What follows belongs to an exercise in optimizing a design on an open flow for small area and a short achievable clock period; a production flow would make more cautious choices. Only simulation tests tie the RTL to the original design; equivalence was not proved. Not every run is shown, and edits may drop behaviour that the tests do not exercise.

Figure 1. PDN straps and rails (run 1).
Pins as bars on the die edge. Tap cells in grey.
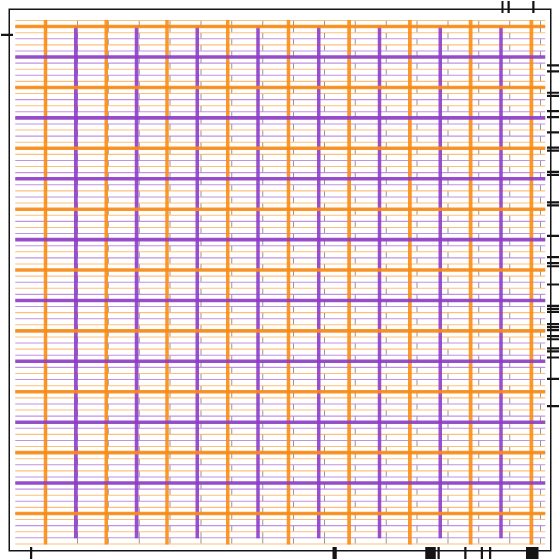
Figure 2. Metal 3 (run 1).
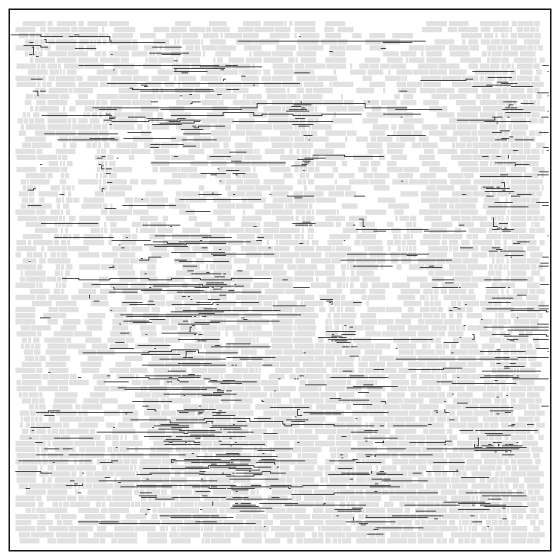
Figure 3. Cell density map (run 1).
The bar under the picture is 50 um long. The die is cut into 24 by 24 equal tiles; white is low, dark blue is high, 0 to 100% covered.
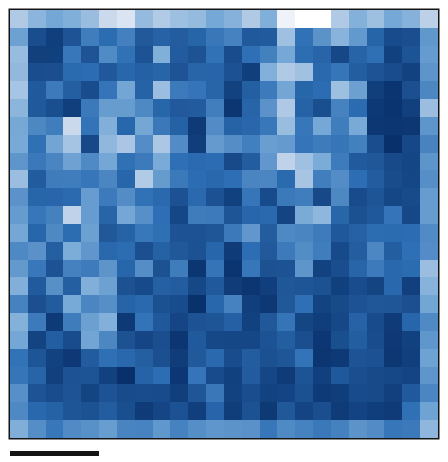
File: flow/config.mk
export PLATFORM = sky130hd
export DESIGN_NAME = filter
export DESIGN_NICKNAME = filter
export VERILOG_FILES = /design/flow/design.v
export SDC_FILE = /design/flow/constraint.sdc
export NUM_CORES = 4
export LEC_CHECK = 0
export CAP_MARGIN = 20
export CORE_MARGIN = 2
export CORE_UTILIZATION = 65
export SETUP_SLACK_MARGIN = 5
export SLEW_MARGIN = 20
export SYNTH_HIERARCHICAL = 1
export TNS_END_PERCENT = 100
File: flow/constraint.sdc
create_clock -name core_clock -period 10.5 [get_ports {clk}]
set_input_delay 2.1000 -clock core_clock [delete_from_list [all_inputs] [get_ports {clk}]]
set_output_delay 2.1000 -clock core_clock [all_outputs]
set_load 0.01 [all_outputs]
File: flow/design.v
module dff #(
    parameter DATA_WIDTH = 33
) (
    input clk,
    input rst_n,
    input [DATA_WIDTH-1:0] d,
    output reg [DATA_WIDTH-1:0] q
);
always @(posedge clk or negedge rst_n) begin
    if (!rst_n) begin
        q <= 0;
    end else begin
        q <= d;
    end
end
endmodule
module filter #(parameter DATA_WIDTH = 16) (
    input clk,
    input rst_n,
    input signed [DATA_WIDTH-1:0] FilterIn,
    input ValidIn,
    output signed [32:0] data_out,
    output reg ValidOut);
wire [15:0] xm = ValidIn ? FilterIn : 16'd0;
reg [15:0] d1;
reg [15:0] d2;
reg [15:0] d3;
reg [15:0] d4;
reg [15:0] d5;
reg [15:0] d6;
reg [15:0] d7;
reg [15:0] d8;
reg [15:0] d9;
reg [15:0] d10;
reg [15:0] d11;
reg [15:0] d12;
reg [15:0] d13;
reg [15:0] d14;
reg [16:0] pr4;
reg [16:0] pr5;
reg [16:0] pr6;
reg [16:0] pr7;
reg [16:0] pr3;
reg [16:0] pl2;
reg r2_0_0;
reg r2_0_1;
reg r2_1_0;
reg r2_2_0;
reg r2_3_0;
reg r2_4_0;
reg r2_4_1;
reg r2_5_0;
reg r2_5_1;
reg r2_6_0;
reg r2_6_1;
reg r2_7_0;
reg r2_7_1;
reg r2_8_0;
reg r2_8_1;
reg r2_9_0;
reg r2_10_0;
reg r2_10_1;
reg r2_10_2;
reg r2_11_0;
reg r2_11_1;
reg r2_12_0;
reg r2_12_1;
reg r2_12_2;
reg r2_13_0;
reg r2_13_1;
reg r2_14_0;
reg r2_14_1;
reg r2_14_2;
reg r2_15_0;
reg r2_15_1;
reg r2_15_2;
reg r2_15_3;
reg r2_16_0;
reg r2_16_1;
reg r2_16_2;
reg r2_17_0;
reg r2_17_1;
reg r2_17_2;
reg r2_18_0;
reg r2_18_1;
reg r2_19_0;
reg r2_19_1;
reg r2_19_2;
reg r2_20_0;
reg r2_20_1;
reg r2_21_0;
reg r2_21_1;
reg r2_22_0;
reg r2_22_1;
reg r2_22_2;
reg r2_23_0;
reg r2_23_1;
reg r2_23_2;
reg r2_24_0;
reg r2_24_1;
reg r2_24_2;
reg r2_25_0;
reg r2_26_0;
reg r2_26_1;
reg r2_27_0;
reg r2_27_1;
reg r2_28_0;
reg r2_29_0;
reg r2_29_1;
reg r2_29_2;
reg r2_30_0;
reg r2_30_1;
reg r2_31_0;
reg r1_0_0;
reg r1_0_1;
reg r1_1_0;
reg r1_1_1;
reg r1_2_0;
reg r1_2_1;
reg r1_3_0;
reg r1_3_1;
reg r1_4_0;
reg r1_4_1;
reg r1_5_0;
reg r1_5_1;
reg r1_6_0;
reg r1_6_1;
reg r1_7_0;
reg r1_7_1;
reg r1_8_0;
reg r1_8_1;
reg r1_9_0;
reg r1_9_1;
reg r1_10_0;
reg r1_10_1;
reg r1_11_0;
reg r1_11_1;
reg r1_12_0;
reg r1_12_1;
reg r1_13_0;
reg r1_13_1;
reg r1_14_0;
reg r1_14_1;
reg r1_15_0;
reg r1_15_1;
reg r1_16_0;
reg r1_16_1;
reg r1_17_0;
reg r1_17_1;
reg r1_18_0;
reg r1_18_1;
reg r1_19_0;
reg r1_19_1;
reg r1_20_0;
reg r1_20_1;
reg r1_21_0;
reg r1_21_1;
reg r1_22_0;
reg r1_22_1;
reg r1_23_0;
reg r1_23_1;
reg r1_24_0;
reg r1_24_1;
reg r1_25_0;
reg r1_25_1;
reg r1_26_0;
reg r1_26_1;
reg r1_27_0;
reg r1_27_1;
reg r1_28_0;
reg r1_28_1;
reg r1_29_0;
reg r1_29_1;
reg r1_30_0;
reg r1_30_1;
reg r1_31_0;
reg r1_31_1;
reg rp_0;
reg rp_1;
reg rp_2;
reg rp_3;
reg rp_4;
reg rp_5;
reg rp_6;
reg rp_7;
reg rp_8;
reg rp_9;
reg rp_10;
reg rp_11;
reg rp_12;
reg rp_13;
reg rp_14;
reg rp_15;
reg rp_16;
reg rp_17;
reg rp_18;
reg rp_19;
reg rp_20;
reg rp_21;
reg rp_22;
reg rp_23;
reg rp_24;
reg rp_25;
reg rp_26;
reg rp_27;
reg rp_28;
reg rp_29;
reg rp_30;
reg rp_31;
reg rp_32;
reg rg_0;
reg rg_1;
reg rg_2;
reg rg_3;
reg rg_4;
reg rg_5;
reg rg_6;
reg rg_7;
reg rg_8;
reg rg_9;
reg rg_10;
reg rg_11;
reg rg_12;
reg rg_13;
reg rg_14;
reg rg_15;
reg rg_16;
reg rg_17;
reg rg_18;
reg rg_19;
reg rg_20;
reg rg_21;
reg rg_22;
reg rg_23;
reg rg_24;
reg rg_25;
reg rg_26;
reg rg_27;
reg rg_28;
reg rg_29;
reg rg_30;
reg rg_31;
reg rg_32;
reg rq_8;
reg rq_9;
reg rq_10;
reg rq_11;
reg rq_12;
reg rq_13;
reg rq_14;
reg rq_15;
reg rq_16;
reg rq_17;
reg rq_18;
reg rq_19;
reg rq_20;
reg rq_21;
reg rq_22;
reg rq_23;
reg rq_24;
reg rq_25;
reg rq_26;
reg rq_27;
reg rq_28;
reg rq_29;
reg rq_30;
reg rq_31;
reg rq_32;
wire s1;
wire c2;
wire s3;
wire c4;
wire s5;
wire c6;
wire s7;
wire c8;
wire s9;
wire c10;
wire g11;
wire g12;
wire s13;
wire c14;
wire s15;
wire c16;
wire s17;
wire c18;
wire s19;
wire c20;
wire s21;
wire c22;
wire g23;
wire g24;
wire s25;
wire c26;
wire s27;
wire c28;
wire s29;
wire c30;
wire s31;
wire c32;
wire s33;
wire c34;
wire s35;
wire c36;
wire s37;
wire c38;
wire s39;
wire c40;
wire s41;
wire c42;
wire s43;
wire c44;
wire s45;
wire c46;
wire s47;
wire c48;
wire s49;
wire c50;
wire n51;
wire s52;
wire c53;
wire g54;
wire g55;
wire s56;
wire c57;
wire s58;
wire c59;
wire s60;
wire c61;
wire s62;
wire c63;
wire s64;
wire c65;
wire s66;
wire c67;
wire s68;
wire c69;
wire s70;
wire c71;
wire s72;
wire c73;
wire s74;
wire c75;
wire s76;
wire c77;
wire s78;
wire c79;
wire s80;
wire c81;
wire s82;
wire c83;
wire s84;
wire c85;
wire s86;
wire c87;
wire s88;
wire c89;
wire s90;
wire c91;
wire s92;
wire c93;
wire s94;
wire c95;
wire s96;
wire c97;
wire s98;
wire c99;
wire g100;
wire g101;
wire s102;
wire c103;
wire s104;
wire c105;
wire s106;
wire c107;
wire s108;
wire c109;
wire s110;
wire c111;
wire s112;
wire c113;
wire s114;
wire c115;
wire s116;
wire c117;
wire n118;
wire s119;
wire c120;
wire g121;
wire g122;
wire s123;
wire c124;
wire s125;
wire c126;
wire s127;
wire c128;
wire s129;
wire c130;
wire s131;
wire c132;
wire s133;
wire c134;
wire s135;
wire c136;
wire s137;
wire c138;
wire n139;
wire s140;
wire c141;
wire s142;
wire c143;
wire s144;
wire c145;
wire s146;
wire c147;
wire s148;
wire c149;
wire s150;
wire c151;
wire s152;
wire c153;
wire s154;
wire c155;
wire s156;
wire c157;
wire s158;
wire c159;
wire n160;
wire s161;
wire c162;
wire s163;
wire c164;
wire s165;
wire c166;
wire s167;
wire c168;
wire s169;
wire c170;
wire s171;
wire c172;
wire s173;
wire c174;
wire s175;
wire c176;
wire s177;
wire c178;
wire s179;
wire c180;
wire s181;
wire c182;
wire s183;
wire c184;
wire s185;
wire c186;
wire s187;
wire c188;
wire s189;
wire c190;
wire s191;
wire c192;
wire s193;
wire c194;
wire s195;
wire c196;
wire s197;
wire c198;
wire s199;
wire c200;
wire s201;
wire c202;
wire g203;
wire g204;
wire s205;
wire c206;
wire s207;
wire c208;
wire s209;
wire c210;
wire s211;
wire c212;
wire s213;
wire c214;
wire s215;
wire c216;
wire s217;
wire c218;
wire s219;
wire c220;
wire s221;
wire c222;
wire s223;
wire c224;
wire s225;
wire c226;
wire s227;
wire c228;
wire s229;
wire c230;
wire s231;
wire c232;
wire s233;
wire c234;
wire s235;
wire c236;
wire s237;
wire c238;
wire s239;
wire c240;
wire g241;
wire g242;
wire s243;
wire c244;
wire s245;
wire c246;
wire s247;
wire c248;
wire s249;
wire c250;
wire s251;
wire c252;
wire s253;
wire c254;
wire s255;
wire c256;
wire g257;
wire g258;
wire s259;
wire c260;
wire s261;
wire c262;
wire s263;
wire c264;
wire s265;
wire c266;
wire s267;
wire c268;
wire s269;
wire c270;
wire s271;
wire c272;
wire s273;
wire c274;
wire s275;
wire c276;
wire s277;
wire c278;
wire s279;
wire c280;
wire s281;
wire c282;
wire s283;
wire c284;
wire g285;
wire g286;
wire s287;
wire c288;
wire s289;
wire c290;
wire s291;
wire c292;
wire s293;
wire c294;
wire s295;
wire c296;
wire s297;
wire c298;
wire g299;
wire g300;
wire s301;
wire c302;
wire s303;
wire c304;
wire s305;
wire c306;
wire s307;
wire c308;
wire g309;
wire g310;
wire s311;
wire c312;
wire s313;
wire c314;
wire s315;
wire c316;
wire g317;
wire g318;
wire s319;
wire c320;
wire s321;
wire c322;
wire s323;
wire c324;
wire s325;
wire c326;
wire s327;
wire c328;
wire n329;
wire s330;
wire c331;
wire g332;
wire g333;
wire s334;
wire c335;
wire g336;
wire g337;
wire s338;
wire c339;
wire s340;
wire c341;
wire n342;
wire s343;
wire c344;
wire n345;
wire s346;
wire c347;
wire s348;
wire c349;
wire s350;
wire c351;
wire s352;
wire c353;
wire s354;
wire c355;
wire s356;
wire c357;
wire s358;
wire c359;
wire n360;
wire s361;
wire c362;
wire s363;
wire c364;
wire s365;
wire c366;
wire s367;
wire c368;
wire s369;
wire c370;
wire s371;
wire c372;
wire s373;
wire c374;
wire s375;
wire c376;
wire s377;
wire c378;
wire s379;
wire c380;
wire s381;
wire c382;
wire s383;
wire c384;
wire s385;
wire c386;
wire s387;
wire c388;
wire s389;
wire c390;
wire n391;
wire s392;
wire c393;
wire s394;
wire c395;
wire s396;
wire c397;
wire s398;
wire c399;
wire s400;
wire c401;
wire s402;
wire c403;
wire s404;
wire c405;
wire s406;
wire c407;
wire s408;
wire c409;
wire s410;
wire c411;
wire s412;
wire c413;
wire n414;
wire s415;
wire c416;
wire s417;
wire c418;
wire s419;
wire c420;
wire s421;
wire c422;
wire s423;
wire c424;
wire s425;
wire c426;
wire n427;
wire s428;
wire c429;
wire s430;
wire c431;
wire s432;
wire c433;
wire s434;
wire c435;
wire s436;
wire c437;
wire s438;
wire c439;
wire s440;
wire c441;
wire s442;
wire c443;
wire s444;
wire c445;
wire s446;
wire c447;
wire s448;
wire c449;
wire s450;
wire c451;
wire s452;
wire c453;
wire s454;
wire c455;
wire s456;
wire c457;
wire s458;
wire c459;
wire s460;
wire c461;
wire s462;
wire c463;
wire s464;
wire c465;
wire n466;
wire s467;
wire c468;
wire s469;
wire c470;
wire s471;
wire c472;
wire s473;
wire c474;
wire s475;
wire c476;
wire s477;
wire c478;
wire s479;
wire c480;
wire n481;
wire s482;
wire c483;
wire s484;
wire c485;
wire s486;
wire c487;
wire s488;
wire c489;
wire s490;
wire c491;
wire s492;
wire c493;
wire s494;
wire c495;
wire n496;
wire s497;
wire c498;
wire s499;
wire c500;
wire s501;
wire c502;
wire s503;
wire c504;
wire s505;
wire c506;
wire s507;
wire c508;
wire s509;
wire c510;
wire s511;
wire c512;
wire s513;
wire c514;
wire s515;
wire c516;
wire s517;
wire c518;
wire s519;
wire c520;
wire n521;
wire s522;
wire c523;
wire s524;
wire c525;
wire s526;
wire c527;
wire s528;
wire c529;
wire s530;
wire c531;
wire s532;
wire c533;
wire s534;
wire c535;
wire s536;
wire c537;
wire s538;
wire c539;
wire s540;
wire c541;
wire s542;
wire c543;
wire s544;
wire c545;
wire s546;
wire c547;
wire s548;
wire c549;
wire s550;
wire c551;
wire s552;
wire c553;
wire s554;
wire c555;
wire s556;
wire c557;
wire s558;
wire c559;
wire s560;
wire c561;
wire s562;
wire c563;
wire s564;
wire c565;
wire s566;
wire c567;
wire s568;
wire c569;
wire s570;
wire c571;
wire s572;
wire c573;
wire s574;
wire c575;
wire s576;
wire c577;
wire n578;
wire s579;
wire c580;
wire s581;
wire c582;
wire s583;
wire c584;
wire n585;
wire g586;
wire g587;
wire n588;
wire s589;
wire c590;
wire s591;
wire c592;
wire s593;
wire c594;
wire s595;
wire c596;
wire s597;
wire c598;
wire s599;
wire c600;
wire s601;
wire c602;
wire s603;
wire c604;
wire s605;
wire c606;
wire n607;
wire s608;
wire c609;
wire s610;
wire c611;
wire s612;
wire c613;
wire s614;
wire c615;
wire s616;
wire c617;
wire s618;
wire c619;
wire s620;
wire c621;
wire s622;
wire c623;
wire s624;
wire c625;
wire s626;
wire c627;
wire s628;
wire c629;
wire s630;
wire c631;
wire s632;
wire c633;
wire s634;
wire c635;
wire s636;
wire c637;
wire s638;
wire c639;
wire s640;
wire c641;
wire s642;
wire c643;
wire s644;
wire c645;
wire s646;
wire c647;
wire s648;
wire c649;
wire s650;
wire c651;
wire s652;
wire c653;
wire s654;
wire c655;
wire s656;
wire c657;
wire s658;
wire c659;
wire s660;
wire c661;
wire s662;
wire c663;
wire s664;
wire c665;
wire s666;
wire c667;
wire s668;
wire c669;
wire s670;
wire c671;
wire s672;
wire c673;
wire s674;
wire c675;
wire s676;
wire c677;
wire s678;
wire c679;
wire s680;
wire c681;
wire s682;
wire c683;
wire s684;
wire c685;
wire s686;
wire c687;
wire n688;
wire s689;
wire c690;
wire s691;
wire c692;
wire s693;
wire c694;
wire s695;
wire c696;
wire n697;
wire s698;
wire c699;
wire s700;
wire c701;
wire s702;
wire c703;
wire s704;
wire c705;
wire s706;
wire c707;
wire s708;
wire c709;
wire s710;
wire c711;
wire s712;
wire c713;
wire s714;
wire c715;
wire s716;
wire c717;
wire s718;
wire c719;
wire s720;
wire c721;
wire s722;
wire c723;
wire s724;
wire c725;
wire n726;
wire s727;
wire c728;
wire s729;
wire c730;
wire s731;
wire c732;
wire s733;
wire c734;
wire s735;
wire c736;
wire n737;
wire s738;
wire c739;
wire s740;
wire c741;
wire s742;
wire c743;
wire s744;
wire c745;
wire s746;
wire c747;
wire s748;
wire c749;
wire n750;
wire s751;
wire c752;
wire s753;
wire c754;
wire n755;
wire s756;
wire c757;
wire s758;
wire c759;
wire s760;
wire c761;
wire s762;
wire c763;
wire s764;
wire c765;
wire s766;
wire c767;
wire s768;
wire c769;
wire n770;
wire s771;
wire c772;
wire s773;
wire c774;
wire s775;
wire c776;
wire n777;
wire s778;
wire c779;
wire s780;
wire c781;
wire s782;
wire c783;
wire n784;
wire s785;
wire c786;
wire s787;
wire c788;
wire s789;
wire c790;
wire s791;
wire c792;
wire s793;
wire c794;
wire s795;
wire c796;
wire s797;
wire c798;
wire s799;
wire c800;
wire n801;
wire s802;
wire c803;
wire s804;
wire c805;
wire s806;
wire c807;
wire n808;
wire s809;
wire c810;
wire s811;
wire c812;
wire s813;
wire c814;
wire s815;
wire c816;
wire s817;
wire c818;
wire n819;
wire s820;
wire c821;
wire s822;
wire c823;
wire s824;
wire c825;
wire s826;
wire c827;
wire n828;
wire s829;
wire c830;
wire s831;
wire c832;
wire s833;
wire c834;
wire s835;
wire c836;
wire s837;
wire c838;
wire s839;
wire c840;
wire s841;
wire c842;
wire s843;
wire c844;
wire s845;
wire c846;
wire n847;
wire s848;
wire c849;
wire s850;
wire c851;
wire s852;
wire c853;
wire s854;
wire c855;
wire s856;
wire c857;
wire n858;
wire s859;
wire c860;
wire s861;
wire c862;
wire s863;
wire c864;
wire s865;
wire c866;
wire s867;
wire c868;
wire s869;
wire c870;
wire s871;
wire c872;
wire s873;
wire c874;
wire s875;
wire c876;
wire s877;
wire c878;
wire s879;
wire c880;
wire n881;
wire s882;
wire c883;
wire s884;
wire c885;
wire s886;
wire c887;
wire s888;
wire c889;
wire s890;
wire c891;
wire s892;
wire c893;
wire n894;
wire s895;
wire c896;
wire s897;
wire c898;
wire n899;
wire s900;
wire c901;
wire s902;
wire c903;
wire s904;
wire c905;
wire s906;
wire c907;
wire s908;
wire c909;
wire n910;
wire s911;
wire c912;
wire n913;
wire s914;
wire c915;
wire n916;
wire s917;
wire c918;
wire n919;
wire s920;
wire c921;
wire s922;
wire c923;
wire s924;
wire c925;
wire s926;
wire c927;
wire s928;
wire c929;
wire s930;
wire c931;
wire s932;
wire c933;
wire s934;
wire c935;
wire s936;
wire c937;
wire s938;
wire c939;
wire s940;
wire c941;
wire s942;
wire c943;
wire s944;
wire c945;
wire s946;
wire c947;
wire s948;
wire c949;
wire s950;
wire c951;
wire n952;
wire s953;
wire c954;
wire n955;
wire s956;
wire c957;
wire s958;
wire c959;
wire n960;
wire s961;
wire c962;
wire n963;
wire s964;
wire c965;
wire n966;
wire s967;
wire c968;
wire n969;
wire s970;
wire c971;
wire s972;
wire c973;
wire n974;
wire s975;
wire c976;
wire s977;
wire c978;
wire s979;
wire c980;
wire s981;
wire c982;
wire s983;
wire c984;
wire s985;
wire c986;
wire s987;
wire c988;
wire s989;
wire c990;
wire s991;
wire c992;
wire s993;
wire c994;
wire n995;
wire s996;
wire c997;
wire n998;
wire s999;
wire c1000;
wire s1001;
wire c1002;
wire s1003;
wire c1004;
wire g1005;
wire g1006;
wire g1007;
wire g1008;
wire g1009;
wire g1010;
wire g1011;
wire g1012;
wire g1013;
wire g1014;
wire g1015;
wire g1016;
wire g1017;
wire g1018;
wire g1019;
wire g1020;
wire g1021;
wire g1022;
wire g1023;
wire g1024;
wire g1025;
wire g1026;
wire g1027;
wire g1028;
wire g1029;
wire g1030;
wire g1031;
wire g1032;
wire g1033;
wire g1034;
wire g1035;
wire g1036;
wire g1037;
wire g1038;
wire g1039;
wire g1040;
wire g1041;
wire g1042;
wire g1043;
wire g1044;
wire g1045;
wire g1046;
wire g1047;
wire g1048;
wire g1049;
wire g1050;
wire g1051;
wire g1052;
wire g1053;
wire g1054;
wire g1055;
wire g1056;
wire g1057;
wire g1058;
wire g1059;
wire g1060;
wire g1061;
wire g1062;
wire g1063;
wire g1064;
wire g1065;
wire g1066;
wire g1067;
wire g1068;
wire g1069;
wire g1070;
wire g1071;
wire g1072;
wire g1073;
wire g1074;
wire g1075;
wire g1076;
wire g1077;
wire g1078;
wire g1079;
wire g1080;
wire g1081;
wire g1082;
wire g1083;
wire g1084;
wire g1085;
wire g1086;
wire g1087;
wire g1088;
wire g1089;
wire g1090;
wire g1091;
wire g1092;
wire g1093;
wire g1094;
wire g1095;
wire g1096;
wire g1097;
wire g1098;
wire g1099;
wire g1100;
wire g1101;
wire g1102;
wire g1103;
wire g1104;
wire g1105;
wire g1106;
wire g1107;
wire g1108;
wire g1109;
wire g1110;
wire g1111;
wire g1112;
wire g1113;
wire g1114;
wire g1115;
wire g1116;
wire g1117;
wire g1118;
wire g1119;
wire g1120;
wire g1121;
wire g1122;
wire g1123;
wire g1124;
wire g1125;
wire g1126;
wire g1127;
wire g1128;
wire g1129;
wire g1130;
wire g1131;
wire g1132;
wire g1133;
wire g1134;
wire g1135;
wire g1136;
wire g1137;
wire g1138;
wire g1139;
wire g1140;
wire g1141;
wire g1142;
wire g1143;
wire g1144;
wire g1145;
wire g1146;
wire g1147;
wire g1148;
wire g1149;
wire g1150;
wire g1151;
wire g1152;
wire g1153;
wire g1154;
wire g1155;
wire g1156;
wire g1157;
wire g1158;
wire g1159;
wire g1160;
wire g1161;
wire g1162;
wire g1163;
wire g1164;
wire g1165;
wire g1166;
wire g1167;
wire g1168;
wire g1169;
wire g1170;
wire g1171;
wire g1172;
wire g1173;
wire g1174;
wire g1175;
wire g1176;
wire g1177;
wire g1178;
wire g1179;
wire g1180;
wire g1181;
wire g1182;
wire g1183;
wire g1184;
wire g1185;
wire g1186;
wire g1187;
wire g1188;
wire g1189;
wire g1190;
wire g1191;
wire g1192;
wire g1193;
wire g1194;
wire g1195;
wire g1196;
wire g1197;
wire g1198;
wire g1199;
wire g1200;
wire g1201;
wire g1202;
wire g1203;
wire g1204;
wire g1205;
wire g1206;
wire g1207;
wire g1208;
wire g1209;
wire g1210;
wire g1211;
wire g1212;
wire g1213;
wire g1214;
wire g1215;
wire g1216;
wire n1217;
wire n1218;
wire n1219;
wire n1220;
wire n1221;
wire n1222;
wire n1223;
wire n1224;
wire n1225;
wire n1226;
wire n1227;
wire n1228;
wire n1229;
wire n1230;
wire n1231;
wire n1232;
wire n1233;
wire n1234;
wire n1235;
wire n1236;
wire n1237;
wire n1238;
wire n1239;
wire n1240;
wire n1241;
wire n1242;
wire n1243;
wire n1244;
wire n1245;
wire n1246;
wire n1247;
wire n1248;
wire n1249;
wire n1250;
wire n1251;
wire n1252;
wire n1253;
wire n1254;
wire n1255;
wire n1256;
wire n1257;
wire n1258;
wire n1259;
wire n1260;
wire n1261;
wire n1262;
wire n1263;
wire s1264;
wire c1265;
wire s1266;
wire c1267;
wire s1268;
wire c1269;
wire s1270;
wire c1271;
wire s1272;
wire c1273;
wire s1274;
wire c1275;
wire s1276;
wire c1277;
wire s1278;
wire c1279;
wire s1280;
wire c1281;
wire s1282;
wire c1283;
wire s1284;
wire c1285;
wire s1286;
wire c1287;
wire s1288;
wire c1289;
wire s1290;
wire c1291;
wire s1292;
wire c1293;
wire s1294;
wire c1295;
wire s1296;
wire c1297;
wire s1298;
wire c1299;
wire s1300;
wire c1301;
wire s1302;
wire c1303;
wire s1304;
wire c1305;
wire s1306;
wire c1307;
wire s1308;
wire c1309;
wire s1310;
wire c1311;
wire s1312;
wire c1313;
wire s1314;
wire c1315;
wire s1316;
wire c1317;
wire s1318;
wire c1319;
wire s1320;
wire c1321;
wire s1322;
wire c1323;
wire s1324;
wire c1325;
wire s1326;
wire c1327;
wire s1328;
wire c1329;
wire s1330;
wire c1331;
wire s1332;
wire c1333;
wire s1334;
wire c1335;
wire s1336;
wire c1337;
wire s1338;
wire c1339;
wire s1340;
wire c1341;
wire s1342;
wire c1343;
wire s1344;
wire c1345;
wire s1346;
wire c1347;
wire s1348;
wire c1349;
wire s1350;
wire c1351;
wire s1352;
wire c1353;
wire s1354;
wire c1355;
wire s1356;
wire c1357;
wire s1358;
wire c1359;
wire s1360;
wire c1361;
wire s1362;
wire c1363;
wire s1364;
wire c1365;
wire s1366;
wire c1367;
wire s1368;
wire c1369;
wire s1370;
wire c1371;
wire s1372;
wire c1373;
wire s1374;
wire c1375;
wire s1376;
wire c1377;
wire s1378;
wire c1379;
wire s1380;
wire c1381;
wire s1382;
wire c1383;
wire s1384;
wire c1385;
wire s1386;
wire c1387;
wire s1388;
wire c1389;
wire s1390;
wire c1391;
wire s1392;
wire c1393;
wire s1394;
wire c1395;
wire s1396;
wire c1397;
wire s1398;
wire c1399;
wire s1400;
wire c1401;
wire s1402;
wire c1403;
wire s1404;
wire c1405;
wire s1406;
wire c1407;
wire s1408;
wire c1409;
wire s1410;
wire c1411;
wire s1412;
wire c1413;
wire s1414;
wire c1415;
wire s1416;
wire c1417;
wire s1418;
wire c1419;
wire s1420;
wire c1421;
wire s1422;
wire c1423;
wire s1424;
wire c1425;
wire s1426;
wire c1427;
wire s1428;
wire c1429;
wire s1430;
wire c1431;
wire s1432;
wire c1433;
wire s1434;
wire c1435;
wire s1436;
wire c1437;
wire s1438;
wire c1439;
wire s1440;
wire c1441;
wire s1442;
wire c1443;
wire s1444;
wire c1445;
wire s1446;
wire c1447;
wire s1448;
wire c1449;
wire s1450;
wire c1451;
wire s1452;
wire c1453;
wire s1454;
wire c1455;
wire s1456;
wire c1457;
wire s1458;
wire c1459;
wire s1460;
wire c1461;
wire s1462;
wire c1463;
wire s1464;
wire c1465;
wire s1466;
wire c1467;
wire s1468;
wire c1469;
wire s1470;
wire c1471;
wire s1472;
wire c1473;
wire s1474;
wire c1475;
wire s1476;
wire c1477;
wire s1478;
wire c1479;
wire s1480;
wire c1481;
wire s1482;
wire c1483;
wire s1484;
wire c1485;
wire s1486;
wire c1487;
wire s1488;
wire c1489;
wire s1490;
wire c1491;
wire s1492;
wire c1493;
wire s1494;
wire c1495;
wire s1496;
wire c1497;
wire s1498;
wire c1499;
wire s1500;
wire c1501;
wire s1502;
wire c1503;
wire s1504;
wire c1505;
wire s1506;
wire c1507;
wire s1508;
wire c1509;
wire s1510;
wire c1511;
wire s1512;
wire c1513;
wire s1514;
wire c1515;
wire s1516;
wire c1517;
wire s1518;
wire c1519;
wire s1520;
wire c1521;
wire s1522;
wire c1523;
wire s1524;
wire c1525;
wire s1526;
wire c1527;
wire s1528;
wire c1529;
wire s1530;
wire c1531;
wire s1532;
wire c1533;
wire s1534;
wire c1535;
wire s1536;
wire c1537;
wire s1538;
wire c1539;
wire s1540;
wire c1541;
wire s1542;
wire c1543;
wire s1544;
wire c1545;
wire s1546;
wire c1547;
wire s1548;
wire c1549;
wire s1550;
wire c1551;
wire s1552;
wire c1553;
wire s1554;
wire c1555;
wire s1556;
wire c1557;
wire s1558;
wire c1559;
wire s1560;
wire c1561;
wire s1562;
wire c1563;
wire s1564;
wire c1565;
wire s1566;
wire c1567;
wire s1568;
wire c1569;
wire s1570;
wire c1571;
wire s1572;
wire c1573;
wire s1574;
wire c1575;
wire s1576;
wire c1577;
wire s1578;
wire c1579;
wire s1580;
wire c1581;
wire s1582;
wire c1583;
wire s1584;
wire c1585;
wire s1586;
wire c1587;
wire s1588;
wire c1589;
wire s1590;
wire c1591;
wire s1592;
wire c1593;
wire s1594;
wire c1595;
wire s1596;
wire c1597;
wire s1598;
wire c1599;
wire s1600;
wire c1601;
wire s1602;
wire c1603;
wire s1604;
wire c1605;
wire s1606;
wire c1607;
wire s1608;
wire c1609;
wire s1610;
wire c1611;
wire s1612;
wire c1613;
wire s1614;
wire c1615;
wire s1616;
wire c1617;
wire s1618;
wire c1619;
wire s1620;
wire c1621;
wire s1622;
wire c1623;
wire s1624;
wire c1625;
wire s1626;
wire c1627;
wire s1628;
wire c1629;
wire s1630;
wire c1631;
wire s1632;
wire c1633;
wire s1634;
wire c1635;
wire s1636;
wire c1637;
wire s1638;
wire c1639;
wire s1640;
wire c1641;
wire s1642;
wire c1643;
wire s1644;
wire c1645;
wire s1646;
wire c1647;
wire s1648;
wire c1649;
wire s1650;
wire c1651;
wire s1652;
wire c1653;
wire s1654;
wire c1655;
wire s1656;
wire c1657;
wire s1658;
wire c1659;
wire s1660;
wire c1661;
wire s1662;
wire c1663;
wire s1664;
wire c1665;
wire s1666;
wire c1667;
wire s1668;
wire c1669;
wire s1670;
wire c1671;
wire s1672;
wire c1673;
wire s1674;
wire c1675;
wire s1676;
wire c1677;
wire s1678;
wire c1679;
wire s1680;
wire c1681;
wire s1682;
wire c1683;
wire s1684;
wire c1685;
wire s1686;
wire c1687;
wire s1688;
wire c1689;
wire s1690;
wire c1691;
wire s1692;
wire c1693;
wire s1694;
wire c1695;
wire s1696;
wire c1697;
wire s1698;
wire c1699;
wire s1700;
wire c1701;
wire s1702;
wire c1703;
wire s1704;
wire c1705;
wire s1706;
wire c1707;
wire s1708;
wire c1709;
wire s1710;
wire c1711;
wire s1712;
wire c1713;
wire s1714;
wire c1715;
wire s1716;
wire c1717;
wire s1718;
wire c1719;
wire s1720;
wire c1721;
wire s1722;
wire c1723;
wire s1724;
wire c1725;
wire s1726;
wire c1727;
wire s1728;
wire c1729;
wire s1730;
wire c1731;
wire s1732;
wire c1733;
wire s1734;
wire c1735;
wire s1736;
wire c1737;
wire s1738;
wire c1739;
wire s1740;
wire c1741;
wire s1742;
wire c1743;
wire s1744;
wire c1745;
wire g1746;
wire g1747;
wire g1748;
wire g1749;
wire g1750;
wire g1751;
wire g1752;
wire g1753;
wire g1754;
wire g1755;
wire g1756;
wire g1757;
wire g1758;
wire g1759;
wire g1760;
wire g1761;
wire g1762;
wire g1763;
wire g1764;
wire g1765;
wire g1766;
wire g1767;
wire g1768;
wire g1769;
wire g1770;
wire g1771;
wire g1772;
wire g1773;
wire g1774;
wire g1775;
wire g1776;
wire g1777;
wire g1778;
wire g1779;
wire g1780;
wire g1781;
wire g1782;
wire g1783;
wire g1784;
wire g1785;
wire g1786;
wire g1787;
wire g1788;
wire g1789;
wire g1790;
wire g1791;
wire g1792;
wire g1793;
wire g1794;
wire g1795;
wire g1796;
wire g1797;
wire g1798;
wire g1799;
wire g1800;
wire g1801;
wire g1802;
wire g1803;
wire g1804;
wire g1805;
wire g1806;
wire g1807;
wire g1808;
wire g1809;
wire g1810;
wire g1811;
wire g1812;
wire g1813;
wire g1814;
wire g1815;
wire g1816;
wire g1817;
wire g1818;
wire g1819;
wire g1820;
wire g1821;
wire g1822;
wire g1823;
wire g1824;
wire g1825;
wire g1826;
wire g1827;
wire g1828;
wire g1829;
wire g1830;
wire g1831;
wire g1832;
wire g1833;
wire g1834;
wire g1835;
wire g1836;
wire g1837;
wire g1838;
wire g1839;
wire g1840;
wire g1841;
wire g1842;
wire g1843;
wire g1844;
wire g1845;
wire g1846;
wire g1847;
wire g1848;
wire g1849;
wire s1850;
wire c1851;
wire s1852;
wire c1853;
wire s1854;
wire c1855;
wire s1856;
wire c1857;
wire s1858;
wire c1859;
wire s1860;
wire c1861;
wire s1862;
wire c1863;
wire s1864;
wire c1865;
wire s1866;
wire c1867;
wire s1868;
wire c1869;
wire s1870;
wire c1871;
wire s1872;
wire c1873;
wire s1874;
wire c1875;
wire s1876;
wire c1877;
wire s1878;
wire c1879;
wire s1880;
wire c1881;
wire s1882;
wire c1883;
wire s1884;
wire c1885;
wire s1886;
wire c1887;
wire s1888;
wire c1889;
wire s1890;
wire c1891;
wire s1892;
wire c1893;
wire s1894;
wire c1895;
wire s1896;
wire c1897;
wire s1898;
wire c1899;
wire s1900;
wire c1901;
wire s1902;
wire c1903;
wire s1904;
wire c1905;
wire s1906;
wire c1907;
wire s1908;
wire c1909;
wire s1910;
wire c1911;
wire s1912;
wire c1913;
wire s1914;
wire c1915;
wire s1916;
wire c1917;
wire s1918;
wire c1919;
wire s1920;
wire c1921;
wire s1922;
wire c1923;
wire s1924;
wire c1925;
wire s1926;
wire c1927;
wire s1928;
wire c1929;
wire s1930;
wire c1931;
wire s1932;
wire c1933;
wire s1934;
wire c1935;
wire s1936;
wire c1937;
wire s1938;
wire c1939;
wire s1940;
wire c1941;
wire s1942;
wire c1943;
wire s1944;
wire c1945;
wire s1946;
wire c1947;
wire s1948;
wire c1949;
wire s1950;
wire c1951;
wire s1952;
wire c1953;
wire s1954;
wire c1955;
wire s1956;
wire c1957;
wire s1958;
wire c1959;
wire s1960;
wire c1961;
wire s1962;
wire c1963;
wire s1964;
wire c1965;
wire s1966;
wire c1967;
wire s1968;
wire c1969;
wire s1970;
wire c1971;
wire s1972;
wire c1973;
wire s1974;
wire c1975;
wire s1976;
wire c1977;
wire s1978;
wire c1979;
wire s1980;
wire c1981;
wire s1982;
wire c1983;
wire s1984;
wire c1985;
wire s1986;
wire c1987;
wire s1988;
wire c1989;
wire s1990;
wire c1991;
wire s1992;
wire c1993;
wire s1994;
wire c1995;
wire s1996;
wire c1997;
wire s1998;
wire c1999;
wire s2000;
wire c2001;
wire s2002;
wire c2003;
wire s2004;
wire c2005;
wire s2006;
wire c2007;
wire s2008;
wire c2009;
wire s2010;
wire c2011;
wire s2012;
wire c2013;
wire s2014;
wire c2015;
wire s2016;
wire c2017;
wire s2018;
wire c2019;
wire s2020;
wire c2021;
wire g2022;
wire g2023;
wire g2024;
wire g2025;
wire g2026;
wire g2027;
wire g2028;
wire g2029;
wire g2030;
wire g2031;
wire g2032;
wire g2033;
wire g2034;
wire g2035;
wire g2036;
wire g2037;
wire g2038;
wire g2039;
wire g2040;
wire g2041;
wire g2042;
wire g2043;
wire g2044;
wire g2045;
wire g2046;
wire g2047;
wire g2048;
wire g2049;
wire g2050;
wire g2051;
wire g2052;
wire g2053;
wire g2054;
wire g2055;
wire g2056;
wire g2057;
wire g2058;
wire g2059;
wire g2060;
wire g2061;
wire g2062;
wire g2063;
wire g2064;
wire g2065;
wire g2066;
wire g2067;
wire g2068;
wire g2069;
wire g2070;
wire g2071;
wire g2072;
wire g2073;
wire g2074;
wire g2075;
wire g2076;
wire g2077;
wire g2078;
wire g2079;
wire g2080;
wire g2081;
wire g2082;
wire g2083;
wire g2084;
wire g2085;
wire g2086;
wire g2087;
wire g2088;
wire g2089;
wire g2090;
wire g2091;
wire g2092;
wire g2093;
wire g2094;
wire g2095;
wire g2096;
wire g2097;
wire g2098;
wire g2099;
wire g2100;
wire g2101;
wire g2102;
wire g2103;
wire g2104;
wire g2105;
wire g2106;
wire g2107;
wire g2108;
wire g2109;
wire g2110;
wire g2111;
wire g2112;
wire g2113;
wire g2114;
wire g2115;
wire g2116;
wire g2117;
wire g2118;
wire g2119;
wire g2120;
wire g2121;
wire g2122;
wire g2123;
wire g2124;
wire g2125;
wire g2126;
wire g2127;
wire g2128;
wire g2129;
wire g2130;
wire g2131;
wire g2132;
wire g2133;
wire g2134;
wire g2135;
wire g2136;
wire g2137;
wire g2138;
wire g2139;
wire g2140;
wire g2141;
wire g2142;
wire g2143;
wire g2144;
wire g2145;
wire g2146;
wire g2147;
wire g2148;
wire g2149;
wire g2150;
wire g2151;
wire g2152;
wire g2153;
wire g2154;
wire g2155;
wire g2156;
wire g2157;
wire g2158;
wire g2159;
wire g2160;
wire g2161;
wire g2162;
wire g2163;
wire g2164;
wire g2165;
wire g2166;
wire g2167;
wire g2168;
wire g2169;
wire g2170;
wire g2171;
wire g2172;
wire g2173;
wire g2174;
wire g2175;
wire g2176;
wire g2177;
wire g2178;
wire g2179;
wire g2180;
wire g2181;
wire g2182;
wire g2183;
wire g2184;
wire g2185;
wire g2186;
wire g2187;
wire g2188;
wire g2189;
wire g2190;
wire g2191;
wire g2192;
wire g2193;
wire g2194;
wire g2195;
wire g2196;
wire g2197;
wire g2198;
wire g2199;
wire g2200;
wire g2201;
wire g2202;
wire g2203;
wire g2204;
wire g2205;
wire g2206;
wire g2207;
wire g2208;
wire g2209;
wire g2210;
wire g2211;
wire g2212;
wire g2213;
wire g2214;
wire g2215;
wire g2216;
wire g2217;
wire g2218;
wire g2219;
wire g2220;
wire g2221;
wire g2222;
wire g2223;
wire g2224;
wire g2225;
wire g2226;
wire g2227;
wire g2228;
wire g2229;
wire g2230;
wire g2231;
wire g2232;
wire g2233;
wire g2234;
wire g2235;
wire g2236;
wire g2237;
wire g2238;
wire g2239;
wire g2240;
wire g2241;
wire g2242;
wire g2243;
wire g2244;
wire g2245;
wire g2246;
wire g2247;
wire g2248;
wire g2249;
wire g2250;
wire g2251;
wire g2252;
wire g2253;
wire g2254;
wire g2255;
wire g2256;
wire g2257;
wire g2258;
wire g2259;
wire g2260;
wire g2261;
wire g2262;
wire g2263;
wire g2264;
wire g2265;
wire g2266;
wire g2267;
wire g2268;
wire g2269;
wire g2270;
wire g2271;
wire g2272;
wire g2273;
wire g2274;
wire g2275;
wire g2276;
wire g2277;
wire g2278;
wire g2279;
wire g2280;
wire g2281;
wire g2282;
wire g2283;
wire g2284;
wire g2285;
wire g2286;
wire g2287;
wire g2288;
wire g2289;
wire g2290;
wire g2291;
wire g2292;
wire g2293;
wire g2294;
wire g2295;
wire g2296;
wire g2297;
wire g2298;
wire g2299;
wire g2300;
wire g2301;
wire g2302;
wire g2303;
wire g2304;
wire g2305;
wire g2306;
wire g2307;
wire g2308;
wire g2309;
wire g2310;
wire g2311;
wire g2312;
wire g2313;
wire g2314;
wire g2315;
wire g2316;
wire g2317;
wire g2318;
wire g2319;
wire g2320;
wire g2321;
wire g2322;
wire g2323;
wire g2324;
wire g2325;
wire g2326;
wire g2327;
wire g2328;
wire g2329;
wire g2330;
wire g2331;
wire g2332;
wire g2333;
wire g2334;
wire g2335;
wire g2336;
wire g2337;
wire g2338;
wire g2339;
wire g2340;
wire g2341;
wire g2342;
wire g2343;
wire g2344;
wire g2345;
wire g2346;
wire g2347;
wire g2348;
wire g2349;
wire g2350;
wire g2351;
wire g2352;
wire g2353;
wire g2354;
wire g2355;
wire g2356;
wire g2357;
wire g2358;
wire g2359;
wire g2360;
wire g2361;
wire g2362;
wire g2363;
wire g2364;
wire g2365;
wire g2366;
wire g2367;
wire g2368;
wire g2369;
wire g2370;
wire g2371;
wire g2372;
wire g2373;
wire g2374;
wire g2375;
wire g2376;
wire g2377;
wire g2378;
wire g2379;
wire g2380;
wire g2381;
wire g2382;
wire g2383;
wire g2384;
wire g2385;
wire g2386;
wire g2387;
wire g2388;
wire g2389;
wire g2390;
wire g2391;
wire g2392;
wire g2393;
wire g2394;
wire g2395;
wire g2396;
wire g2397;
wire g2398;
wire g2399;
wire g2400;
wire g2401;
wire g2402;
wire g2403;
wire g2404;
wire g2405;
wire g2406;
wire g2407;
wire g2408;
wire g2409;
wire g2410;
wire g2411;
wire g2412;
wire g2413;
wire g2414;
wire g2415;
wire g2416;
wire g2417;
wire g2418;
wire g2419;
wire g2420;
wire g2421;
wire g2422;
wire g2423;
wire g2424;
wire g2425;
wire g2426;
wire g2427;
wire g2428;
wire g2429;
wire g2430;
wire g2431;
wire g2432;
wire g2433;
wire g2434;
wire g2435;
wire g2436;
wire g2437;
wire g2438;
wire g2439;
wire g2440;
wire g2441;
wire g2442;
wire g2443;
wire g2444;
wire g2445;
wire g2446;
wire g2447;
wire g2448;
wire g2449;
wire g2450;
wire g2451;
wire g2452;
wire g2453;
wire g2454;
wire g2455;
wire g2456;
wire g2457;
wire g2458;
wire g2459;
wire g2460;
wire g2461;
wire g2462;
wire g2463;
wire g2464;
wire g2465;
wire g2466;
wire g2467;
wire g2468;
wire g2469;
wire g2470;
wire g2471;
wire g2472;
wire g2473;
wire g2474;
wire g2475;
wire g2476;
wire g2477;
wire g2478;
wire g2479;
wire g2480;
wire g2481;
wire g2482;
wire g2483;
wire g2484;
wire g2485;
wire g2486;
wire g2487;
wire g2488;
wire g2489;
wire g2490;
wire g2491;
wire g2492;
wire g2493;
wire g2494;
wire g2495;
wire g2496;
wire g2497;
wire g2498;
wire g2499;
wire g2500;
wire g2501;
wire g2502;
wire g2503;
wire g2504;
wire g2505;
wire g2506;
wire g2507;
wire g2508;
wire g2509;
wire g2510;
wire g2511;
wire g2512;
wire g2513;
wire g2514;
wire g2515;
wire g2516;
wire g2517;
wire g2518;
wire g2519;
wire g2520;
wire g2521;
wire g2522;
wire g2523;
wire g2524;
wire [32:0] pbin;
fa_cell us1 (.a(pr4[0]), .b(pr5[0]), .c(d13[0]), .s(s1), .co(c2));
fa_cell us3 (.a(pr4[1]), .b(pr5[1]), .c(d13[1]), .s(s3), .co(c4));
fa_cell us5 (.a(pr7[0]), .b(d6[0]), .c(d14[1]), .s(s5), .co(c6));
fa_cell us7 (.a(pr4[2]), .b(pr4[0]), .c(pr5[2]), .s(s7), .co(c8));
fa_cell us9 (.a(pr7[1]), .b(d6[1]), .c(d13[0]), .s(s9), .co(c10));
assign g11 = ~(pr4[3] ^ pr4[1]);
assign g12 = pr4[3] | pr4[1];
fa_cell us13 (.a(pr5[3]), .b(pr5[0]), .c(pr6[0]), .s(s13), .co(c14));
fa_cell us15 (.a(pr7[2]), .b(d6[2]), .c(d13[1]), .s(s15), .co(c16));
fa_cell us17 (.a(pr4[4]), .b(pr4[2]), .c(pr4[0]), .s(s17), .co(c18));
fa_cell us19 (.a(pr5[4]), .b(pr5[1]), .c(pr6[1]), .s(s19), .co(c20));
fa_cell us21 (.a(pr7[3]), .b(d6[3]), .c(d13[2]), .s(s21), .co(c22));
assign g23 = ~(pr4[5] ^ pr4[3]);
assign g24 = pr4[5] | pr4[3];
fa_cell us25 (.a(pr4[1]), .b(pr4[0]), .c(pr5[5]), .s(s25), .co(c26));
fa_cell us27 (.a(pr5[2]), .b(pr6[2]), .c(pr7[0]), .s(s27), .co(c28));
fa_cell us29 (.a(pr7[4]), .b(d6[4]), .c(d13[3]), .s(s29), .co(c30));
fa_cell us31 (.a(pr4[6]), .b(pr4[4]), .c(pr4[2]), .s(s31), .co(c32));
fa_cell us33 (.a(pr4[1]), .b(pr5[6]), .c(pr5[3]), .s(s33), .co(c34));
fa_cell us35 (.a(pr6[3]), .b(pr7[1]), .c(pr7[0]), .s(s35), .co(c36));
fa_cell us37 (.a(d6[0]), .b(d13[6]), .c(d14[0]), .s(s37), .co(c38));
fa_cell us39 (.a(pr7[5]), .b(d6[5]), .c(d13[4]), .s(s39), .co(c40));
fa_cell us41 (.a(pr4[7]), .b(pr4[5]), .c(pr4[3]), .s(s41), .co(c42));
fa_cell us43 (.a(pr4[2]), .b(pr5[7]), .c(pr5[4]), .s(s43), .co(c44));
fa_cell us45 (.a(pr6[4]), .b(pr7[2]), .c(pr7[1]), .s(s45), .co(c46));
fa_cell us47 (.a(d6[1]), .b(d6[0]), .c(d13[7]), .s(s47), .co(c48));
fa_cell us49 (.a(pr7[6]), .b(d6[6]), .c(d13[5]), .s(s49), .co(c50));
assign n51 = ~d14[7];
fa_cell us52 (.a(d14[1]), .b(d14[0]), .c(n51), .s(s52), .co(c53));
assign g54 = ~(pr4[8] ^ pr4[6]);
assign g55 = pr4[8] | pr4[6];
fa_cell us56 (.a(pr4[4]), .b(pr4[3]), .c(pr4[0]), .s(s56), .co(c57));
fa_cell us58 (.a(pr5[8]), .b(pr5[5]), .c(pr6[5]), .s(s58), .co(c59));
fa_cell us60 (.a(pr6[0]), .b(pr7[3]), .c(pr7[2]), .s(s60), .co(c61));
fa_cell us62 (.a(d6[2]), .b(d6[1]), .c(d13[8]), .s(s62), .co(c63));
fa_cell us64 (.a(d13[0]), .b(d14[2]), .c(d14[1]), .s(s64), .co(c65));
fa_cell us66 (.a(pr7[7]), .b(d6[7]), .c(d13[6]), .s(s66), .co(c67));
fa_cell us68 (.a(pr4[9]), .b(pr4[7]), .c(pr4[5]), .s(s68), .co(c69));
fa_cell us70 (.a(pr4[4]), .b(pr4[1]), .c(pr5[9]), .s(s70), .co(c71));
fa_cell us72 (.a(pr5[6]), .b(pr5[0]), .c(pr6[6]), .s(s72), .co(c73));
fa_cell us74 (.a(pr6[1]), .b(pr7[4]), .c(pr7[3]), .s(s74), .co(c75));
fa_cell us76 (.a(d6[3]), .b(d6[2]), .c(d13[9]), .s(s76), .co(c77));
fa_cell us78 (.a(d13[1]), .b(d14[3]), .c(d14[2]), .s(s78), .co(c79));
fa_cell us80 (.a(pr7[8]), .b(pr7[0]), .c(d6[8]), .s(s80), .co(c81));
fa_cell us82 (.a(d13[7]), .b(d14[9]), .c(d14[6]), .s(s82), .co(c83));
fa_cell us84 (.a(pr4[10]), .b(pr4[8]), .c(pr4[6]), .s(s84), .co(c85));
fa_cell us86 (.a(pr4[5]), .b(pr4[2]), .c(pr5[10]), .s(s86), .co(c87));
fa_cell us88 (.a(pr5[7]), .b(pr5[1]), .c(pr6[7]), .s(s88), .co(c89));
fa_cell us90 (.a(pr6[2]), .b(pr6[0]), .c(pr7[5]), .s(s90), .co(c91));
fa_cell us92 (.a(pr7[4]), .b(d6[4]), .c(d6[3]), .s(s92), .co(c93));
fa_cell us94 (.a(d13[10]), .b(d13[2]), .c(d14[4]), .s(s94), .co(c95));
fa_cell us96 (.a(pr7[9]), .b(pr7[1]), .c(d6[9]), .s(s96), .co(c97));
fa_cell us98 (.a(d13[8]), .b(d14[10]), .c(d14[7]), .s(s98), .co(c99));
assign g100 = ~(pr4[11] ^ pr4[9]);
assign g101 = pr4[11] | pr4[9];
fa_cell us102 (.a(pr4[7]), .b(pr4[6]), .c(pr4[3]), .s(s102), .co(c103));
fa_cell us104 (.a(pr5[11]), .b(pr5[8]), .c(pr5[2]), .s(s104), .co(c105));
fa_cell us106 (.a(pr5[0]), .b(pr6[8]), .c(pr6[3]), .s(s106), .co(c107));
fa_cell us108 (.a(pr6[1]), .b(pr7[6]), .c(pr7[5]), .s(s108), .co(c109));
fa_cell us110 (.a(d6[5]), .b(d6[4]), .c(d6[0]), .s(s110), .co(c111));
fa_cell us112 (.a(d13[11]), .b(d13[3]), .c(d14[5]), .s(s112), .co(c113));
fa_cell us114 (.a(pr4[0]), .b(pr7[10]), .c(pr7[2]), .s(s114), .co(c115));
fa_cell us116 (.a(d6[10]), .b(d13[9]), .c(d14[11]), .s(s116), .co(c117));
assign n118 = ~d14[8];
fa_cell us119 (.a(d14[4]), .b(d14[2]), .c(n118), .s(s119), .co(c120));
assign g121 = ~(pr4[12] ^ pr4[10]);
assign g122 = pr4[12] | pr4[10];
fa_cell us123 (.a(pr4[8]), .b(pr4[7]), .c(pr4[4]), .s(s123), .co(c124));
fa_cell us125 (.a(pr5[12]), .b(pr5[9]), .c(pr5[3]), .s(s125), .co(c126));
fa_cell us127 (.a(pr5[1]), .b(pr6[9]), .c(pr6[4]), .s(s127), .co(c128));
fa_cell us129 (.a(pr6[2]), .b(pr7[7]), .c(pr7[6]), .s(s129), .co(c130));
fa_cell us131 (.a(d6[6]), .b(d6[5]), .c(d6[1]), .s(s131), .co(c132));
fa_cell us133 (.a(d13[12]), .b(d13[4]), .c(d14[6]), .s(s133), .co(c134));
fa_cell us135 (.a(pr4[1]), .b(pr7[11]), .c(pr7[3]), .s(s135), .co(c136));
fa_cell us137 (.a(d6[11]), .b(d13[10]), .c(d14[12]), .s(s137), .co(c138));
assign n139 = ~d14[9];
fa_cell us140 (.a(d14[5]), .b(d14[3]), .c(n139), .s(s140), .co(c141));
fa_cell us142 (.a(pr4[13]), .b(pr4[11]), .c(pr4[9]), .s(s142), .co(c143));
fa_cell us144 (.a(pr4[8]), .b(pr4[5]), .c(pr5[13]), .s(s144), .co(c145));
fa_cell us146 (.a(pr5[10]), .b(pr5[4]), .c(pr5[2]), .s(s146), .co(c147));
fa_cell us148 (.a(pr6[10]), .b(pr6[5]), .c(pr6[3]), .s(s148), .co(c149));
fa_cell us150 (.a(pr6[0]), .b(pr7[8]), .c(pr7[7]), .s(s150), .co(c151));
fa_cell us152 (.a(d6[7]), .b(d6[6]), .c(d6[2]), .s(s152), .co(c153));
fa_cell us154 (.a(d13[13]), .b(d13[5]), .c(d14[7]), .s(s154), .co(c155));
fa_cell us156 (.a(pr4[2]), .b(pr7[12]), .c(pr7[4]), .s(s156), .co(c157));
fa_cell us158 (.a(d6[12]), .b(d13[11]), .c(d14[13]), .s(s158), .co(c159));
assign n160 = ~d14[10];
fa_cell us161 (.a(d14[6]), .b(d14[4]), .c(n160), .s(s161), .co(c162));
fa_cell us163 (.a(pr4[14]), .b(pr4[12]), .c(pr4[10]), .s(s163), .co(c164));
fa_cell us165 (.a(pr4[9]), .b(pr4[6]), .c(pr5[14]), .s(s165), .co(c166));
fa_cell us167 (.a(pr5[11]), .b(pr5[5]), .c(pr5[3]), .s(s167), .co(c168));
fa_cell us169 (.a(pr6[11]), .b(pr6[6]), .c(pr6[4]), .s(s169), .co(c170));
fa_cell us171 (.a(pr6[1]), .b(pr7[9]), .c(pr7[8]), .s(s171), .co(c172));
fa_cell us173 (.a(pr7[0]), .b(d6[8]), .c(d6[7]), .s(s173), .co(c174));
fa_cell us175 (.a(d6[3]), .b(d6[0]), .c(d13[14]), .s(s175), .co(c176));
fa_cell us177 (.a(d13[6]), .b(d14[8]), .c(d14[7]), .s(s177), .co(c178));
fa_cell us179 (.a(pr4[3]), .b(pr7[13]), .c(pr7[5]), .s(s179), .co(c180));
fa_cell us181 (.a(d6[13]), .b(d13[12]), .c(d14[14]), .s(s181), .co(c182));
fa_cell us183 (.a(pr4[15]), .b(pr4[13]), .c(pr4[11]), .s(s183), .co(c184));
fa_cell us185 (.a(pr4[10]), .b(pr4[7]), .c(pr5[15]), .s(s185), .co(c186));
fa_cell us187 (.a(pr5[12]), .b(pr5[6]), .c(pr5[4]), .s(s187), .co(c188));
fa_cell us189 (.a(pr6[12]), .b(pr6[7]), .c(pr6[5]), .s(s189), .co(c190));
fa_cell us191 (.a(pr6[2]), .b(pr7[10]), .c(pr7[9]), .s(s191), .co(c192));
fa_cell us193 (.a(pr7[1]), .b(d6[9]), .c(d6[8]), .s(s193), .co(c194));
fa_cell us195 (.a(d6[4]), .b(d6[1]), .c(d13[7]), .s(s195), .co(c196));
fa_cell us197 (.a(d14[15]), .b(d14[9]), .c(d14[8]), .s(s197), .co(c198));
fa_cell us199 (.a(pr4[4]), .b(pr7[14]), .c(pr7[6]), .s(s199), .co(c200));
fa_cell us201 (.a(d6[14]), .b(d13[15]), .c(d13[13]), .s(s201), .co(c202));
assign g203 = ~(pr4[14] ^ pr4[12]);
assign g204 = pr4[14] | pr4[12];
fa_cell us205 (.a(pr4[11]), .b(pr4[8]), .c(~pr5[16]), .s(s205), .co(c206));
fa_cell us207 (.a(pr5[13]), .b(pr5[7]), .c(pr5[5]), .s(s207), .co(c208));
fa_cell us209 (.a(pr6[13]), .b(pr6[8]), .c(pr6[6]), .s(s209), .co(c210));
fa_cell us211 (.a(pr6[3]), .b(pr7[11]), .c(pr7[10]), .s(s211), .co(c212));
fa_cell us213 (.a(pr7[2]), .b(d6[15]), .c(d6[10]), .s(s213), .co(c214));
fa_cell us215 (.a(d6[9]), .b(d6[5]), .c(d6[2]), .s(s215), .co(c216));
fa_cell us217 (.a(d13[8]), .b(d14[10]), .c(d14[9]), .s(s217), .co(c218));
fa_cell us219 (.a(pr4[16]), .b(pr4[5]), .c(pr7[15]), .s(s219), .co(c220));
fa_cell us221 (.a(pr7[7]), .b(d13[14]), .c(d14[13]), .s(s221), .co(c222));
fa_cell us223 (.a(pr4[15]), .b(pr4[13]), .c(pr4[12]), .s(s223), .co(c224));
fa_cell us225 (.a(pr4[9]), .b(pr5[14]), .c(pr5[8]), .s(s225), .co(c226));
fa_cell us227 (.a(pr5[6]), .b(pr6[14]), .c(pr6[9]), .s(s227), .co(c228));
fa_cell us229 (.a(pr6[7]), .b(pr6[4]), .c(pr7[16]), .s(s229), .co(c230));
fa_cell us231 (.a(pr7[12]), .b(pr7[11]), .c(pr7[3]), .s(s231), .co(c232));
fa_cell us233 (.a(d6[11]), .b(d6[10]), .c(d6[6]), .s(s233), .co(c234));
fa_cell us235 (.a(d6[3]), .b(d13[15]), .c(d13[9]), .s(s235), .co(c236));
fa_cell us237 (.a(d14[11]), .b(d14[10]), .c(d14[8]), .s(s237), .co(c238));
fa_cell us239 (.a(pr4[6]), .b(pr7[8]), .c(d14[14]), .s(s239), .co(c240));
assign g241 = ~(pr4[14] ^ pr4[13]);
assign g242 = pr4[14] | pr4[13];
fa_cell us243 (.a(pr4[10]), .b(pr5[15]), .c(pr5[9]), .s(s243), .co(c244));
fa_cell us245 (.a(pr5[7]), .b(pr6[15]), .c(pr6[10]), .s(s245), .co(c246));
fa_cell us247 (.a(pr6[8]), .b(pr6[5]), .c(pr7[13]), .s(s247), .co(c248));
fa_cell us249 (.a(pr7[12]), .b(pr7[4]), .c(d6[12]), .s(s249), .co(c250));
fa_cell us251 (.a(d6[11]), .b(d6[7]), .c(d6[4]), .s(s251), .co(c252));
fa_cell us253 (.a(d13[10]), .b(d14[15]), .c(d14[12]), .s(s253), .co(c254));
fa_cell us255 (.a(pr4[16]), .b(pr4[7]), .c(pr7[9]), .s(s255), .co(c256));
assign g257 = ~(pr4[15] ^ pr4[14]);
assign g258 = pr4[15] | pr4[14];
fa_cell us259 (.a(pr4[11]), .b(~pr5[16]), .c(pr5[10]), .s(s259), .co(c260));
fa_cell us261 (.a(pr5[8]), .b(~pr6[16]), .c(pr6[11]), .s(s261), .co(c262));
fa_cell us263 (.a(pr6[9]), .b(pr6[6]), .c(pr7[14]), .s(s263), .co(c264));
fa_cell us265 (.a(pr7[13]), .b(pr7[5]), .c(d6[13]), .s(s265), .co(c266));
fa_cell us267 (.a(d6[12]), .b(d6[8]), .c(d6[5]), .s(s267), .co(c268));
fa_cell us269 (.a(d13[11]), .b(d14[13]), .c(d14[12]), .s(s269), .co(c270));
fa_cell us271 (.a(pr4[15]), .b(pr4[12]), .c(pr5[11]), .s(s271), .co(c272));
fa_cell us273 (.a(pr5[9]), .b(pr6[12]), .c(pr6[10]), .s(s273), .co(c274));
fa_cell us275 (.a(pr6[7]), .b(pr7[15]), .c(pr7[14]), .s(s275), .co(c276));
fa_cell us277 (.a(pr7[6]), .b(d6[14]), .c(d6[13]), .s(s277), .co(c278));
fa_cell us279 (.a(d6[9]), .b(d6[6]), .c(d13[12]), .s(s279), .co(c280));
fa_cell us281 (.a(d14[14]), .b(d14[13]), .c(d14[11]), .s(s281), .co(c282));
fa_cell us283 (.a(pr4[16]), .b(pr4[9]), .c(pr7[11]), .s(s283), .co(c284));
assign g285 = ~(pr4[13] ^ pr5[12]);
assign g286 = pr4[13] | pr5[12];
fa_cell us287 (.a(pr5[10]), .b(pr6[13]), .c(pr6[11]), .s(s287), .co(c288));
fa_cell us289 (.a(pr6[8]), .b(pr7[15]), .c(pr7[7]), .s(s289), .co(c290));
fa_cell us291 (.a(d6[14]), .b(d6[10]), .c(d6[7]), .s(s291), .co(c292));
fa_cell us293 (.a(d13[13]), .b(d14[14]), .c(d14[12]), .s(s293), .co(c294));
fa_cell us295 (.a(pr4[16]), .b(pr4[10]), .c(pr7[16]), .s(s295), .co(c296));
fa_cell us297 (.a(pr7[12]), .b(d6[15]), .c(d14[15]), .s(s297), .co(c298));
assign g299 = ~(pr4[14] ^ pr5[13]);
assign g300 = pr4[14] | pr5[13];
fa_cell us301 (.a(pr5[11]), .b(pr6[14]), .c(pr6[12]), .s(s301), .co(c302));
fa_cell us303 (.a(pr6[9]), .b(pr7[8]), .c(d6[11]), .s(s303), .co(c304));
fa_cell us305 (.a(d6[8]), .b(d13[14]), .c(d14[13]), .s(s305), .co(c306));
fa_cell us307 (.a(pr4[11]), .b(pr7[16]), .c(pr7[13]), .s(s307), .co(c308));
assign g309 = ~(pr4[15] ^ pr5[14]);
assign g310 = pr4[15] | pr5[14];
fa_cell us311 (.a(pr5[12]), .b(pr6[15]), .c(pr6[13]), .s(s311), .co(c312));
fa_cell us313 (.a(pr6[10]), .b(pr7[9]), .c(d6[12]), .s(s313), .co(c314));
fa_cell us315 (.a(pr4[12]), .b(pr7[14]), .c(d13[15]), .s(s315), .co(c316));
assign g317 = ~(pr5[15] ^ pr5[13]);
assign g318 = pr5[15] | pr5[13];
fa_cell us319 (.a(~pr6[16]), .b(pr6[14]), .c(pr6[11]), .s(s319), .co(c320));
fa_cell us321 (.a(pr7[10]), .b(d6[13]), .c(d6[10]), .s(s321), .co(c322));
fa_cell us323 (.a(pr4[16]), .b(pr4[13]), .c(pr7[15]), .s(s323), .co(c324));
fa_cell us325 (.a(~pr5[16]), .b(pr5[14]), .c(pr6[15]), .s(s325), .co(c326));
fa_cell us327 (.a(pr6[12]), .b(pr7[16]), .c(pr7[11]), .s(s327), .co(c328));
assign n329 = ~pr4[14];
fa_cell us330 (.a(d6[14]), .b(d6[11]), .c(n329), .s(s330), .co(c331));
assign g332 = ~(pr5[15] ^ ~pr6[16]);
assign g333 = pr5[15] | ~pr6[16];
fa_cell us334 (.a(pr6[13]), .b(pr7[12]), .c(d6[12]), .s(s334), .co(c335));
assign g336 = ~(pr4[16] ^ ~pr5[16]);
assign g337 = pr4[16] | ~pr5[16];
fa_cell us338 (.a(pr6[14]), .b(pr7[13]), .c(d6[13]), .s(s338), .co(c339));
fa_cell us340 (.a(pr6[15]), .b(pr7[14]), .c(d6[14]), .s(s340), .co(c341));
assign n342 = ~d6[15];
fa_cell us343 (.a(~pr6[16]), .b(pr7[15]), .c(n342), .s(s343), .co(c344));
assign n345 = ~s5;
fa_cell us346 (.a(c2), .b(s3), .c(n345), .s(s346), .co(c347));
fa_cell us348 (.a(d13[2]), .b(c4), .c(s7), .s(s348), .co(c349));
fa_cell us350 (.a(d14[2]), .b(c6), .c(s9), .s(s350), .co(c351));
fa_cell us352 (.a(d14[3]), .b(d14[0]), .c(c10), .s(s352), .co(c353));
fa_cell us354 (.a(d13[3]), .b(c8), .c(g11), .s(s354), .co(c355));
fa_cell us356 (.a(d13[4]), .b(g12), .c(c14), .s(s356), .co(c357));
fa_cell us358 (.a(d14[4]), .b(d14[1]), .c(c16), .s(s358), .co(c359));
assign n360 = ~s21;
fa_cell us361 (.a(s17), .b(s19), .c(n360), .s(s361), .co(c362));
fa_cell us363 (.a(d13[5]), .b(c18), .c(c20), .s(s363), .co(c364));
fa_cell us365 (.a(d14[5]), .b(d14[2]), .c(c22), .s(s365), .co(c366));
fa_cell us367 (.a(g23), .b(s25), .c(s27), .s(s367), .co(c368));
fa_cell us369 (.a(g24), .b(c26), .c(c28), .s(s369), .co(c370));
fa_cell us371 (.a(d14[6]), .b(d14[3]), .c(c30), .s(s371), .co(c372));
fa_cell us373 (.a(s31), .b(s33), .c(s35), .s(s373), .co(c374));
fa_cell us375 (.a(c32), .b(c34), .c(c36), .s(s375), .co(c376));
fa_cell us377 (.a(c38), .b(s41), .c(s43), .s(s377), .co(c378));
fa_cell us379 (.a(d14[4]), .b(c40), .c(s49), .s(s379), .co(c380));
fa_cell us381 (.a(s45), .b(s47), .c(s52), .s(s381), .co(c382));
fa_cell us383 (.a(c42), .b(c44), .c(c46), .s(s383), .co(c384));
fa_cell us385 (.a(d14[8]), .b(d14[5]), .c(c50), .s(s385), .co(c386));
fa_cell us387 (.a(c48), .b(g54), .c(s56), .s(s387), .co(c388));
fa_cell us389 (.a(s58), .b(s60), .c(s62), .s(s389), .co(c390));
assign n391 = ~s66;
fa_cell us392 (.a(s64), .b(c53), .c(n391), .s(s392), .co(c393));
fa_cell us394 (.a(d14[0]), .b(g55), .c(c57), .s(s394), .co(c395));
fa_cell us396 (.a(c59), .b(c61), .c(c63), .s(s396), .co(c397));
fa_cell us398 (.a(c65), .b(s68), .c(s70), .s(s398), .co(c399));
fa_cell us400 (.a(s72), .b(s74), .c(s76), .s(s400), .co(c401));
fa_cell us402 (.a(c67), .b(s80), .c(s82), .s(s402), .co(c403));
fa_cell us404 (.a(d14[3]), .b(d14[1]), .c(c69), .s(s404), .co(c405));
fa_cell us406 (.a(c71), .b(c73), .c(c75), .s(s406), .co(c407));
fa_cell us408 (.a(c77), .b(c79), .c(s84), .s(s408), .co(c409));
fa_cell us410 (.a(s86), .b(s88), .c(s90), .s(s410), .co(c411));
fa_cell us412 (.a(c81), .b(c83), .c(s96), .s(s412), .co(c413));
assign n414 = ~s98;
fa_cell us415 (.a(s92), .b(s94), .c(n414), .s(s415), .co(c416));
fa_cell us417 (.a(c85), .b(c87), .c(c89), .s(s417), .co(c418));
fa_cell us419 (.a(c91), .b(c93), .c(c95), .s(s419), .co(c420));
fa_cell us421 (.a(g100), .b(s102), .c(s104), .s(s421), .co(c422));
fa_cell us423 (.a(s106), .b(s108), .c(s110), .s(s423), .co(c424));
fa_cell us425 (.a(c97), .b(c99), .c(s114), .s(s425), .co(c426));
assign n427 = ~s116;
fa_cell us428 (.a(s112), .b(s119), .c(n427), .s(s428), .co(c429));
fa_cell us430 (.a(g101), .b(c103), .c(c105), .s(s430), .co(c431));
fa_cell us432 (.a(c107), .b(c109), .c(c111), .s(s432), .co(c433));
fa_cell us434 (.a(c113), .b(g121), .c(s123), .s(s434), .co(c435));
fa_cell us436 (.a(s125), .b(s127), .c(s129), .s(s436), .co(c437));
fa_cell us438 (.a(c115), .b(c117), .c(s135), .s(s438), .co(c439));
fa_cell us440 (.a(s131), .b(s133), .c(c120), .s(s440), .co(c441));
fa_cell us442 (.a(g122), .b(c124), .c(c126), .s(s442), .co(c443));
fa_cell us444 (.a(c128), .b(c130), .c(c132), .s(s444), .co(c445));
fa_cell us446 (.a(c134), .b(s142), .c(s144), .s(s446), .co(c447));
fa_cell us448 (.a(s146), .b(s148), .c(s150), .s(s448), .co(c449));
fa_cell us450 (.a(c136), .b(c138), .c(s156), .s(s450), .co(c451));
fa_cell us452 (.a(s152), .b(s154), .c(c141), .s(s452), .co(c453));
fa_cell us454 (.a(d14[5]), .b(c143), .c(c145), .s(s454), .co(c455));
fa_cell us456 (.a(c147), .b(c149), .c(c151), .s(s456), .co(c457));
fa_cell us458 (.a(d14[11]), .b(c157), .c(c159), .s(s458), .co(c459));
fa_cell us460 (.a(c153), .b(c155), .c(s163), .s(s460), .co(c461));
fa_cell us462 (.a(s165), .b(s167), .c(s169), .s(s462), .co(c463));
fa_cell us464 (.a(s171), .b(s173), .c(s175), .s(s464), .co(c465));
assign n466 = ~s179;
fa_cell us467 (.a(s177), .b(c162), .c(n466), .s(s467), .co(c468));
fa_cell us469 (.a(d14[6]), .b(c164), .c(c166), .s(s469), .co(c470));
fa_cell us471 (.a(c168), .b(c170), .c(c172), .s(s471), .co(c472));
fa_cell us473 (.a(c174), .b(c176), .c(c178), .s(s473), .co(c474));
fa_cell us475 (.a(d14[12]), .b(c180), .c(c182), .s(s475), .co(c476));
fa_cell us477 (.a(s183), .b(s185), .c(s187), .s(s477), .co(c478));
fa_cell us479 (.a(s189), .b(s191), .c(s193), .s(s479), .co(c480));
assign n481 = ~s199;
fa_cell us482 (.a(s195), .b(s197), .c(n481), .s(s482), .co(c483));
fa_cell us484 (.a(d14[7]), .b(c184), .c(c186), .s(s484), .co(c485));
fa_cell us486 (.a(c188), .b(c190), .c(c192), .s(s486), .co(c487));
fa_cell us488 (.a(c194), .b(c196), .c(c198), .s(s488), .co(c489));
fa_cell us490 (.a(g203), .b(s205), .c(s207), .s(s490), .co(c491));
fa_cell us492 (.a(s209), .b(s211), .c(s213), .s(s492), .co(c493));
fa_cell us494 (.a(c200), .b(c202), .c(s219), .s(s494), .co(c495));
assign n496 = ~s221;
fa_cell us497 (.a(s215), .b(s217), .c(n496), .s(s497), .co(c498));
fa_cell us499 (.a(g204), .b(c206), .c(c208), .s(s499), .co(c500));
fa_cell us501 (.a(c210), .b(c212), .c(c214), .s(s501), .co(c502));
fa_cell us503 (.a(c216), .b(c218), .c(s223), .s(s503), .co(c504));
fa_cell us505 (.a(s225), .b(s227), .c(s229), .s(s505), .co(c506));
fa_cell us507 (.a(s231), .b(s233), .c(s235), .s(s507), .co(c508));
fa_cell us509 (.a(c220), .b(c222), .c(s239), .s(s509), .co(c510));
fa_cell us511 (.a(d14[11]), .b(d14[9]), .c(c224), .s(s511), .co(c512));
fa_cell us513 (.a(c226), .b(c228), .c(c230), .s(s513), .co(c514));
fa_cell us515 (.a(c232), .b(c234), .c(c236), .s(s515), .co(c516));
fa_cell us517 (.a(c238), .b(g241), .c(s243), .s(s517), .co(c518));
fa_cell us519 (.a(s245), .b(s247), .c(s249), .s(s519), .co(c520));
assign n521 = ~c240;
fa_cell us522 (.a(s251), .b(s253), .c(n521), .s(s522), .co(c523));
fa_cell us524 (.a(d14[10]), .b(g242), .c(c244), .s(s524), .co(c525));
fa_cell us526 (.a(c246), .b(c248), .c(c250), .s(s526), .co(c527));
fa_cell us528 (.a(pr4[8]), .b(pr7[10]), .c(c256), .s(s528), .co(c529));
fa_cell us530 (.a(c252), .b(c254), .c(g257), .s(s530), .co(c531));
fa_cell us532 (.a(s259), .b(s261), .c(s263), .s(s532), .co(c533));
fa_cell us534 (.a(s265), .b(s267), .c(s269), .s(s534), .co(c535));
fa_cell us536 (.a(g258), .b(c260), .c(c262), .s(s536), .co(c537));
fa_cell us538 (.a(c264), .b(c266), .c(c268), .s(s538), .co(c539));
fa_cell us540 (.a(c270), .b(s271), .c(s273), .s(s540), .co(c541));
fa_cell us542 (.a(s275), .b(s277), .c(s279), .s(s542), .co(c543));
fa_cell us544 (.a(c272), .b(c274), .c(c276), .s(s544), .co(c545));
fa_cell us546 (.a(c278), .b(c280), .c(c282), .s(s546), .co(c547));
fa_cell us548 (.a(g285), .b(s287), .c(s289), .s(s548), .co(c549));
fa_cell us550 (.a(c284), .b(s295), .c(s297), .s(s550), .co(c551));
fa_cell us552 (.a(g286), .b(c288), .c(c290), .s(s552), .co(c553));
fa_cell us554 (.a(d6[15]), .b(d14[15]), .c(c296), .s(s554), .co(c555));
fa_cell us556 (.a(c292), .b(c294), .c(g299), .s(s556), .co(c557));
fa_cell us558 (.a(s301), .b(s303), .c(s305), .s(s558), .co(c559));
fa_cell us560 (.a(d6[9]), .b(d14[14]), .c(g300), .s(s560), .co(c561));
fa_cell us562 (.a(c302), .b(c304), .c(c306), .s(s562), .co(c563));
fa_cell us564 (.a(g309), .b(s311), .c(s313), .s(s564), .co(c565));
fa_cell us566 (.a(g310), .b(c312), .c(c314), .s(s566), .co(c567));
fa_cell us568 (.a(g317), .b(s319), .c(s321), .s(s568), .co(c569));
fa_cell us570 (.a(d14[15]), .b(c316), .c(s323), .s(s570), .co(c571));
fa_cell us572 (.a(g318), .b(c320), .c(c322), .s(s572), .co(c573));
fa_cell us574 (.a(s325), .b(s327), .c(s330), .s(s574), .co(c575));
fa_cell us576 (.a(c326), .b(c328), .c(g332), .s(s576), .co(c577));
assign n578 = ~pr4[15];
fa_cell us579 (.a(n578), .b(s334), .c(c331), .s(s579), .co(c580));
fa_cell us581 (.a(g333), .b(c335), .c(g336), .s(s581), .co(c582));
fa_cell us583 (.a(g337), .b(c339), .c(s340), .s(s583), .co(c584));
assign n585 = ~pr7[16];
assign g586 = ~(n585 ^ c344);
assign g587 = n585 | c344;
assign n588 = ~s350;
fa_cell us589 (.a(s348), .b(c347), .c(n588), .s(s589), .co(c590));
fa_cell us591 (.a(s15), .b(c351), .c(s352), .s(s591), .co(c592));
fa_cell us593 (.a(s13), .b(c349), .c(s354), .s(s593), .co(c594));
fa_cell us595 (.a(c355), .b(s356), .c(s361), .s(s595), .co(c596));
fa_cell us597 (.a(s29), .b(c359), .c(s365), .s(s597), .co(c598));
fa_cell us599 (.a(c357), .b(s363), .c(s367), .s(s599), .co(c600));
fa_cell us601 (.a(s37), .b(c364), .c(c368), .s(s601), .co(c602));
fa_cell us603 (.a(s39), .b(c366), .c(s371), .s(s603), .co(c604));
fa_cell us605 (.a(c370), .b(c374), .c(s375), .s(s605), .co(c606));
assign n607 = ~c372;
fa_cell us608 (.a(n607), .b(s377), .c(s381), .s(s608), .co(c609));
fa_cell us610 (.a(c376), .b(c378), .c(s383), .s(s610), .co(c611));
fa_cell us612 (.a(s387), .b(s389), .c(c382), .s(s612), .co(c613));
fa_cell us614 (.a(s78), .b(c384), .c(c388), .s(s614), .co(c615));
fa_cell us616 (.a(c390), .b(s394), .c(s396), .s(s616), .co(c617));
fa_cell us618 (.a(s398), .b(s400), .c(c393), .s(s618), .co(c619));
fa_cell us620 (.a(c395), .b(c397), .c(c399), .s(s620), .co(c621));
fa_cell us622 (.a(c401), .b(s404), .c(s406), .s(s622), .co(c623));
fa_cell us624 (.a(s408), .b(s410), .c(s415), .s(s624), .co(c625));
fa_cell us626 (.a(c405), .b(c407), .c(c409), .s(s626), .co(c627));
fa_cell us628 (.a(c411), .b(s417), .c(s419), .s(s628), .co(c629));
fa_cell us630 (.a(s421), .b(s423), .c(c416), .s(s630), .co(c631));
fa_cell us632 (.a(s140), .b(c418), .c(c420), .s(s632), .co(c633));
fa_cell us634 (.a(c422), .b(c424), .c(s430), .s(s634), .co(c635));
fa_cell us636 (.a(s432), .b(s434), .c(s436), .s(s636), .co(c637));
fa_cell us638 (.a(s137), .b(c426), .c(s438), .s(s638), .co(c639));
fa_cell us640 (.a(s161), .b(c431), .c(c433), .s(s640), .co(c641));
fa_cell us642 (.a(c435), .b(c437), .c(s442), .s(s642), .co(c643));
fa_cell us644 (.a(s444), .b(c441), .c(s446), .s(s644), .co(c645));
fa_cell us646 (.a(s158), .b(c439), .c(s450), .s(s646), .co(c647));
fa_cell us648 (.a(c443), .b(c445), .c(c447), .s(s648), .co(c649));
fa_cell us650 (.a(c449), .b(s454), .c(s456), .s(s650), .co(c651));
fa_cell us652 (.a(s181), .b(c451), .c(s458), .s(s652), .co(c653));
fa_cell us654 (.a(c453), .b(s460), .c(s462), .s(s654), .co(c655));
fa_cell us656 (.a(c455), .b(c457), .c(c461), .s(s656), .co(c657));
fa_cell us658 (.a(c463), .b(c465), .c(s469), .s(s658), .co(c659));
fa_cell us660 (.a(s201), .b(c459), .c(s475), .s(s660), .co(c661));
fa_cell us662 (.a(s471), .b(s473), .c(s477), .s(s662), .co(c663));
fa_cell us664 (.a(s479), .b(c468), .c(s482), .s(s664), .co(c665));
fa_cell us666 (.a(c470), .b(c472), .c(c474), .s(s666), .co(c667));
fa_cell us668 (.a(c478), .b(c480), .c(s484), .s(s668), .co(c669));
fa_cell us670 (.a(s486), .b(s488), .c(s490), .s(s670), .co(c671));
fa_cell us672 (.a(s492), .b(c483), .c(s497), .s(s672), .co(c673));
fa_cell us674 (.a(s237), .b(c485), .c(c487), .s(s674), .co(c675));
fa_cell us676 (.a(c489), .b(c491), .c(c493), .s(s676), .co(c677));
fa_cell us678 (.a(s499), .b(s501), .c(s503), .s(s678), .co(c679));
fa_cell us680 (.a(s505), .b(s507), .c(c498), .s(s680), .co(c681));
fa_cell us682 (.a(c500), .b(c502), .c(c504), .s(s682), .co(c683));
fa_cell us684 (.a(c506), .b(c508), .c(s511), .s(s684), .co(c685));
fa_cell us686 (.a(s513), .b(s515), .c(s517), .s(s686), .co(c687));
assign n688 = ~s255;
fa_cell us689 (.a(n688), .b(s519), .c(s522), .s(s689), .co(c690));
fa_cell us691 (.a(c512), .b(c514), .c(c516), .s(s691), .co(c692));
fa_cell us693 (.a(c518), .b(c520), .c(s524), .s(s693), .co(c694));
fa_cell us695 (.a(s526), .b(c523), .c(s530), .s(s695), .co(c696));
assign n697 = ~s528;
fa_cell us698 (.a(s532), .b(s534), .c(n697), .s(s698), .co(c699));
fa_cell us700 (.a(s281), .b(c525), .c(c527), .s(s700), .co(c701));
fa_cell us702 (.a(c531), .b(c533), .c(c535), .s(s702), .co(c703));
fa_cell us704 (.a(s536), .b(s538), .c(s540), .s(s704), .co(c705));
fa_cell us706 (.a(s291), .b(s293), .c(c537), .s(s706), .co(c707));
fa_cell us708 (.a(c539), .b(c541), .c(c543), .s(s708), .co(c709));
fa_cell us710 (.a(s544), .b(s546), .c(s548), .s(s710), .co(c711));
fa_cell us712 (.a(c545), .b(c547), .c(c549), .s(s712), .co(c713));
fa_cell us714 (.a(c298), .b(s307), .c(c551), .s(s714), .co(c715));
fa_cell us716 (.a(s552), .b(s556), .c(s558), .s(s716), .co(c717));
fa_cell us718 (.a(c308), .b(s315), .c(c555), .s(s718), .co(c719));
fa_cell us720 (.a(c553), .b(c557), .c(c559), .s(s720), .co(c721));
fa_cell us722 (.a(s560), .b(s562), .c(s564), .s(s722), .co(c723));
fa_cell us724 (.a(c561), .b(c563), .c(c565), .s(s724), .co(c725));
assign n726 = ~s570;
fa_cell us727 (.a(s566), .b(s568), .c(n726), .s(s727), .co(c728));
fa_cell us729 (.a(c567), .b(c569), .c(s572), .s(s729), .co(c730));
fa_cell us731 (.a(c573), .b(s576), .c(c575), .s(s731), .co(c732));
fa_cell us733 (.a(s338), .b(c577), .c(c580), .s(s733), .co(c734));
fa_cell us735 (.a(c341), .b(s343), .c(c584), .s(s735), .co(c736));
assign n737 = ~s591;
fa_cell us738 (.a(s593), .b(c590), .c(n737), .s(s738), .co(c739));
fa_cell us740 (.a(c353), .b(s358), .c(c592), .s(s740), .co(c741));
fa_cell us742 (.a(c362), .b(s599), .c(c596), .s(s742), .co(c743));
fa_cell us744 (.a(s369), .b(s373), .c(c600), .s(s744), .co(c745));
fa_cell us746 (.a(c602), .b(s605), .c(s608), .s(s746), .co(c747));
fa_cell us748 (.a(s392), .b(c606), .c(s610), .s(s748), .co(c749));
assign n750 = ~c380;
fa_cell us751 (.a(n750), .b(c609), .c(s612), .s(s751), .co(c752));
fa_cell us753 (.a(c611), .b(s614), .c(s616), .s(s753), .co(c754));
assign n755 = ~c386;
fa_cell us756 (.a(n755), .b(c613), .c(s618), .s(s756), .co(c757));
fa_cell us758 (.a(c615), .b(c617), .c(s620), .s(s758), .co(c759));
fa_cell us760 (.a(s622), .b(c619), .c(s624), .s(s760), .co(c761));
fa_cell us762 (.a(s428), .b(c621), .c(c623), .s(s762), .co(c763));
fa_cell us764 (.a(s626), .b(s628), .c(c625), .s(s764), .co(c765));
fa_cell us766 (.a(c429), .b(s440), .c(c627), .s(s766), .co(c767));
fa_cell us768 (.a(c629), .b(s632), .c(s634), .s(s768), .co(c769));
assign n770 = ~s638;
fa_cell us771 (.a(c631), .b(s636), .c(n770), .s(s771), .co(c772));
fa_cell us773 (.a(s448), .b(s452), .c(c633), .s(s773), .co(c774));
fa_cell us775 (.a(c635), .b(s640), .c(c637), .s(s775), .co(c776));
assign n777 = ~c639;
fa_cell us778 (.a(s642), .b(s644), .c(n777), .s(s778), .co(c779));
fa_cell us780 (.a(s464), .b(s467), .c(c641), .s(s780), .co(c781));
fa_cell us782 (.a(c643), .b(c645), .c(s648), .s(s782), .co(c783));
assign n784 = ~c647;
fa_cell us785 (.a(s650), .b(s654), .c(n784), .s(s785), .co(c786));
fa_cell us787 (.a(c649), .b(c651), .c(c655), .s(s787), .co(c788));
fa_cell us789 (.a(s656), .b(s658), .c(s662), .s(s789), .co(c790));
fa_cell us791 (.a(c476), .b(s494), .c(c661), .s(s791), .co(c792));
fa_cell us793 (.a(c657), .b(c659), .c(s666), .s(s793), .co(c794));
fa_cell us795 (.a(c663), .b(s668), .c(s670), .s(s795), .co(c796));
fa_cell us797 (.a(c667), .b(c669), .c(s674), .s(s797), .co(c798));
fa_cell us799 (.a(c671), .b(s676), .c(s678), .s(s799), .co(c800));
assign n801 = ~c495;
fa_cell us802 (.a(n801), .b(c673), .c(s680), .s(s802), .co(c803));
fa_cell us804 (.a(c675), .b(c677), .c(c679), .s(s804), .co(c805));
fa_cell us806 (.a(s682), .b(s684), .c(c681), .s(s806), .co(c807));
assign n808 = ~c510;
fa_cell us809 (.a(n808), .b(s686), .c(s689), .s(s809), .co(c810));
fa_cell us811 (.a(c683), .b(c685), .c(s691), .s(s811), .co(c812));
fa_cell us813 (.a(c687), .b(s693), .c(c690), .s(s813), .co(c814));
fa_cell us815 (.a(s542), .b(c692), .c(c694), .s(s815), .co(c816));
fa_cell us817 (.a(s700), .b(c696), .c(s702), .s(s817), .co(c818));
assign n819 = ~s283;
fa_cell us820 (.a(n819), .b(c699), .c(s704), .s(s820), .co(c821));
fa_cell us822 (.a(c701), .b(c703), .c(s706), .s(s822), .co(c823));
fa_cell us824 (.a(c705), .b(s708), .c(s710), .s(s824), .co(c825));
fa_cell us826 (.a(c707), .b(c709), .c(c711), .s(s826), .co(c827));
assign n828 = ~s554;
fa_cell us829 (.a(n828), .b(s712), .c(s716), .s(s829), .co(c830));
fa_cell us831 (.a(c713), .b(c717), .c(s720), .s(s831), .co(c832));
fa_cell us833 (.a(c721), .b(c723), .c(s724), .s(s833), .co(c834));
fa_cell us835 (.a(s574), .b(c725), .c(s729), .s(s835), .co(c836));
fa_cell us837 (.a(s579), .b(c730), .c(s731), .s(s837), .co(c838));
fa_cell us839 (.a(s581), .b(c732), .c(s733), .s(s839), .co(c840));
fa_cell us841 (.a(c582), .b(s583), .c(c734), .s(s841), .co(c842));
fa_cell us843 (.a(c594), .b(s595), .c(c739), .s(s843), .co(c844));
fa_cell us845 (.a(s601), .b(s744), .c(c743), .s(s845), .co(c846));
assign n847 = ~s379;
fa_cell us848 (.a(n847), .b(c745), .c(s746), .s(s848), .co(c849));
fa_cell us850 (.a(s748), .b(c747), .c(s751), .s(s850), .co(c851));
fa_cell us852 (.a(c749), .b(s753), .c(c752), .s(s852), .co(c853));
fa_cell us854 (.a(c754), .b(s758), .c(c757), .s(s854), .co(c855));
fa_cell us856 (.a(s630), .b(s762), .c(c759), .s(s856), .co(c857));
assign n858 = ~c413;
fa_cell us859 (.a(n858), .b(c761), .c(s764), .s(s859), .co(c860));
fa_cell us861 (.a(c763), .b(s766), .c(s768), .s(s861), .co(c862));
fa_cell us863 (.a(c767), .b(s773), .c(c769), .s(s863), .co(c864));
fa_cell us865 (.a(s775), .b(c772), .c(s778), .s(s865), .co(c866));
fa_cell us867 (.a(c774), .b(s780), .c(c776), .s(s867), .co(c868));
fa_cell us869 (.a(s782), .b(c779), .c(s785), .s(s869), .co(c870));
fa_cell us871 (.a(s664), .b(c781), .c(c783), .s(s871), .co(c872));
fa_cell us873 (.a(s787), .b(c786), .c(s789), .s(s873), .co(c874));
fa_cell us875 (.a(c665), .b(s672), .c(c788), .s(s875), .co(c876));
fa_cell us877 (.a(s793), .b(c790), .c(s795), .s(s877), .co(c878));
fa_cell us879 (.a(c794), .b(s797), .c(c796), .s(s879), .co(c880));
assign n881 = ~s509;
fa_cell us882 (.a(n881), .b(s799), .c(s802), .s(s882), .co(c883));
fa_cell us884 (.a(c798), .b(c800), .c(s804), .s(s884), .co(c885));
fa_cell us886 (.a(s806), .b(c803), .c(s809), .s(s886), .co(c887));
fa_cell us888 (.a(s695), .b(s698), .c(c805), .s(s888), .co(c889));
fa_cell us890 (.a(s811), .b(c807), .c(s813), .s(s890), .co(c891));
fa_cell us892 (.a(c812), .b(s815), .c(c814), .s(s892), .co(c893));
assign n894 = ~c529;
fa_cell us895 (.a(n894), .b(s817), .c(s820), .s(s895), .co(c896));
fa_cell us897 (.a(c816), .b(c818), .c(s822), .s(s897), .co(c898));
assign n899 = ~s550;
fa_cell us900 (.a(n899), .b(c821), .c(s824), .s(s900), .co(c901));
fa_cell us902 (.a(c823), .b(c825), .c(s826), .s(s902), .co(c903));
fa_cell us904 (.a(s722), .b(c827), .c(c830), .s(s904), .co(c905));
fa_cell us906 (.a(s727), .b(c832), .c(s833), .s(s906), .co(c907));
fa_cell us908 (.a(c728), .b(c834), .c(s835), .s(s908), .co(c909));
assign n910 = ~d6[15];
fa_cell us911 (.a(n910), .b(c836), .c(s837), .s(s911), .co(c912));
assign n913 = ~s597;
fa_cell us914 (.a(n913), .b(s742), .c(c844), .s(s914), .co(c915));
assign n916 = ~c604;
fa_cell us917 (.a(n916), .b(c846), .c(s848), .s(s917), .co(c918));
assign n919 = ~s385;
fa_cell us920 (.a(n919), .b(c849), .c(s850), .s(s920), .co(c921));
fa_cell us922 (.a(s756), .b(c851), .c(s852), .s(s922), .co(c923));
fa_cell us924 (.a(s760), .b(c853), .c(s854), .s(s924), .co(c925));
fa_cell us926 (.a(s856), .b(c855), .c(s859), .s(s926), .co(c927));
fa_cell us928 (.a(c765), .b(s771), .c(c857), .s(s928), .co(c929));
fa_cell us930 (.a(c862), .b(s863), .c(s865), .s(s930), .co(c931));
fa_cell us932 (.a(c864), .b(s867), .c(c866), .s(s932), .co(c933));
fa_cell us934 (.a(c868), .b(s871), .c(c870), .s(s934), .co(c935));
fa_cell us936 (.a(c872), .b(s875), .c(c874), .s(s936), .co(c937));
fa_cell us938 (.a(c876), .b(c878), .c(s879), .s(s938), .co(c939));
fa_cell us940 (.a(c880), .b(s884), .c(c883), .s(s940), .co(c941));
fa_cell us942 (.a(c810), .b(s888), .c(c885), .s(s942), .co(c943));
fa_cell us944 (.a(c889), .b(c891), .c(s892), .s(s944), .co(c945));
fa_cell us946 (.a(c893), .b(s897), .c(c896), .s(s946), .co(c947));
fa_cell us948 (.a(s829), .b(c898), .c(c901), .s(s948), .co(c949));
fa_cell us950 (.a(s831), .b(c903), .c(s904), .s(s950), .co(c951));
assign n952 = ~c719;
fa_cell us953 (.a(n952), .b(c905), .c(s906), .s(s953), .co(c954));
assign n955 = ~c324;
fa_cell us956 (.a(n955), .b(c907), .c(s908), .s(s956), .co(c957));
fa_cell us958 (.a(c838), .b(s839), .c(c912), .s(s958), .co(c959));
assign n960 = ~c598;
fa_cell us961 (.a(n960), .b(s845), .c(c915), .s(s961), .co(c962));
assign n963 = ~s402;
fa_cell us964 (.a(n963), .b(c921), .c(s922), .s(s964), .co(c965));
assign n966 = ~c403;
fa_cell us967 (.a(n966), .b(c923), .c(s924), .s(s967), .co(c968));
assign n969 = ~s425;
fa_cell us970 (.a(n969), .b(c925), .c(s926), .s(s970), .co(c971));
fa_cell us972 (.a(s861), .b(c860), .c(s928), .s(s972), .co(c973));
assign n974 = ~s646;
fa_cell us975 (.a(n974), .b(c929), .c(s930), .s(s975), .co(c976));
fa_cell us977 (.a(s869), .b(c931), .c(s932), .s(s977), .co(c978));
fa_cell us979 (.a(s873), .b(c933), .c(s934), .s(s979), .co(c980));
fa_cell us981 (.a(s877), .b(c935), .c(s936), .s(s981), .co(c982));
fa_cell us983 (.a(s882), .b(c937), .c(s938), .s(s983), .co(c984));
fa_cell us985 (.a(s886), .b(c939), .c(s940), .s(s985), .co(c986));
fa_cell us987 (.a(s890), .b(c887), .c(s942), .s(s987), .co(c988));
fa_cell us989 (.a(s895), .b(c943), .c(s944), .s(s989), .co(c990));
fa_cell us991 (.a(s900), .b(c945), .c(s946), .s(s991), .co(c992));
fa_cell us993 (.a(s902), .b(c947), .c(s948), .s(s993), .co(c994));
assign n995 = ~c715;
fa_cell us996 (.a(n995), .b(c949), .c(s950), .s(s996), .co(c997));
assign n998 = ~c571;
fa_cell us999 (.a(n998), .b(c954), .c(s956), .s(s999), .co(c1000));
fa_cell us1001 (.a(c909), .b(s911), .c(c957), .s(s1001), .co(c1002));
fa_cell us1003 (.a(c840), .b(s841), .c(c959), .s(s1003), .co(c1004));
assign g1005 = xm[0] ^ d12[0];
assign g1006 = xm[0] & d12[0];
assign g1007 = xm[1] ^ d12[1];
assign g1008 = xm[1] & d12[1];
assign g1009 = xm[2] ^ d12[2];
assign g1010 = xm[2] & d12[2];
assign g1011 = xm[3] ^ d12[3];
assign g1012 = xm[3] & d12[3];
assign g1013 = xm[4] ^ d12[4];
assign g1014 = xm[4] & d12[4];
assign g1015 = xm[5] ^ d12[5];
assign g1016 = xm[5] & d12[5];
assign g1017 = xm[6] ^ d12[6];
assign g1018 = xm[6] & d12[6];
assign g1019 = xm[7] ^ d12[7];
assign g1020 = xm[7] & d12[7];
assign g1021 = xm[8] ^ d12[8];
assign g1022 = xm[8] & d12[8];
assign g1023 = xm[9] ^ d12[9];
assign g1024 = xm[9] & d12[9];
assign g1025 = xm[10] ^ d12[10];
assign g1026 = xm[10] & d12[10];
assign g1027 = xm[11] ^ d12[11];
assign g1028 = xm[11] & d12[11];
assign g1029 = xm[12] ^ d12[12];
assign g1030 = xm[12] & d12[12];
assign g1031 = xm[13] ^ d12[13];
assign g1032 = xm[13] & d12[13];
assign g1033 = xm[14] ^ d12[14];
assign g1034 = xm[14] & d12[14];
assign g1035 = xm[15] ^ d12[15];
assign g1036 = xm[15] & d12[15];
assign g1037 = xm[15] ^ d12[15];
assign g1038 = xm[15] & d12[15];
assign g1039 = g1007 & g1006;
assign g1040 = g1008 | g1039;
assign g1041 = g1007 & g1005;
assign g1042 = g1009 & g1008;
assign g1043 = g1010 | g1042;
assign g1044 = g1009 & g1007;
assign g1045 = g1011 & g1010;
assign g1046 = g1012 | g1045;
assign g1047 = g1011 & g1009;
assign g1048 = g1013 & g1012;
assign g1049 = g1014 | g1048;
assign g1050 = g1013 & g1011;
assign g1051 = g1015 & g1014;
assign g1052 = g1016 | g1051;
assign g1053 = g1015 & g1013;
assign g1054 = g1017 & g1016;
assign g1055 = g1018 | g1054;
assign g1056 = g1017 & g1015;
assign g1057 = g1019 & g1018;
assign g1058 = g1020 | g1057;
assign g1059 = g1019 & g1017;
assign g1060 = g1021 & g1020;
assign g1061 = g1022 | g1060;
assign g1062 = g1021 & g1019;
assign g1063 = g1023 & g1022;
assign g1064 = g1024 | g1063;
assign g1065 = g1023 & g1021;
assign g1066 = g1025 & g1024;
assign g1067 = g1026 | g1066;
assign g1068 = g1025 & g1023;
assign g1069 = g1027 & g1026;
assign g1070 = g1028 | g1069;
assign g1071 = g1027 & g1025;
assign g1072 = g1029 & g1028;
assign g1073 = g1030 | g1072;
assign g1074 = g1029 & g1027;
assign g1075 = g1031 & g1030;
assign g1076 = g1032 | g1075;
assign g1077 = g1031 & g1029;
assign g1078 = g1033 & g1032;
assign g1079 = g1034 | g1078;
assign g1080 = g1033 & g1031;
assign g1081 = g1035 & g1034;
assign g1082 = g1036 | g1081;
assign g1083 = g1035 & g1033;
assign g1084 = g1037 & g1036;
assign g1085 = g1038 | g1084;
assign g1086 = g1037 & g1035;
assign g1087 = g1044 & g1006;
assign g1088 = g1043 | g1087;
assign g1089 = g1044 & g1005;
assign g1090 = g1047 & g1040;
assign g1091 = g1046 | g1090;
assign g1092 = g1047 & g1041;
assign g1093 = g1050 & g1043;
assign g1094 = g1049 | g1093;
assign g1095 = g1050 & g1044;
assign g1096 = g1053 & g1046;
assign g1097 = g1052 | g1096;
assign g1098 = g1053 & g1047;
assign g1099 = g1056 & g1049;
assign g1100 = g1055 | g1099;
assign g1101 = g1056 & g1050;
assign g1102 = g1059 & g1052;
assign g1103 = g1058 | g1102;
assign g1104 = g1059 & g1053;
assign g1105 = g1062 & g1055;
assign g1106 = g1061 | g1105;
assign g1107 = g1062 & g1056;
assign g1108 = g1065 & g1058;
assign g1109 = g1064 | g1108;
assign g1110 = g1065 & g1059;
assign g1111 = g1068 & g1061;
assign g1112 = g1067 | g1111;
assign g1113 = g1068 & g1062;
assign g1114 = g1071 & g1064;
assign g1115 = g1070 | g1114;
assign g1116 = g1071 & g1065;
assign g1117 = g1074 & g1067;
assign g1118 = g1073 | g1117;
assign g1119 = g1074 & g1068;
assign g1120 = g1077 & g1070;
assign g1121 = g1076 | g1120;
assign g1122 = g1077 & g1071;
assign g1123 = g1080 & g1073;
assign g1124 = g1079 | g1123;
assign g1125 = g1080 & g1074;
assign g1126 = g1083 & g1076;
assign g1127 = g1082 | g1126;
assign g1128 = g1083 & g1077;
assign g1129 = g1086 & g1079;
assign g1130 = g1085 | g1129;
assign g1131 = g1086 & g1080;
assign g1132 = g1095 & g1006;
assign g1133 = g1094 | g1132;
assign g1134 = g1095 & g1005;
assign g1135 = g1098 & g1040;
assign g1136 = g1097 | g1135;
assign g1137 = g1098 & g1041;
assign g1138 = g1101 & g1088;
assign g1139 = g1100 | g1138;
assign g1140 = g1101 & g1089;
assign g1141 = g1104 & g1091;
assign g1142 = g1103 | g1141;
assign g1143 = g1104 & g1092;
assign g1144 = g1107 & g1094;
assign g1145 = g1106 | g1144;
assign g1146 = g1107 & g1095;
assign g1147 = g1110 & g1097;
assign g1148 = g1109 | g1147;
assign g1149 = g1110 & g1098;
assign g1150 = g1113 & g1100;
assign g1151 = g1112 | g1150;
assign g1152 = g1113 & g1101;
assign g1153 = g1116 & g1103;
assign g1154 = g1115 | g1153;
assign g1155 = g1116 & g1104;
assign g1156 = g1119 & g1106;
assign g1157 = g1118 | g1156;
assign g1158 = g1119 & g1107;
assign g1159 = g1122 & g1109;
assign g1160 = g1121 | g1159;
assign g1161 = g1122 & g1110;
assign g1162 = g1125 & g1112;
assign g1163 = g1124 | g1162;
assign g1164 = g1125 & g1113;
assign g1165 = g1128 & g1115;
assign g1166 = g1127 | g1165;
assign g1167 = g1128 & g1116;
assign g1168 = g1131 & g1118;
assign g1169 = g1130 | g1168;
assign g1170 = g1131 & g1119;
assign g1171 = g1146 & g1006;
assign g1172 = g1145 | g1171;
assign g1173 = g1146 & g1005;
assign g1174 = g1149 & g1040;
assign g1175 = g1148 | g1174;
assign g1176 = g1149 & g1041;
assign g1177 = g1152 & g1088;
assign g1178 = g1151 | g1177;
assign g1179 = g1152 & g1089;
assign g1180 = g1155 & g1091;
assign g1181 = g1154 | g1180;
assign g1182 = g1155 & g1092;
assign g1183 = g1158 & g1133;
assign g1184 = g1157 | g1183;
assign g1185 = g1158 & g1134;
assign g1186 = g1161 & g1136;
assign g1187 = g1160 | g1186;
assign g1188 = g1161 & g1137;
assign g1189 = g1164 & g1139;
assign g1190 = g1163 | g1189;
assign g1191 = g1164 & g1140;
assign g1192 = g1167 & g1142;
assign g1193 = g1166 | g1192;
assign g1194 = g1167 & g1143;
assign g1195 = g1170 & g1145;
assign g1196 = g1169 | g1195;
assign g1197 = g1170 & g1146;
assign g1198 = g1197 & g1006;
assign g1199 = g1196 | g1198;
assign g1200 = g1197 & g1005;
assign g1201 = g1007 ^ g1006;
assign g1202 = g1009 ^ g1040;
assign g1203 = g1011 ^ g1088;
assign g1204 = g1013 ^ g1091;
assign g1205 = g1015 ^ g1133;
assign g1206 = g1017 ^ g1136;
assign g1207 = g1019 ^ g1139;
assign g1208 = g1021 ^ g1142;
assign g1209 = g1023 ^ g1172;
assign g1210 = g1025 ^ g1175;
assign g1211 = g1027 ^ g1178;
assign g1212 = g1029 ^ g1181;
assign g1213 = g1031 ^ g1184;
assign g1214 = g1033 ^ g1187;
assign g1215 = g1035 ^ g1190;
assign g1216 = g1037 ^ g1193;
assign n1217 = ~r2_0_1;
assign n1218 = ~r2_4_1;
assign n1219 = ~r2_5_1;
assign n1220 = ~r2_6_1;
assign n1221 = ~pl2[0];
assign n1222 = ~pl2[1];
assign n1223 = ~pl2[2];
assign n1224 = ~pl2[0];
assign n1225 = ~r2_10_2;
assign n1226 = ~pl2[3];
assign n1227 = ~pl2[1];
assign n1228 = ~pl2[4];
assign n1229 = ~pl2[2];
assign n1230 = ~pl2[5];
assign n1231 = ~pl2[3];
assign n1232 = ~pl2[6];
assign n1233 = ~pl2[4];
assign n1234 = ~r2_14_2;
assign n1235 = ~pl2[7];
assign n1236 = ~pl2[5];
assign n1237 = ~r2_15_2;
assign n1238 = ~r2_15_3;
assign n1239 = ~pl2[8];
assign n1240 = ~pl2[6];
assign n1241 = ~r2_16_2;
assign n1242 = ~pl2[16];
assign n1243 = ~pl2[9];
assign n1244 = ~pl2[7];
assign n1245 = ~r2_17_2;
assign n1246 = ~pl2[10];
assign n1247 = ~pl2[8];
assign n1248 = ~pl2[11];
assign n1249 = ~pl2[9];
assign n1250 = ~pl2[16];
assign n1251 = ~pl2[12];
assign n1252 = ~pl2[10];
assign n1253 = ~pl2[16];
assign n1254 = ~pl2[13];
assign n1255 = ~pl2[11];
assign n1256 = ~pl2[14];
assign n1257 = ~pl2[12];
assign n1258 = ~r2_22_2;
assign n1259 = ~pl2[15];
assign n1260 = ~pl2[13];
assign n1261 = ~r2_23_2;
assign n1262 = ~pl2[14];
assign n1263 = ~pl2[15];
assign s1264 = pl2[9] ^ pl2[6];
assign c1265 = pl2[9] & pl2[6];
fa_cell us1266 (.a(pl2[10]), .b(pl2[7]), .c(pl2[6]), .s(s1266), .co(c1267));
fa_cell us1268 (.a(pl2[11]), .b(pl2[8]), .c(pl2[7]), .s(s1268), .co(c1269));
assign s1270 = ~pr3[11] ^ ~pr3[9];
assign c1271 = ~pr3[11] & ~pr3[9];
fa_cell us1272 (.a(pl2[12]), .b(pl2[9]), .c(pl2[8]), .s(s1272), .co(c1273));
assign s1274 = ~pr3[12] ^ ~pr3[10];
assign c1275 = ~pr3[12] & ~pr3[10];
fa_cell us1276 (.a(pl2[13]), .b(pl2[10]), .c(pl2[9]), .s(s1276), .co(c1277));
fa_cell us1278 (.a(~pr3[13]), .b(~pr3[11]), .c(~pr3[5]), .s(s1278), .co(c1279));
fa_cell us1280 (.a(pl2[14]), .b(pl2[11]), .c(pl2[10]), .s(s1280), .co(c1281));
fa_cell us1282 (.a(~pr3[14]), .b(~pr3[12]), .c(~pr3[6]), .s(s1282), .co(c1283));
assign s1284 = ~pr3[4] ^ r2_15_0;
assign c1285 = ~pr3[4] & r2_15_0;
fa_cell us1286 (.a(pl2[15]), .b(pl2[12]), .c(pl2[11]), .s(s1286), .co(c1287));
fa_cell us1288 (.a(~pr3[15]), .b(~pr3[13]), .c(~pr3[7]), .s(s1288), .co(c1289));
fa_cell us1290 (.a(pl2[13]), .b(pl2[12]), .c(pr3[16]), .s(s1290), .co(c1291));
assign s1292 = ~pr3[14] ^ ~pr3[8];
assign c1293 = ~pr3[14] & ~pr3[8];
fa_cell us1294 (.a(pl2[7]), .b(pl2[4]), .c(pl2[3]), .s(s1294), .co(c1295));
fa_cell us1296 (.a(pl2[8]), .b(pl2[5]), .c(pl2[4]), .s(s1296), .co(c1297));
assign s1298 = ~pr3[8] ^ ~pr3[6];
assign c1299 = ~pr3[8] & ~pr3[6];
fa_cell us1300 (.a(pl2[5]), .b(~pr3[9]), .c(~pr3[7]), .s(s1300), .co(c1301));
fa_cell us1302 (.a(~pr3[1]), .b(r2_10_0), .c(r2_10_1), .s(s1302), .co(c1303));
fa_cell us1304 (.a(n1223), .b(n1224), .c(n1225), .s(s1304), .co(c1305));
fa_cell us1306 (.a(~pr3[10]), .b(~pr3[8]), .c(~pr3[2]), .s(s1306), .co(c1307));
fa_cell us1308 (.a(~pr3[0]), .b(r2_11_0), .c(r2_11_1), .s(s1308), .co(c1309));
fa_cell us1310 (.a(n1226), .b(n1227), .c(c1265), .s(s1310), .co(c1311));
fa_cell us1312 (.a(~pr3[3]), .b(~pr3[1]), .c(r2_12_0), .s(s1312), .co(c1313));
fa_cell us1314 (.a(r2_12_1), .b(r2_12_2), .c(n1228), .s(s1314), .co(c1315));
fa_cell us1316 (.a(n1229), .b(s1270), .c(c1267), .s(s1316), .co(c1317));
fa_cell us1318 (.a(~pr3[4]), .b(~pr3[2]), .c(r2_13_0), .s(s1318), .co(c1319));
fa_cell us1320 (.a(r2_13_1), .b(n1230), .c(n1231), .s(s1320), .co(c1321));
fa_cell us1322 (.a(c1271), .b(s1274), .c(c1269), .s(s1322), .co(c1323));
fa_cell us1324 (.a(~pr3[3]), .b(r2_14_0), .c(r2_14_1), .s(s1324), .co(c1325));
fa_cell us1326 (.a(n1232), .b(n1233), .c(n1234), .s(s1326), .co(c1327));
fa_cell us1328 (.a(c1275), .b(c1273), .c(s1276), .s(s1328), .co(c1329));
fa_cell us1330 (.a(r2_15_1), .b(n1235), .c(n1236), .s(s1330), .co(c1331));
fa_cell us1332 (.a(n1237), .b(n1238), .c(s1284), .s(s1332), .co(c1333));
fa_cell us1334 (.a(c1277), .b(c1279), .c(s1280), .s(s1334), .co(c1335));
fa_cell us1336 (.a(~pr3[5]), .b(r2_16_0), .c(r2_16_1), .s(s1336), .co(c1337));
fa_cell us1338 (.a(n1239), .b(n1240), .c(n1241), .s(s1338), .co(c1339));
fa_cell us1340 (.a(c1285), .b(c1281), .c(c1283), .s(s1340), .co(c1341));
assign s1342 = s1286 ^ s1288;
assign c1343 = s1286 & s1288;
fa_cell us1344 (.a(~pr3[6]), .b(r2_17_0), .c(r2_17_1), .s(s1344), .co(c1345));
fa_cell us1346 (.a(n1242), .b(n1243), .c(n1244), .s(s1346), .co(c1347));
fa_cell us1348 (.a(n1245), .b(s1292), .c(c1287), .s(s1348), .co(c1349));
assign s1350 = c1289 ^ s1290;
assign c1351 = c1289 & s1290;
fa_cell us1352 (.a(pl2[14]), .b(pl2[13]), .c(~pr3[15]), .s(s1352), .co(c1353));
fa_cell us1354 (.a(~pr3[9]), .b(~pr3[7]), .c(r2_18_0), .s(s1354), .co(c1355));
fa_cell us1356 (.a(r2_18_1), .b(n1246), .c(n1247), .s(s1356), .co(c1357));
assign s1358 = c1293 ^ c1291;
assign c1359 = c1293 & c1291;
fa_cell us1360 (.a(pl2[15]), .b(pl2[14]), .c(pr3[16]), .s(s1360), .co(c1361));
fa_cell us1362 (.a(~pr3[10]), .b(~pr3[8]), .c(r2_19_0), .s(s1362), .co(c1363));
fa_cell us1364 (.a(r2_19_1), .b(r2_19_2), .c(n1248), .s(s1364), .co(c1365));
fa_cell us1366 (.a(pl2[15]), .b(~pr3[11]), .c(~pr3[9]), .s(s1366), .co(c1367));
assign s1368 = r2_20_0 ^ r2_20_1;
assign c1369 = r2_20_0 & r2_20_1;
assign s1370 = ~pr3[12] ^ ~pr3[10];
assign c1371 = ~pr3[12] & ~pr3[10];
assign s1372 = c1301 ^ c1303;
assign c1373 = c1301 & c1303;
fa_cell us1374 (.a(c1307), .b(c1309), .c(s1312), .s(s1374), .co(c1375));
fa_cell us1376 (.a(c1313), .b(s1318), .c(s1272), .s(s1376), .co(c1377));
fa_cell us1378 (.a(c1319), .b(s1324), .c(s1278), .s(s1378), .co(c1379));
fa_cell us1380 (.a(c1325), .b(s1282), .c(c1327), .s(s1380), .co(c1381));
assign s1382 = s1336 ^ c1331;
assign c1383 = s1336 & c1331;
fa_cell us1384 (.a(c1337), .b(s1344), .c(c1339), .s(s1384), .co(c1385));
assign s1386 = c1345 ^ s1352;
assign c1387 = c1345 & s1352;
assign s1388 = n1249 ^ c1353;
assign c1389 = n1249 & c1353;
assign s1390 = n1250 ^ n1251;
assign c1391 = n1250 & n1251;
assign s1392 = r2_21_0 ^ r2_21_1;
assign c1393 = r2_21_0 & r2_21_1;
assign s1394 = ~pr3[13] ^ ~pr3[11];
assign c1395 = ~pr3[13] & ~pr3[11];
fa_cell us1396 (.a(pl2[3]), .b(pl2[0]), .c(~pr3[3]), .s(s1396), .co(c1397));
fa_cell us1398 (.a(pl2[4]), .b(pl2[1]), .c(pl2[0]), .s(s1398), .co(c1399));
fa_cell us1400 (.a(~pr3[4]), .b(~pr3[2]), .c(r2_5_0), .s(s1400), .co(c1401));
fa_cell us1402 (.a(pl2[5]), .b(pl2[2]), .c(pl2[1]), .s(s1402), .co(c1403));
fa_cell us1404 (.a(~pr3[5]), .b(~pr3[3]), .c(r2_6_0), .s(s1404), .co(c1405));
fa_cell us1406 (.a(pl2[6]), .b(pl2[3]), .c(pl2[2]), .s(s1406), .co(c1407));
fa_cell us1408 (.a(~pr3[6]), .b(~pr3[4]), .c(r2_7_0), .s(s1408), .co(c1409));
fa_cell us1410 (.a(~pr3[7]), .b(~pr3[5]), .c(r2_8_0), .s(s1410), .co(c1411));
fa_cell us1412 (.a(r2_8_1), .b(n1221), .c(s1294), .s(s1412), .co(c1413));
fa_cell us1414 (.a(~pr3[0]), .b(r2_9_0), .c(n1222), .s(s1414), .co(c1415));
fa_cell us1416 (.a(s1298), .b(c1295), .c(s1296), .s(s1416), .co(c1417));
fa_cell us1418 (.a(c1299), .b(s1264), .c(c1297), .s(s1418), .co(c1419));
fa_cell us1420 (.a(s1300), .b(s1302), .c(s1304), .s(s1420), .co(c1421));
fa_cell us1422 (.a(s1306), .b(s1308), .c(s1266), .s(s1422), .co(c1423));
fa_cell us1424 (.a(c1305), .b(s1372), .c(s1310), .s(s1424), .co(c1425));
fa_cell us1426 (.a(s1268), .b(s1314), .c(c1373), .s(s1426), .co(c1427));
fa_cell us1428 (.a(c1311), .b(s1316), .c(s1374), .s(s1428), .co(c1429));
fa_cell us1430 (.a(c1315), .b(s1320), .c(c1317), .s(s1430), .co(c1431));
fa_cell us1432 (.a(c1375), .b(s1322), .c(s1376), .s(s1432), .co(c1433));
fa_cell us1434 (.a(c1321), .b(s1326), .c(c1323), .s(s1434), .co(c1435));
fa_cell us1436 (.a(c1377), .b(s1378), .c(s1328), .s(s1436), .co(c1437));
fa_cell us1438 (.a(s1330), .b(s1332), .c(c1379), .s(s1438), .co(c1439));
fa_cell us1440 (.a(c1329), .b(s1334), .c(s1380), .s(s1440), .co(c1441));
fa_cell us1442 (.a(s1338), .b(c1333), .c(s1342), .s(s1442), .co(c1443));
fa_cell us1444 (.a(s1382), .b(c1335), .c(s1340), .s(s1444), .co(c1445));
fa_cell us1446 (.a(s1346), .b(c1343), .c(c1383), .s(s1446), .co(c1447));
fa_cell us1448 (.a(s1350), .b(c1341), .c(s1348), .s(s1448), .co(c1449));
fa_cell us1450 (.a(s1354), .b(c1347), .c(s1356), .s(s1450), .co(c1451));
fa_cell us1452 (.a(s1358), .b(c1351), .c(s1386), .s(s1452), .co(c1453));
assign s1454 = c1349 ^ c1385;
assign c1455 = c1349 & c1385;
fa_cell us1456 (.a(c1355), .b(s1360), .c(s1362), .s(s1456), .co(c1457));
fa_cell us1458 (.a(c1357), .b(s1364), .c(c1359), .s(s1458), .co(c1459));
assign s1460 = s1388 ^ c1387;
assign c1461 = s1388 & c1387;
fa_cell us1462 (.a(n1252), .b(s1368), .c(s1390), .s(s1462), .co(c1463));
fa_cell us1464 (.a(c1361), .b(c1363), .c(s1366), .s(s1464), .co(c1465));
assign s1466 = c1365 ^ c1389;
assign c1467 = c1365 & c1389;
fa_cell us1468 (.a(n1253), .b(n1254), .c(n1255), .s(s1468), .co(c1469));
fa_cell us1470 (.a(c1369), .b(s1392), .c(s1370), .s(s1470), .co(c1471));
assign s1472 = c1391 ^ c1367;
assign c1473 = c1391 & c1367;
fa_cell us1474 (.a(r2_22_0), .b(r2_22_1), .c(n1256), .s(s1474), .co(c1475));
fa_cell us1476 (.a(n1257), .b(n1258), .c(c1393), .s(s1476), .co(c1477));
assign s1478 = c1371 ^ s1394;
assign c1479 = c1371 & s1394;
fa_cell us1480 (.a(~pr3[14]), .b(~pr3[12]), .c(r2_23_0), .s(s1480), .co(c1481));
fa_cell us1482 (.a(r2_23_1), .b(n1259), .c(n1260), .s(s1482), .co(c1483));
assign s1484 = n1261 ^ c1395;
assign c1485 = n1261 & c1395;
fa_cell us1486 (.a(pl2[16]), .b(~pr3[15]), .c(~pr3[13]), .s(s1486), .co(c1487));
fa_cell us1488 (.a(r2_24_0), .b(r2_24_1), .c(r2_24_2), .s(s1488), .co(c1489));
assign s1490 = n1220 ^ c1399;
assign c1491 = n1220 & c1399;
fa_cell us1492 (.a(r2_7_1), .b(c1403), .c(c1405), .s(s1492), .co(c1493));
fa_cell us1494 (.a(c1407), .b(c1409), .c(s1410), .s(s1494), .co(c1495));
fa_cell us1496 (.a(c1411), .b(s1414), .c(c1413), .s(s1496), .co(c1497));
fa_cell us1498 (.a(c1415), .b(c1417), .c(s1418), .s(s1498), .co(c1499));
fa_cell us1500 (.a(c1419), .b(s1422), .c(c1421), .s(s1500), .co(c1501));
fa_cell us1502 (.a(c1423), .b(c1425), .c(s1426), .s(s1502), .co(c1503));
fa_cell us1504 (.a(c1427), .b(s1430), .c(c1429), .s(s1504), .co(c1505));
fa_cell us1506 (.a(c1431), .b(s1434), .c(c1433), .s(s1506), .co(c1507));
fa_cell us1508 (.a(c1435), .b(c1437), .c(s1438), .s(s1508), .co(c1509));
fa_cell us1510 (.a(c1381), .b(s1442), .c(c1439), .s(s1510), .co(c1511));
fa_cell us1512 (.a(s1384), .b(c1443), .c(s1446), .s(s1512), .co(c1513));
assign s1514 = s1450 ^ c1447;
assign c1515 = s1450 & c1447;
fa_cell us1516 (.a(s1456), .b(s1460), .c(c1451), .s(s1516), .co(c1517));
fa_cell us1518 (.a(s1462), .b(c1457), .c(s1466), .s(s1518), .co(c1519));
fa_cell us1520 (.a(s1468), .b(s1472), .c(s1470), .s(s1520), .co(c1521));
fa_cell us1522 (.a(c1469), .b(s1478), .c(s1474), .s(s1522), .co(c1523));
fa_cell us1524 (.a(c1479), .b(s1480), .c(s1484), .s(s1524), .co(c1525));
assign s1526 = n1262 ^ c1481;
assign c1527 = n1262 & c1481;
assign s1528 = pr3[16] ^ ~pr3[14];
assign c1529 = pr3[16] & ~pr3[14];
assign s1530 = pl2[1] ^ ~pr3[1];
assign c1531 = pl2[1] & ~pr3[1];
fa_cell us1532 (.a(pl2[2]), .b(~pr3[2]), .c(~pr3[0]), .s(s1532), .co(c1533));
assign s1534 = r2_3_0 ^ xm[3];
assign c1535 = r2_3_0 & xm[3];
fa_cell us1536 (.a(~pr3[1]), .b(r2_4_0), .c(n1218), .s(s1536), .co(c1537));
fa_cell us1538 (.a(s1396), .b(xm[4]), .c(~xm[2]), .s(s1538), .co(c1539));
fa_cell us1540 (.a(n1219), .b(c1397), .c(s1398), .s(s1540), .co(c1541));
fa_cell us1542 (.a(s1400), .b(xm[5]), .c(~xm[3]), .s(s1542), .co(c1543));
fa_cell us1544 (.a(c1401), .b(s1402), .c(s1404), .s(s1544), .co(c1545));
fa_cell us1546 (.a(s1490), .b(xm[6]), .c(~xm[4]), .s(s1546), .co(c1547));
fa_cell us1548 (.a(s1406), .b(s1408), .c(c1491), .s(s1548), .co(c1549));
fa_cell us1550 (.a(s1492), .b(xm[7]), .c(~xm[5]), .s(s1550), .co(c1551));
fa_cell us1552 (.a(c1493), .b(s1494), .c(s1412), .s(s1552), .co(c1553));
fa_cell us1554 (.a(xm[8]), .b(~xm[6]), .c(xm[0]), .s(s1554), .co(c1555));
fa_cell us1556 (.a(c1495), .b(s1416), .c(s1496), .s(s1556), .co(c1557));
fa_cell us1558 (.a(xm[9]), .b(~xm[7]), .c(xm[1]), .s(s1558), .co(c1559));
fa_cell us1560 (.a(s1420), .b(c1497), .c(s1498), .s(s1560), .co(c1561));
fa_cell us1562 (.a(xm[10]), .b(~xm[8]), .c(xm[2]), .s(s1562), .co(c1563));
fa_cell us1564 (.a(s1424), .b(c1499), .c(s1500), .s(s1564), .co(c1565));
fa_cell us1566 (.a(xm[11]), .b(~xm[9]), .c(xm[3]), .s(s1566), .co(c1567));
fa_cell us1568 (.a(c1501), .b(s1428), .c(s1502), .s(s1568), .co(c1569));
fa_cell us1570 (.a(xm[12]), .b(~xm[10]), .c(xm[4]), .s(s1570), .co(c1571));
fa_cell us1572 (.a(s1432), .b(c1503), .c(s1504), .s(s1572), .co(c1573));
fa_cell us1574 (.a(xm[13]), .b(~xm[11]), .c(xm[5]), .s(s1574), .co(c1575));
fa_cell us1576 (.a(s1436), .b(c1505), .c(s1506), .s(s1576), .co(c1577));
fa_cell us1578 (.a(xm[14]), .b(~xm[12]), .c(xm[6]), .s(s1578), .co(c1579));
fa_cell us1580 (.a(s1440), .b(c1507), .c(s1508), .s(s1580), .co(c1581));
fa_cell us1582 (.a(~xm[15]), .b(~xm[13]), .c(xm[7]), .s(s1582), .co(c1583));
fa_cell us1584 (.a(s1444), .b(c1441), .c(s1510), .s(s1584), .co(c1585));
fa_cell us1586 (.a(c1509), .b(~xm[14]), .c(xm[8]), .s(s1586), .co(c1587));
fa_cell us1588 (.a(c1445), .b(s1448), .c(s1512), .s(s1588), .co(c1589));
fa_cell us1590 (.a(c1511), .b(xm[15]), .c(xm[9]), .s(s1590), .co(c1591));
fa_cell us1592 (.a(s1454), .b(s1452), .c(c1449), .s(s1592), .co(c1593));
fa_cell us1594 (.a(s1514), .b(c1513), .c(xm[10]), .s(s1594), .co(c1595));
fa_cell us1596 (.a(s1458), .b(c1455), .c(c1453), .s(s1596), .co(c1597));
fa_cell us1598 (.a(c1515), .b(s1516), .c(xm[11]), .s(s1598), .co(c1599));
fa_cell us1600 (.a(c1461), .b(s1464), .c(c1459), .s(s1600), .co(c1601));
fa_cell us1602 (.a(s1518), .b(c1517), .c(xm[12]), .s(s1602), .co(c1603));
fa_cell us1604 (.a(c1463), .b(c1467), .c(c1465), .s(s1604), .co(c1605));
fa_cell us1606 (.a(s1520), .b(c1519), .c(xm[13]), .s(s1606), .co(c1607));
fa_cell us1608 (.a(c1473), .b(c1471), .c(s1476), .s(s1608), .co(c1609));
fa_cell us1610 (.a(s1522), .b(c1521), .c(xm[14]), .s(s1610), .co(c1611));
fa_cell us1612 (.a(c1475), .b(s1482), .c(c1477), .s(s1612), .co(c1613));
fa_cell us1614 (.a(s1524), .b(c1523), .c(~xm[15]), .s(s1614), .co(c1615));
fa_cell us1616 (.a(c1485), .b(s1486), .c(s1488), .s(s1616), .co(c1617));
fa_cell us1618 (.a(c1483), .b(s1526), .c(c1525), .s(s1618), .co(c1619));
fa_cell us1620 (.a(r2_25_0), .b(n1263), .c(s1528), .s(s1620), .co(c1621));
fa_cell us1622 (.a(c1487), .b(c1489), .c(c1527), .s(s1622), .co(c1623));
fa_cell us1624 (.a(pl2[16]), .b(~pr3[15]), .c(r2_26_0), .s(s1624), .co(c1625));
assign s1626 = r2_26_1 ^ c1529;
assign c1627 = r2_26_1 & c1529;
assign s1628 = pr3[16] ^ r2_27_0;
assign c1629 = pr3[16] & r2_27_0;
assign s1630 = pl2[0] ^ ~pr3[0];
assign c1631 = pl2[0] & ~pr3[0];
fa_cell us1632 (.a(r2_2_0), .b(s1530), .c(xm[2]), .s(s1632), .co(c1633));
fa_cell us1634 (.a(c1531), .b(s1532), .c(~xm[1]), .s(s1634), .co(c1635));
fa_cell us1636 (.a(c1533), .b(s1536), .c(c1535), .s(s1636), .co(c1637));
fa_cell us1638 (.a(c1537), .b(s1540), .c(c1539), .s(s1638), .co(c1639));
fa_cell us1640 (.a(c1541), .b(s1544), .c(c1543), .s(s1640), .co(c1641));
fa_cell us1642 (.a(c1545), .b(s1548), .c(c1547), .s(s1642), .co(c1643));
fa_cell us1644 (.a(c1549), .b(s1552), .c(c1551), .s(s1644), .co(c1645));
fa_cell us1646 (.a(c1553), .b(s1556), .c(c1555), .s(s1646), .co(c1647));
fa_cell us1648 (.a(c1557), .b(s1560), .c(c1559), .s(s1648), .co(c1649));
fa_cell us1650 (.a(c1561), .b(s1564), .c(c1563), .s(s1650), .co(c1651));
fa_cell us1652 (.a(c1565), .b(s1568), .c(c1567), .s(s1652), .co(c1653));
fa_cell us1654 (.a(c1569), .b(s1572), .c(c1571), .s(s1654), .co(c1655));
fa_cell us1656 (.a(c1573), .b(s1576), .c(c1575), .s(s1656), .co(c1657));
fa_cell us1658 (.a(c1577), .b(s1580), .c(c1579), .s(s1658), .co(c1659));
fa_cell us1660 (.a(s1584), .b(c1581), .c(c1583), .s(s1660), .co(c1661));
fa_cell us1662 (.a(s1588), .b(c1585), .c(c1587), .s(s1662), .co(c1663));
fa_cell us1664 (.a(s1592), .b(c1589), .c(c1591), .s(s1664), .co(c1665));
fa_cell us1666 (.a(s1596), .b(c1593), .c(c1595), .s(s1666), .co(c1667));
fa_cell us1668 (.a(s1600), .b(c1597), .c(c1599), .s(s1668), .co(c1669));
fa_cell us1670 (.a(s1604), .b(c1601), .c(c1603), .s(s1670), .co(c1671));
fa_cell us1672 (.a(s1608), .b(c1605), .c(c1607), .s(s1672), .co(c1673));
fa_cell us1674 (.a(c1609), .b(s1612), .c(c1611), .s(s1674), .co(c1675));
fa_cell us1676 (.a(s1616), .b(c1613), .c(s1618), .s(s1676), .co(c1677));
fa_cell us1678 (.a(s1620), .b(c1617), .c(s1622), .s(s1678), .co(c1679));
fa_cell us1680 (.a(s1624), .b(s1626), .c(c1621), .s(s1680), .co(c1681));
fa_cell us1682 (.a(r2_27_1), .b(s1628), .c(c1625), .s(s1682), .co(c1683));
assign s1684 = r2_0_0 ^ n1217;
assign c1685 = r2_0_0 & n1217;
fa_cell us1686 (.a(r2_1_0), .b(s1630), .c(xm[1]), .s(s1686), .co(c1687));
fa_cell us1688 (.a(c1631), .b(~xm[0]), .c(s1632), .s(s1688), .co(c1689));
fa_cell us1690 (.a(s1534), .b(c1633), .c(s1634), .s(s1690), .co(c1691));
fa_cell us1692 (.a(c1635), .b(s1538), .c(s1636), .s(s1692), .co(c1693));
fa_cell us1694 (.a(s1542), .b(c1637), .c(s1638), .s(s1694), .co(c1695));
fa_cell us1696 (.a(s1546), .b(c1639), .c(s1640), .s(s1696), .co(c1697));
fa_cell us1698 (.a(s1550), .b(c1641), .c(s1642), .s(s1698), .co(c1699));
fa_cell us1700 (.a(s1554), .b(c1643), .c(s1644), .s(s1700), .co(c1701));
fa_cell us1702 (.a(s1558), .b(c1645), .c(s1646), .s(s1702), .co(c1703));
fa_cell us1704 (.a(s1562), .b(c1647), .c(s1648), .s(s1704), .co(c1705));
fa_cell us1706 (.a(s1566), .b(c1649), .c(s1650), .s(s1706), .co(c1707));
fa_cell us1708 (.a(s1570), .b(c1651), .c(s1652), .s(s1708), .co(c1709));
fa_cell us1710 (.a(s1574), .b(c1653), .c(s1654), .s(s1710), .co(c1711));
fa_cell us1712 (.a(s1578), .b(c1655), .c(s1656), .s(s1712), .co(c1713));
fa_cell us1714 (.a(s1582), .b(c1657), .c(s1658), .s(s1714), .co(c1715));
fa_cell us1716 (.a(s1586), .b(c1659), .c(s1660), .s(s1716), .co(c1717));
fa_cell us1718 (.a(s1590), .b(c1661), .c(s1662), .s(s1718), .co(c1719));
fa_cell us1720 (.a(s1594), .b(c1663), .c(s1664), .s(s1720), .co(c1721));
fa_cell us1722 (.a(s1598), .b(c1665), .c(s1666), .s(s1722), .co(c1723));
fa_cell us1724 (.a(s1602), .b(c1667), .c(s1668), .s(s1724), .co(c1725));
fa_cell us1726 (.a(s1606), .b(c1669), .c(s1670), .s(s1726), .co(c1727));
fa_cell us1728 (.a(s1610), .b(c1671), .c(s1672), .s(s1728), .co(c1729));
fa_cell us1730 (.a(s1614), .b(c1673), .c(s1674), .s(s1730), .co(c1731));
fa_cell us1732 (.a(s1676), .b(c1615), .c(c1675), .s(s1732), .co(c1733));
fa_cell us1734 (.a(c1619), .b(s1678), .c(c1677), .s(s1734), .co(c1735));
fa_cell us1736 (.a(c1623), .b(s1680), .c(c1679), .s(s1736), .co(c1737));
fa_cell us1738 (.a(c1627), .b(s1682), .c(c1681), .s(s1738), .co(c1739));
fa_cell us1740 (.a(r2_28_0), .b(c1629), .c(c1683), .s(s1740), .co(c1741));
fa_cell us1742 (.a(r2_29_0), .b(r2_29_1), .c(r2_29_2), .s(s1742), .co(c1743));
assign s1744 = r2_30_0 ^ r2_30_1;
assign c1745 = r2_30_0 & r2_30_1;
assign g1746 = r1_9_0 ^ r1_9_1;
assign g1747 = r1_9_0 & r1_9_1;
assign g1748 = r1_10_0 ^ r1_10_1;
assign g1749 = r1_10_0 & r1_10_1;
assign g1750 = r1_11_0 ^ r1_11_1;
assign g1751 = r1_11_0 & r1_11_1;
assign g1752 = r1_12_0 ^ r1_12_1;
assign g1753 = r1_12_0 & r1_12_1;
assign g1754 = r1_13_0 ^ r1_13_1;
assign g1755 = r1_13_0 & r1_13_1;
assign g1756 = r1_14_0 ^ r1_14_1;
assign g1757 = r1_14_0 & r1_14_1;
assign g1758 = r1_15_0 ^ r1_15_1;
assign g1759 = r1_15_0 & r1_15_1;
assign g1760 = r1_16_0 ^ r1_16_1;
assign g1761 = r1_16_0 & r1_16_1;
assign g1762 = r1_17_0 ^ r1_17_1;
assign g1763 = r1_17_0 & r1_17_1;
assign g1764 = r1_18_0 ^ r1_18_1;
assign g1765 = r1_18_0 & r1_18_1;
assign g1766 = g1748 & g1747;
assign g1767 = g1749 | g1766;
assign g1768 = g1748 & g1746;
assign g1769 = g1750 & g1749;
assign g1770 = g1751 | g1769;
assign g1771 = g1750 & g1748;
assign g1772 = g1752 & g1751;
assign g1773 = g1753 | g1772;
assign g1774 = g1752 & g1750;
assign g1775 = g1754 & g1753;
assign g1776 = g1755 | g1775;
assign g1777 = g1754 & g1752;
assign g1778 = g1756 & g1755;
assign g1779 = g1757 | g1778;
assign g1780 = g1756 & g1754;
assign g1781 = g1758 & g1757;
assign g1782 = g1759 | g1781;
assign g1783 = g1758 & g1756;
assign g1784 = g1760 & g1759;
assign g1785 = g1761 | g1784;
assign g1786 = g1760 & g1758;
assign g1787 = g1762 & g1761;
assign g1788 = g1763 | g1787;
assign g1789 = g1762 & g1760;
assign g1790 = g1764 & g1763;
assign g1791 = g1765 | g1790;
assign g1792 = g1764 & g1762;
assign g1793 = g1771 & g1747;
assign g1794 = g1770 | g1793;
assign g1795 = g1771 & g1746;
assign g1796 = g1774 & g1767;
assign g1797 = g1773 | g1796;
assign g1798 = g1774 & g1768;
assign g1799 = g1777 & g1770;
assign g1800 = g1776 | g1799;
assign g1801 = g1777 & g1771;
assign g1802 = g1780 & g1773;
assign g1803 = g1779 | g1802;
assign g1804 = g1780 & g1774;
assign g1805 = g1783 & g1776;
assign g1806 = g1782 | g1805;
assign g1807 = g1783 & g1777;
assign g1808 = g1786 & g1779;
assign g1809 = g1785 | g1808;
assign g1810 = g1786 & g1780;
assign g1811 = g1789 & g1782;
assign g1812 = g1788 | g1811;
assign g1813 = g1789 & g1783;
assign g1814 = g1792 & g1785;
assign g1815 = g1791 | g1814;
assign g1816 = g1792 & g1786;
assign g1817 = g1801 & g1747;
assign g1818 = g1800 | g1817;
assign g1819 = g1801 & g1746;
assign g1820 = g1804 & g1767;
assign g1821 = g1803 | g1820;
assign g1822 = g1804 & g1768;
assign g1823 = g1807 & g1794;
assign g1824 = g1806 | g1823;
assign g1825 = g1807 & g1795;
assign g1826 = g1810 & g1797;
assign g1827 = g1809 | g1826;
assign g1828 = g1810 & g1798;
assign g1829 = g1813 & g1800;
assign g1830 = g1812 | g1829;
assign g1831 = g1813 & g1801;
assign g1832 = g1816 & g1803;
assign g1833 = g1815 | g1832;
assign g1834 = g1816 & g1804;
assign g1835 = g1831 & g1747;
assign g1836 = g1830 | g1835;
assign g1837 = g1831 & g1746;
assign g1838 = g1834 & g1767;
assign g1839 = g1833 | g1838;
assign g1840 = g1834 & g1768;
assign g1841 = g1748 ^ g1747;
assign g1842 = g1750 ^ g1767;
assign g1843 = g1752 ^ g1794;
assign g1844 = g1754 ^ g1797;
assign g1845 = g1756 ^ g1818;
assign g1846 = g1758 ^ g1821;
assign g1847 = g1760 ^ g1824;
assign g1848 = g1762 ^ g1827;
assign g1849 = g1764 ^ g1836;
assign s1850 = r1_6_0 ^ r1_6_1;
assign c1851 = r1_6_0 & r1_6_1;
fa_cell us1852 (.a(r1_7_0), .b(r1_7_1), .c(~xm[7]), .s(s1852), .co(c1853));
assign s1854 = ~xm[4] ^ xm[1];
assign c1855 = ~xm[4] & xm[1];
fa_cell us1856 (.a(r1_8_0), .b(r1_8_1), .c(~xm[8]), .s(s1856), .co(c1857));
fa_cell us1858 (.a(~xm[5]), .b(xm[2]), .c(xm[1]), .s(s1858), .co(c1859));
fa_cell us1860 (.a(g1746), .b(~xm[9]), .c(~xm[6]), .s(s1860), .co(c1861));
fa_cell us1862 (.a(xm[3]), .b(xm[2]), .c(xm[0]), .s(s1862), .co(c1863));
fa_cell us1864 (.a(g1841), .b(~xm[10]), .c(~xm[7]), .s(s1864), .co(c1865));
fa_cell us1866 (.a(xm[4]), .b(xm[3]), .c(xm[1]), .s(s1866), .co(c1867));
fa_cell us1868 (.a(g1842), .b(~xm[11]), .c(~xm[8]), .s(s1868), .co(c1869));
fa_cell us1870 (.a(xm[5]), .b(xm[4]), .c(xm[2]), .s(s1870), .co(c1871));
fa_cell us1872 (.a(g1843), .b(~xm[12]), .c(~xm[9]), .s(s1872), .co(c1873));
fa_cell us1874 (.a(xm[6]), .b(xm[5]), .c(xm[3]), .s(s1874), .co(c1875));
fa_cell us1876 (.a(g1844), .b(~xm[13]), .c(~xm[10]), .s(s1876), .co(c1877));
fa_cell us1878 (.a(xm[7]), .b(xm[6]), .c(xm[4]), .s(s1878), .co(c1879));
fa_cell us1880 (.a(g1845), .b(~xm[14]), .c(~xm[11]), .s(s1880), .co(c1881));
fa_cell us1882 (.a(xm[8]), .b(xm[7]), .c(xm[5]), .s(s1882), .co(c1883));
fa_cell us1884 (.a(g1846), .b(xm[15]), .c(~xm[12]), .s(s1884), .co(c1885));
fa_cell us1886 (.a(xm[9]), .b(xm[8]), .c(xm[6]), .s(s1886), .co(c1887));
fa_cell us1888 (.a(g1847), .b(~xm[13]), .c(xm[10]), .s(s1888), .co(c1889));
assign s1890 = xm[9] ^ xm[7];
assign c1891 = xm[9] & xm[7];
fa_cell us1892 (.a(g1848), .b(~xm[14]), .c(xm[11]), .s(s1892), .co(c1893));
assign s1894 = xm[10] ^ xm[8];
assign c1895 = xm[10] & xm[8];
fa_cell us1896 (.a(g1849), .b(xm[15]), .c(xm[12]), .s(s1896), .co(c1897));
assign s1898 = xm[11] ^ xm[9];
assign c1899 = xm[11] & xm[9];
fa_cell us1900 (.a(r1_19_0), .b(r1_19_1), .c(g1839), .s(s1900), .co(c1901));
fa_cell us1902 (.a(xm[13]), .b(xm[12]), .c(xm[10]), .s(s1902), .co(c1903));
fa_cell us1904 (.a(r1_20_0), .b(r1_20_1), .c(xm[14]), .s(s1904), .co(c1905));
assign s1906 = xm[13] ^ xm[11];
assign c1907 = xm[13] & xm[11];
fa_cell us1908 (.a(r1_21_0), .b(r1_21_1), .c(~xm[15]), .s(s1908), .co(c1909));
assign s1910 = xm[14] ^ xm[12];
assign c1911 = xm[14] & xm[12];
fa_cell us1912 (.a(r1_22_0), .b(r1_22_1), .c(~xm[15]), .s(s1912), .co(c1913));
assign s1914 = r1_3_0 ^ r1_3_1;
assign c1915 = r1_3_0 & r1_3_1;
fa_cell us1916 (.a(r1_4_0), .b(r1_4_1), .c(~xm[4]), .s(s1916), .co(c1917));
fa_cell us1918 (.a(r1_5_0), .b(r1_5_1), .c(~xm[5]), .s(s1918), .co(c1919));
fa_cell us1920 (.a(s1850), .b(~xm[6]), .c(~xm[3]), .s(s1920), .co(c1921));
fa_cell us1922 (.a(c1851), .b(xm[0]), .c(s1854), .s(s1922), .co(c1923));
fa_cell us1924 (.a(c1855), .b(c1853), .c(s1856), .s(s1924), .co(c1925));
fa_cell us1926 (.a(c1857), .b(c1859), .c(s1860), .s(s1926), .co(c1927));
fa_cell us1928 (.a(c1861), .b(c1863), .c(s1864), .s(s1928), .co(c1929));
fa_cell us1930 (.a(c1865), .b(c1867), .c(s1868), .s(s1930), .co(c1931));
fa_cell us1932 (.a(c1869), .b(c1871), .c(s1872), .s(s1932), .co(c1933));
fa_cell us1934 (.a(c1873), .b(c1875), .c(s1876), .s(s1934), .co(c1935));
fa_cell us1936 (.a(c1877), .b(c1879), .c(s1880), .s(s1936), .co(c1937));
fa_cell us1938 (.a(c1881), .b(c1883), .c(s1884), .s(s1938), .co(c1939));
fa_cell us1940 (.a(s1890), .b(c1885), .c(c1887), .s(s1940), .co(c1941));
fa_cell us1942 (.a(c1891), .b(s1894), .c(c1889), .s(s1942), .co(c1943));
fa_cell us1944 (.a(c1895), .b(s1898), .c(c1893), .s(s1944), .co(c1945));
fa_cell us1946 (.a(s1900), .b(c1899), .c(c1897), .s(s1946), .co(c1947));
fa_cell us1948 (.a(c1901), .b(s1906), .c(c1903), .s(s1948), .co(c1949));
fa_cell us1950 (.a(c1907), .b(s1910), .c(c1905), .s(s1950), .co(c1951));
fa_cell us1952 (.a(xm[13]), .b(c1911), .c(c1909), .s(s1952), .co(c1953));
fa_cell us1954 (.a(r1_23_0), .b(r1_23_1), .c(xm[14]), .s(s1954), .co(c1955));
assign s1956 = r1_24_0 ^ r1_24_1;
assign c1957 = r1_24_0 & r1_24_1;
assign s1958 = r1_0_0 ^ r1_0_1;
assign c1959 = r1_0_0 & r1_0_1;
fa_cell us1960 (.a(r1_1_0), .b(r1_1_1), .c(~xm[1]), .s(s1960), .co(c1961));
fa_cell us1962 (.a(r1_2_0), .b(r1_2_1), .c(~xm[2]), .s(s1962), .co(c1963));
fa_cell us1964 (.a(s1914), .b(~xm[3]), .c(~xm[0]), .s(s1964), .co(c1965));
fa_cell us1966 (.a(c1915), .b(~xm[1]), .c(s1916), .s(s1966), .co(c1967));
fa_cell us1968 (.a(~xm[2]), .b(c1917), .c(s1918), .s(s1968), .co(c1969));
fa_cell us1970 (.a(xm[0]), .b(c1919), .c(s1920), .s(s1970), .co(c1971));
fa_cell us1972 (.a(c1921), .b(s1852), .c(s1922), .s(s1972), .co(c1973));
fa_cell us1974 (.a(s1858), .b(c1923), .c(s1924), .s(s1974), .co(c1975));
fa_cell us1976 (.a(s1862), .b(c1925), .c(s1926), .s(s1976), .co(c1977));
fa_cell us1978 (.a(s1866), .b(c1927), .c(s1928), .s(s1978), .co(c1979));
fa_cell us1980 (.a(s1870), .b(c1929), .c(s1930), .s(s1980), .co(c1981));
fa_cell us1982 (.a(s1874), .b(c1931), .c(s1932), .s(s1982), .co(c1983));
fa_cell us1984 (.a(s1878), .b(c1933), .c(s1934), .s(s1984), .co(c1985));
fa_cell us1986 (.a(s1882), .b(c1935), .c(s1936), .s(s1986), .co(c1987));
fa_cell us1988 (.a(s1886), .b(c1937), .c(s1938), .s(s1988), .co(c1989));
fa_cell us1990 (.a(s1888), .b(c1939), .c(s1940), .s(s1990), .co(c1991));
fa_cell us1992 (.a(s1892), .b(c1941), .c(s1942), .s(s1992), .co(c1993));
fa_cell us1994 (.a(s1896), .b(c1943), .c(s1944), .s(s1994), .co(c1995));
fa_cell us1996 (.a(s1902), .b(c1945), .c(s1946), .s(s1996), .co(c1997));
fa_cell us1998 (.a(s1904), .b(c1947), .c(s1948), .s(s1998), .co(c1999));
fa_cell us2000 (.a(s1908), .b(c1949), .c(s1950), .s(s2000), .co(c2001));
fa_cell us2002 (.a(s1912), .b(c1951), .c(s1952), .s(s2002), .co(c2003));
fa_cell us2004 (.a(c1913), .b(s1954), .c(c1953), .s(s2004), .co(c2005));
fa_cell us2006 (.a(s1956), .b(~xm[15]), .c(c1955), .s(s2006), .co(c2007));
fa_cell us2008 (.a(r1_25_0), .b(r1_25_1), .c(c1957), .s(s2008), .co(c2009));
assign s2010 = r1_26_0 ^ r1_26_1;
assign c2011 = r1_26_0 & r1_26_1;
assign s2012 = r1_27_0 ^ r1_27_1;
assign c2013 = r1_27_0 & r1_27_1;
assign s2014 = r1_28_0 ^ r1_28_1;
assign c2015 = r1_28_0 & r1_28_1;
assign s2016 = r1_29_0 ^ r1_29_1;
assign c2017 = r1_29_0 & r1_29_1;
assign s2018 = r1_30_0 ^ r1_30_1;
assign c2019 = r1_30_0 & r1_30_1;
assign s2020 = r1_31_0 ^ r1_31_1;
assign c2021 = r1_31_0 & r1_31_1;
assign g2022 = s1958 ^ ~xm[0];
assign g2023 = s1958 & ~xm[0];
assign g2024 = c1959 ^ s1960;
assign g2025 = c1959 & s1960;
assign g2026 = c1961 ^ s1962;
assign g2027 = c1961 & s1962;
assign g2028 = c1963 ^ s1964;
assign g2029 = c1963 & s1964;
assign g2030 = c1965 ^ s1966;
assign g2031 = c1965 & s1966;
assign g2032 = c1967 ^ s1968;
assign g2033 = c1967 & s1968;
assign g2034 = c1969 ^ s1970;
assign g2035 = c1969 & s1970;
assign g2036 = c1971 ^ s1972;
assign g2037 = c1971 & s1972;
assign g2038 = c1973 ^ s1974;
assign g2039 = c1973 & s1974;
assign g2040 = c1975 ^ s1976;
assign g2041 = c1975 & s1976;
assign g2042 = c1977 ^ s1978;
assign g2043 = c1977 & s1978;
assign g2044 = c1979 ^ s1980;
assign g2045 = c1979 & s1980;
assign g2046 = c1981 ^ s1982;
assign g2047 = c1981 & s1982;
assign g2048 = c1983 ^ s1984;
assign g2049 = c1983 & s1984;
assign g2050 = c1985 ^ s1986;
assign g2051 = c1985 & s1986;
assign g2052 = c1987 ^ s1988;
assign g2053 = c1987 & s1988;
assign g2054 = c1989 ^ s1990;
assign g2055 = c1989 & s1990;
assign g2056 = c1991 ^ s1992;
assign g2057 = c1991 & s1992;
assign g2058 = c1993 ^ s1994;
assign g2059 = c1993 & s1994;
assign g2060 = c1995 ^ s1996;
assign g2061 = c1995 & s1996;
assign g2062 = c1997 ^ s1998;
assign g2063 = c1997 & s1998;
assign g2064 = c1999 ^ s2000;
assign g2065 = c1999 & s2000;
assign g2066 = c2001 ^ s2002;
assign g2067 = c2001 & s2002;
assign g2068 = c2003 ^ s2004;
assign g2069 = c2003 & s2004;
assign g2070 = c2005 ^ s2006;
assign g2071 = c2005 & s2006;
assign g2072 = c2007 ^ s2008;
assign g2073 = c2007 & s2008;
assign g2074 = c2009 ^ s2010;
assign g2075 = c2009 & s2010;
assign g2076 = c2011 ^ s2012;
assign g2077 = c2011 & s2012;
assign g2078 = c2013 ^ s2014;
assign g2079 = c2013 & s2014;
assign g2080 = c2015 ^ s2016;
assign g2081 = c2015 & s2016;
assign g2082 = c2017 ^ s2018;
assign g2083 = c2017 & s2018;
assign g2084 = c2019 ^ s2020;
assign g2085 = c2019 & s2020;
assign g2086 = c2021 ^ 1'b1;
assign g2087 = c2021 & 1'b1;
assign g2088 = g2024 & g2023;
assign g2089 = g2025 | g2088;
assign g2090 = g2024 & g2022;
assign g2091 = g2026 & g2025;
assign g2092 = g2027 | g2091;
assign g2093 = g2026 & g2024;
assign g2094 = g2028 & g2027;
assign g2095 = g2029 | g2094;
assign g2096 = g2028 & g2026;
assign g2097 = g2030 & g2029;
assign g2098 = g2031 | g2097;
assign g2099 = g2030 & g2028;
assign g2100 = g2032 & g2031;
assign g2101 = g2033 | g2100;
assign g2102 = g2032 & g2030;
assign g2103 = g2034 & g2033;
assign g2104 = g2035 | g2103;
assign g2105 = g2034 & g2032;
assign g2106 = g2036 & g2035;
assign g2107 = g2037 | g2106;
assign g2108 = g2036 & g2034;
assign g2109 = g2038 & g2037;
assign g2110 = g2039 | g2109;
assign g2111 = g2038 & g2036;
assign g2112 = g2040 & g2039;
assign g2113 = g2041 | g2112;
assign g2114 = g2040 & g2038;
assign g2115 = g2042 & g2041;
assign g2116 = g2043 | g2115;
assign g2117 = g2042 & g2040;
assign g2118 = g2044 & g2043;
assign g2119 = g2045 | g2118;
assign g2120 = g2044 & g2042;
assign g2121 = g2046 & g2045;
assign g2122 = g2047 | g2121;
assign g2123 = g2046 & g2044;
assign g2124 = g2048 & g2047;
assign g2125 = g2049 | g2124;
assign g2126 = g2048 & g2046;
assign g2127 = g2050 & g2049;
assign g2128 = g2051 | g2127;
assign g2129 = g2050 & g2048;
assign g2130 = g2052 & g2051;
assign g2131 = g2053 | g2130;
assign g2132 = g2052 & g2050;
assign g2133 = g2054 & g2053;
assign g2134 = g2055 | g2133;
assign g2135 = g2054 & g2052;
assign g2136 = g2056 & g2055;
assign g2137 = g2057 | g2136;
assign g2138 = g2056 & g2054;
assign g2139 = g2058 & g2057;
assign g2140 = g2059 | g2139;
assign g2141 = g2058 & g2056;
assign g2142 = g2060 & g2059;
assign g2143 = g2061 | g2142;
assign g2144 = g2060 & g2058;
assign g2145 = g2062 & g2061;
assign g2146 = g2063 | g2145;
assign g2147 = g2062 & g2060;
assign g2148 = g2064 & g2063;
assign g2149 = g2065 | g2148;
assign g2150 = g2064 & g2062;
assign g2151 = g2066 & g2065;
assign g2152 = g2067 | g2151;
assign g2153 = g2066 & g2064;
assign g2154 = g2068 & g2067;
assign g2155 = g2069 | g2154;
assign g2156 = g2068 & g2066;
assign g2157 = g2070 & g2069;
assign g2158 = g2071 | g2157;
assign g2159 = g2070 & g2068;
assign g2160 = g2072 & g2071;
assign g2161 = g2073 | g2160;
assign g2162 = g2072 & g2070;
assign g2163 = g2074 & g2073;
assign g2164 = g2075 | g2163;
assign g2165 = g2074 & g2072;
assign g2166 = g2076 & g2075;
assign g2167 = g2077 | g2166;
assign g2168 = g2076 & g2074;
assign g2169 = g2078 & g2077;
assign g2170 = g2079 | g2169;
assign g2171 = g2078 & g2076;
assign g2172 = g2080 & g2079;
assign g2173 = g2081 | g2172;
assign g2174 = g2080 & g2078;
assign g2175 = g2082 & g2081;
assign g2176 = g2083 | g2175;
assign g2177 = g2082 & g2080;
assign g2178 = g2084 & g2083;
assign g2179 = g2085 | g2178;
assign g2180 = g2084 & g2082;
assign g2181 = g2086 & g2085;
assign g2182 = g2087 | g2181;
assign g2183 = g2086 & g2084;
assign g2184 = g2093 & g2023;
assign g2185 = g2092 | g2184;
assign g2186 = g2093 & g2022;
assign g2187 = g2096 & g2089;
assign g2188 = g2095 | g2187;
assign g2189 = g2096 & g2090;
assign g2190 = g2099 & g2092;
assign g2191 = g2098 | g2190;
assign g2192 = g2099 & g2093;
assign g2193 = g2102 & g2095;
assign g2194 = g2101 | g2193;
assign g2195 = g2102 & g2096;
assign g2196 = g2105 & g2098;
assign g2197 = g2104 | g2196;
assign g2198 = g2105 & g2099;
assign g2199 = g2108 & g2101;
assign g2200 = g2107 | g2199;
assign g2201 = g2108 & g2102;
assign g2202 = g2111 & g2104;
assign g2203 = g2110 | g2202;
assign g2204 = g2111 & g2105;
assign g2205 = g2114 & g2107;
assign g2206 = g2113 | g2205;
assign g2207 = g2114 & g2108;
assign g2208 = g2117 & g2110;
assign g2209 = g2116 | g2208;
assign g2210 = g2117 & g2111;
assign g2211 = g2120 & g2113;
assign g2212 = g2119 | g2211;
assign g2213 = g2120 & g2114;
assign g2214 = g2123 & g2116;
assign g2215 = g2122 | g2214;
assign g2216 = g2123 & g2117;
assign g2217 = g2126 & g2119;
assign g2218 = g2125 | g2217;
assign g2219 = g2126 & g2120;
assign g2220 = g2129 & g2122;
assign g2221 = g2128 | g2220;
assign g2222 = g2129 & g2123;
assign g2223 = g2132 & g2125;
assign g2224 = g2131 | g2223;
assign g2225 = g2132 & g2126;
assign g2226 = g2135 & g2128;
assign g2227 = g2134 | g2226;
assign g2228 = g2135 & g2129;
assign g2229 = g2138 & g2131;
assign g2230 = g2137 | g2229;
assign g2231 = g2138 & g2132;
assign g2232 = g2141 & g2134;
assign g2233 = g2140 | g2232;
assign g2234 = g2141 & g2135;
assign g2235 = g2144 & g2137;
assign g2236 = g2143 | g2235;
assign g2237 = g2144 & g2138;
assign g2238 = g2147 & g2140;
assign g2239 = g2146 | g2238;
assign g2240 = g2147 & g2141;
assign g2241 = g2150 & g2143;
assign g2242 = g2149 | g2241;
assign g2243 = g2150 & g2144;
assign g2244 = g2153 & g2146;
assign g2245 = g2152 | g2244;
assign g2246 = g2153 & g2147;
assign g2247 = g2156 & g2149;
assign g2248 = g2155 | g2247;
assign g2249 = g2156 & g2150;
assign g2250 = g2159 & g2152;
assign g2251 = g2158 | g2250;
assign g2252 = g2159 & g2153;
assign g2253 = g2162 & g2155;
assign g2254 = g2161 | g2253;
assign g2255 = g2162 & g2156;
assign g2256 = g2165 & g2158;
assign g2257 = g2164 | g2256;
assign g2258 = g2165 & g2159;
assign g2259 = g2168 & g2161;
assign g2260 = g2167 | g2259;
assign g2261 = g2168 & g2162;
assign g2262 = g2171 & g2164;
assign g2263 = g2170 | g2262;
assign g2264 = g2171 & g2165;
assign g2265 = g2174 & g2167;
assign g2266 = g2173 | g2265;
assign g2267 = g2174 & g2168;
assign g2268 = g2177 & g2170;
assign g2269 = g2176 | g2268;
assign g2270 = g2177 & g2171;
assign g2271 = g2180 & g2173;
assign g2272 = g2179 | g2271;
assign g2273 = g2180 & g2174;
assign g2274 = g2183 & g2176;
assign g2275 = g2182 | g2274;
assign g2276 = g2183 & g2177;
assign g2277 = g2192 & g2023;
assign g2278 = g2191 | g2277;
assign g2279 = g2192 & g2022;
assign g2280 = g2195 & g2089;
assign g2281 = g2194 | g2280;
assign g2282 = g2195 & g2090;
assign g2283 = g2198 & g2185;
assign g2284 = g2197 | g2283;
assign g2285 = g2198 & g2186;
assign g2286 = g2201 & g2188;
assign g2287 = g2200 | g2286;
assign g2288 = g2201 & g2189;
assign g2289 = g2204 & g2191;
assign g2290 = g2203 | g2289;
assign g2291 = g2204 & g2192;
assign g2292 = g2207 & g2194;
assign g2293 = g2206 | g2292;
assign g2294 = g2207 & g2195;
assign g2295 = g2210 & g2197;
assign g2296 = g2209 | g2295;
assign g2297 = g2210 & g2198;
assign g2298 = g2213 & g2200;
assign g2299 = g2212 | g2298;
assign g2300 = g2213 & g2201;
assign g2301 = g2216 & g2203;
assign g2302 = g2215 | g2301;
assign g2303 = g2216 & g2204;
assign g2304 = g2219 & g2206;
assign g2305 = g2218 | g2304;
assign g2306 = g2219 & g2207;
assign g2307 = g2222 & g2209;
assign g2308 = g2221 | g2307;
assign g2309 = g2222 & g2210;
assign g2310 = g2225 & g2212;
assign g2311 = g2224 | g2310;
assign g2312 = g2225 & g2213;
assign g2313 = g2228 & g2215;
assign g2314 = g2227 | g2313;
assign g2315 = g2228 & g2216;
assign g2316 = g2231 & g2218;
assign g2317 = g2230 | g2316;
assign g2318 = g2231 & g2219;
assign g2319 = g2234 & g2221;
assign g2320 = g2233 | g2319;
assign g2321 = g2234 & g2222;
assign g2322 = g2237 & g2224;
assign g2323 = g2236 | g2322;
assign g2324 = g2237 & g2225;
assign g2325 = g2240 & g2227;
assign g2326 = g2239 | g2325;
assign g2327 = g2240 & g2228;
assign g2328 = g2243 & g2230;
assign g2329 = g2242 | g2328;
assign g2330 = g2243 & g2231;
assign g2331 = g2246 & g2233;
assign g2332 = g2245 | g2331;
assign g2333 = g2246 & g2234;
assign g2334 = g2249 & g2236;
assign g2335 = g2248 | g2334;
assign g2336 = g2249 & g2237;
assign g2337 = g2252 & g2239;
assign g2338 = g2251 | g2337;
assign g2339 = g2252 & g2240;
assign g2340 = g2255 & g2242;
assign g2341 = g2254 | g2340;
assign g2342 = g2255 & g2243;
assign g2343 = g2258 & g2245;
assign g2344 = g2257 | g2343;
assign g2345 = g2258 & g2246;
assign g2346 = g2261 & g2248;
assign g2347 = g2260 | g2346;
assign g2348 = g2261 & g2249;
assign g2349 = g2264 & g2251;
assign g2350 = g2263 | g2349;
assign g2351 = g2264 & g2252;
assign g2352 = g2267 & g2254;
assign g2353 = g2266 | g2352;
assign g2354 = g2267 & g2255;
assign g2355 = g2270 & g2257;
assign g2356 = g2269 | g2355;
assign g2357 = g2270 & g2258;
assign g2358 = g2273 & g2260;
assign g2359 = g2272 | g2358;
assign g2360 = g2273 & g2261;
assign g2361 = g2276 & g2263;
assign g2362 = g2275 | g2361;
assign g2363 = g2276 & g2264;
assign g2364 = rq_8 & rg_0;
assign g2365 = rg_8 | g2364;
assign g2366 = rq_8 & g2022;
assign g2367 = rq_9 & rg_1;
assign g2368 = rg_9 | g2367;
assign g2369 = rq_9 & g2090;
assign g2370 = rq_10 & rg_2;
assign g2371 = rg_10 | g2370;
assign g2372 = rq_10 & g2186;
assign g2373 = rq_11 & rg_3;
assign g2374 = rg_11 | g2373;
assign g2375 = rq_11 & g2189;
assign g2376 = rq_12 & rg_4;
assign g2377 = rg_12 | g2376;
assign g2378 = rq_12 & g2279;
assign g2379 = rq_13 & rg_5;
assign g2380 = rg_13 | g2379;
assign g2381 = rq_13 & g2282;
assign g2382 = rq_14 & rg_6;
assign g2383 = rg_14 | g2382;
assign g2384 = rq_14 & g2285;
assign g2385 = rq_15 & rg_7;
assign g2386 = rg_15 | g2385;
assign g2387 = rq_15 & g2288;
assign g2388 = rq_16 & rg_8;
assign g2389 = rg_16 | g2388;
assign g2390 = rq_16 & rq_8;
assign g2391 = rq_17 & rg_9;
assign g2392 = rg_17 | g2391;
assign g2393 = rq_17 & rq_9;
assign g2394 = rq_18 & rg_10;
assign g2395 = rg_18 | g2394;
assign g2396 = rq_18 & rq_10;
assign g2397 = rq_19 & rg_11;
assign g2398 = rg_19 | g2397;
assign g2399 = rq_19 & rq_11;
assign g2400 = rq_20 & rg_12;
assign g2401 = rg_20 | g2400;
assign g2402 = rq_20 & rq_12;
assign g2403 = rq_21 & rg_13;
assign g2404 = rg_21 | g2403;
assign g2405 = rq_21 & rq_13;
assign g2406 = rq_22 & rg_14;
assign g2407 = rg_22 | g2406;
assign g2408 = rq_22 & rq_14;
assign g2409 = rq_23 & rg_15;
assign g2410 = rg_23 | g2409;
assign g2411 = rq_23 & rq_15;
assign g2412 = rq_24 & rg_16;
assign g2413 = rg_24 | g2412;
assign g2414 = rq_24 & rq_16;
assign g2415 = rq_25 & rg_17;
assign g2416 = rg_25 | g2415;
assign g2417 = rq_25 & rq_17;
assign g2418 = rq_26 & rg_18;
assign g2419 = rg_26 | g2418;
assign g2420 = rq_26 & rq_18;
assign g2421 = rq_27 & rg_19;
assign g2422 = rg_27 | g2421;
assign g2423 = rq_27 & rq_19;
assign g2424 = rq_28 & rg_20;
assign g2425 = rg_28 | g2424;
assign g2426 = rq_28 & rq_20;
assign g2427 = rq_29 & rg_21;
assign g2428 = rg_29 | g2427;
assign g2429 = rq_29 & rq_21;
assign g2430 = rq_30 & rg_22;
assign g2431 = rg_30 | g2430;
assign g2432 = rq_30 & rq_22;
assign g2433 = rq_31 & rg_23;
assign g2434 = rg_31 | g2433;
assign g2435 = rq_31 & rq_23;
assign g2436 = rq_32 & rg_24;
assign g2437 = rg_32 | g2436;
assign g2438 = rq_32 & rq_24;
assign g2439 = g2390 & rg_0;
assign g2440 = g2389 | g2439;
assign g2441 = g2390 & g2022;
assign g2442 = g2393 & rg_1;
assign g2443 = g2392 | g2442;
assign g2444 = g2393 & g2090;
assign g2445 = g2396 & rg_2;
assign g2446 = g2395 | g2445;
assign g2447 = g2396 & g2186;
assign g2448 = g2399 & rg_3;
assign g2449 = g2398 | g2448;
assign g2450 = g2399 & g2189;
assign g2451 = g2402 & rg_4;
assign g2452 = g2401 | g2451;
assign g2453 = g2402 & g2279;
assign g2454 = g2405 & rg_5;
assign g2455 = g2404 | g2454;
assign g2456 = g2405 & g2282;
assign g2457 = g2408 & rg_6;
assign g2458 = g2407 | g2457;
assign g2459 = g2408 & g2285;
assign g2460 = g2411 & rg_7;
assign g2461 = g2410 | g2460;
assign g2462 = g2411 & g2288;
assign g2463 = g2414 & g2365;
assign g2464 = g2413 | g2463;
assign g2465 = g2414 & g2366;
assign g2466 = g2417 & g2368;
assign g2467 = g2416 | g2466;
assign g2468 = g2417 & g2369;
assign g2469 = g2420 & g2371;
assign g2470 = g2419 | g2469;
assign g2471 = g2420 & g2372;
assign g2472 = g2423 & g2374;
assign g2473 = g2422 | g2472;
assign g2474 = g2423 & g2375;
assign g2475 = g2426 & g2377;
assign g2476 = g2425 | g2475;
assign g2477 = g2426 & g2378;
assign g2478 = g2429 & g2380;
assign g2479 = g2428 | g2478;
assign g2480 = g2429 & g2381;
assign g2481 = g2432 & g2383;
assign g2482 = g2431 | g2481;
assign g2483 = g2432 & g2384;
assign g2484 = g2435 & g2386;
assign g2485 = g2434 | g2484;
assign g2486 = g2435 & g2387;
assign g2487 = g2438 & g2389;
assign g2488 = g2437 | g2487;
assign g2489 = g2438 & g2390;
assign g2490 = g2489 & rg_0;
assign g2491 = g2488 | g2490;
assign g2492 = g2489 & g2022;
assign g2493 = rp_1 ^ rg_0;
assign g2494 = rp_2 ^ rg_1;
assign g2495 = rp_3 ^ rg_2;
assign g2496 = rp_4 ^ rg_3;
assign g2497 = rp_5 ^ rg_4;
assign g2498 = rp_6 ^ rg_5;
assign g2499 = rp_7 ^ rg_6;
assign g2500 = rp_8 ^ rg_7;
assign g2501 = rp_9 ^ g2365;
assign g2502 = rp_10 ^ g2368;
assign g2503 = rp_11 ^ g2371;
assign g2504 = rp_12 ^ g2374;
assign g2505 = rp_13 ^ g2377;
assign g2506 = rp_14 ^ g2380;
assign g2507 = rp_15 ^ g2383;
assign g2508 = rp_16 ^ g2386;
assign g2509 = rp_17 ^ g2440;
assign g2510 = rp_18 ^ g2443;
assign g2511 = rp_19 ^ g2446;
assign g2512 = rp_20 ^ g2449;
assign g2513 = rp_21 ^ g2452;
assign g2514 = rp_22 ^ g2455;
assign g2515 = rp_23 ^ g2458;
assign g2516 = rp_24 ^ g2461;
assign g2517 = rp_25 ^ g2464;
assign g2518 = rp_26 ^ g2467;
assign g2519 = rp_27 ^ g2470;
assign g2520 = rp_28 ^ g2473;
assign g2521 = rp_29 ^ g2476;
assign g2522 = rp_30 ^ g2479;
assign g2523 = rp_31 ^ g2482;
assign g2524 = rp_32 ^ g2485;
always @(posedge clk or negedge rst_n) begin
  if (!rst_n) begin
    d1 <= 16'd0;
    d2 <= 16'd0;
    d3 <= 16'd0;
    d4 <= 16'd0;
    d5 <= 16'd0;
    d6 <= 16'd0;
    d7 <= 16'd0;
    d8 <= 16'd0;
    d9 <= 16'd0;
    d10 <= 16'd0;
    d11 <= 16'd0;
    d12 <= 16'd0;
    d13 <= 16'd0;
    d14 <= 16'd0;
    pr4 <= 17'd0;
    pr5 <= 17'd0;
    pr6 <= 17'd0;
    pr7 <= 17'd0;
    pr3 <= 17'd0;
    pl2 <= 17'd0;
    r2_0_0 <= 1'b0;
    r2_0_1 <= 1'b0;
    r2_1_0 <= 1'b1;
    r2_2_0 <= 1'b1;
    r2_3_0 <= 1'b0;
    r2_4_0 <= 1'b0;
    r2_4_1 <= 1'b0;
    r2_5_0 <= 1'b1;
    r2_5_1 <= 1'b0;
    r2_6_0 <= 1'b0;
    r2_6_1 <= 1'b0;
    r2_7_0 <= 1'b0;
    r2_7_1 <= 1'b1;
    r2_8_0 <= 1'b1;
    r2_8_1 <= 1'b1;
    r2_9_0 <= 1'b0;
    r2_10_0 <= 1'b1;
    r2_10_1 <= 1'b1;
    r2_10_2 <= 1'b0;
    r2_11_0 <= 1'b1;
    r2_11_1 <= 1'b1;
    r2_12_0 <= 1'b1;
    r2_12_1 <= 1'b0;
    r2_12_2 <= 1'b0;
    r2_13_0 <= 1'b0;
    r2_13_1 <= 1'b1;
    r2_14_0 <= 1'b0;
    r2_14_1 <= 1'b0;
    r2_14_2 <= 1'b0;
    r2_15_0 <= 1'b1;
    r2_15_1 <= 1'b0;
    r2_15_2 <= 1'b0;
    r2_15_3 <= 1'b0;
    r2_16_0 <= 1'b1;
    r2_16_1 <= 1'b1;
    r2_16_2 <= 1'b0;
    r2_17_0 <= 1'b0;
    r2_17_1 <= 1'b1;
    r2_17_2 <= 1'b0;
    r2_18_0 <= 1'b0;
    r2_18_1 <= 1'b1;
    r2_19_0 <= 1'b0;
    r2_19_1 <= 1'b0;
    r2_19_2 <= 1'b0;
    r2_20_0 <= 1'b1;
    r2_20_1 <= 1'b0;
    r2_21_0 <= 1'b1;
    r2_21_1 <= 1'b1;
    r2_22_0 <= 1'b0;
    r2_22_1 <= 1'b1;
    r2_22_2 <= 1'b0;
    r2_23_0 <= 1'b0;
    r2_23_1 <= 1'b1;
    r2_23_2 <= 1'b0;
    r2_24_0 <= 1'b0;
    r2_24_1 <= 1'b1;
    r2_24_2 <= 1'b0;
    r2_25_0 <= 1'b0;
    r2_26_0 <= 1'b1;
    r2_26_1 <= 1'b0;
    r2_27_0 <= 1'b0;
    r2_27_1 <= 1'b1;
    r2_28_0 <= 1'b0;
    r2_29_0 <= 1'b0;
    r2_29_1 <= 1'b0;
    r2_29_2 <= 1'b1;
    r2_30_0 <= 1'b1;
    r2_30_1 <= 1'b0;
    r2_31_0 <= 1'b1;
    r1_0_0 <= 1'b1;
    r1_0_1 <= 1'b0;
    r1_1_0 <= 1'b0;
    r1_1_1 <= 1'b0;
    r1_2_0 <= 1'b1;
    r1_2_1 <= 1'b1;
    r1_3_0 <= 1'b0;
    r1_3_1 <= 1'b0;
    r1_4_0 <= 1'b1;
    r1_4_1 <= 1'b1;
    r1_5_0 <= 1'b0;
    r1_5_1 <= 1'b1;
    r1_6_0 <= 1'b0;
    r1_6_1 <= 1'b1;
    r1_7_0 <= 1'b0;
    r1_7_1 <= 1'b1;
    r1_8_0 <= 1'b1;
    r1_8_1 <= 1'b0;
    r1_9_0 <= 1'b1;
    r1_9_1 <= 1'b0;
    r1_10_0 <= 1'b1;
    r1_10_1 <= 1'b0;
    r1_11_0 <= 1'b1;
    r1_11_1 <= 1'b0;
    r1_12_0 <= 1'b1;
    r1_12_1 <= 1'b0;
    r1_13_0 <= 1'b1;
    r1_13_1 <= 1'b0;
    r1_14_0 <= 1'b1;
    r1_14_1 <= 1'b0;
    r1_15_0 <= 1'b1;
    r1_15_1 <= 1'b1;
    r1_16_0 <= 1'b0;
    r1_16_1 <= 1'b0;
    r1_17_0 <= 1'b0;
    r1_17_1 <= 1'b1;
    r1_18_0 <= 1'b1;
    r1_18_1 <= 1'b1;
    r1_19_0 <= 1'b0;
    r1_19_1 <= 1'b0;
    r1_20_0 <= 1'b1;
    r1_20_1 <= 1'b0;
    r1_21_0 <= 1'b1;
    r1_21_1 <= 1'b1;
    r1_22_0 <= 1'b0;
    r1_22_1 <= 1'b1;
    r1_23_0 <= 1'b0;
    r1_23_1 <= 1'b0;
    r1_24_0 <= 1'b0;
    r1_24_1 <= 1'b0;
    r1_25_0 <= 1'b1;
    r1_25_1 <= 1'b0;
    r1_26_0 <= 1'b1;
    r1_26_1 <= 1'b0;
    r1_27_0 <= 1'b1;
    r1_27_1 <= 1'b0;
    r1_28_0 <= 1'b0;
    r1_28_1 <= 1'b1;
    r1_29_0 <= 1'b0;
    r1_29_1 <= 1'b1;
    r1_30_0 <= 1'b0;
    r1_30_1 <= 1'b1;
    r1_31_0 <= 1'b0;
    r1_31_1 <= 1'b1;
  end else begin
    d1 <= xm;
    d2 <= d1;
    d3 <= d2;
    d4 <= d3;
    d5 <= d4;
    d6 <= d5;
    d7 <= d6;
    d8 <= d7;
    d9 <= d8;
    d10 <= d9;
    d11 <= d10;
    d12 <= d11;
    d13 <= d12;
    d14 <= d13;
    pr4 <= {d1[15], d1} + {d9[15], d9};
    pr5 <= {d2[15], d2} + {d8[15], d8};
    pr6 <= {d3[15], d3} + {d7[15], d7};
    pr7 <= {d4[15], d4} + {d6[15], d6};
    pr3 <= {d1[15], d1} + {d11[15], d11};
    pl2 <= {g1216, g1215, g1214, g1213, g1212, g1211, g1210, g1209, g1208, g1207, g1206, g1205, g1204, g1203, g1202, g1201, g1005};
    r2_0_0 <= s1;
    r2_0_1 <= d14[0];
    r2_1_0 <= s346;
    r2_2_0 <= s589;
    r2_3_0 <= s738;
    r2_4_0 <= s843;
    r2_4_1 <= s740;
    r2_5_0 <= s914;
    r2_5_1 <= c741;
    r2_6_0 <= s961;
    r2_6_1 <= s603;
    r2_7_0 <= s917;
    r2_7_1 <= c962;
    r2_8_0 <= s920;
    r2_8_1 <= c918;
    r2_9_0 <= s964;
    r2_10_0 <= c965;
    r2_10_1 <= s967;
    r2_10_2 <= s412;
    r2_11_0 <= c968;
    r2_11_1 <= s970;
    r2_12_0 <= c927;
    r2_12_1 <= s972;
    r2_12_2 <= c971;
    r2_13_0 <= c973;
    r2_13_1 <= s975;
    r2_14_0 <= c976;
    r2_14_1 <= s977;
    r2_14_2 <= s652;
    r2_15_0 <= c978;
    r2_15_1 <= s979;
    r2_15_2 <= c653;
    r2_15_3 <= s660;
    r2_16_0 <= c980;
    r2_16_1 <= s981;
    r2_16_2 <= s791;
    r2_17_0 <= c982;
    r2_17_1 <= s983;
    r2_17_2 <= c792;
    r2_18_0 <= c984;
    r2_18_1 <= s985;
    r2_19_0 <= c941;
    r2_19_1 <= s987;
    r2_19_2 <= c986;
    r2_20_0 <= c988;
    r2_20_1 <= s989;
    r2_21_0 <= c990;
    r2_21_1 <= s991;
    r2_22_0 <= c992;
    r2_22_1 <= s993;
    r2_22_2 <= s714;
    r2_23_0 <= c994;
    r2_23_1 <= s996;
    r2_23_2 <= s718;
    r2_24_0 <= c951;
    r2_24_1 <= s953;
    r2_24_2 <= c997;
    r2_25_0 <= s999;
    r2_26_0 <= c1000;
    r2_26_1 <= s1001;
    r2_27_0 <= s958;
    r2_27_1 <= c1002;
    r2_28_0 <= s1003;
    r2_29_0 <= s735;
    r2_29_1 <= c842;
    r2_29_2 <= c1004;
    r2_30_0 <= g586;
    r2_30_1 <= c736;
    r2_31_0 <= g587;
    r1_0_0 <= s1684;
    r1_0_1 <= xm[0];
    r1_1_0 <= c1685;
    r1_1_1 <= s1686;
    r1_2_0 <= c1687;
    r1_2_1 <= s1688;
    r1_3_0 <= c1689;
    r1_3_1 <= s1690;
    r1_4_0 <= c1691;
    r1_4_1 <= s1692;
    r1_5_0 <= c1693;
    r1_5_1 <= s1694;
    r1_6_0 <= c1695;
    r1_6_1 <= s1696;
    r1_7_0 <= c1697;
    r1_7_1 <= s1698;
    r1_8_0 <= c1699;
    r1_8_1 <= s1700;
    r1_9_0 <= c1701;
    r1_9_1 <= s1702;
    r1_10_0 <= c1703;
    r1_10_1 <= s1704;
    r1_11_0 <= c1705;
    r1_11_1 <= s1706;
    r1_12_0 <= c1707;
    r1_12_1 <= s1708;
    r1_13_0 <= c1709;
    r1_13_1 <= s1710;
    r1_14_0 <= c1711;
    r1_14_1 <= s1712;
    r1_15_0 <= c1713;
    r1_15_1 <= s1714;
    r1_16_0 <= c1715;
    r1_16_1 <= s1716;
    r1_17_0 <= c1717;
    r1_17_1 <= s1718;
    r1_18_0 <= c1719;
    r1_18_1 <= s1720;
    r1_19_0 <= c1721;
    r1_19_1 <= s1722;
    r1_20_0 <= c1723;
    r1_20_1 <= s1724;
    r1_21_0 <= c1725;
    r1_21_1 <= s1726;
    r1_22_0 <= c1727;
    r1_22_1 <= s1728;
    r1_23_0 <= c1729;
    r1_23_1 <= s1730;
    r1_24_0 <= c1731;
    r1_24_1 <= s1732;
    r1_25_0 <= c1733;
    r1_25_1 <= s1734;
    r1_26_0 <= c1735;
    r1_26_1 <= s1736;
    r1_27_0 <= c1737;
    r1_27_1 <= s1738;
    r1_28_0 <= c1739;
    r1_28_1 <= s1740;
    r1_29_0 <= c1741;
    r1_29_1 <= s1742;
    r1_30_0 <= c1743;
    r1_30_1 <= s1744;
    r1_31_0 <= c1745;
    r1_31_1 <= r2_31_0;
  end
end
always @(posedge clk) begin
  rp_0 <= g2022;
  rp_1 <= g2024;
  rp_2 <= g2026;
  rp_3 <= g2028;
  rp_4 <= g2030;
  rp_5 <= g2032;
  rp_6 <= g2034;
  rp_7 <= g2036;
  rp_8 <= g2038;
  rp_9 <= g2040;
  rp_10 <= g2042;
  rp_11 <= g2044;
  rp_12 <= g2046;
  rp_13 <= g2048;
  rp_14 <= g2050;
  rp_15 <= g2052;
  rp_16 <= g2054;
  rp_17 <= g2056;
  rp_18 <= g2058;
  rp_19 <= g2060;
  rp_20 <= g2062;
  rp_21 <= g2064;
  rp_22 <= g2066;
  rp_23 <= g2068;
  rp_24 <= g2070;
  rp_25 <= g2072;
  rp_26 <= g2074;
  rp_27 <= g2076;
  rp_28 <= g2078;
  rp_29 <= g2080;
  rp_30 <= g2082;
  rp_31 <= g2084;
  rp_32 <= g2086;
  rg_0 <= g2023;
  rg_1 <= g2089;
  rg_2 <= g2185;
  rg_3 <= g2188;
  rg_4 <= g2278;
  rg_5 <= g2281;
  rg_6 <= g2284;
  rg_7 <= g2287;
  rg_8 <= g2290;
  rg_9 <= g2293;
  rg_10 <= g2296;
  rg_11 <= g2299;
  rg_12 <= g2302;
  rg_13 <= g2305;
  rg_14 <= g2308;
  rg_15 <= g2311;
  rg_16 <= g2314;
  rg_17 <= g2317;
  rg_18 <= g2320;
  rg_19 <= g2323;
  rg_20 <= g2326;
  rg_21 <= g2329;
  rg_22 <= g2332;
  rg_23 <= g2335;
  rg_24 <= g2338;
  rg_25 <= g2341;
  rg_26 <= g2344;
  rg_27 <= g2347;
  rg_28 <= g2350;
  rg_29 <= g2353;
  rg_30 <= g2356;
  rg_31 <= g2359;
  rg_32 <= g2362;
  rq_8 <= g2291;
  rq_9 <= g2294;
  rq_10 <= g2297;
  rq_11 <= g2300;
  rq_12 <= g2303;
  rq_13 <= g2306;
  rq_14 <= g2309;
  rq_15 <= g2312;
  rq_16 <= g2315;
  rq_17 <= g2318;
  rq_18 <= g2321;
  rq_19 <= g2324;
  rq_20 <= g2327;
  rq_21 <= g2330;
  rq_22 <= g2333;
  rq_23 <= g2336;
  rq_24 <= g2339;
  rq_25 <= g2342;
  rq_26 <= g2345;
  rq_27 <= g2348;
  rq_28 <= g2351;
  rq_29 <= g2354;
  rq_30 <= g2357;
  rq_31 <= g2360;
  rq_32 <= g2363;
end
assign data_out = {g2524, g2523, g2522, g2521, g2520, g2519, g2518, g2517, g2516, g2515, g2514, g2513, g2512, g2511, g2510, g2509, g2508, g2507, g2506, g2505, g2504, g2503, g2502, g2501, g2500, g2499, g2498, g2497, g2496, g2495, g2494, g2493, rp_0};
reg [4:0] num_taps_and_delay;
always @(posedge clk or negedge rst_n) begin
    if (!rst_n) begin
        ValidOut <= 1'b0;
        num_taps_and_delay <= 5'd0;
    end else if (ValidIn) begin
        ValidOut <= 1'b1;
        num_taps_and_delay <= 5'd17;
    end else if (num_taps_and_delay > 5'd1) begin
        num_taps_and_delay <= num_taps_and_delay - 5'd1;
        ValidOut <= 1'b1;
    end else begin
        ValidOut <= 1'b0;
    end
end
endmodule
module fa_cell (input a, input b, input c, output s, output co);
assign s = a ^ b ^ c;
assign co = (a & b) | (a & c) | (b & c);
endmodule
File: flow/flow/run.sh
#!/bin/bash
# Layout: the standard flow (standard.sh) unchanged, except that timing repair
# aims at a larger setup margin (a shorter period than the 10.5 ns clock) and the
# port buffers are plain buffers instead of delay cells.  make's full output goes
# to make_finish.log here; each ORFS step keeps its own log under orfs/logs/.
set -uo pipefail
bash standard.sh SETUP_SLACK_MARGIN=6.8 'BUFFER_PORTS_ARGS=-buffer_cell sky130_fd_sc_hd__buf_4' finish > make_finish.log 2>&1
status=$?
tail -n 40 make_finish.log
exit $status
File: flow/standard.sh
#!/bin/bash
# synth_recipe.tcl (not shown) runs the flow's synth.tcl, then flattens the netlist and writes it again
# the make line also repeats each setting of config.mk as NAME=value (left out here)
make -C /OpenROAD-flow-scripts/flow DESIGN_CONFIG=/design/flow/config.mk WORK_HOME=/design/flow/orfs CLKGATE_MAP_FILE= SYNTH_SCRIPT=/design/flow/synth_recipe.tcl "${@:-finish}"
==> out/qor.yml, run 1 <==
yosys:
  syn-mean-instance-area_um2: 14.7
  synth-edff-count: 0
  synth_cells: 2492
floorplanning:
  floorplan.initialDensity_pct: 66.1
  pin_count: 53
clocking:
  clock_network_latency_to_the_later_pin_of_the_worst_skew_pair_ns: 0.66
final_layout:
  fraction_of_area_in_registers_pct: 31.2
  area_dominant_class: "multi-input gates"
  num-multi-input-gates: 1684
  fraction_of_area_in_multi_input_gates_pct: 55.0
sta:
  drv_slew: 0
  clock_skew_ns: 0.0428
  unrepaired_setup_endpoints_after_global_routing: "yes"
setup_path:
  critical_path.slowest_cell: "sky130_fd_sc_hd__fa_2"
  number_of_cells_on_the_worst_reg_to_reg_path: 16
  path_class: "register to register"
  worst_setup_path_endpoint: "rg_25"
  cpPeakStageDelay_ns: 0.56
  worstReg2RegEnd: "rg_25"
detailed_routing:
  drt_drc_violations_left: 0
  wl_met1_mm: 38.7
  drt_pass1_iterations: 5
placement:
  place_hpwl_mm: 78.9
global_route:
  global_route.usage.met1_pct: 48.1
outcome:
  run_status: "finished clean"
min_path:
  timing.hold.worst_path_depth: 0
Notes on Figure 1 above:
- VDD: purple
- VSS: orange
- tap cells: 748
- signal pins: 53

Notes on Figure 2 above:
- longest straight run: 86.0 um
- wire length on this layer: 7540 um
Final Routed Wirelength: 108 mm
detailed-route via count: 22000

Notes on Figure 3 above:
- tiles over 75% full: 56%
- fullest tile: 100%
- mean over tiles: 74%
- nearly empty tiles: 0.30%

[run 1: state kept, by name (all words and copies together), names as in the netlist, 17 cells and up]
name  count
pl2      17
pr7      17
pr6      17
pr4      17
pr5      17
pr3      17
[run 1: Yosys cell counts (all sizes together), types with 3 or more instances]
cell     number
xor2         56
nand4        29
clkbuf       15
a2111oi       4
a31o          3
buf          35
nor3         14
nand2        80
fa          744
nor2         57
nor2b         9
o21ai        66
a311oi        3
ha          199
xnor2        70
dfstp        59
dfxtp        89
o31ai         5
nand3        12
a21oi       124
o2111ai       3
mux2i         4
and3          7
a31oi        11
dfrtp       405
inv         205
a41o          3
and2          5
a21o         70
o21bai       25
a211oi        9
nand2b       11
o21a         24
o22ai         3
o211ai        6
[run 1: per-stage QoR]
stage	cells	cell area [um2]	hold slack [ns]	setup WS, ns	util [%]
floorplan	2492	37700	0.331	5.76	-
global placement	3248	38700	0.331	5.03	69.9
detailed placement	3248	38700	0.335	4.92	69.9
CTS	3513	43100	0.349	6.19	77.7
global route	3549	43800	0.354	5.96	79.1
finish	3549	43800	0.346	6.06	79.1
[run 1: modules after synthesis, one instance, submodules excluded]
module   area [um2]  cells  flops+latches  times used
filter        21800   1754            553           1
fa_cell        20.0      1              0         738
==> run 2: changes to the inputs <==
--- a/flow/flow/run.sh
+++ b/flow/flow/run.sh
@@ -6,3 +6,3 @@
 set -uo pipefail
-bash standard.sh SETUP_SLACK_MARGIN=6.8 'BUFFER_PORTS_ARGS=-buffer_cell sky130_fd_sc_hd__buf_4' finish > make_finish.log 2>&1
+bash standard.sh SETUP_SLACK_MARGIN=6.35 'BUFFER_PORTS_ARGS=-buffer_cell sky130_fd_sc_hd__buf_4' finish > make_finish.log 2>&1
 status=$?
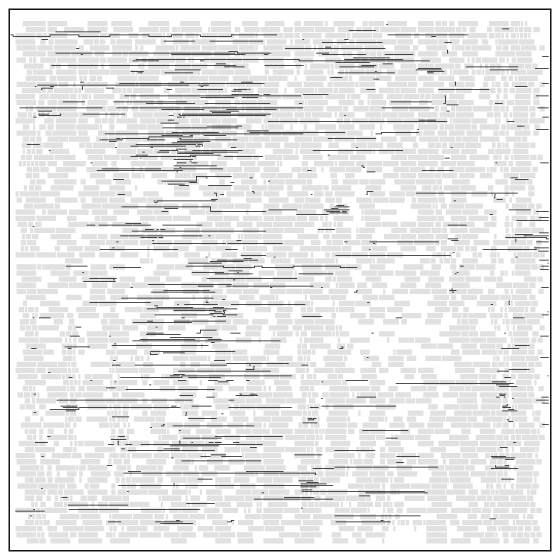
Figure 4: run 2, metal 3.
- main direction: horizontal
- longest straight run: 95.7 um
- nets with wire on the layer: 341

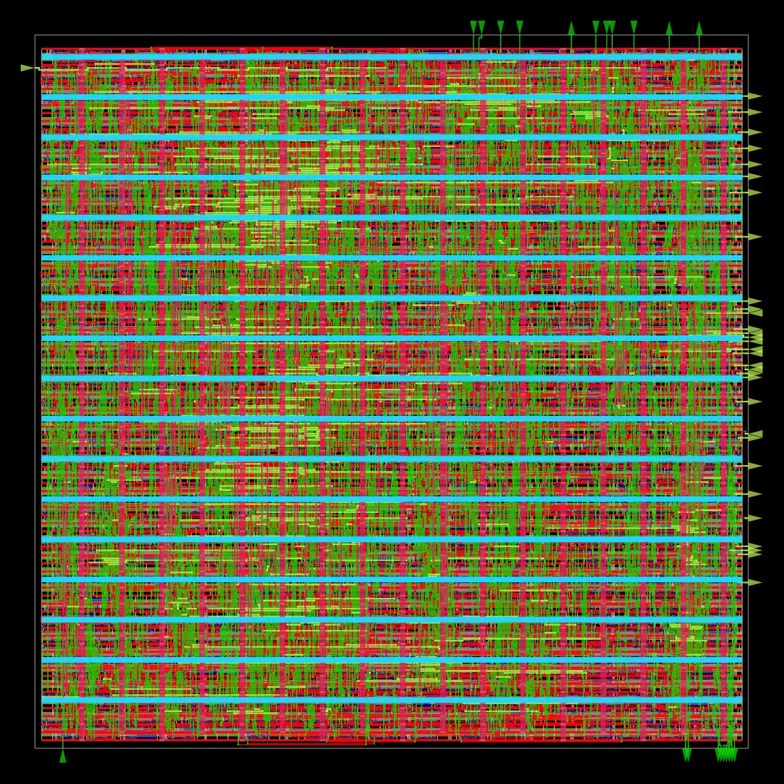
Figure 5: run 2, final layout.
post-route design area: 41700 um2
die area: 58200 um2
width of the die: 241 um

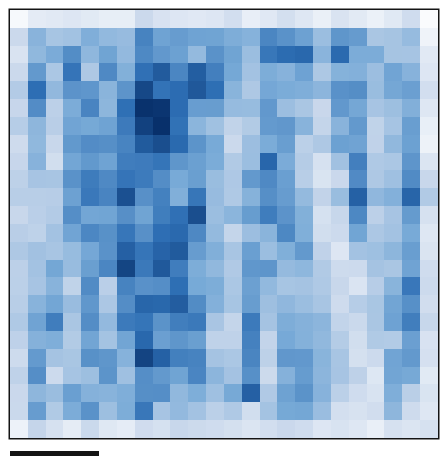
Figure 6: run 2, routed metal per tile.
The bar under the picture is 50 um long. The die is cut into 24 by 24 equal tiles; white is low, dark blue is high, scaled to the fullest tile. Values are wire area over tile area, all layers added.
- tiles over half the peak: 40%
- emptiest ninth of the die: lower right
- fullest tile: 0.61
- mean over tiles: 0.27

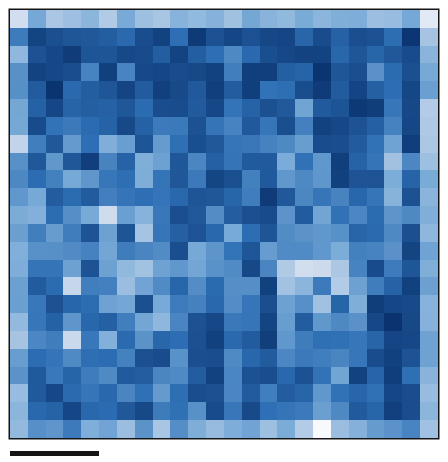
Figure 7: run 2, cell density map.
The bar under the picture is 50 um long. The die is cut into 24 by 24 equal tiles; white is low, dark blue is high, 0 to 100% covered.
- tiles over 75% full: 46%
- mean over tiles: 70%
- fullest tile: 99%
post-layout utilization of the core: 75.2%
core area: 55400 um2
starting density of the core: 66.1%

==> out/qor.yml, run 2 <==
placement:
  place_hpwl_mm: 76.6  # was 78.9 mm
  place_worst_setup_slack_ns: 4.87  # was 4.92 ns
  placedInstanceArea_um2: 38200  # was 38700 um2
min_path:
  timing.hold.worst_path_depth: 0  # unchanged
detailed_routing:
  vias: 20600  # was 22000
  totalWireLength_mm: 97.5  # was 108 mm
  drt_pass1_iterations: 5  # unchanged
  drt_drc_violations_left: 0  # unchanged
floorplanning:
  pin_count: 53  # unchanged
setup_path:
  rrSetupSlack_ns: 6.25  # was 6.06 ns
  cpPeakStageDelay_ns: 0.58  # was 0.56 ns
  number_of_cells_on_the_worst_reg_to_reg_path: 17  # was 16
  worst_setup_path_endpoint: "rg_17"  # was rg_25
  path_class: "register to register"  # unchanged
  worstReg2RegEnd: "rg_17"  # was rg_25
  critical_path.slowest_cell: "sky130_fd_sc_hd__fa_2"  # unchanged
final_layout:
  num-multi-input-gates: 1684  # unchanged
  fraction_of_area_in_multi_input_gates_pct: 55.3  # was 55.0%
  fraction_of_area_in_registers_pct: 32.7  # was 31.2%
  area_dominant_class: "multi-input gates"  # unchanged
sta:
  drv_slew: 0  # unchanged
  unrepaired_setup_endpoints_after_global_routing: "yes"  # unchanged
  clock_skew_ns: 0.0418  # was 0.0428 ns
  timing.final.ws_setup_ns: 6.25  # was 6.06 ns
yosys:
  syn-mean-instance-area_um2: 14.7  # unchanged
  post_synth_most_frequent_cells: "sky130_fd_sc_hd__fa_1, sky130_fd_sc_hd__dfrtp_1, sky130_fd_sc_hd__inv_1"  # unchanged
  async_reset_ff_share_pct: 83.9  # unchanged
  synth_cells: 2492  # unchanged
  yosysMostFrequentCell: "sky130_fd_sc_hd__fa_1"  # unchanged
  synth-edff-count: 0  # unchanged
outcome:
  run_status: "finished clean"  # unchanged
global_route:
  global_route.usage.met1_pct: 45.0  # was 48.1%
clocking:
  clock_network_latency_to_the_later_pin_of_the_worst_skew_pair_ns: 0.64  # was 0.66 ns
run 2: changes by cell type in the layout (fill, tap and decap cells not counted), moves of 16 or more:
cell	previous run	this run
sky130_fd_sc_hd__dfrtp_2	91	75
sky130_fd_sc_hd__fa_1	439	671
sky130_fd_sc_hd__buf_4	186	123
sky130_fd_sc_hd__buf_6	48	1
sky130_fd_sc_hd__fa_2	305	73
sky130_fd_sc_hd__dfrtp_1	296	312
run 2: per-layer routing:
| metal | part of all wire [%] | wire length [um] | vias to the layer above |
|---|---|---|---|
| li1 | - | - | 8427 |
| met1 | 38 | 37000 | 11000 |
| met2 | 51 | 49600 | 849 |
| met3 | 6.5 | 6300 | 246 |
| met4 | 4.7 | 4560 | 0 |
| met5 | 0 | 0 | - |
run 2: per-stage QoR:
step | instances | hold WS (ns)
floorplan | 2492 | 0.331
CTS | 3374 | 0.332
detailed placement | 3248 | 0.335
global route | 3431 | 0.353
global placement | 3248 | 0.332
finish | 3431 | 0.331
==> run 3: changes to the inputs <==
--- a/flow/flow/run.sh
+++ b/flow/flow/run.sh
@@ -6,3 +6,3 @@
 set -uo pipefail
-bash standard.sh SETUP_SLACK_MARGIN=6.35 'BUFFER_PORTS_ARGS=-buffer_cell sky130_fd_sc_hd__buf_4' finish > make_finish.log 2>&1
+bash standard.sh SETUP_SLACK_MARGIN=6.3 'BUFFER_PORTS_ARGS=-buffer_cell sky130_fd_sc_hd__buf_4' finish > make_finish.log 2>&1
 status=$?
--- a/flow/config.mk
+++ b/flow/config.mk
@@ -9,3 +9,3 @@
 export CORE_MARGIN = 2
-export CORE_UTILIZATION = 65
+export CORE_UTILIZATION = 25
 export SETUP_SLACK_MARGIN = 5
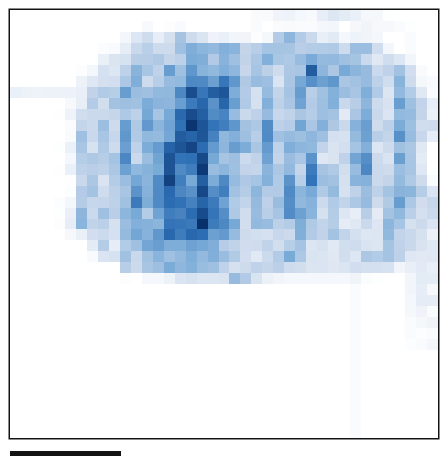
Figure 8: run 3, routed metal per tile.
The bar under the picture is 100 um long. The die is cut into 39 by 39 equal tiles; white is low, dark blue is high, scaled to the fullest tile. Values are wire area over tile area, all layers added.
- nearly empty tiles: 48%
- tiles over half the peak: 9.2%
- mean over tiles: 0.10
- fullest tile: 0.59
- densest ninth of the die: centre

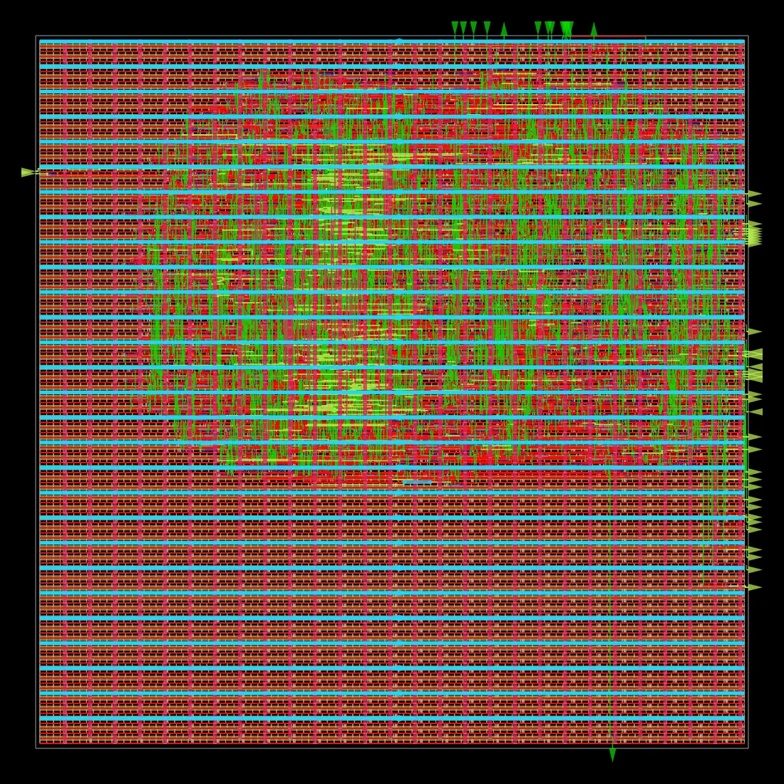
Figure 9: run 3, final layout.
post-layout utilization of the core: 29.0%
width of the die: 387 um
number of top-level pins: 53
post-route design area: 42300 um2
Final Routed Wirelength: 95.9 mm

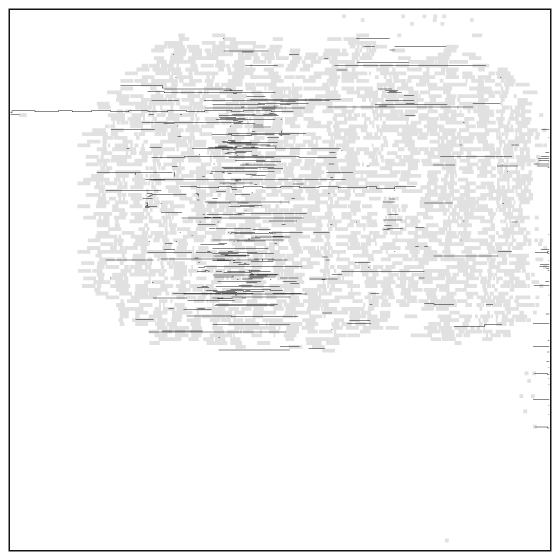
Figure 10: run 3, metal 3.
- longest straight run: 144 um
- share of all routed wire: 6.2%
- main direction: horizontal
- wire length on this layer: 5920 um
met3 capacity usage during global routing: 2.64%
detailed-route via count: 19700

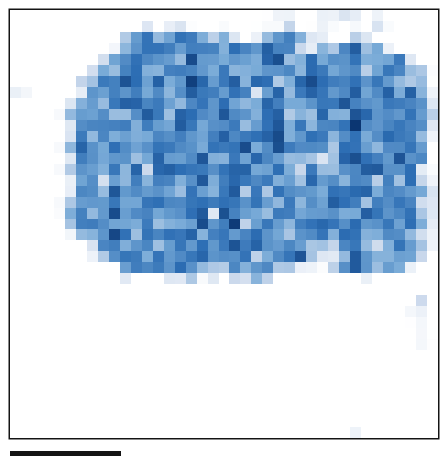
Figure 11: run 3, cell density map.
The bar under the picture is 100 um long. The die is cut into 39 by 39 equal tiles; white is low, dark blue is high, 0 to 100% covered.
- fullest tile: 98%
- nearly empty tiles: 51%
- tiles over 75% full: 5.8%
- mean over tiles: 27%
core area: 146000 um2
starting density of the core: 25.2%

==> out/qor.yml, run 3 <==
setup_path:
  path_class: "register to register"  # unchanged
  critical_path.slowest_cell: "sky130_fd_sc_hd__fa_2"  # unchanged
  cpPeakStageDelay_ns: 0.61  # was 0.58 ns
yosys:
  synth-edff-count: 0  # unchanged
  async_reset_ff_share_pct: 83.9  # unchanged
  synth_top_family_by_area: "adder cells"  # unchanged
  syn-mean-instance-area_um2: 14.7  # unchanged
  post_synth_most_frequent_cells: "sky130_fd_sc_hd__fa_1, sky130_fd_sc_hd__dfrtp_1, sky130_fd_sc_hd__inv_1"  # unchanged
  synth_cells: 2492  # unchanged
  synth.yosys.seq_area_share_pct: 36.8  # unchanged
  synthTopCellsByArea: "sky130_fd_sc_hd__fa_1, sky130_fd_sc_hd__dfrtp_1, sky130_fd_sc_hd__ha_1, sky130_fd_sc_hd__dfxtp_1, sky130_fd_sc_hd__dfstp_2"  # unchanged
  yosysMostFrequentCell: "sky130_fd_sc_hd__fa_1"  # unchanged
  synth_xor_area_share_pct: 3.01  # unchanged
global_route:
  antenna_violations_before_repair: 3  # was 0
  grt_first_pass_wirelength_mm: 145  # about the same
  global_route.usage.met1_pct: 18.2  # was 45.0%
placement:
  place_hpwl_mm: 78.2  # was 76.6 mm
  globalplace.congestion: 0.939  # was 0.987
  place_worst_setup_slack_ns: 4.93  # was 4.87 ns
  placedInstanceArea_um2: 39700  # was 38200 um2
  placedCellCount: 4415  # was 3248
clocking:
  cts_hold_repair.buffers: 0  # unchanged
  clock_network_latency_to_the_later_pin_of_the_worst_skew_pair_ns: 0.65  # was 0.64 ns
  cts-htree-levels: 2  # unchanged
  clock-sinks: 553  # unchanged
  clock_tree.buffer_depth: 3  # unchanged
sta:
  unrepaired_setup_endpoints_after_global_routing: "yes"  # unchanged
  clock_skew_ns: 0.0341  # was 0.0418 ns
  hold_violations: 0  # unchanged
  drv_slew: 0  # unchanged
  final-setup-viol-count: 0  # unchanged
  timing.hold.ws_ns: 0.329  # was 0.331 ns
  timing.final.ws_setup_ns: 6.27  # was 6.25 ns
detailed_routing:
  wl_met1_mm: 43.3  # was 37.0 mm
  drt_pass1_iterations: 5  # unchanged
  met2_layer_wire_length_in_the_routed_design_mm: 43.8  # was 49.6 mm
  drt_drc_violations_left: 0  # unchanged
  met3WireLength_mm: 5.92  # was 6.30 mm
  topRoutingLayerUsed: "met5"  # was met4
final_layout:
  final_cells: 4550  # was 3431
  commonest_non_fill_non_tap_cell_in_the_layout: "sky130_fd_sc_hd__fa_1"  # unchanged
floorplanning:
  die_area_um2: 150000  # was 58200 um2
outcome:
  run_status: "finished clean"  # unchanged
## run 3: cell counts after synthesis
No cell type changed its count.
## run 3: critical path: cells and delay by family, from the launching register on
| kind | cells | cell delay, ns |
|---|---|---|
| AO/OA/AOI/OAI | 7 | 0.97 |
| XOR/XNOR | 1 | 0.14 |
| adder cells (fa/ha/maj) | 6 | 2.31 |
| buffers and inverters | 3 | 0.28 |
| flip-flops | 1 | 0.40 |
## run 3: worst paths after layout
check | startpoint | endpoint | slack, ns | cells after the start
min | d5[15] | d6[15] | 0.33 | 0
max in group asynchronous | rst_n | d14[11] | 6.91 | 3
min in group asynchronous | rst_n | d5[5] | 1.48 | 1
max | r1_9_1 | rg_21 | 6.27 | 17
max reg2reg | r1_9_1 | rg_21 | 6.27 | 17
min reg2reg | d5[15] | d6[15] | 0.33 | 0
## run 3: per-module statistics from Yosys, one instance, submodules excluded
module / flip-flops and latches / cell area (um2) / copies in the design / cells
fa_cell: 0 / 20.0 / 738 / 1
filter: 553 / 21800 / 1 / 1754
## run 3: cell type report
cell class	count	area share, %
antenna	1	0.00592
clock buffer	78	3.97
clock inverter	23	0.438
inverter	205	1.96
multi-input combinational	1684	53.9
sequential	553	32.1
tap	1917	5.67
timing repair buffer	89	1.88
==> run 4: changes to the inputs <==
--- a/flow/flow/run.sh
+++ b/flow/flow/run.sh
@@ -6,3 +6,3 @@
 set -uo pipefail
-bash standard.sh SETUP_SLACK_MARGIN=6.3 'BUFFER_PORTS_ARGS=-buffer_cell sky130_fd_sc_hd__buf_4' finish > make_finish.log 2>&1
+bash standard.sh SETUP_SLACK_MARGIN=6.15 'BUFFER_PORTS_ARGS=-buffer_cell sky130_fd_sc_hd__buf_4' finish > make_finish.log 2>&1
 status=$?
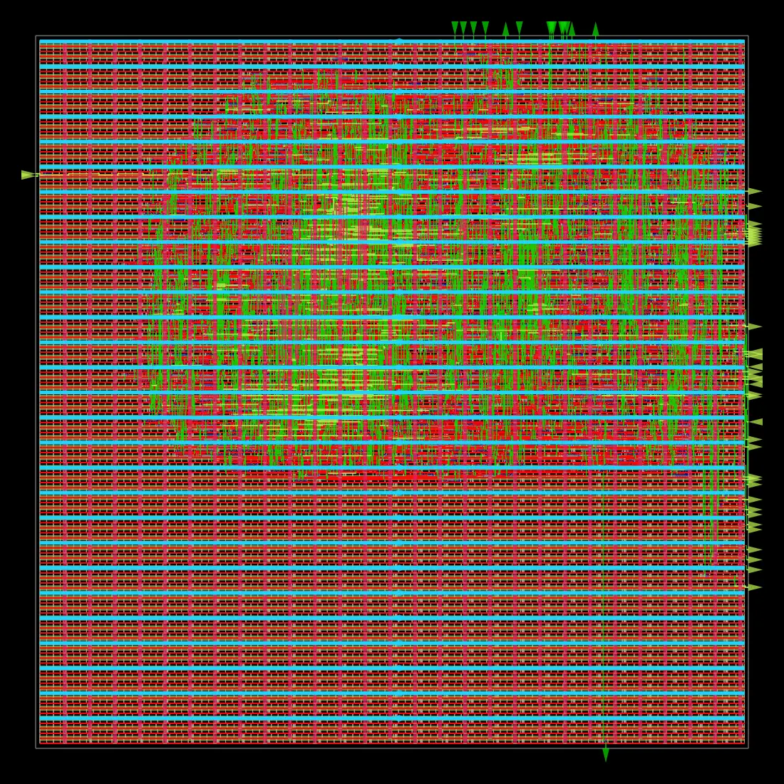
Figure 12: run 4, final layout.
post-route design area: 41800 um2
Final Routed Wirelength: 94.7 mm
number of cell rows: 140
non-filler instance count after layout: 4528

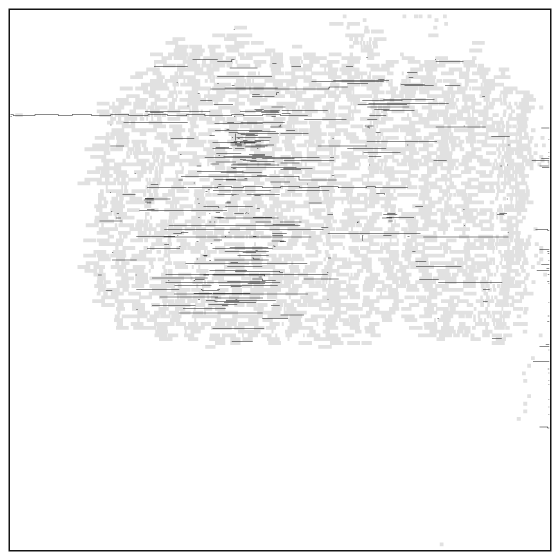
Figure 13: run 4, metal 3.
- wire length on this layer: 5420 um
- longest straight run: 116 um
detailed-route via count: 19600
met3 capacity usage during global routing: 2.23%

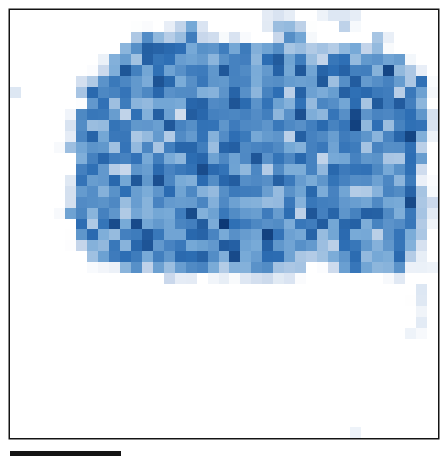
Figure 14: run 4, cell density map.
The bar under the picture is 100 um long. The die is cut into 39 by 39 equal tiles; white is low, dark blue is high, 0 to 100% covered.
- fullest tile: 96%
- tiles over 75% full: 6.9%
- mean over tiles: 26%
- nearly empty tiles: 52%
post-layout utilization of the core: 28.7%

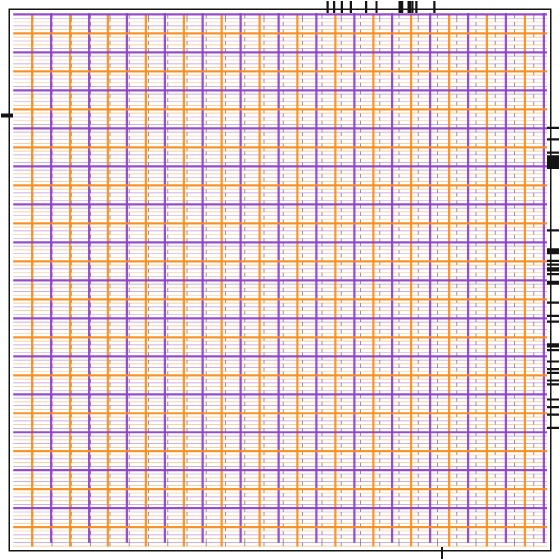
Figure 15: run 4, PDN straps and rails.
Pins as bars on the die edge. Tap cells in grey.
- VDD: purple
- VSS: orange
- met5 straps: 28
- tap cells: 1917
- met1 rails: 141
vertical die dimension: 387 um

==> out/qor.yml, run 4 <==
setup_path:
  setup.worst_path.start: "pr7[5]"  # was r1_9_1
  worst-path-max-fanout: 5  # was 8
  worstPathBufferInverterCount: 0  # was 3
  cpPeakStageDelay_ns: 0.75  # was 0.61 ns
  path_class: "register to register"  # unchanged
  critical_path.slowest_cell: "sky130_fd_sc_hd__dfrtp_1"  # was sky130_fd_sc_hd__fa_2
  reg2reg_from: "pr7[5]"  # was r1_9_1
floorplanning:
  die_area_um2: 150000  # unchanged
  die-width_um: 387  # unchanged
  floorplan.initialDensity_pct: 25.2  # unchanged
  pin_count: 53  # unchanged
  floorplan.core_area_um2: 146000  # unchanged
detailed_routing:
  drt_drc_violations_left: 0  # unchanged
  drt_pass1_iterations: 5  # unchanged
sta:
  timing.final.ws_setup_ns: 6.19  # was 6.27 ns
  final-setup-viol-count: 0  # unchanged
  hold_violations: 0  # unchanged
  unrepaired_setup_endpoints_after_global_routing: "yes"  # unchanged
  clock_skew_ns: 0.0348  # was 0.0341 ns
  finalCriticalPeriod_ns: 4.31  # was 4.23 ns
placement:
  place_hpwl_mm: 77.6  # was 78.2 mm
  place_worst_setup_slack_ns: 4.96  # was 4.93 ns
  globalplace.congestion: 0.938  # was 0.939
  placedCellCount: 4415  # unchanged
  placedInstanceArea_um2: 39700  # unchanged
final_layout:
  commonest_non_fill_non_tap_cell_in_the_layout: "sky130_fd_sc_hd__fa_1"  # unchanged
global_route:
  grt_first_pass_wirelength_mm: 144  # was 145 mm
  antenna_violations_before_repair: 2  # was 3
  global_route.usage.met1_pct: 18.1  # was 18.2%
yosys:
  synth_cells: 2492  # unchanged
  post_synth_most_frequent_cells: "sky130_fd_sc_hd__fa_1, sky130_fd_sc_hd__dfrtp_1, sky130_fd_sc_hd__inv_1"  # unchanged
  synth-edff-count: 0  # unchanged
  synthTopCellsByArea: "sky130_fd_sc_hd__fa_1, sky130_fd_sc_hd__dfrtp_1, sky130_fd_sc_hd__ha_1, sky130_fd_sc_hd__dfxtp_1, sky130_fd_sc_hd__dfstp_2"  # unchanged
  syn-mean-instance-area_um2: 14.7  # unchanged
  synth.yosys.seq_area_share_pct: 36.8  # unchanged
  yosysMostFrequentCell: "sky130_fd_sc_hd__fa_1"  # unchanged
clocking:
  cts_hold_repair.buffers: 0  # unchanged
  clock-sinks: 553  # unchanged
  clock_tree.buffer_depth: 3  # unchanged
  cts-htree-levels: 2  # unchanged
job:
  maxCapViolCount: 0  # unchanged
outcome:
  run_status: "finished clean"  # unchanged
min_path:
  start_point_of_the_worst_hold_path: "d5[6]"  # was d5[15]
run 4: cells by family (layout without fill, tap and decap cells):
family / after synthesis / after routing / synth area share, %
simple gates: 235 / 235 / 3.06
mux: 4 / 4 / 0.109
flops: 553 / 553 / 36.8
compound gates: 376 / 376 / 6.60
buf+inv: 255 / 373 / 2.96
fa+ha+maj: 943 / 943 / 47.5
xor+xnor: 126 / 126 / 3.01
other cells: 0 / 1 / 0
run 4: area by class of cell:
cell class              count  area (um2)
fillers                 14600      104000
repair buffers             63         556
flip-flops and latches    553       13500
inverters                 205         811
well taps                1917        2400
diodes                      1        2.50
clock buffers              90        1760
clock inverters            15         171
multi-input cells        1684       22600
run 4: per-layer routing:
metal	up-vias	wire length, um
li1	8275	-
met1	10600	43200
met2	578	43600
met3	145	5420
met4	0	2460
met5	-	0
run 4: final timing paths:
| kind | cells past startpoint | slack, ns | end |
|---|---|---|---|
| max in group asynchronous | 3 | 7.04 | d1[14] |
| max reg2reg | 7 | 6.19 | r2_11_1 |
| min in group asynchronous | 1 | 1.51 | d3[8] |
| min | 0 | 0.34 | d6[6] |
| min reg2reg | 0 | 0.34 | d6[6] |
| max | 7 | 6.19 | r2_11_1 |
==> run 5: changes to the inputs <==
--- a/flow/design.v
+++ b/flow/design.v
@@ -3598,35 +3598,35 @@
 fa_cell us1268 (.a(pl2[11]), .b(pl2[8]), .c(pl2[7]), .s(s1268), .co(c1269));
-assign s1270 = ~pr3[11] ^ ~pr3[9];
-assign c1271 = ~pr3[11] & ~pr3[9];
+assign s1270 = pr3[11] ^ pr3[9];
+assign c1271 = pr3[11] & pr3[9];
 fa_cell us1272 (.a(pl2[12]), .b(pl2[9]), .c(pl2[8]), .s(s1272), .co(c1273));
-assign s1274 = ~pr3[12] ^ ~pr3[10];
-assign c1275 = ~pr3[12] & ~pr3[10];
+assign s1274 = pr3[12] ^ pr3[10];
+assign c1275 = pr3[12] & pr3[10];
 fa_cell us1276 (.a(pl2[13]), .b(pl2[10]), .c(pl2[9]), .s(s1276), .co(c1277));
-fa_cell us1278 (.a(~pr3[13]), .b(~pr3[11]), .c(~pr3[5]), .s(s1278), .co(c1279));
+fa_cell us1278 (.a(pr3[13]), .b(pr3[11]), .c(pr3[5]), .s(s1278), .co(c1279));
 fa_cell us1280 (.a(pl2[14]), .b(pl2[11]), .c(pl2[10]), .s(s1280), .co(c1281));
-fa_cell us1282 (.a(~pr3[14]), .b(~pr3[12]), .c(~pr3[6]), .s(s1282), .co(c1283));
-assign s1284 = ~pr3[4] ^ r2_15_0;
-assign c1285 = ~pr3[4] & r2_15_0;
+fa_cell us1282 (.a(pr3[14]), .b(pr3[12]), .c(pr3[6]), .s(s1282), .co(c1283));
+assign s1284 = pr3[4] ^ r2_15_0;
+assign c1285 = pr3[4] & r2_15_0;
 fa_cell us1286 (.a(pl2[15]), .b(pl2[12]), .c(pl2[11]), .s(s1286), .co(c1287));
-fa_cell us1288 (.a(~pr3[15]), .b(~pr3[13]), .c(~pr3[7]), .s(s1288), .co(c1289));
-fa_cell us1290 (.a(pl2[13]), .b(pl2[12]), .c(pr3[16]), .s(s1290), .co(c1291));
-assign s1292 = ~pr3[14] ^ ~pr3[8];
-assign c1293 = ~pr3[14] & ~pr3[8];
+fa_cell us1288 (.a(pr3[15]), .b(pr3[13]), .c(pr3[7]), .s(s1288), .co(c1289));
+fa_cell us1290 (.a(pl2[13]), .b(pl2[12]), .c(~pr3[16]), .s(s1290), .co(c1291));
+assign s1292 = pr3[14] ^ pr3[8];
+assign c1293 = pr3[14] & pr3[8];
 fa_cell us1294 (.a(pl2[7]), .b(pl2[4]), .c(pl2[3]), .s(s1294), .co(c1295));
 fa_cell us1296 (.a(pl2[8]), .b(pl2[5]), .c(pl2[4]), .s(s1296), .co(c1297));
-assign s1298 = ~pr3[8] ^ ~pr3[6];
-assign c1299 = ~pr3[8] & ~pr3[6];
-fa_cell us1300 (.a(pl2[5]), .b(~pr3[9]), .c(~pr3[7]), .s(s1300), .co(c1301));
-fa_cell us1302 (.a(~pr3[1]), .b(r2_10_0), .c(r2_10_1), .s(s1302), .co(c1303));
+assign s1298 = pr3[8] ^ pr3[6];
+assign c1299 = pr3[8] & pr3[6];
+fa_cell us1300 (.a(pl2[5]), .b(pr3[9]), .c(pr3[7]), .s(s1300), .co(c1301));
+fa_cell us1302 (.a(pr3[1]), .b(r2_10_0), .c(r2_10_1), .s(s1302), .co(c1303));
 fa_cell us1304 (.a(n1223), .b(n1224), .c(n1225), .s(s1304), .co(c1305));
-fa_cell us1306 (.a(~pr3[10]), .b(~pr3[8]), .c(~pr3[2]), .s(s1306), .co(c1307));
-fa_cell us1308 (.a(~pr3[0]), .b(r2_11_0), .c(r2_11_1), .s(s1308), .co(c1309));
+fa_cell us1306 (.a(pr3[10]), .b(pr3[8]), .c(pr3[2]), .s(s1306), .co(c1307));
+fa_cell us1308 (.a(pr3[0]), .b(r2_11_0), .c(r2_11_1), .s(s1308), .co(c1309));
 fa_cell us1310 (.a(n1226), .b(n1227), .c(c1265), .s(s1310), .co(c1311));
-fa_cell us1312 (.a(~pr3[3]), .b(~pr3[1]), .c(r2_12_0), .s(s1312), .co(c1313));
+fa_cell us1312 (.a(pr3[3]), .b(pr3[1]), .c(r2_12_0), .s(s1312), .co(c1313));
 fa_cell us1314 (.a(r2_12_1), .b(r2_12_2), .c(n1228), .s(s1314), .co(c1315));
 fa_cell us1316 (.a(n1229), .b(s1270), .c(c1267), .s(s1316), .co(c1317));
-fa_cell us1318 (.a(~pr3[4]), .b(~pr3[2]), .c(r2_13_0), .s(s1318), .co(c1319));
+fa_cell us1318 (.a(pr3[4]), .b(pr3[2]), .c(r2_13_0), .s(s1318), .co(c1319));
 fa_cell us1320 (.a(r2_13_1), .b(n1230), .c(n1231), .s(s1320), .co(c1321));
 fa_cell us1322 (.a(c1271), .b(s1274), .c(c1269), .s(s1322), .co(c1323));
-fa_cell us1324 (.a(~pr3[3]), .b(r2_14_0), .c(r2_14_1), .s(s1324), .co(c1325));
+fa_cell us1324 (.a(pr3[3]), .b(r2_14_0), .c(r2_14_1), .s(s1324), .co(c1325));
 fa_cell us1326 (.a(n1232), .b(n1233), .c(n1234), .s(s1326), .co(c1327));
@@ -3636,3 +3636,3 @@
 fa_cell us1334 (.a(c1277), .b(c1279), .c(s1280), .s(s1334), .co(c1335));
-fa_cell us1336 (.a(~pr3[5]), .b(r2_16_0), .c(r2_16_1), .s(s1336), .co(c1337));
+fa_cell us1336 (.a(pr3[5]), .b(r2_16_0), .c(r2_16_1), .s(s1336), .co(c1337));
 fa_cell us1338 (.a(n1239), .b(n1240), .c(n1241), .s(s1338), .co(c1339));
@@ -3641,3 +3641,3 @@
 assign c1343 = s1286 & s1288;
-fa_cell us1344 (.a(~pr3[6]), .b(r2_17_0), .c(r2_17_1), .s(s1344), .co(c1345));
+fa_cell us1344 (.a(pr3[6]), .b(r2_17_0), .c(r2_17_1), .s(s1344), .co(c1345));
 fa_cell us1346 (.a(n1242), .b(n1243), .c(n1244), .s(s1346), .co(c1347));
@@ -3646,4 +3646,4 @@
 assign c1351 = c1289 & s1290;
-fa_cell us1352 (.a(pl2[14]), .b(pl2[13]), .c(~pr3[15]), .s(s1352), .co(c1353));
-fa_cell us1354 (.a(~pr3[9]), .b(~pr3[7]), .c(r2_18_0), .s(s1354), .co(c1355));
+fa_cell us1352 (.a(pl2[14]), .b(pl2[13]), .c(pr3[15]), .s(s1352), .co(c1353));
+fa_cell us1354 (.a(pr3[9]), .b(pr3[7]), .c(r2_18_0), .s(s1354), .co(c1355));
 fa_cell us1356 (.a(r2_18_1), .b(n1246), .c(n1247), .s(s1356), .co(c1357));
@@ -3651,10 +3651,10 @@
 assign c1359 = c1293 & c1291;
-fa_cell us1360 (.a(pl2[15]), .b(pl2[14]), .c(pr3[16]), .s(s1360), .co(c1361));
-fa_cell us1362 (.a(~pr3[10]), .b(~pr3[8]), .c(r2_19_0), .s(s1362), .co(c1363));
+fa_cell us1360 (.a(pl2[15]), .b(pl2[14]), .c(~pr3[16]), .s(s1360), .co(c1361));
+fa_cell us1362 (.a(pr3[10]), .b(pr3[8]), .c(r2_19_0), .s(s1362), .co(c1363));
 fa_cell us1364 (.a(r2_19_1), .b(r2_19_2), .c(n1248), .s(s1364), .co(c1365));
-fa_cell us1366 (.a(pl2[15]), .b(~pr3[11]), .c(~pr3[9]), .s(s1366), .co(c1367));
+fa_cell us1366 (.a(pl2[15]), .b(pr3[11]), .c(pr3[9]), .s(s1366), .co(c1367));
 assign s1368 = r2_20_0 ^ r2_20_1;
 assign c1369 = r2_20_0 & r2_20_1;
-assign s1370 = ~pr3[12] ^ ~pr3[10];
-assign c1371 = ~pr3[12] & ~pr3[10];
+assign s1370 = pr3[12] ^ pr3[10];
+assign c1371 = pr3[12] & pr3[10];
 assign s1372 = c1301 ^ c1303;
@@ -3676,14 +3676,14 @@
 assign c1393 = r2_21_0 & r2_21_1;
-assign s1394 = ~pr3[13] ^ ~pr3[11];
-assign c1395 = ~pr3[13] & ~pr3[11];
-fa_cell us1396 (.a(pl2[3]), .b(pl2[0]), .c(~pr3[3]), .s(s1396), .co(c1397));
+assign s1394 = pr3[13] ^ pr3[11];
+assign c1395 = pr3[13] & pr3[11];
+fa_cell us1396 (.a(pl2[3]), .b(pl2[0]), .c(pr3[3]), .s(s1396), .co(c1397));
 fa_cell us1398 (.a(pl2[4]), .b(pl2[1]), .c(pl2[0]), .s(s1398), .co(c1399));
-fa_cell us1400 (.a(~pr3[4]), .b(~pr3[2]), .c(r2_5_0), .s(s1400), .co(c1401));
+fa_cell us1400 (.a(pr3[4]), .b(pr3[2]), .c(r2_5_0), .s(s1400), .co(c1401));
 fa_cell us1402 (.a(pl2[5]), .b(pl2[2]), .c(pl2[1]), .s(s1402), .co(c1403));
-fa_cell us1404 (.a(~pr3[5]), .b(~pr3[3]), .c(r2_6_0), .s(s1404), .co(c1405));
+fa_cell us1404 (.a(pr3[5]), .b(pr3[3]), .c(r2_6_0), .s(s1404), .co(c1405));
 fa_cell us1406 (.a(pl2[6]), .b(pl2[3]), .c(pl2[2]), .s(s1406), .co(c1407));
-fa_cell us1408 (.a(~pr3[6]), .b(~pr3[4]), .c(r2_7_0), .s(s1408), .co(c1409));
-fa_cell us1410 (.a(~pr3[7]), .b(~pr3[5]), .c(r2_8_0), .s(s1410), .co(c1411));
+fa_cell us1408 (.a(pr3[6]), .b(pr3[4]), .c(r2_7_0), .s(s1408), .co(c1409));
+fa_cell us1410 (.a(pr3[7]), .b(pr3[5]), .c(r2_8_0), .s(s1410), .co(c1411));
 fa_cell us1412 (.a(r2_8_1), .b(n1221), .c(s1294), .s(s1412), .co(c1413));
-fa_cell us1414 (.a(~pr3[0]), .b(r2_9_0), .c(n1222), .s(s1414), .co(c1415));
+fa_cell us1414 (.a(pr3[0]), .b(r2_9_0), .c(n1222), .s(s1414), .co(c1415));
 fa_cell us1416 (.a(s1298), .b(c1295), .c(s1296), .s(s1416), .co(c1417));
@@ -3725,3 +3725,3 @@
 assign c1479 = c1371 & s1394;
-fa_cell us1480 (.a(~pr3[14]), .b(~pr3[12]), .c(r2_23_0), .s(s1480), .co(c1481));
+fa_cell us1480 (.a(pr3[14]), .b(pr3[12]), .c(r2_23_0), .s(s1480), .co(c1481));
 fa_cell us1482 (.a(r2_23_1), .b(n1259), .c(n1260), .s(s1482), .co(c1483));
@@ -3729,3 +3729,3 @@
 assign c1485 = n1261 & c1395;
-fa_cell us1486 (.a(pl2[16]), .b(~pr3[15]), .c(~pr3[13]), .s(s1486), .co(c1487));
+fa_cell us1486 (.a(pl2[16]), .b(pr3[15]), .c(pr3[13]), .s(s1486), .co(c1487));
 fa_cell us1488 (.a(r2_24_0), .b(r2_24_1), .c(r2_24_2), .s(s1488), .co(c1489));
@@ -3753,10 +3753,10 @@
 assign c1527 = n1262 & c1481;
-assign s1528 = pr3[16] ^ ~pr3[14];
-assign c1529 = pr3[16] & ~pr3[14];
-assign s1530 = pl2[1] ^ ~pr3[1];
-assign c1531 = pl2[1] & ~pr3[1];
-fa_cell us1532 (.a(pl2[2]), .b(~pr3[2]), .c(~pr3[0]), .s(s1532), .co(c1533));
+assign s1528 = ~pr3[16] ^ pr3[14];
+assign c1529 = ~pr3[16] & pr3[14];
+assign s1530 = pl2[1] ^ pr3[1];
+assign c1531 = pl2[1] & pr3[1];
+fa_cell us1532 (.a(pl2[2]), .b(pr3[2]), .c(pr3[0]), .s(s1532), .co(c1533));
 assign s1534 = r2_3_0 ^ xm[3];
 assign c1535 = r2_3_0 & xm[3];
-fa_cell us1536 (.a(~pr3[1]), .b(r2_4_0), .c(n1218), .s(s1536), .co(c1537));
+fa_cell us1536 (.a(pr3[1]), .b(r2_4_0), .c(n1218), .s(s1536), .co(c1537));
 fa_cell us1538 (.a(s1396), .b(xm[4]), .c(~xm[2]), .s(s1538), .co(c1539));
@@ -3804,9 +3804,9 @@
 fa_cell us1622 (.a(c1487), .b(c1489), .c(c1527), .s(s1622), .co(c1623));
-fa_cell us1624 (.a(pl2[16]), .b(~pr3[15]), .c(r2_26_0), .s(s1624), .co(c1625));
+fa_cell us1624 (.a(pl2[16]), .b(pr3[15]), .c(r2_26_0), .s(s1624), .co(c1625));
 assign s1626 = r2_26_1 ^ c1529;
 assign c1627 = r2_26_1 & c1529;
-assign s1628 = pr3[16] ^ r2_27_0;
-assign c1629 = pr3[16] & r2_27_0;
-assign s1630 = pl2[0] ^ ~pr3[0];
-assign c1631 = pl2[0] & ~pr3[0];
+assign s1628 = ~pr3[16] ^ r2_27_0;
+assign c1629 = ~pr3[16] & r2_27_0;
+assign s1630 = pl2[0] ^ pr3[0];
+assign c1631 = pl2[0] & pr3[0];
 fa_cell us1632 (.a(r2_2_0), .b(s1530), .c(xm[2]), .s(s1632), .co(c1633));
@@ -4599,3 +4599,3 @@
     pr7 <= 17'd0;
-    pr3 <= 17'd0;
+    pr3 <= 17'h1ffff;
     pl2 <= 17'd0;
@@ -4749,7 +4749,7 @@
     d14 <= d13;
-    pr4 <= {d1[15], d1} + {d9[15], d9};
-    pr5 <= {d2[15], d2} + {d8[15], d8};
-    pr6 <= {d3[15], d3} + {d7[15], d7};
-    pr7 <= {d4[15], d4} + {d6[15], d6};
-    pr3 <= {d1[15], d1} + {d11[15], d11};
+    pr4 <= ({d1[15], d1} + {d9[15], d9});
+    pr5 <= ({d2[15], d2} + {d8[15], d8});
+    pr6 <= ({d3[15], d3} + {d7[15], d7});
+    pr7 <= ({d4[15], d4} + {d6[15], d6});
+    pr3 <= ~({d1[15], d1} + {d11[15], d11});
     pl2 <= {g1216, g1215, g1214, g1213, g1212, g1211, g1210, g1209, g1208, g1207, g1206, g1205, g1204, g1203, g1202, g1201, g1005};
--- a/flow/flow/run.sh
+++ b/flow/flow/run.sh
@@ -6,3 +6,3 @@
 set -uo pipefail
-bash standard.sh SETUP_SLACK_MARGIN=6.15 'BUFFER_PORTS_ARGS=-buffer_cell sky130_fd_sc_hd__buf_4' finish > make_finish.log 2>&1
+bash standard.sh SETUP_SLACK_MARGIN=6.25 'BUFFER_PORTS_ARGS=-buffer_cell sky130_fd_sc_hd__buf_4' finish > make_finish.log 2>&1
 status=$?
--- a/flow/config.mk
+++ b/flow/config.mk
@@ -9,3 +9,3 @@
 export CORE_MARGIN = 2
-export CORE_UTILIZATION = 25
+export CORE_UTILIZATION = 65
 export SETUP_SLACK_MARGIN = 5
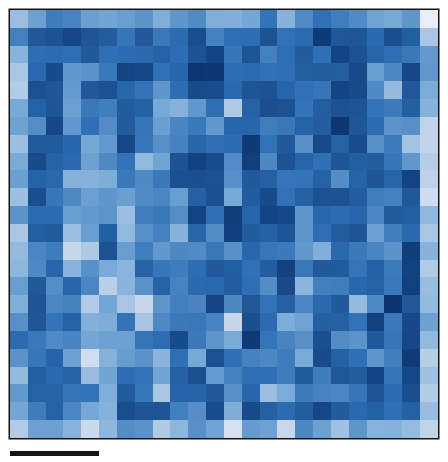
Figure 16: run 5, cell density map.
The bar under the picture is 50 um long. The die is cut into 24 by 24 equal tiles; white is low, dark blue is high, 0 to 100% covered.
- mean over tiles: 68%
- tiles over 75% full: 41%
- fullest tile: 98%
starting density of the core: 65.4%
core area: 56200 um2

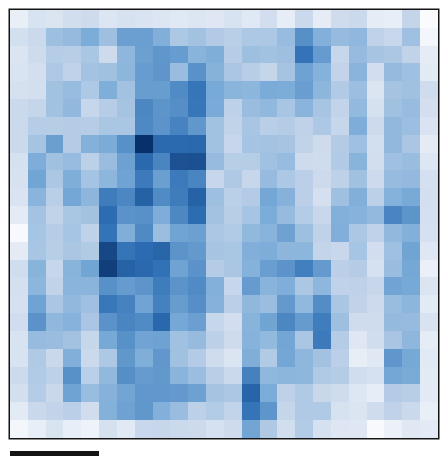
Figure 17: run 5, routed metal per tile.
The bar under the picture is 50 um long. The die is cut into 24 by 24 equal tiles; white is low, dark blue is high, scaled to the fullest tile. Values are wire area over tile area, all layers added.
- fullest tile: 0.67
- mean over tiles: 0.26
- tiles over half the peak: 25%
detailed-route via count: 20200
overall routing resource usage: 33.5%
mean routed wirelength per cell: 27.3 um
Final Routed Wirelength: 93.0 mm

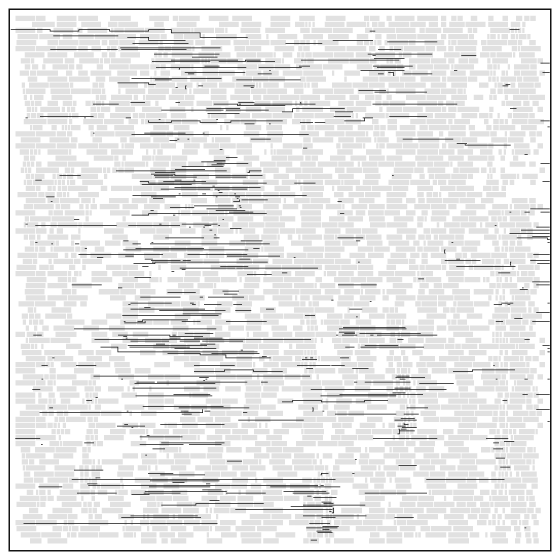
Figure 18: run 5, metal 3.
- wire length on this layer: 6080 um
- main direction: horizontal

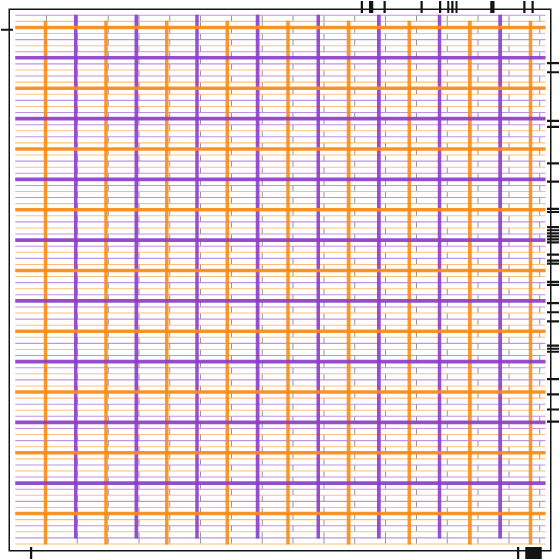
Figure 19: run 5, PDN straps and rails.
Pins as bars on the die edge. Tap cells in grey.
- VSS: orange
- VDD: purple
- signal pins: 53
- rows: 87
vertical die dimension: 242 um
width of the die: 242 um

==> out/qor.yml, run 5 <==
outcome:
  run_status: "finished clean"  # unchanged
placement:
  placedCellCount: 3275  # was 4415
  place_hpwl_mm: 75.3  # was 77.6 mm
  place_worst_setup_slack_ns: 4.93  # was 4.96 ns
  placedInstanceArea_um2: 38300  # was 39700 um2
job:
  maxCapViolCount: 0  # unchanged
floorplanning:
  std_cell_rows: 87  # was 140
  pin_count: 53  # unchanged
setup_path:
  number_of_cells_on_the_worst_reg_to_reg_path: 18  # was 7
  critical_path.slowest_cell: "sky130_fd_sc_hd__fa_2"  # was sky130_fd_sc_hd__dfrtp_1
  reg2reg_from: "r1_10_0"  # was pr7[5]
  setup.worst_path.start: "ValidIn"  # was pr7[5]
  cell_depth_of_the_worst_setup_path: 14  # was 7
  worstPathBufferInverterCount: 3  # was 0
final_layout:
  final_cell_area_um2: 40800  # was 41800 um2
min_path:
  start_point_of_the_worst_hold_path: "d10[15]"  # was d5[6]
  holdPathEnd: "d11[15]"  # was d6[6]
detailed_routing:
  drt_pass1_iterations: 5  # unchanged
  met2_layer_wire_length_in_the_routed_design_mm: 46.8  # was 43.6 mm
  drt_drc_violations_left: 0  # unchanged
  topRoutingLayerUsed: "met4"  # unchanged
clocking:
  clock_network_latency_to_the_later_pin_of_the_worst_skew_pair_ns: 0.63  # was 0.64 ns
  clock_tree.buffer_depth: 3  # unchanged
  cts-htree-levels: 2  # unchanged
  clock-sinks: 553  # unchanged
sta:
  drv_slew: 0  # unchanged
  final-setup-viol-count: 0  # unchanged
  clock_skew_ns: 0.0240  # was 0.0348 ns
  unrepaired_setup_endpoints_after_global_routing: "yes"  # unchanged
  hold_violations: 0  # unchanged
yosys:
  synth.yosys.seq_area_share_pct: 36.7  # was 36.8%
  post_synth_most_frequent_cells: "sky130_fd_sc_hd__fa_1, sky130_fd_sc_hd__dfrtp_1, sky130_fd_sc_hd__inv_1"  # unchanged
  async_reset_ff_share_pct: 83.9  # unchanged
  yosysMostFrequentCell: "sky130_fd_sc_hd__fa_1"  # unchanged
global_route:
  met3_usage_pct: 5.65  # was 2.23%
[run 5: changes by cell type after synthesis, sizes merged, moves of 7 or more]
cell and change:
dfrtp -17, dfstp +17, o21ai +17, a21o -13, clkbuf -9, nor2 +9
a21oi -7, nand2b +7, nand4 +7
[run 5: timing repair]
| action | in CTS | in global routing |
|---|---|---|
| gates resized for setup | 61 | 77 |
| endpoints found under the setup margin | 79 | 54 |
| gates cloned | 1 | 1 |
| hold buffers | 0 | 0 |
| pin swaps | 11 | 48 |
| setup buffers | 6 | 16 |
| hold endpoints to repair | 0 | 0 |
[run 5: area by class of cell]
| type | count | area, um2 |
|---|---|---|
| multi-input cells | 1708 | 22900 |
| diodes | 2 | 5.00 |
| clock inverters | 20 | 164 |
| fillers | 3620 | 15300 |
| inverters | 202 | 807 |
| flip-flops and latches | 553 | 13600 |
| clock buffers | 87 | 1750 |
| well taps | 756 | 946 |
| repair buffers | 80 | 716 |
[run 5: logic make-up after synthesis]
kind of cell	after synthesis	synth area share, %
compound gates	368	6.49
xor+xnor	120	2.86
simple gates	274	3.68
buf+inv	244	2.85
flops	553	36.7
mux	3	0.0817
fa+ha+maj	943	47.3
==> run 6: changes to the inputs <==
--- a/flow/config.mk
+++ b/flow/config.mk
@@ -9,3 +9,3 @@
 export CORE_MARGIN = 2
-export CORE_UTILIZATION = 65
+export CORE_UTILIZATION = 25
 export SETUP_SLACK_MARGIN = 5
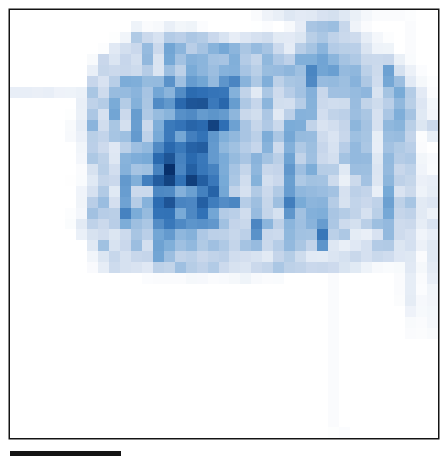
Figure 20: run 6, routed metal per tile.
The bar under the picture is 100 um long. The die is cut into 39 by 39 equal tiles; white is low, dark blue is high, scaled to the fullest tile. Values are wire area over tile area, all layers added.
- mean over tiles: 0.10
- nearly empty tiles: 49%
- tiles over half the peak: 8.2%

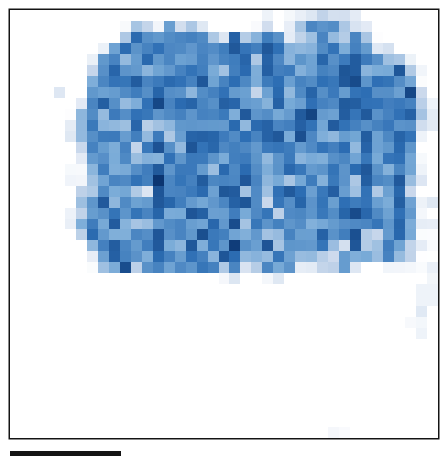
Figure 21: run 6, cell density map.
The bar under the picture is 100 um long. The die is cut into 39 by 39 equal tiles; white is low, dark blue is high, 0 to 100% covered.
- nearly empty tiles: 52%
- tiles over 75% full: 7.6%
- fullest tile: 98%
- mean over tiles: 27%
core area: 146000 um2
starting density of the core: 25.2%
post-layout utilization of the core: 29.1%

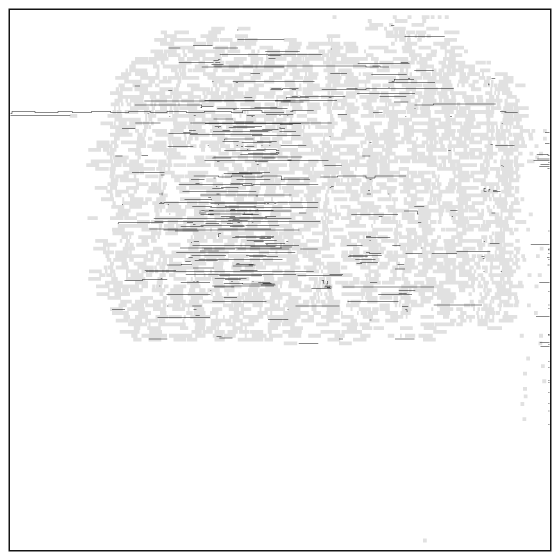
Figure 22: run 6, metal 3.
- share of all routed wire: 6.5%
- longest straight run: 120 um
- nets with wire on the layer: 243
- wire length on this layer: 6200 um
- main direction: horizontal
Final Routed Wirelength: 94.9 mm
detailed-route via count: 19700

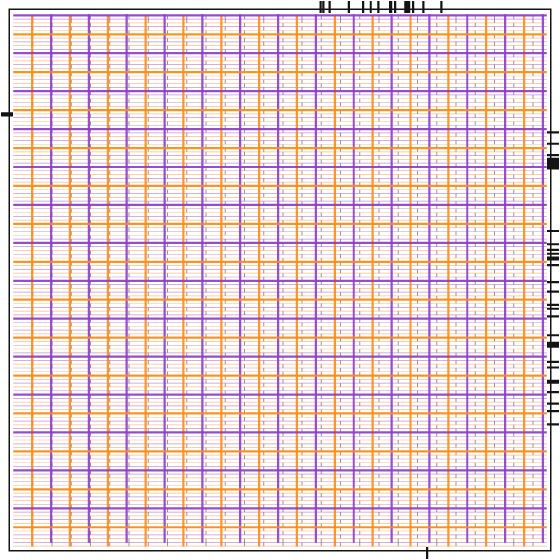
Figure 23: run 6, PDN straps and rails.
Pins as bars on the die edge. Tap cells in grey.
- VSS: orange
- VDD: purple
- signal pins: 53
- met4 straps: 28

==> out/qor.yml, run 6 <==
setup_path:
  critical_path.slowest_cell: "sky130_fd_sc_hd__fa_2"  # unchanged
  setup.worst_path.start: "ValidIn"  # unchanged
  worstReg2RegEnd: "rg_25"  # was rg_28
  reg2reg_from: "r1_9_1"  # was r1_10_0
  worst-path-max-fanout: 8  # unchanged
outcome:
  run_status: "finished clean"  # unchanged
yosys:
  synth-edff-count: 0  # unchanged
  synth.yosys.seq_area_share_pct: 36.7  # unchanged
  synth_top_family_by_area: "adder cells"  # unchanged
  synthTopCellsByArea: "sky130_fd_sc_hd__fa_1, sky130_fd_sc_hd__dfrtp_1, sky130_fd_sc_hd__ha_1, sky130_fd_sc_hd__dfstp_2, sky130_fd_sc_hd__dfxtp_1"  # unchanged
  async_reset_ff_share_pct: 83.9  # unchanged
  post_synth_most_frequent_cells: "sky130_fd_sc_hd__fa_1, sky130_fd_sc_hd__dfrtp_1, sky130_fd_sc_hd__inv_1"  # unchanged
  synth-adder-area-share_pct: 47.3  # unchanged
sta:
  unrepaired_setup_endpoints_after_global_routing: "yes"  # unchanged
  hold_violations: 0  # unchanged
clocking:
  clock-sinks: 553  # unchanged
  clock_network_latency_to_the_later_pin_of_the_worst_skew_pair_ns: 0.64  # was 0.63 ns
  cts_hold_repair.buffers: 0  # unchanged
  number_of_setup_buffers_added_after_cts: 8  # was 6
placement:
  place_worst_setup_slack_ns: 4.98  # was 4.93 ns
  globalplace.congestion: 0.917  # was 0.980
global_route:
  grt_first_pass_wirelength_mm: 144  # was 142 mm
min_path:
  holdPathEnd: "d11[1]"  # was d11[15]
  start_point_of_the_worst_hold_path: "d10[1]"  # was d10[15]
floorplanning:
  die-width_um: 387  # was 242 um
[run 6: cell count changes in the layout (fill, tap and decap cells not counted), sizes merged]
cell	delta
diode	-2
clkinv	-3
clkbuf	-5
bufinv	+5
buf	+3
[run 6: final cells by class]
class / instances / area (um2) / area share, %
multi-input cells: 1708 / 22900 / 54.1
inverters: 202 / 805 / 1.90
well taps: 1917 / 2400 / 5.66
repair buffers: 83 / 749 / 1.77
flip-flops and latches: 553 / 13600 / 32.0
clock buffers: 82 / 1650 / 3.90
clock inverters: 22 / 273 / 0.644
[run 6: stage by stage]
stage	instance area (um2)	cells	utilization, %	hold WS (ns)
after floorplan	37300	2505	-	0.331
after global placement	39800	4436	27.3	0.331
after detailed placement	39800	4436	27.3	0.335
after CTS	42000	4549	28.8	0.337
after global routing	42300	4567	29.1	0.344
final	42300	4567	29.1	0.330
[run 6: per-module statistics from Yosys (local to each module, per instance)]
module   flip-flops and latches  times used
fa_cell                       0         738
filter                      553           1
[run 6: layer usage]
layer	part of all wire, %	up-vias	global-route usage (%)
li1	-	8396	-
met1	45	10600	17.6
met2	46	612	20.2
met3	6.5	166	2.94
met4	2.9	2	3.48
met5	0.0084	-	0
==> run 7: too many edits to list; what changed since run 6 <==
flow/design.v: 5004 -> 5004 lines; modules unchanged: 2
  filter: edited, 4984 -> 4984 lines
--- a/flow/config.mk
+++ b/flow/config.mk
@@ -8,5 +8,5 @@
 export CAP_MARGIN = 20
 export CORE_MARGIN = 2
-export CORE_UTILIZATION = 25
+export CORE_UTILIZATION = 65
 export SETUP_SLACK_MARGIN = 5
 export SLEW_MARGIN = 20
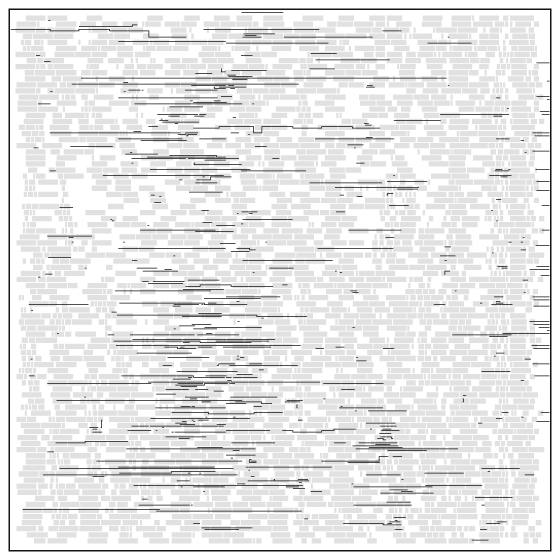
Figure 24: run 7, metal 3.
- share of all routed wire: 6.1%
- nets with wire on the layer: 279

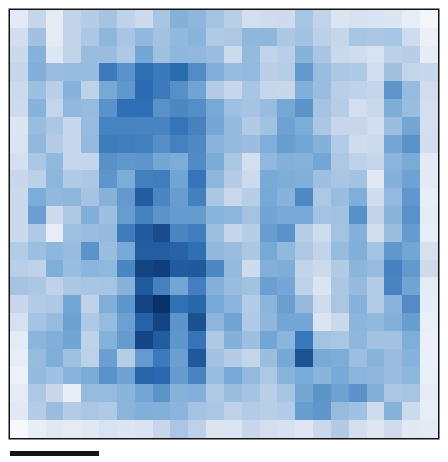
Figure 25: run 7, routed metal per tile.
The bar under the picture is 50 um long. The die is cut into 24 by 24 equal tiles; white is low, dark blue is high, scaled to the fullest tile. Values are wire area over tile area, all layers added.
- mean over tiles: 0.26
- tiles over half the peak: 27%
- densest ninth of the die: centre
- fullest tile: 0.63
- emptiest ninth of the die: upper right

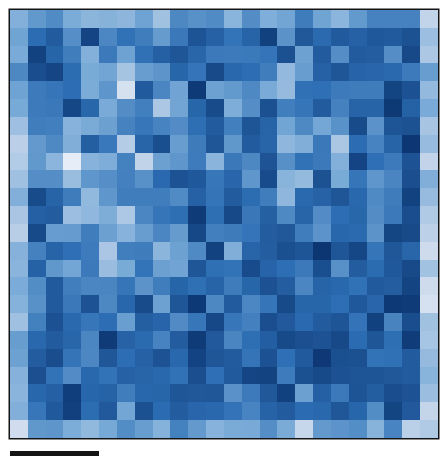
Figure 26: run 7, cell density map.
The bar under the picture is 50 um long. The die is cut into 24 by 24 equal tiles; white is low, dark blue is high, 0 to 100% covered.
- fullest tile: 98%
- mean over tiles: 69%
- tiles over 75% full: 43%
post-layout utilization of the core: 73.1%
starting density of the core: 65.5%
core area: 56100 um2

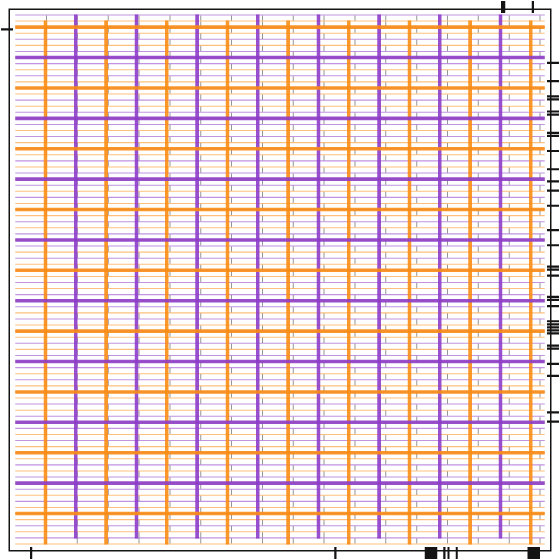
Figure 27: run 7, PDN straps and rails.
Pins as bars on the die edge. Tap cells in grey.
- VDD: purple
- VSS: orange
- rows: 87
- signal pins: 53
- met5 straps: 17
- met4 straps: 17

==> out/qor.yml, run 7 <==
outcome:
  run_status: "finished clean"  # unchanged
detailed_routing:
  avgRoutedWirePerCell_um: 26.7  # was 20.8 um
  topRoutingLayerUsed: "met4"  # was met5
  met3WireLength_mm: 5.62  # was 6.20 mm
  drt_pass1_iterations: 7  # was 5
  totalWireLength_mm: 92.4  # was 94.9 mm
  wl_met1_mm: 36.1  # was 42.3 mm
final_layout:
  fraction_of_area_in_registers_pct: 33.0  # was 32.0%
  multiInputGateArea_um2: 22600  # was 22900 um2
  clock_buffers: 73  # was 82
  commonest_non_fill_non_tap_cell_in_the_layout: "sky130_fd_sc_hd__fa_1"  # unchanged
  area_dominant_class: "multi-input gates"  # unchanged
  num-multi-input-gates: 1673  # was 1708
  signal_buffers: 95  # was 83
  final-clk-cell-share_pct: 4.76  # was 4.55%
floorplanning:
  die-width_um: 242  # was 387 um
  std_cell_rows: 87  # was 140
  tapcell_cnt: 756  # was 1917
yosys:
  synthTopCellsByArea: "sky130_fd_sc_hd__fa_1, sky130_fd_sc_hd__dfrtp_1, sky130_fd_sc_hd__ha_1, sky130_fd_sc_hd__dfxtp_1, sky130_fd_sc_hd__inv_1"  # was sky130_fd_sc_hd__fa_1, sky130_fd_sc_hd__dfrtp_1, sky130_fd_sc_hd__ha_1, sky130_fd_sc_hd__dfstp_2, sky130_fd_sc_hd__dfxtp_1
  synth_xor_area_share_pct: 3.01  # was 2.86%
  syn-mean-instance-area_um2: 14.4  # was 14.7 um2
  synth-adder-area-share_pct: 47.4  # was 47.3%
  yosysMostFrequentCell: "sky130_fd_sc_hd__fa_1"  # unchanged
  synth-edff-count: 0  # unchanged
  synth.yosys.seq_area_share_pct: 36.6  # was 36.7%
  synth_simple_gate_area_share_pct: 3.10  # was 3.68%
setup_path:
  worstPathBufferInverterCount: 3  # unchanged
  number_of_cells_on_the_worst_reg_to_reg_path: 7  # was 16
  path_class: "primary input to register"  # unchanged
  worst-path-max-fanout: 7  # was 8
  setup.worst_path.start: "ValidIn"  # unchanged
  critical_path.slowest_cell: "sky130_fd_sc_hd__fa_1"  # was sky130_fd_sc_hd__fa_2
  worstReg2RegEnd: "r2_14_1"  # was rg_25
global_route:
  met2_usage_pct: 56.9  # was 20.2%
  met3_usage_pct: 5.59  # was 2.94%
sta:
  finalCriticalPeriod_ns: 4.24  # was 4.28 ns
  hold_violations: 0  # unchanged
  clock_skew_ns: 0.0292  # was 0.0362 ns
  unrepaired_setup_endpoints_after_global_routing: "yes"  # unchanged
  final-setup-viol-count: 0  # unchanged
clocking:
  cts-htree-levels: 2  # unchanged
  clock_tree.buffer_depth: 3  # unchanged
  clock-sinks: 553  # unchanged
min_path:
  start_point_of_the_worst_hold_path: "d5[6]"  # was d10[1]
  holdPathEnd: "d6[6]"  # was d11[1]
  timing.hold.worst_path_depth: 0  # unchanged
placement:
  place_hpwl_mm: 74.5  # was 78.1 mm
job:
  maxCapViolCount: 0  # unchanged
==> run 7: metrics by stage <==
stage	instances	cell area, um2	util [%]	setup slack, ns	hold slack, ns
CTS	3430	40600	72.4	6.24	0.347
global route	3458	41000	73.1	6.20	0.353
floorplan	2545	37300	-	5.72	0.331
detailed placement	3317	38300	68.3	4.95	0.335
finish	3458	41000	73.1	6.26	0.340
global placement	3317	38300	68.3	5.02	0.331
==> run 7: worst max-delay path by stage <==
stage	depth (start not counted)	slack, ns	end
floorplan	13	5.72	rg_28
global route	19	6.20	rg_17
detailed placement	11	4.95	rg_16
global placement	11	5.02	rg_16
CTS	19	6.24	rg_17
finish	11	6.26	rg_14
==> run 7: timing repair <==
action                     CTS  global route
resized for setup           75            67
pin swaps                   24            42
setup endpoints to repair   90            65
gates cloned                 2             0
setup buffers                7            27
==> run 7: cells by family (layout without fill, tap and decap cells) <==
logic type	after synthesis	in the layout
flops	553	553
fa+ha+maj	944	944
xor+xnor	126	126
simple gates	242	242
compound gates	360	360
buf+inv	319	476
mux	1	1
==> run 8: changes to the inputs <==
--- a/flow/config.mk
+++ b/flow/config.mk
@@ -9,3 +9,3 @@
 export CORE_MARGIN = 2
-export CORE_UTILIZATION = 65
+export CORE_UTILIZATION = 25
 export SETUP_SLACK_MARGIN = 5
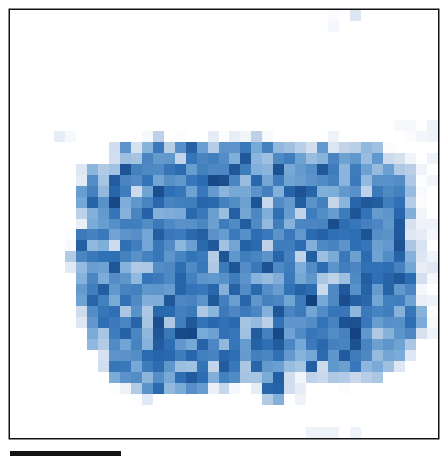
Figure 28: run 8, cell density map.
The bar under the picture is 100 um long. The die is cut into 39 by 39 equal tiles; white is low, dark blue is high, 0 to 100% covered.
- tiles over 75% full: 8.3%
- densest ninth of the die: centre
- nearly empty tiles: 52%
- emptiest ninth of the die: upper left
- mean over tiles: 27%
- fullest tile: 94%

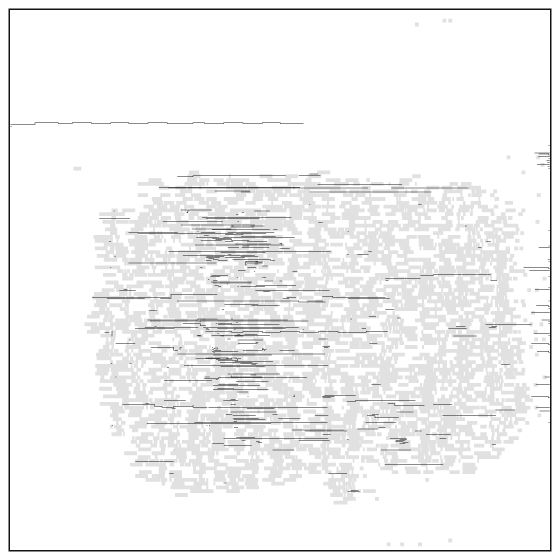
Figure 29: run 8, metal 3.
- share of all routed wire: 6.2%
- nets with wire on the layer: 220

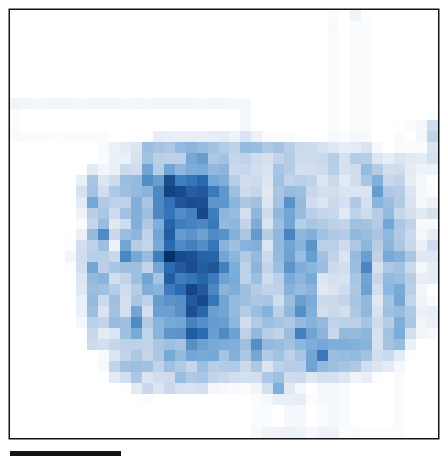
Figure 30: run 8, routed metal per tile.
The bar under the picture is 100 um long. The die is cut into 39 by 39 equal tiles; white is low, dark blue is high, scaled to the fullest tile. Values are wire area over tile area, all layers added.
- nearly empty tiles: 44%
- densest ninth of the die: centre
- emptiest ninth of the die: upper left
- fullest tile: 0.58
- tiles over half the peak: 9.3%
overall routing resource usage: 12.9%
Final Routed Wirelength: 94.4 mm

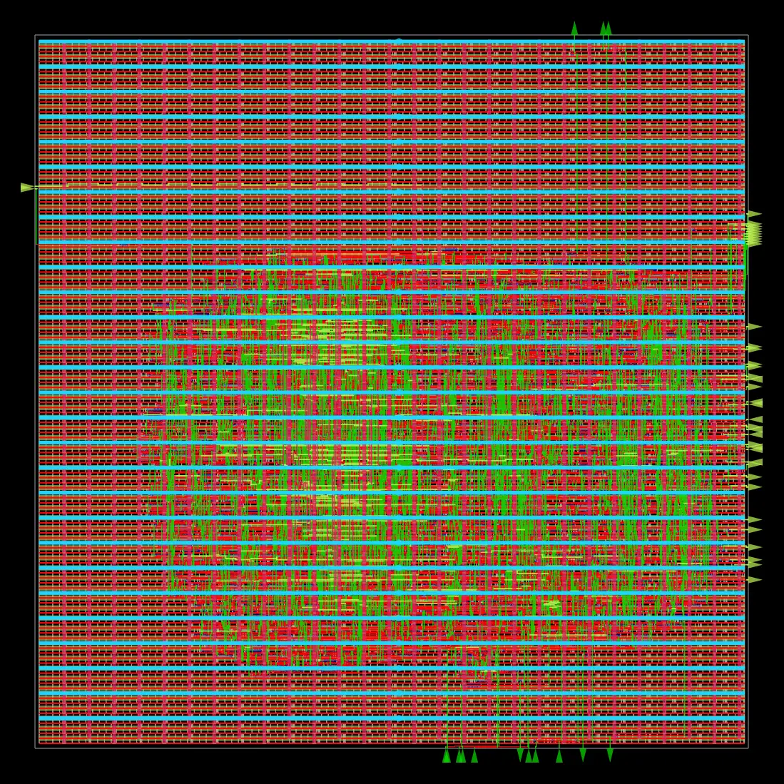
Figure 31: run 8, final layout.
non-filler instance count after layout: 4637
post-route design area: 42700 um2
die area: 150000 um2

==> out/qor.yml, run 8 <==
clocking:
  clock_network_latency_to_the_later_pin_of_the_worst_skew_pair_ns: 0.64  # was 0.65 ns
  cts-htree-levels: 2  # unchanged
  clock-sinks: 553  # unchanged
  clock_tree.buffer_depth: 3  # unchanged
placement:
  globalplace.congestion: 0.911  # was 0.965
  place_worst_setup_slack_ns: 4.90  # was 4.95 ns
  placedInstanceArea_um2: 39800  # was 38300 um2
  place_hpwl_mm: 76.7  # was 74.5 mm
detailed_routing:
  drt_pass1_iterations: 8  # was 7
  vias: 19900  # was 20200
  met2_layer_wire_length_in_the_routed_design_mm: 43.8  # was 46.1 mm
  avgRoutedWirePerCell_um: 20.4  # was 26.7 um
  wl_met1_mm: 42.3  # was 36.1 mm
  drt_drc_violations_left: 0  # unchanged
setup_path:
  rrSetupSlack_ns: 6.31  # was 6.29 ns
  worstReg2RegEnd: "r2_17_1"  # was r2_14_1
  critical_path.slowest_cell: "sky130_fd_sc_hd__fa_2"  # was sky130_fd_sc_hd__fa_1
  cp_delay_by_family_top: "adder cells"  # unchanged
  path_class: "primary input to register"  # unchanged
  cell_depth_of_the_worst_setup_path: 11  # unchanged
  worst_setup_path_endpoint: "rg_15"  # was rg_14
yosys:
  synthTopCellsByArea: "sky130_fd_sc_hd__fa_1, sky130_fd_sc_hd__dfrtp_1, sky130_fd_sc_hd__ha_1, sky130_fd_sc_hd__dfxtp_1, sky130_fd_sc_hd__inv_1"  # unchanged
  syn-mean-instance-area_um2: 14.4  # unchanged
  synth.yosys.seq_area_share_pct: 36.6  # unchanged
  synth-edff-count: 0  # unchanged
  synth_cells: 2545  # unchanged
global_route:
  grt_first_pass_wirelength_mm: 145  # was 143 mm
  met2_usage_pct: 20.8  # was 56.9%
  global_route.usage.met1_pct: 17.4  # was 44.7%
  antenna_violations_before_repair: 1  # was 4
sta:
  timing.hold.ws_ns: 0.341  # was 0.340 ns
  drv_slew: 0  # unchanged
  timing.final.ws_setup_ns: 6.26  # about the same
  unrepaired_setup_endpoints_after_global_routing: "yes"  # unchanged
  hold_violations: 0  # unchanged
  final-setup-viol-count: 0  # unchanged
  finalCriticalPeriod_ns: 4.24  # about the same
outcome:
  run_status: "finished clean"  # unchanged
job:
  maxCapViolCount: 0  # unchanged
floorplanning:
  die-width_um: 387  # was 242 um
  floorplan.initialDensity_pct: 25.2  # was 65.5%
final_layout:
  layout_fillers: 14600  # was 3559
  finish.utilization_pct: 29.3  # was 73.1%
  commonest_non_fill_non_tap_cell_in_the_layout: "sky130_fd_sc_hd__fa_1"  # unchanged
[run 8: cell counts after synthesis]
No cell type changed its count.
[run 8: kinds of logic (layout without fill, tap and decap cells)]
kind of cell | after synthesis | after routing | share of synthesized area [%]
adders and majority gates | 944 | 944 | 47.4
DFF | 553 | 553 | 36.6
AOI/OAI and AO/OA | 360 | 360 | 6.26
buffers and inverters | 319 | 494 | 3.60
and+or+nand+nor | 242 | 242 | 3.10
xor gates and xnor gates | 126 | 126 | 3.01
muxes | 1 | 1 | 0.0273
[run 8: area by class of cell]
cell class                 count  area (um2)  share of cell area [%]
clock buffer                  83        1770                    4.14
timing repair buffer         110         995                    2.33
clock inverter                24         229                   0.536
tap                         1917        2400                    5.61
multi-input combinational   1673       22700                    53.2
inverter                     277        1100                    2.58
sequential                   553       13500                    31.6
[run 8: modules after synthesis, one instance, submodules excluded]
module	copies in the design	cell area (um2)	flip-flops and latches
fa_cell	738	20.0	0
filter	1	21900	553
[run 8: worst min-delay path by stage]
stage	slack, ns	endpoint	cells after the start
final	0.34	d6[12]	0
after global routing	0.35	d6[2]	0
after CTS	0.34	d6[12]	0
after detailed placement	0.33	d6[12]	0
after global placement	0.33	d11[4]	0
after floorplan	0.33	d11[0]	0
--- run 9: outline of the changes from run 8 ---
flow/design.v: 5004 -> 5184 lines; modules unchanged: 2
  filter: edited, 4984 -> 5164 lines
--- a/flow/config.mk
+++ b/flow/config.mk
@@ -8,5 +8,5 @@
 export CAP_MARGIN = 20
 export CORE_MARGIN = 2
-export CORE_UTILIZATION = 25
+export CORE_UTILIZATION = 65
 export SETUP_SLACK_MARGIN = 5
 export SLEW_MARGIN = 20
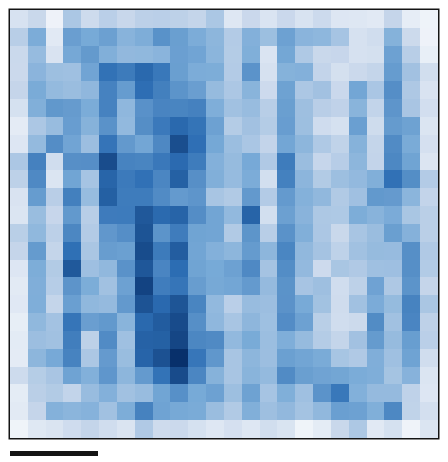
Figure 32: run 9, routed metal per tile.
The bar under the picture is 50 um long. The die is cut into 24 by 24 equal tiles; white is low, dark blue is high, scaled to the fullest tile. Values are wire area over tile area, all layers added.
- emptiest ninth of the die: upper right
- tiles over half the peak: 37%
- mean over tiles: 0.26
- fullest tile: 0.60
mean routed wirelength per cell: 27.0 um
overall routing resource usage: 34.5%
Final Routed Wirelength: 97.0 mm
detailed-route via count: 21200

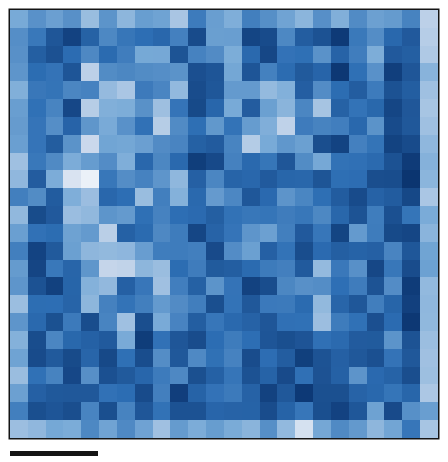
Figure 33: run 9, cell density map.
The bar under the picture is 50 um long. The die is cut into 24 by 24 equal tiles; white is low, dark blue is high, 0 to 100% covered.
- tiles over 75% full: 41%
- mean over tiles: 68%
- fullest tile: 98%
core area: 57400 um2
post-layout utilization of the core: 72.9%
starting density of the core: 65.5%

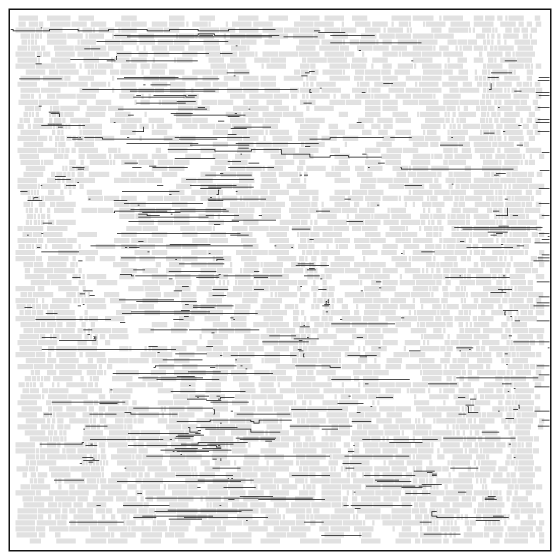
Figure 34: run 9, metal 3.
- share of all routed wire: 5.8%
- main direction: horizontal
- nets with wire on the layer: 290
- longest straight run: 97.1 um
met3 capacity usage during global routing: 5.43%

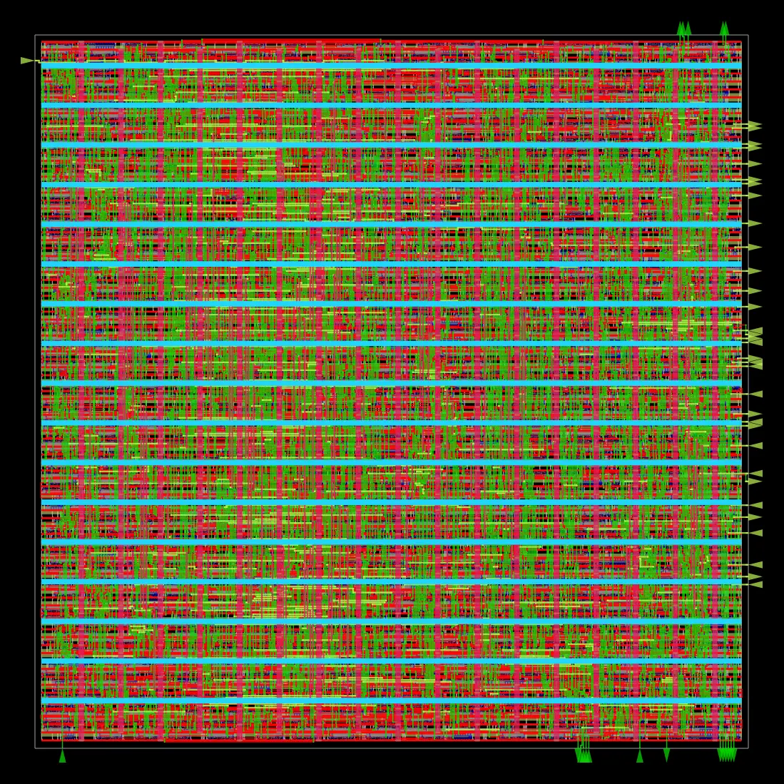
Figure 35: run 9, final layout.
width of the die: 244 um
die area: 59700 um2
non-filler instance count after layout: 3588

==> out/qor.yml, run 9 <==
detailed_routing:
  met2_layer_wire_length_in_the_routed_design_mm: 49.4  # was 43.8 mm
  topRoutingLayerUsed: "met4"  # unchanged
job:
  maxCapViolCount: 0  # unchanged
sta:
  hold_violations: 0  # unchanged
  timing.hold.ws_ns: 0.345  # was 0.341 ns
  finalCriticalPeriod_ns: 4.35  # was 4.24 ns
  final-setup-viol-count: 0  # unchanged
  drv_slew: 0  # unchanged
setup_path:
  cpPeakStageDelay_ns: 0.53  # was 0.60 ns
  cell_depth_of_the_worst_setup_path: 18  # was 11
  worstPathBufferInverterCount: 3  # unchanged
  number_of_cells_on_the_worst_reg_to_reg_path: 18  # was 8
  cp_delay_by_family_top: "adder cells"  # unchanged
  reg2reg_from: "r1_9_0"  # was d6[1]
  setup.worst_path.start: "r1_9_0"  # was ValidIn
  path_class: "register to register"  # was primary input to register
  worstReg2RegEnd: "rg_22"  # was r2_17_1
  rrSetupSlack_ns: 6.15  # was 6.31 ns
placement:
  place_hpwl_mm: 77.7  # was 76.7 mm
  placedCellCount: 3456  # was 4477
  placedInstanceArea_um2: 39100  # was 39800 um2
outcome:
  run_status: "finished clean"  # unchanged
global_route:
  global_route.usage.met1_pct: 43.8  # was 17.4%
  grt_first_pass_wirelength_mm: 148  # was 145 mm
  met2_usage_pct: 59.6  # was 20.8%
  busiest_layer: "met2"  # unchanged
clocking:
  cts-htree-levels: 2  # unchanged
  clock_network_latency_to_the_later_pin_of_the_worst_skew_pair_ns: 0.64  # about the same
  cts_hold_repair.buffers: 0  # unchanged
  clock_tree.buffer_depth: 3  # unchanged
floorplanning:
  std_cell_rows: 88  # was 140
  pin_count: 53  # unchanged
yosys:
  synth.yosys.seq_area_share_pct: 35.7  # was 36.6%
  syn-mean-instance-area_um2: 14.0  # was 14.4 um2
  post_synth_most_frequent_cells: "sky130_fd_sc_hd__fa_1, sky130_fd_sc_hd__dfrtp_1, sky130_fd_sc_hd__inv_1"  # unchanged
  synth-adder-area-share_pct: 46.7  # was 47.4%
  synth_xor_area_share_pct: 2.68  # was 3.01%
  async_reset_ff_share_pct: 83.9  # unchanged
  synth_top_family_by_area: "adder cells"  # unchanged
  synth_mux_area_share_pct: 0.490  # was 0.0273%
min_path:
  start_point_of_the_worst_hold_path: "d5[4]"  # was d5[12]
final_layout:
  final_cell_area_um2: 41800  # was 42700 um2
  layout_fillers: 3678  # was 14600
run 9: changes by cell type after synthesis, moves of 8 or more:
cell                       change
sky130_fd_sc_hd__and2_1       +29
sky130_fd_sc_hd__inv_1        +17
sky130_fd_sc_hd__a21oi_1      +11
sky130_fd_sc_hd__mux2_2       +11
sky130_fd_sc_hd__nor2_1       +20
sky130_fd_sc_hd__o21ai_0       +8
sky130_fd_sc_hd__nand2_1      +20
sky130_fd_sc_hd__nand2b_1     +14
sky130_fd_sc_hd__ha_1         +13
run 9: kinds of logic (layout without fill, tap and decap cells):
family	after synthesis	in the layout
compound gates	373	373
mux	17	17
fa+ha+maj	957	957
buf+inv	347	480
simple gates	328	328
flops	553	553
xor+xnor	115	115
run 9: repair_timing:
action	4_1_cts	5_1_grt
setup endpoints to repair	84	64
gates cloned	0	1
setup buffers	5	17
pin swaps	34	69
resized for setup	71	84
run 9: final cells by class:
type / count / area [um2] / area share [%]
Tap cell: 765 / 957 / 2.29
Inverter: 294 / 1180 / 2.83
Multi-Input combinational cell: 1790 / 23400 / 55.9
Clock inverter: 27 / 433 / 1.04
Timing Repair Buffer: 77 / 691 / 1.65
Clock buffer: 82 / 1650 / 3.96
Sequential cell: 553 / 13500 / 32.3

==> screenshots <==
PDN straps and rails.
Pins as bars on the die edge. Tap cells in grey.
picture 1
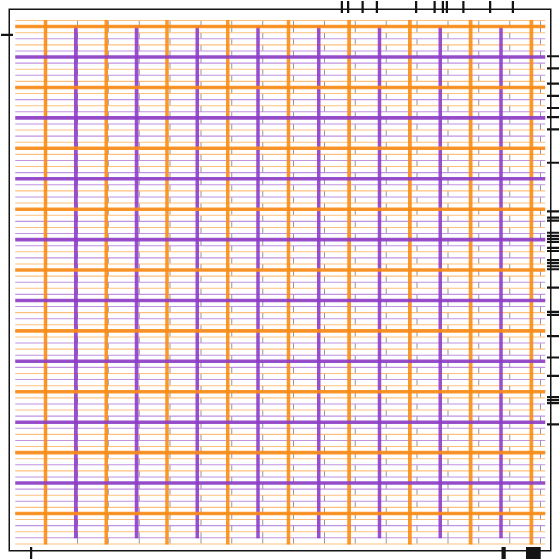
picture 2
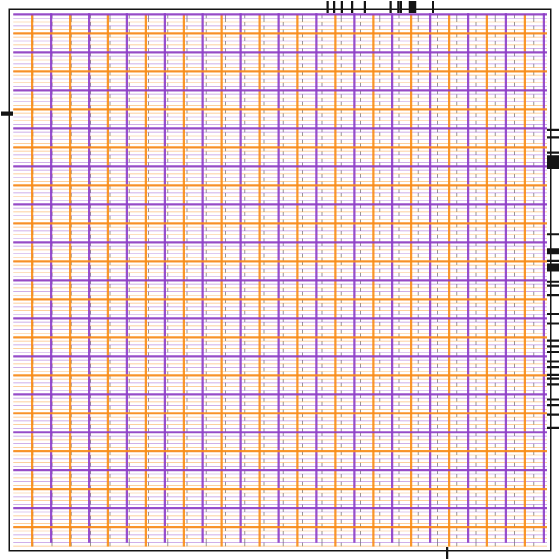
picture 3
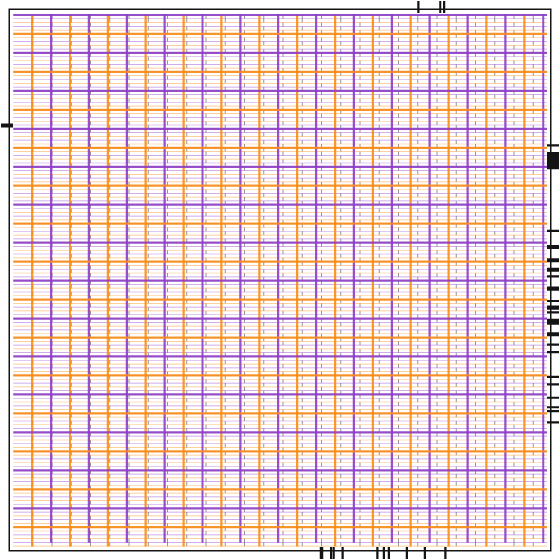
For run 3, see picture 2.
For run 8, see picture 3.
For run 2, see picture 1.
The one with the smallest die is picture 1.

Key to picture 3:
- VDD: purple
- VSS: orange
- met4 straps: 28
- rows: 140
- signal pins: 53
- met5 straps: 28
- met1 rails: 141

-- port drivers added, routing unchanged --
How much do the figures lean on ideal ports? The routed layouts below were timed once more, with nothing changed but the port constraints.
Step 1: set_driving_cell puts a clkbuf_16 on clk and a buf_2 on each other input, an assumption about the parent block.
Step 2, shift: input delay + t, output delay - t, t = (earliest + latest rising clock arrival at the registers) / 2. This alone moves slack from input paths to output paths.
Three values: no drivers, after step 1, after step 2; two values: the first two.
| run | t (ns) | setup WS [ns] | hold WS [ns] | latest minus earliest clock arrival (ns) |
|---|---|---|---|---|
| run 1 | 0.706 | 6.062 / 6.062 / 5.370 | 0.346 / 0.346 / 0.346 | 0.046 / 0.046 |
| run 2 | 0.681 | 6.253 / 6.166 / 5.485 | 0.331 / 0.331 / 0.331 | 0.043 / 0.044 |
| run 3 | 0.699 | 6.270 / 6.163 / 5.464 | 0.329 / 0.329 / 0.329 | 0.035 / 0.034 |
| run 4 | 0.692 | 6.193 / 6.193 / 5.509 | 0.341 / 0.341 / 0.341 | 0.035 / 0.035 |
| run 5 | 0.683 | 6.226 / 6.105 / 5.422 | 0.334 / 0.334 / 0.334 | 0.025 / 0.025 |
| run 6 | 0.685 | 6.219 / 6.043 / 5.357 | 0.330 / 0.330 / 0.330 | 0.037 / 0.037 |
| run 7 | 0.698 | 6.261 / 6.129 / 5.431 | 0.340 / 0.340 / 0.340 | 0.030 / 0.030 |
| run 8 | 0.704 | 6.260 / 6.121 / 5.418 | 0.341 / 0.341 / 0.341 | 0.017 / 0.017 |
| run 9 | 0.685 | 6.147 / 6.147 / 5.482 | 0.345 / 0.345 / 0.345 | 0.044 / 0.044 |
After both steps every run listed still meets setup and hold. For run 6, which loses most, drivers alone change the setup slack by -0.176 ns; drivers and shift together by -0.862 ns.
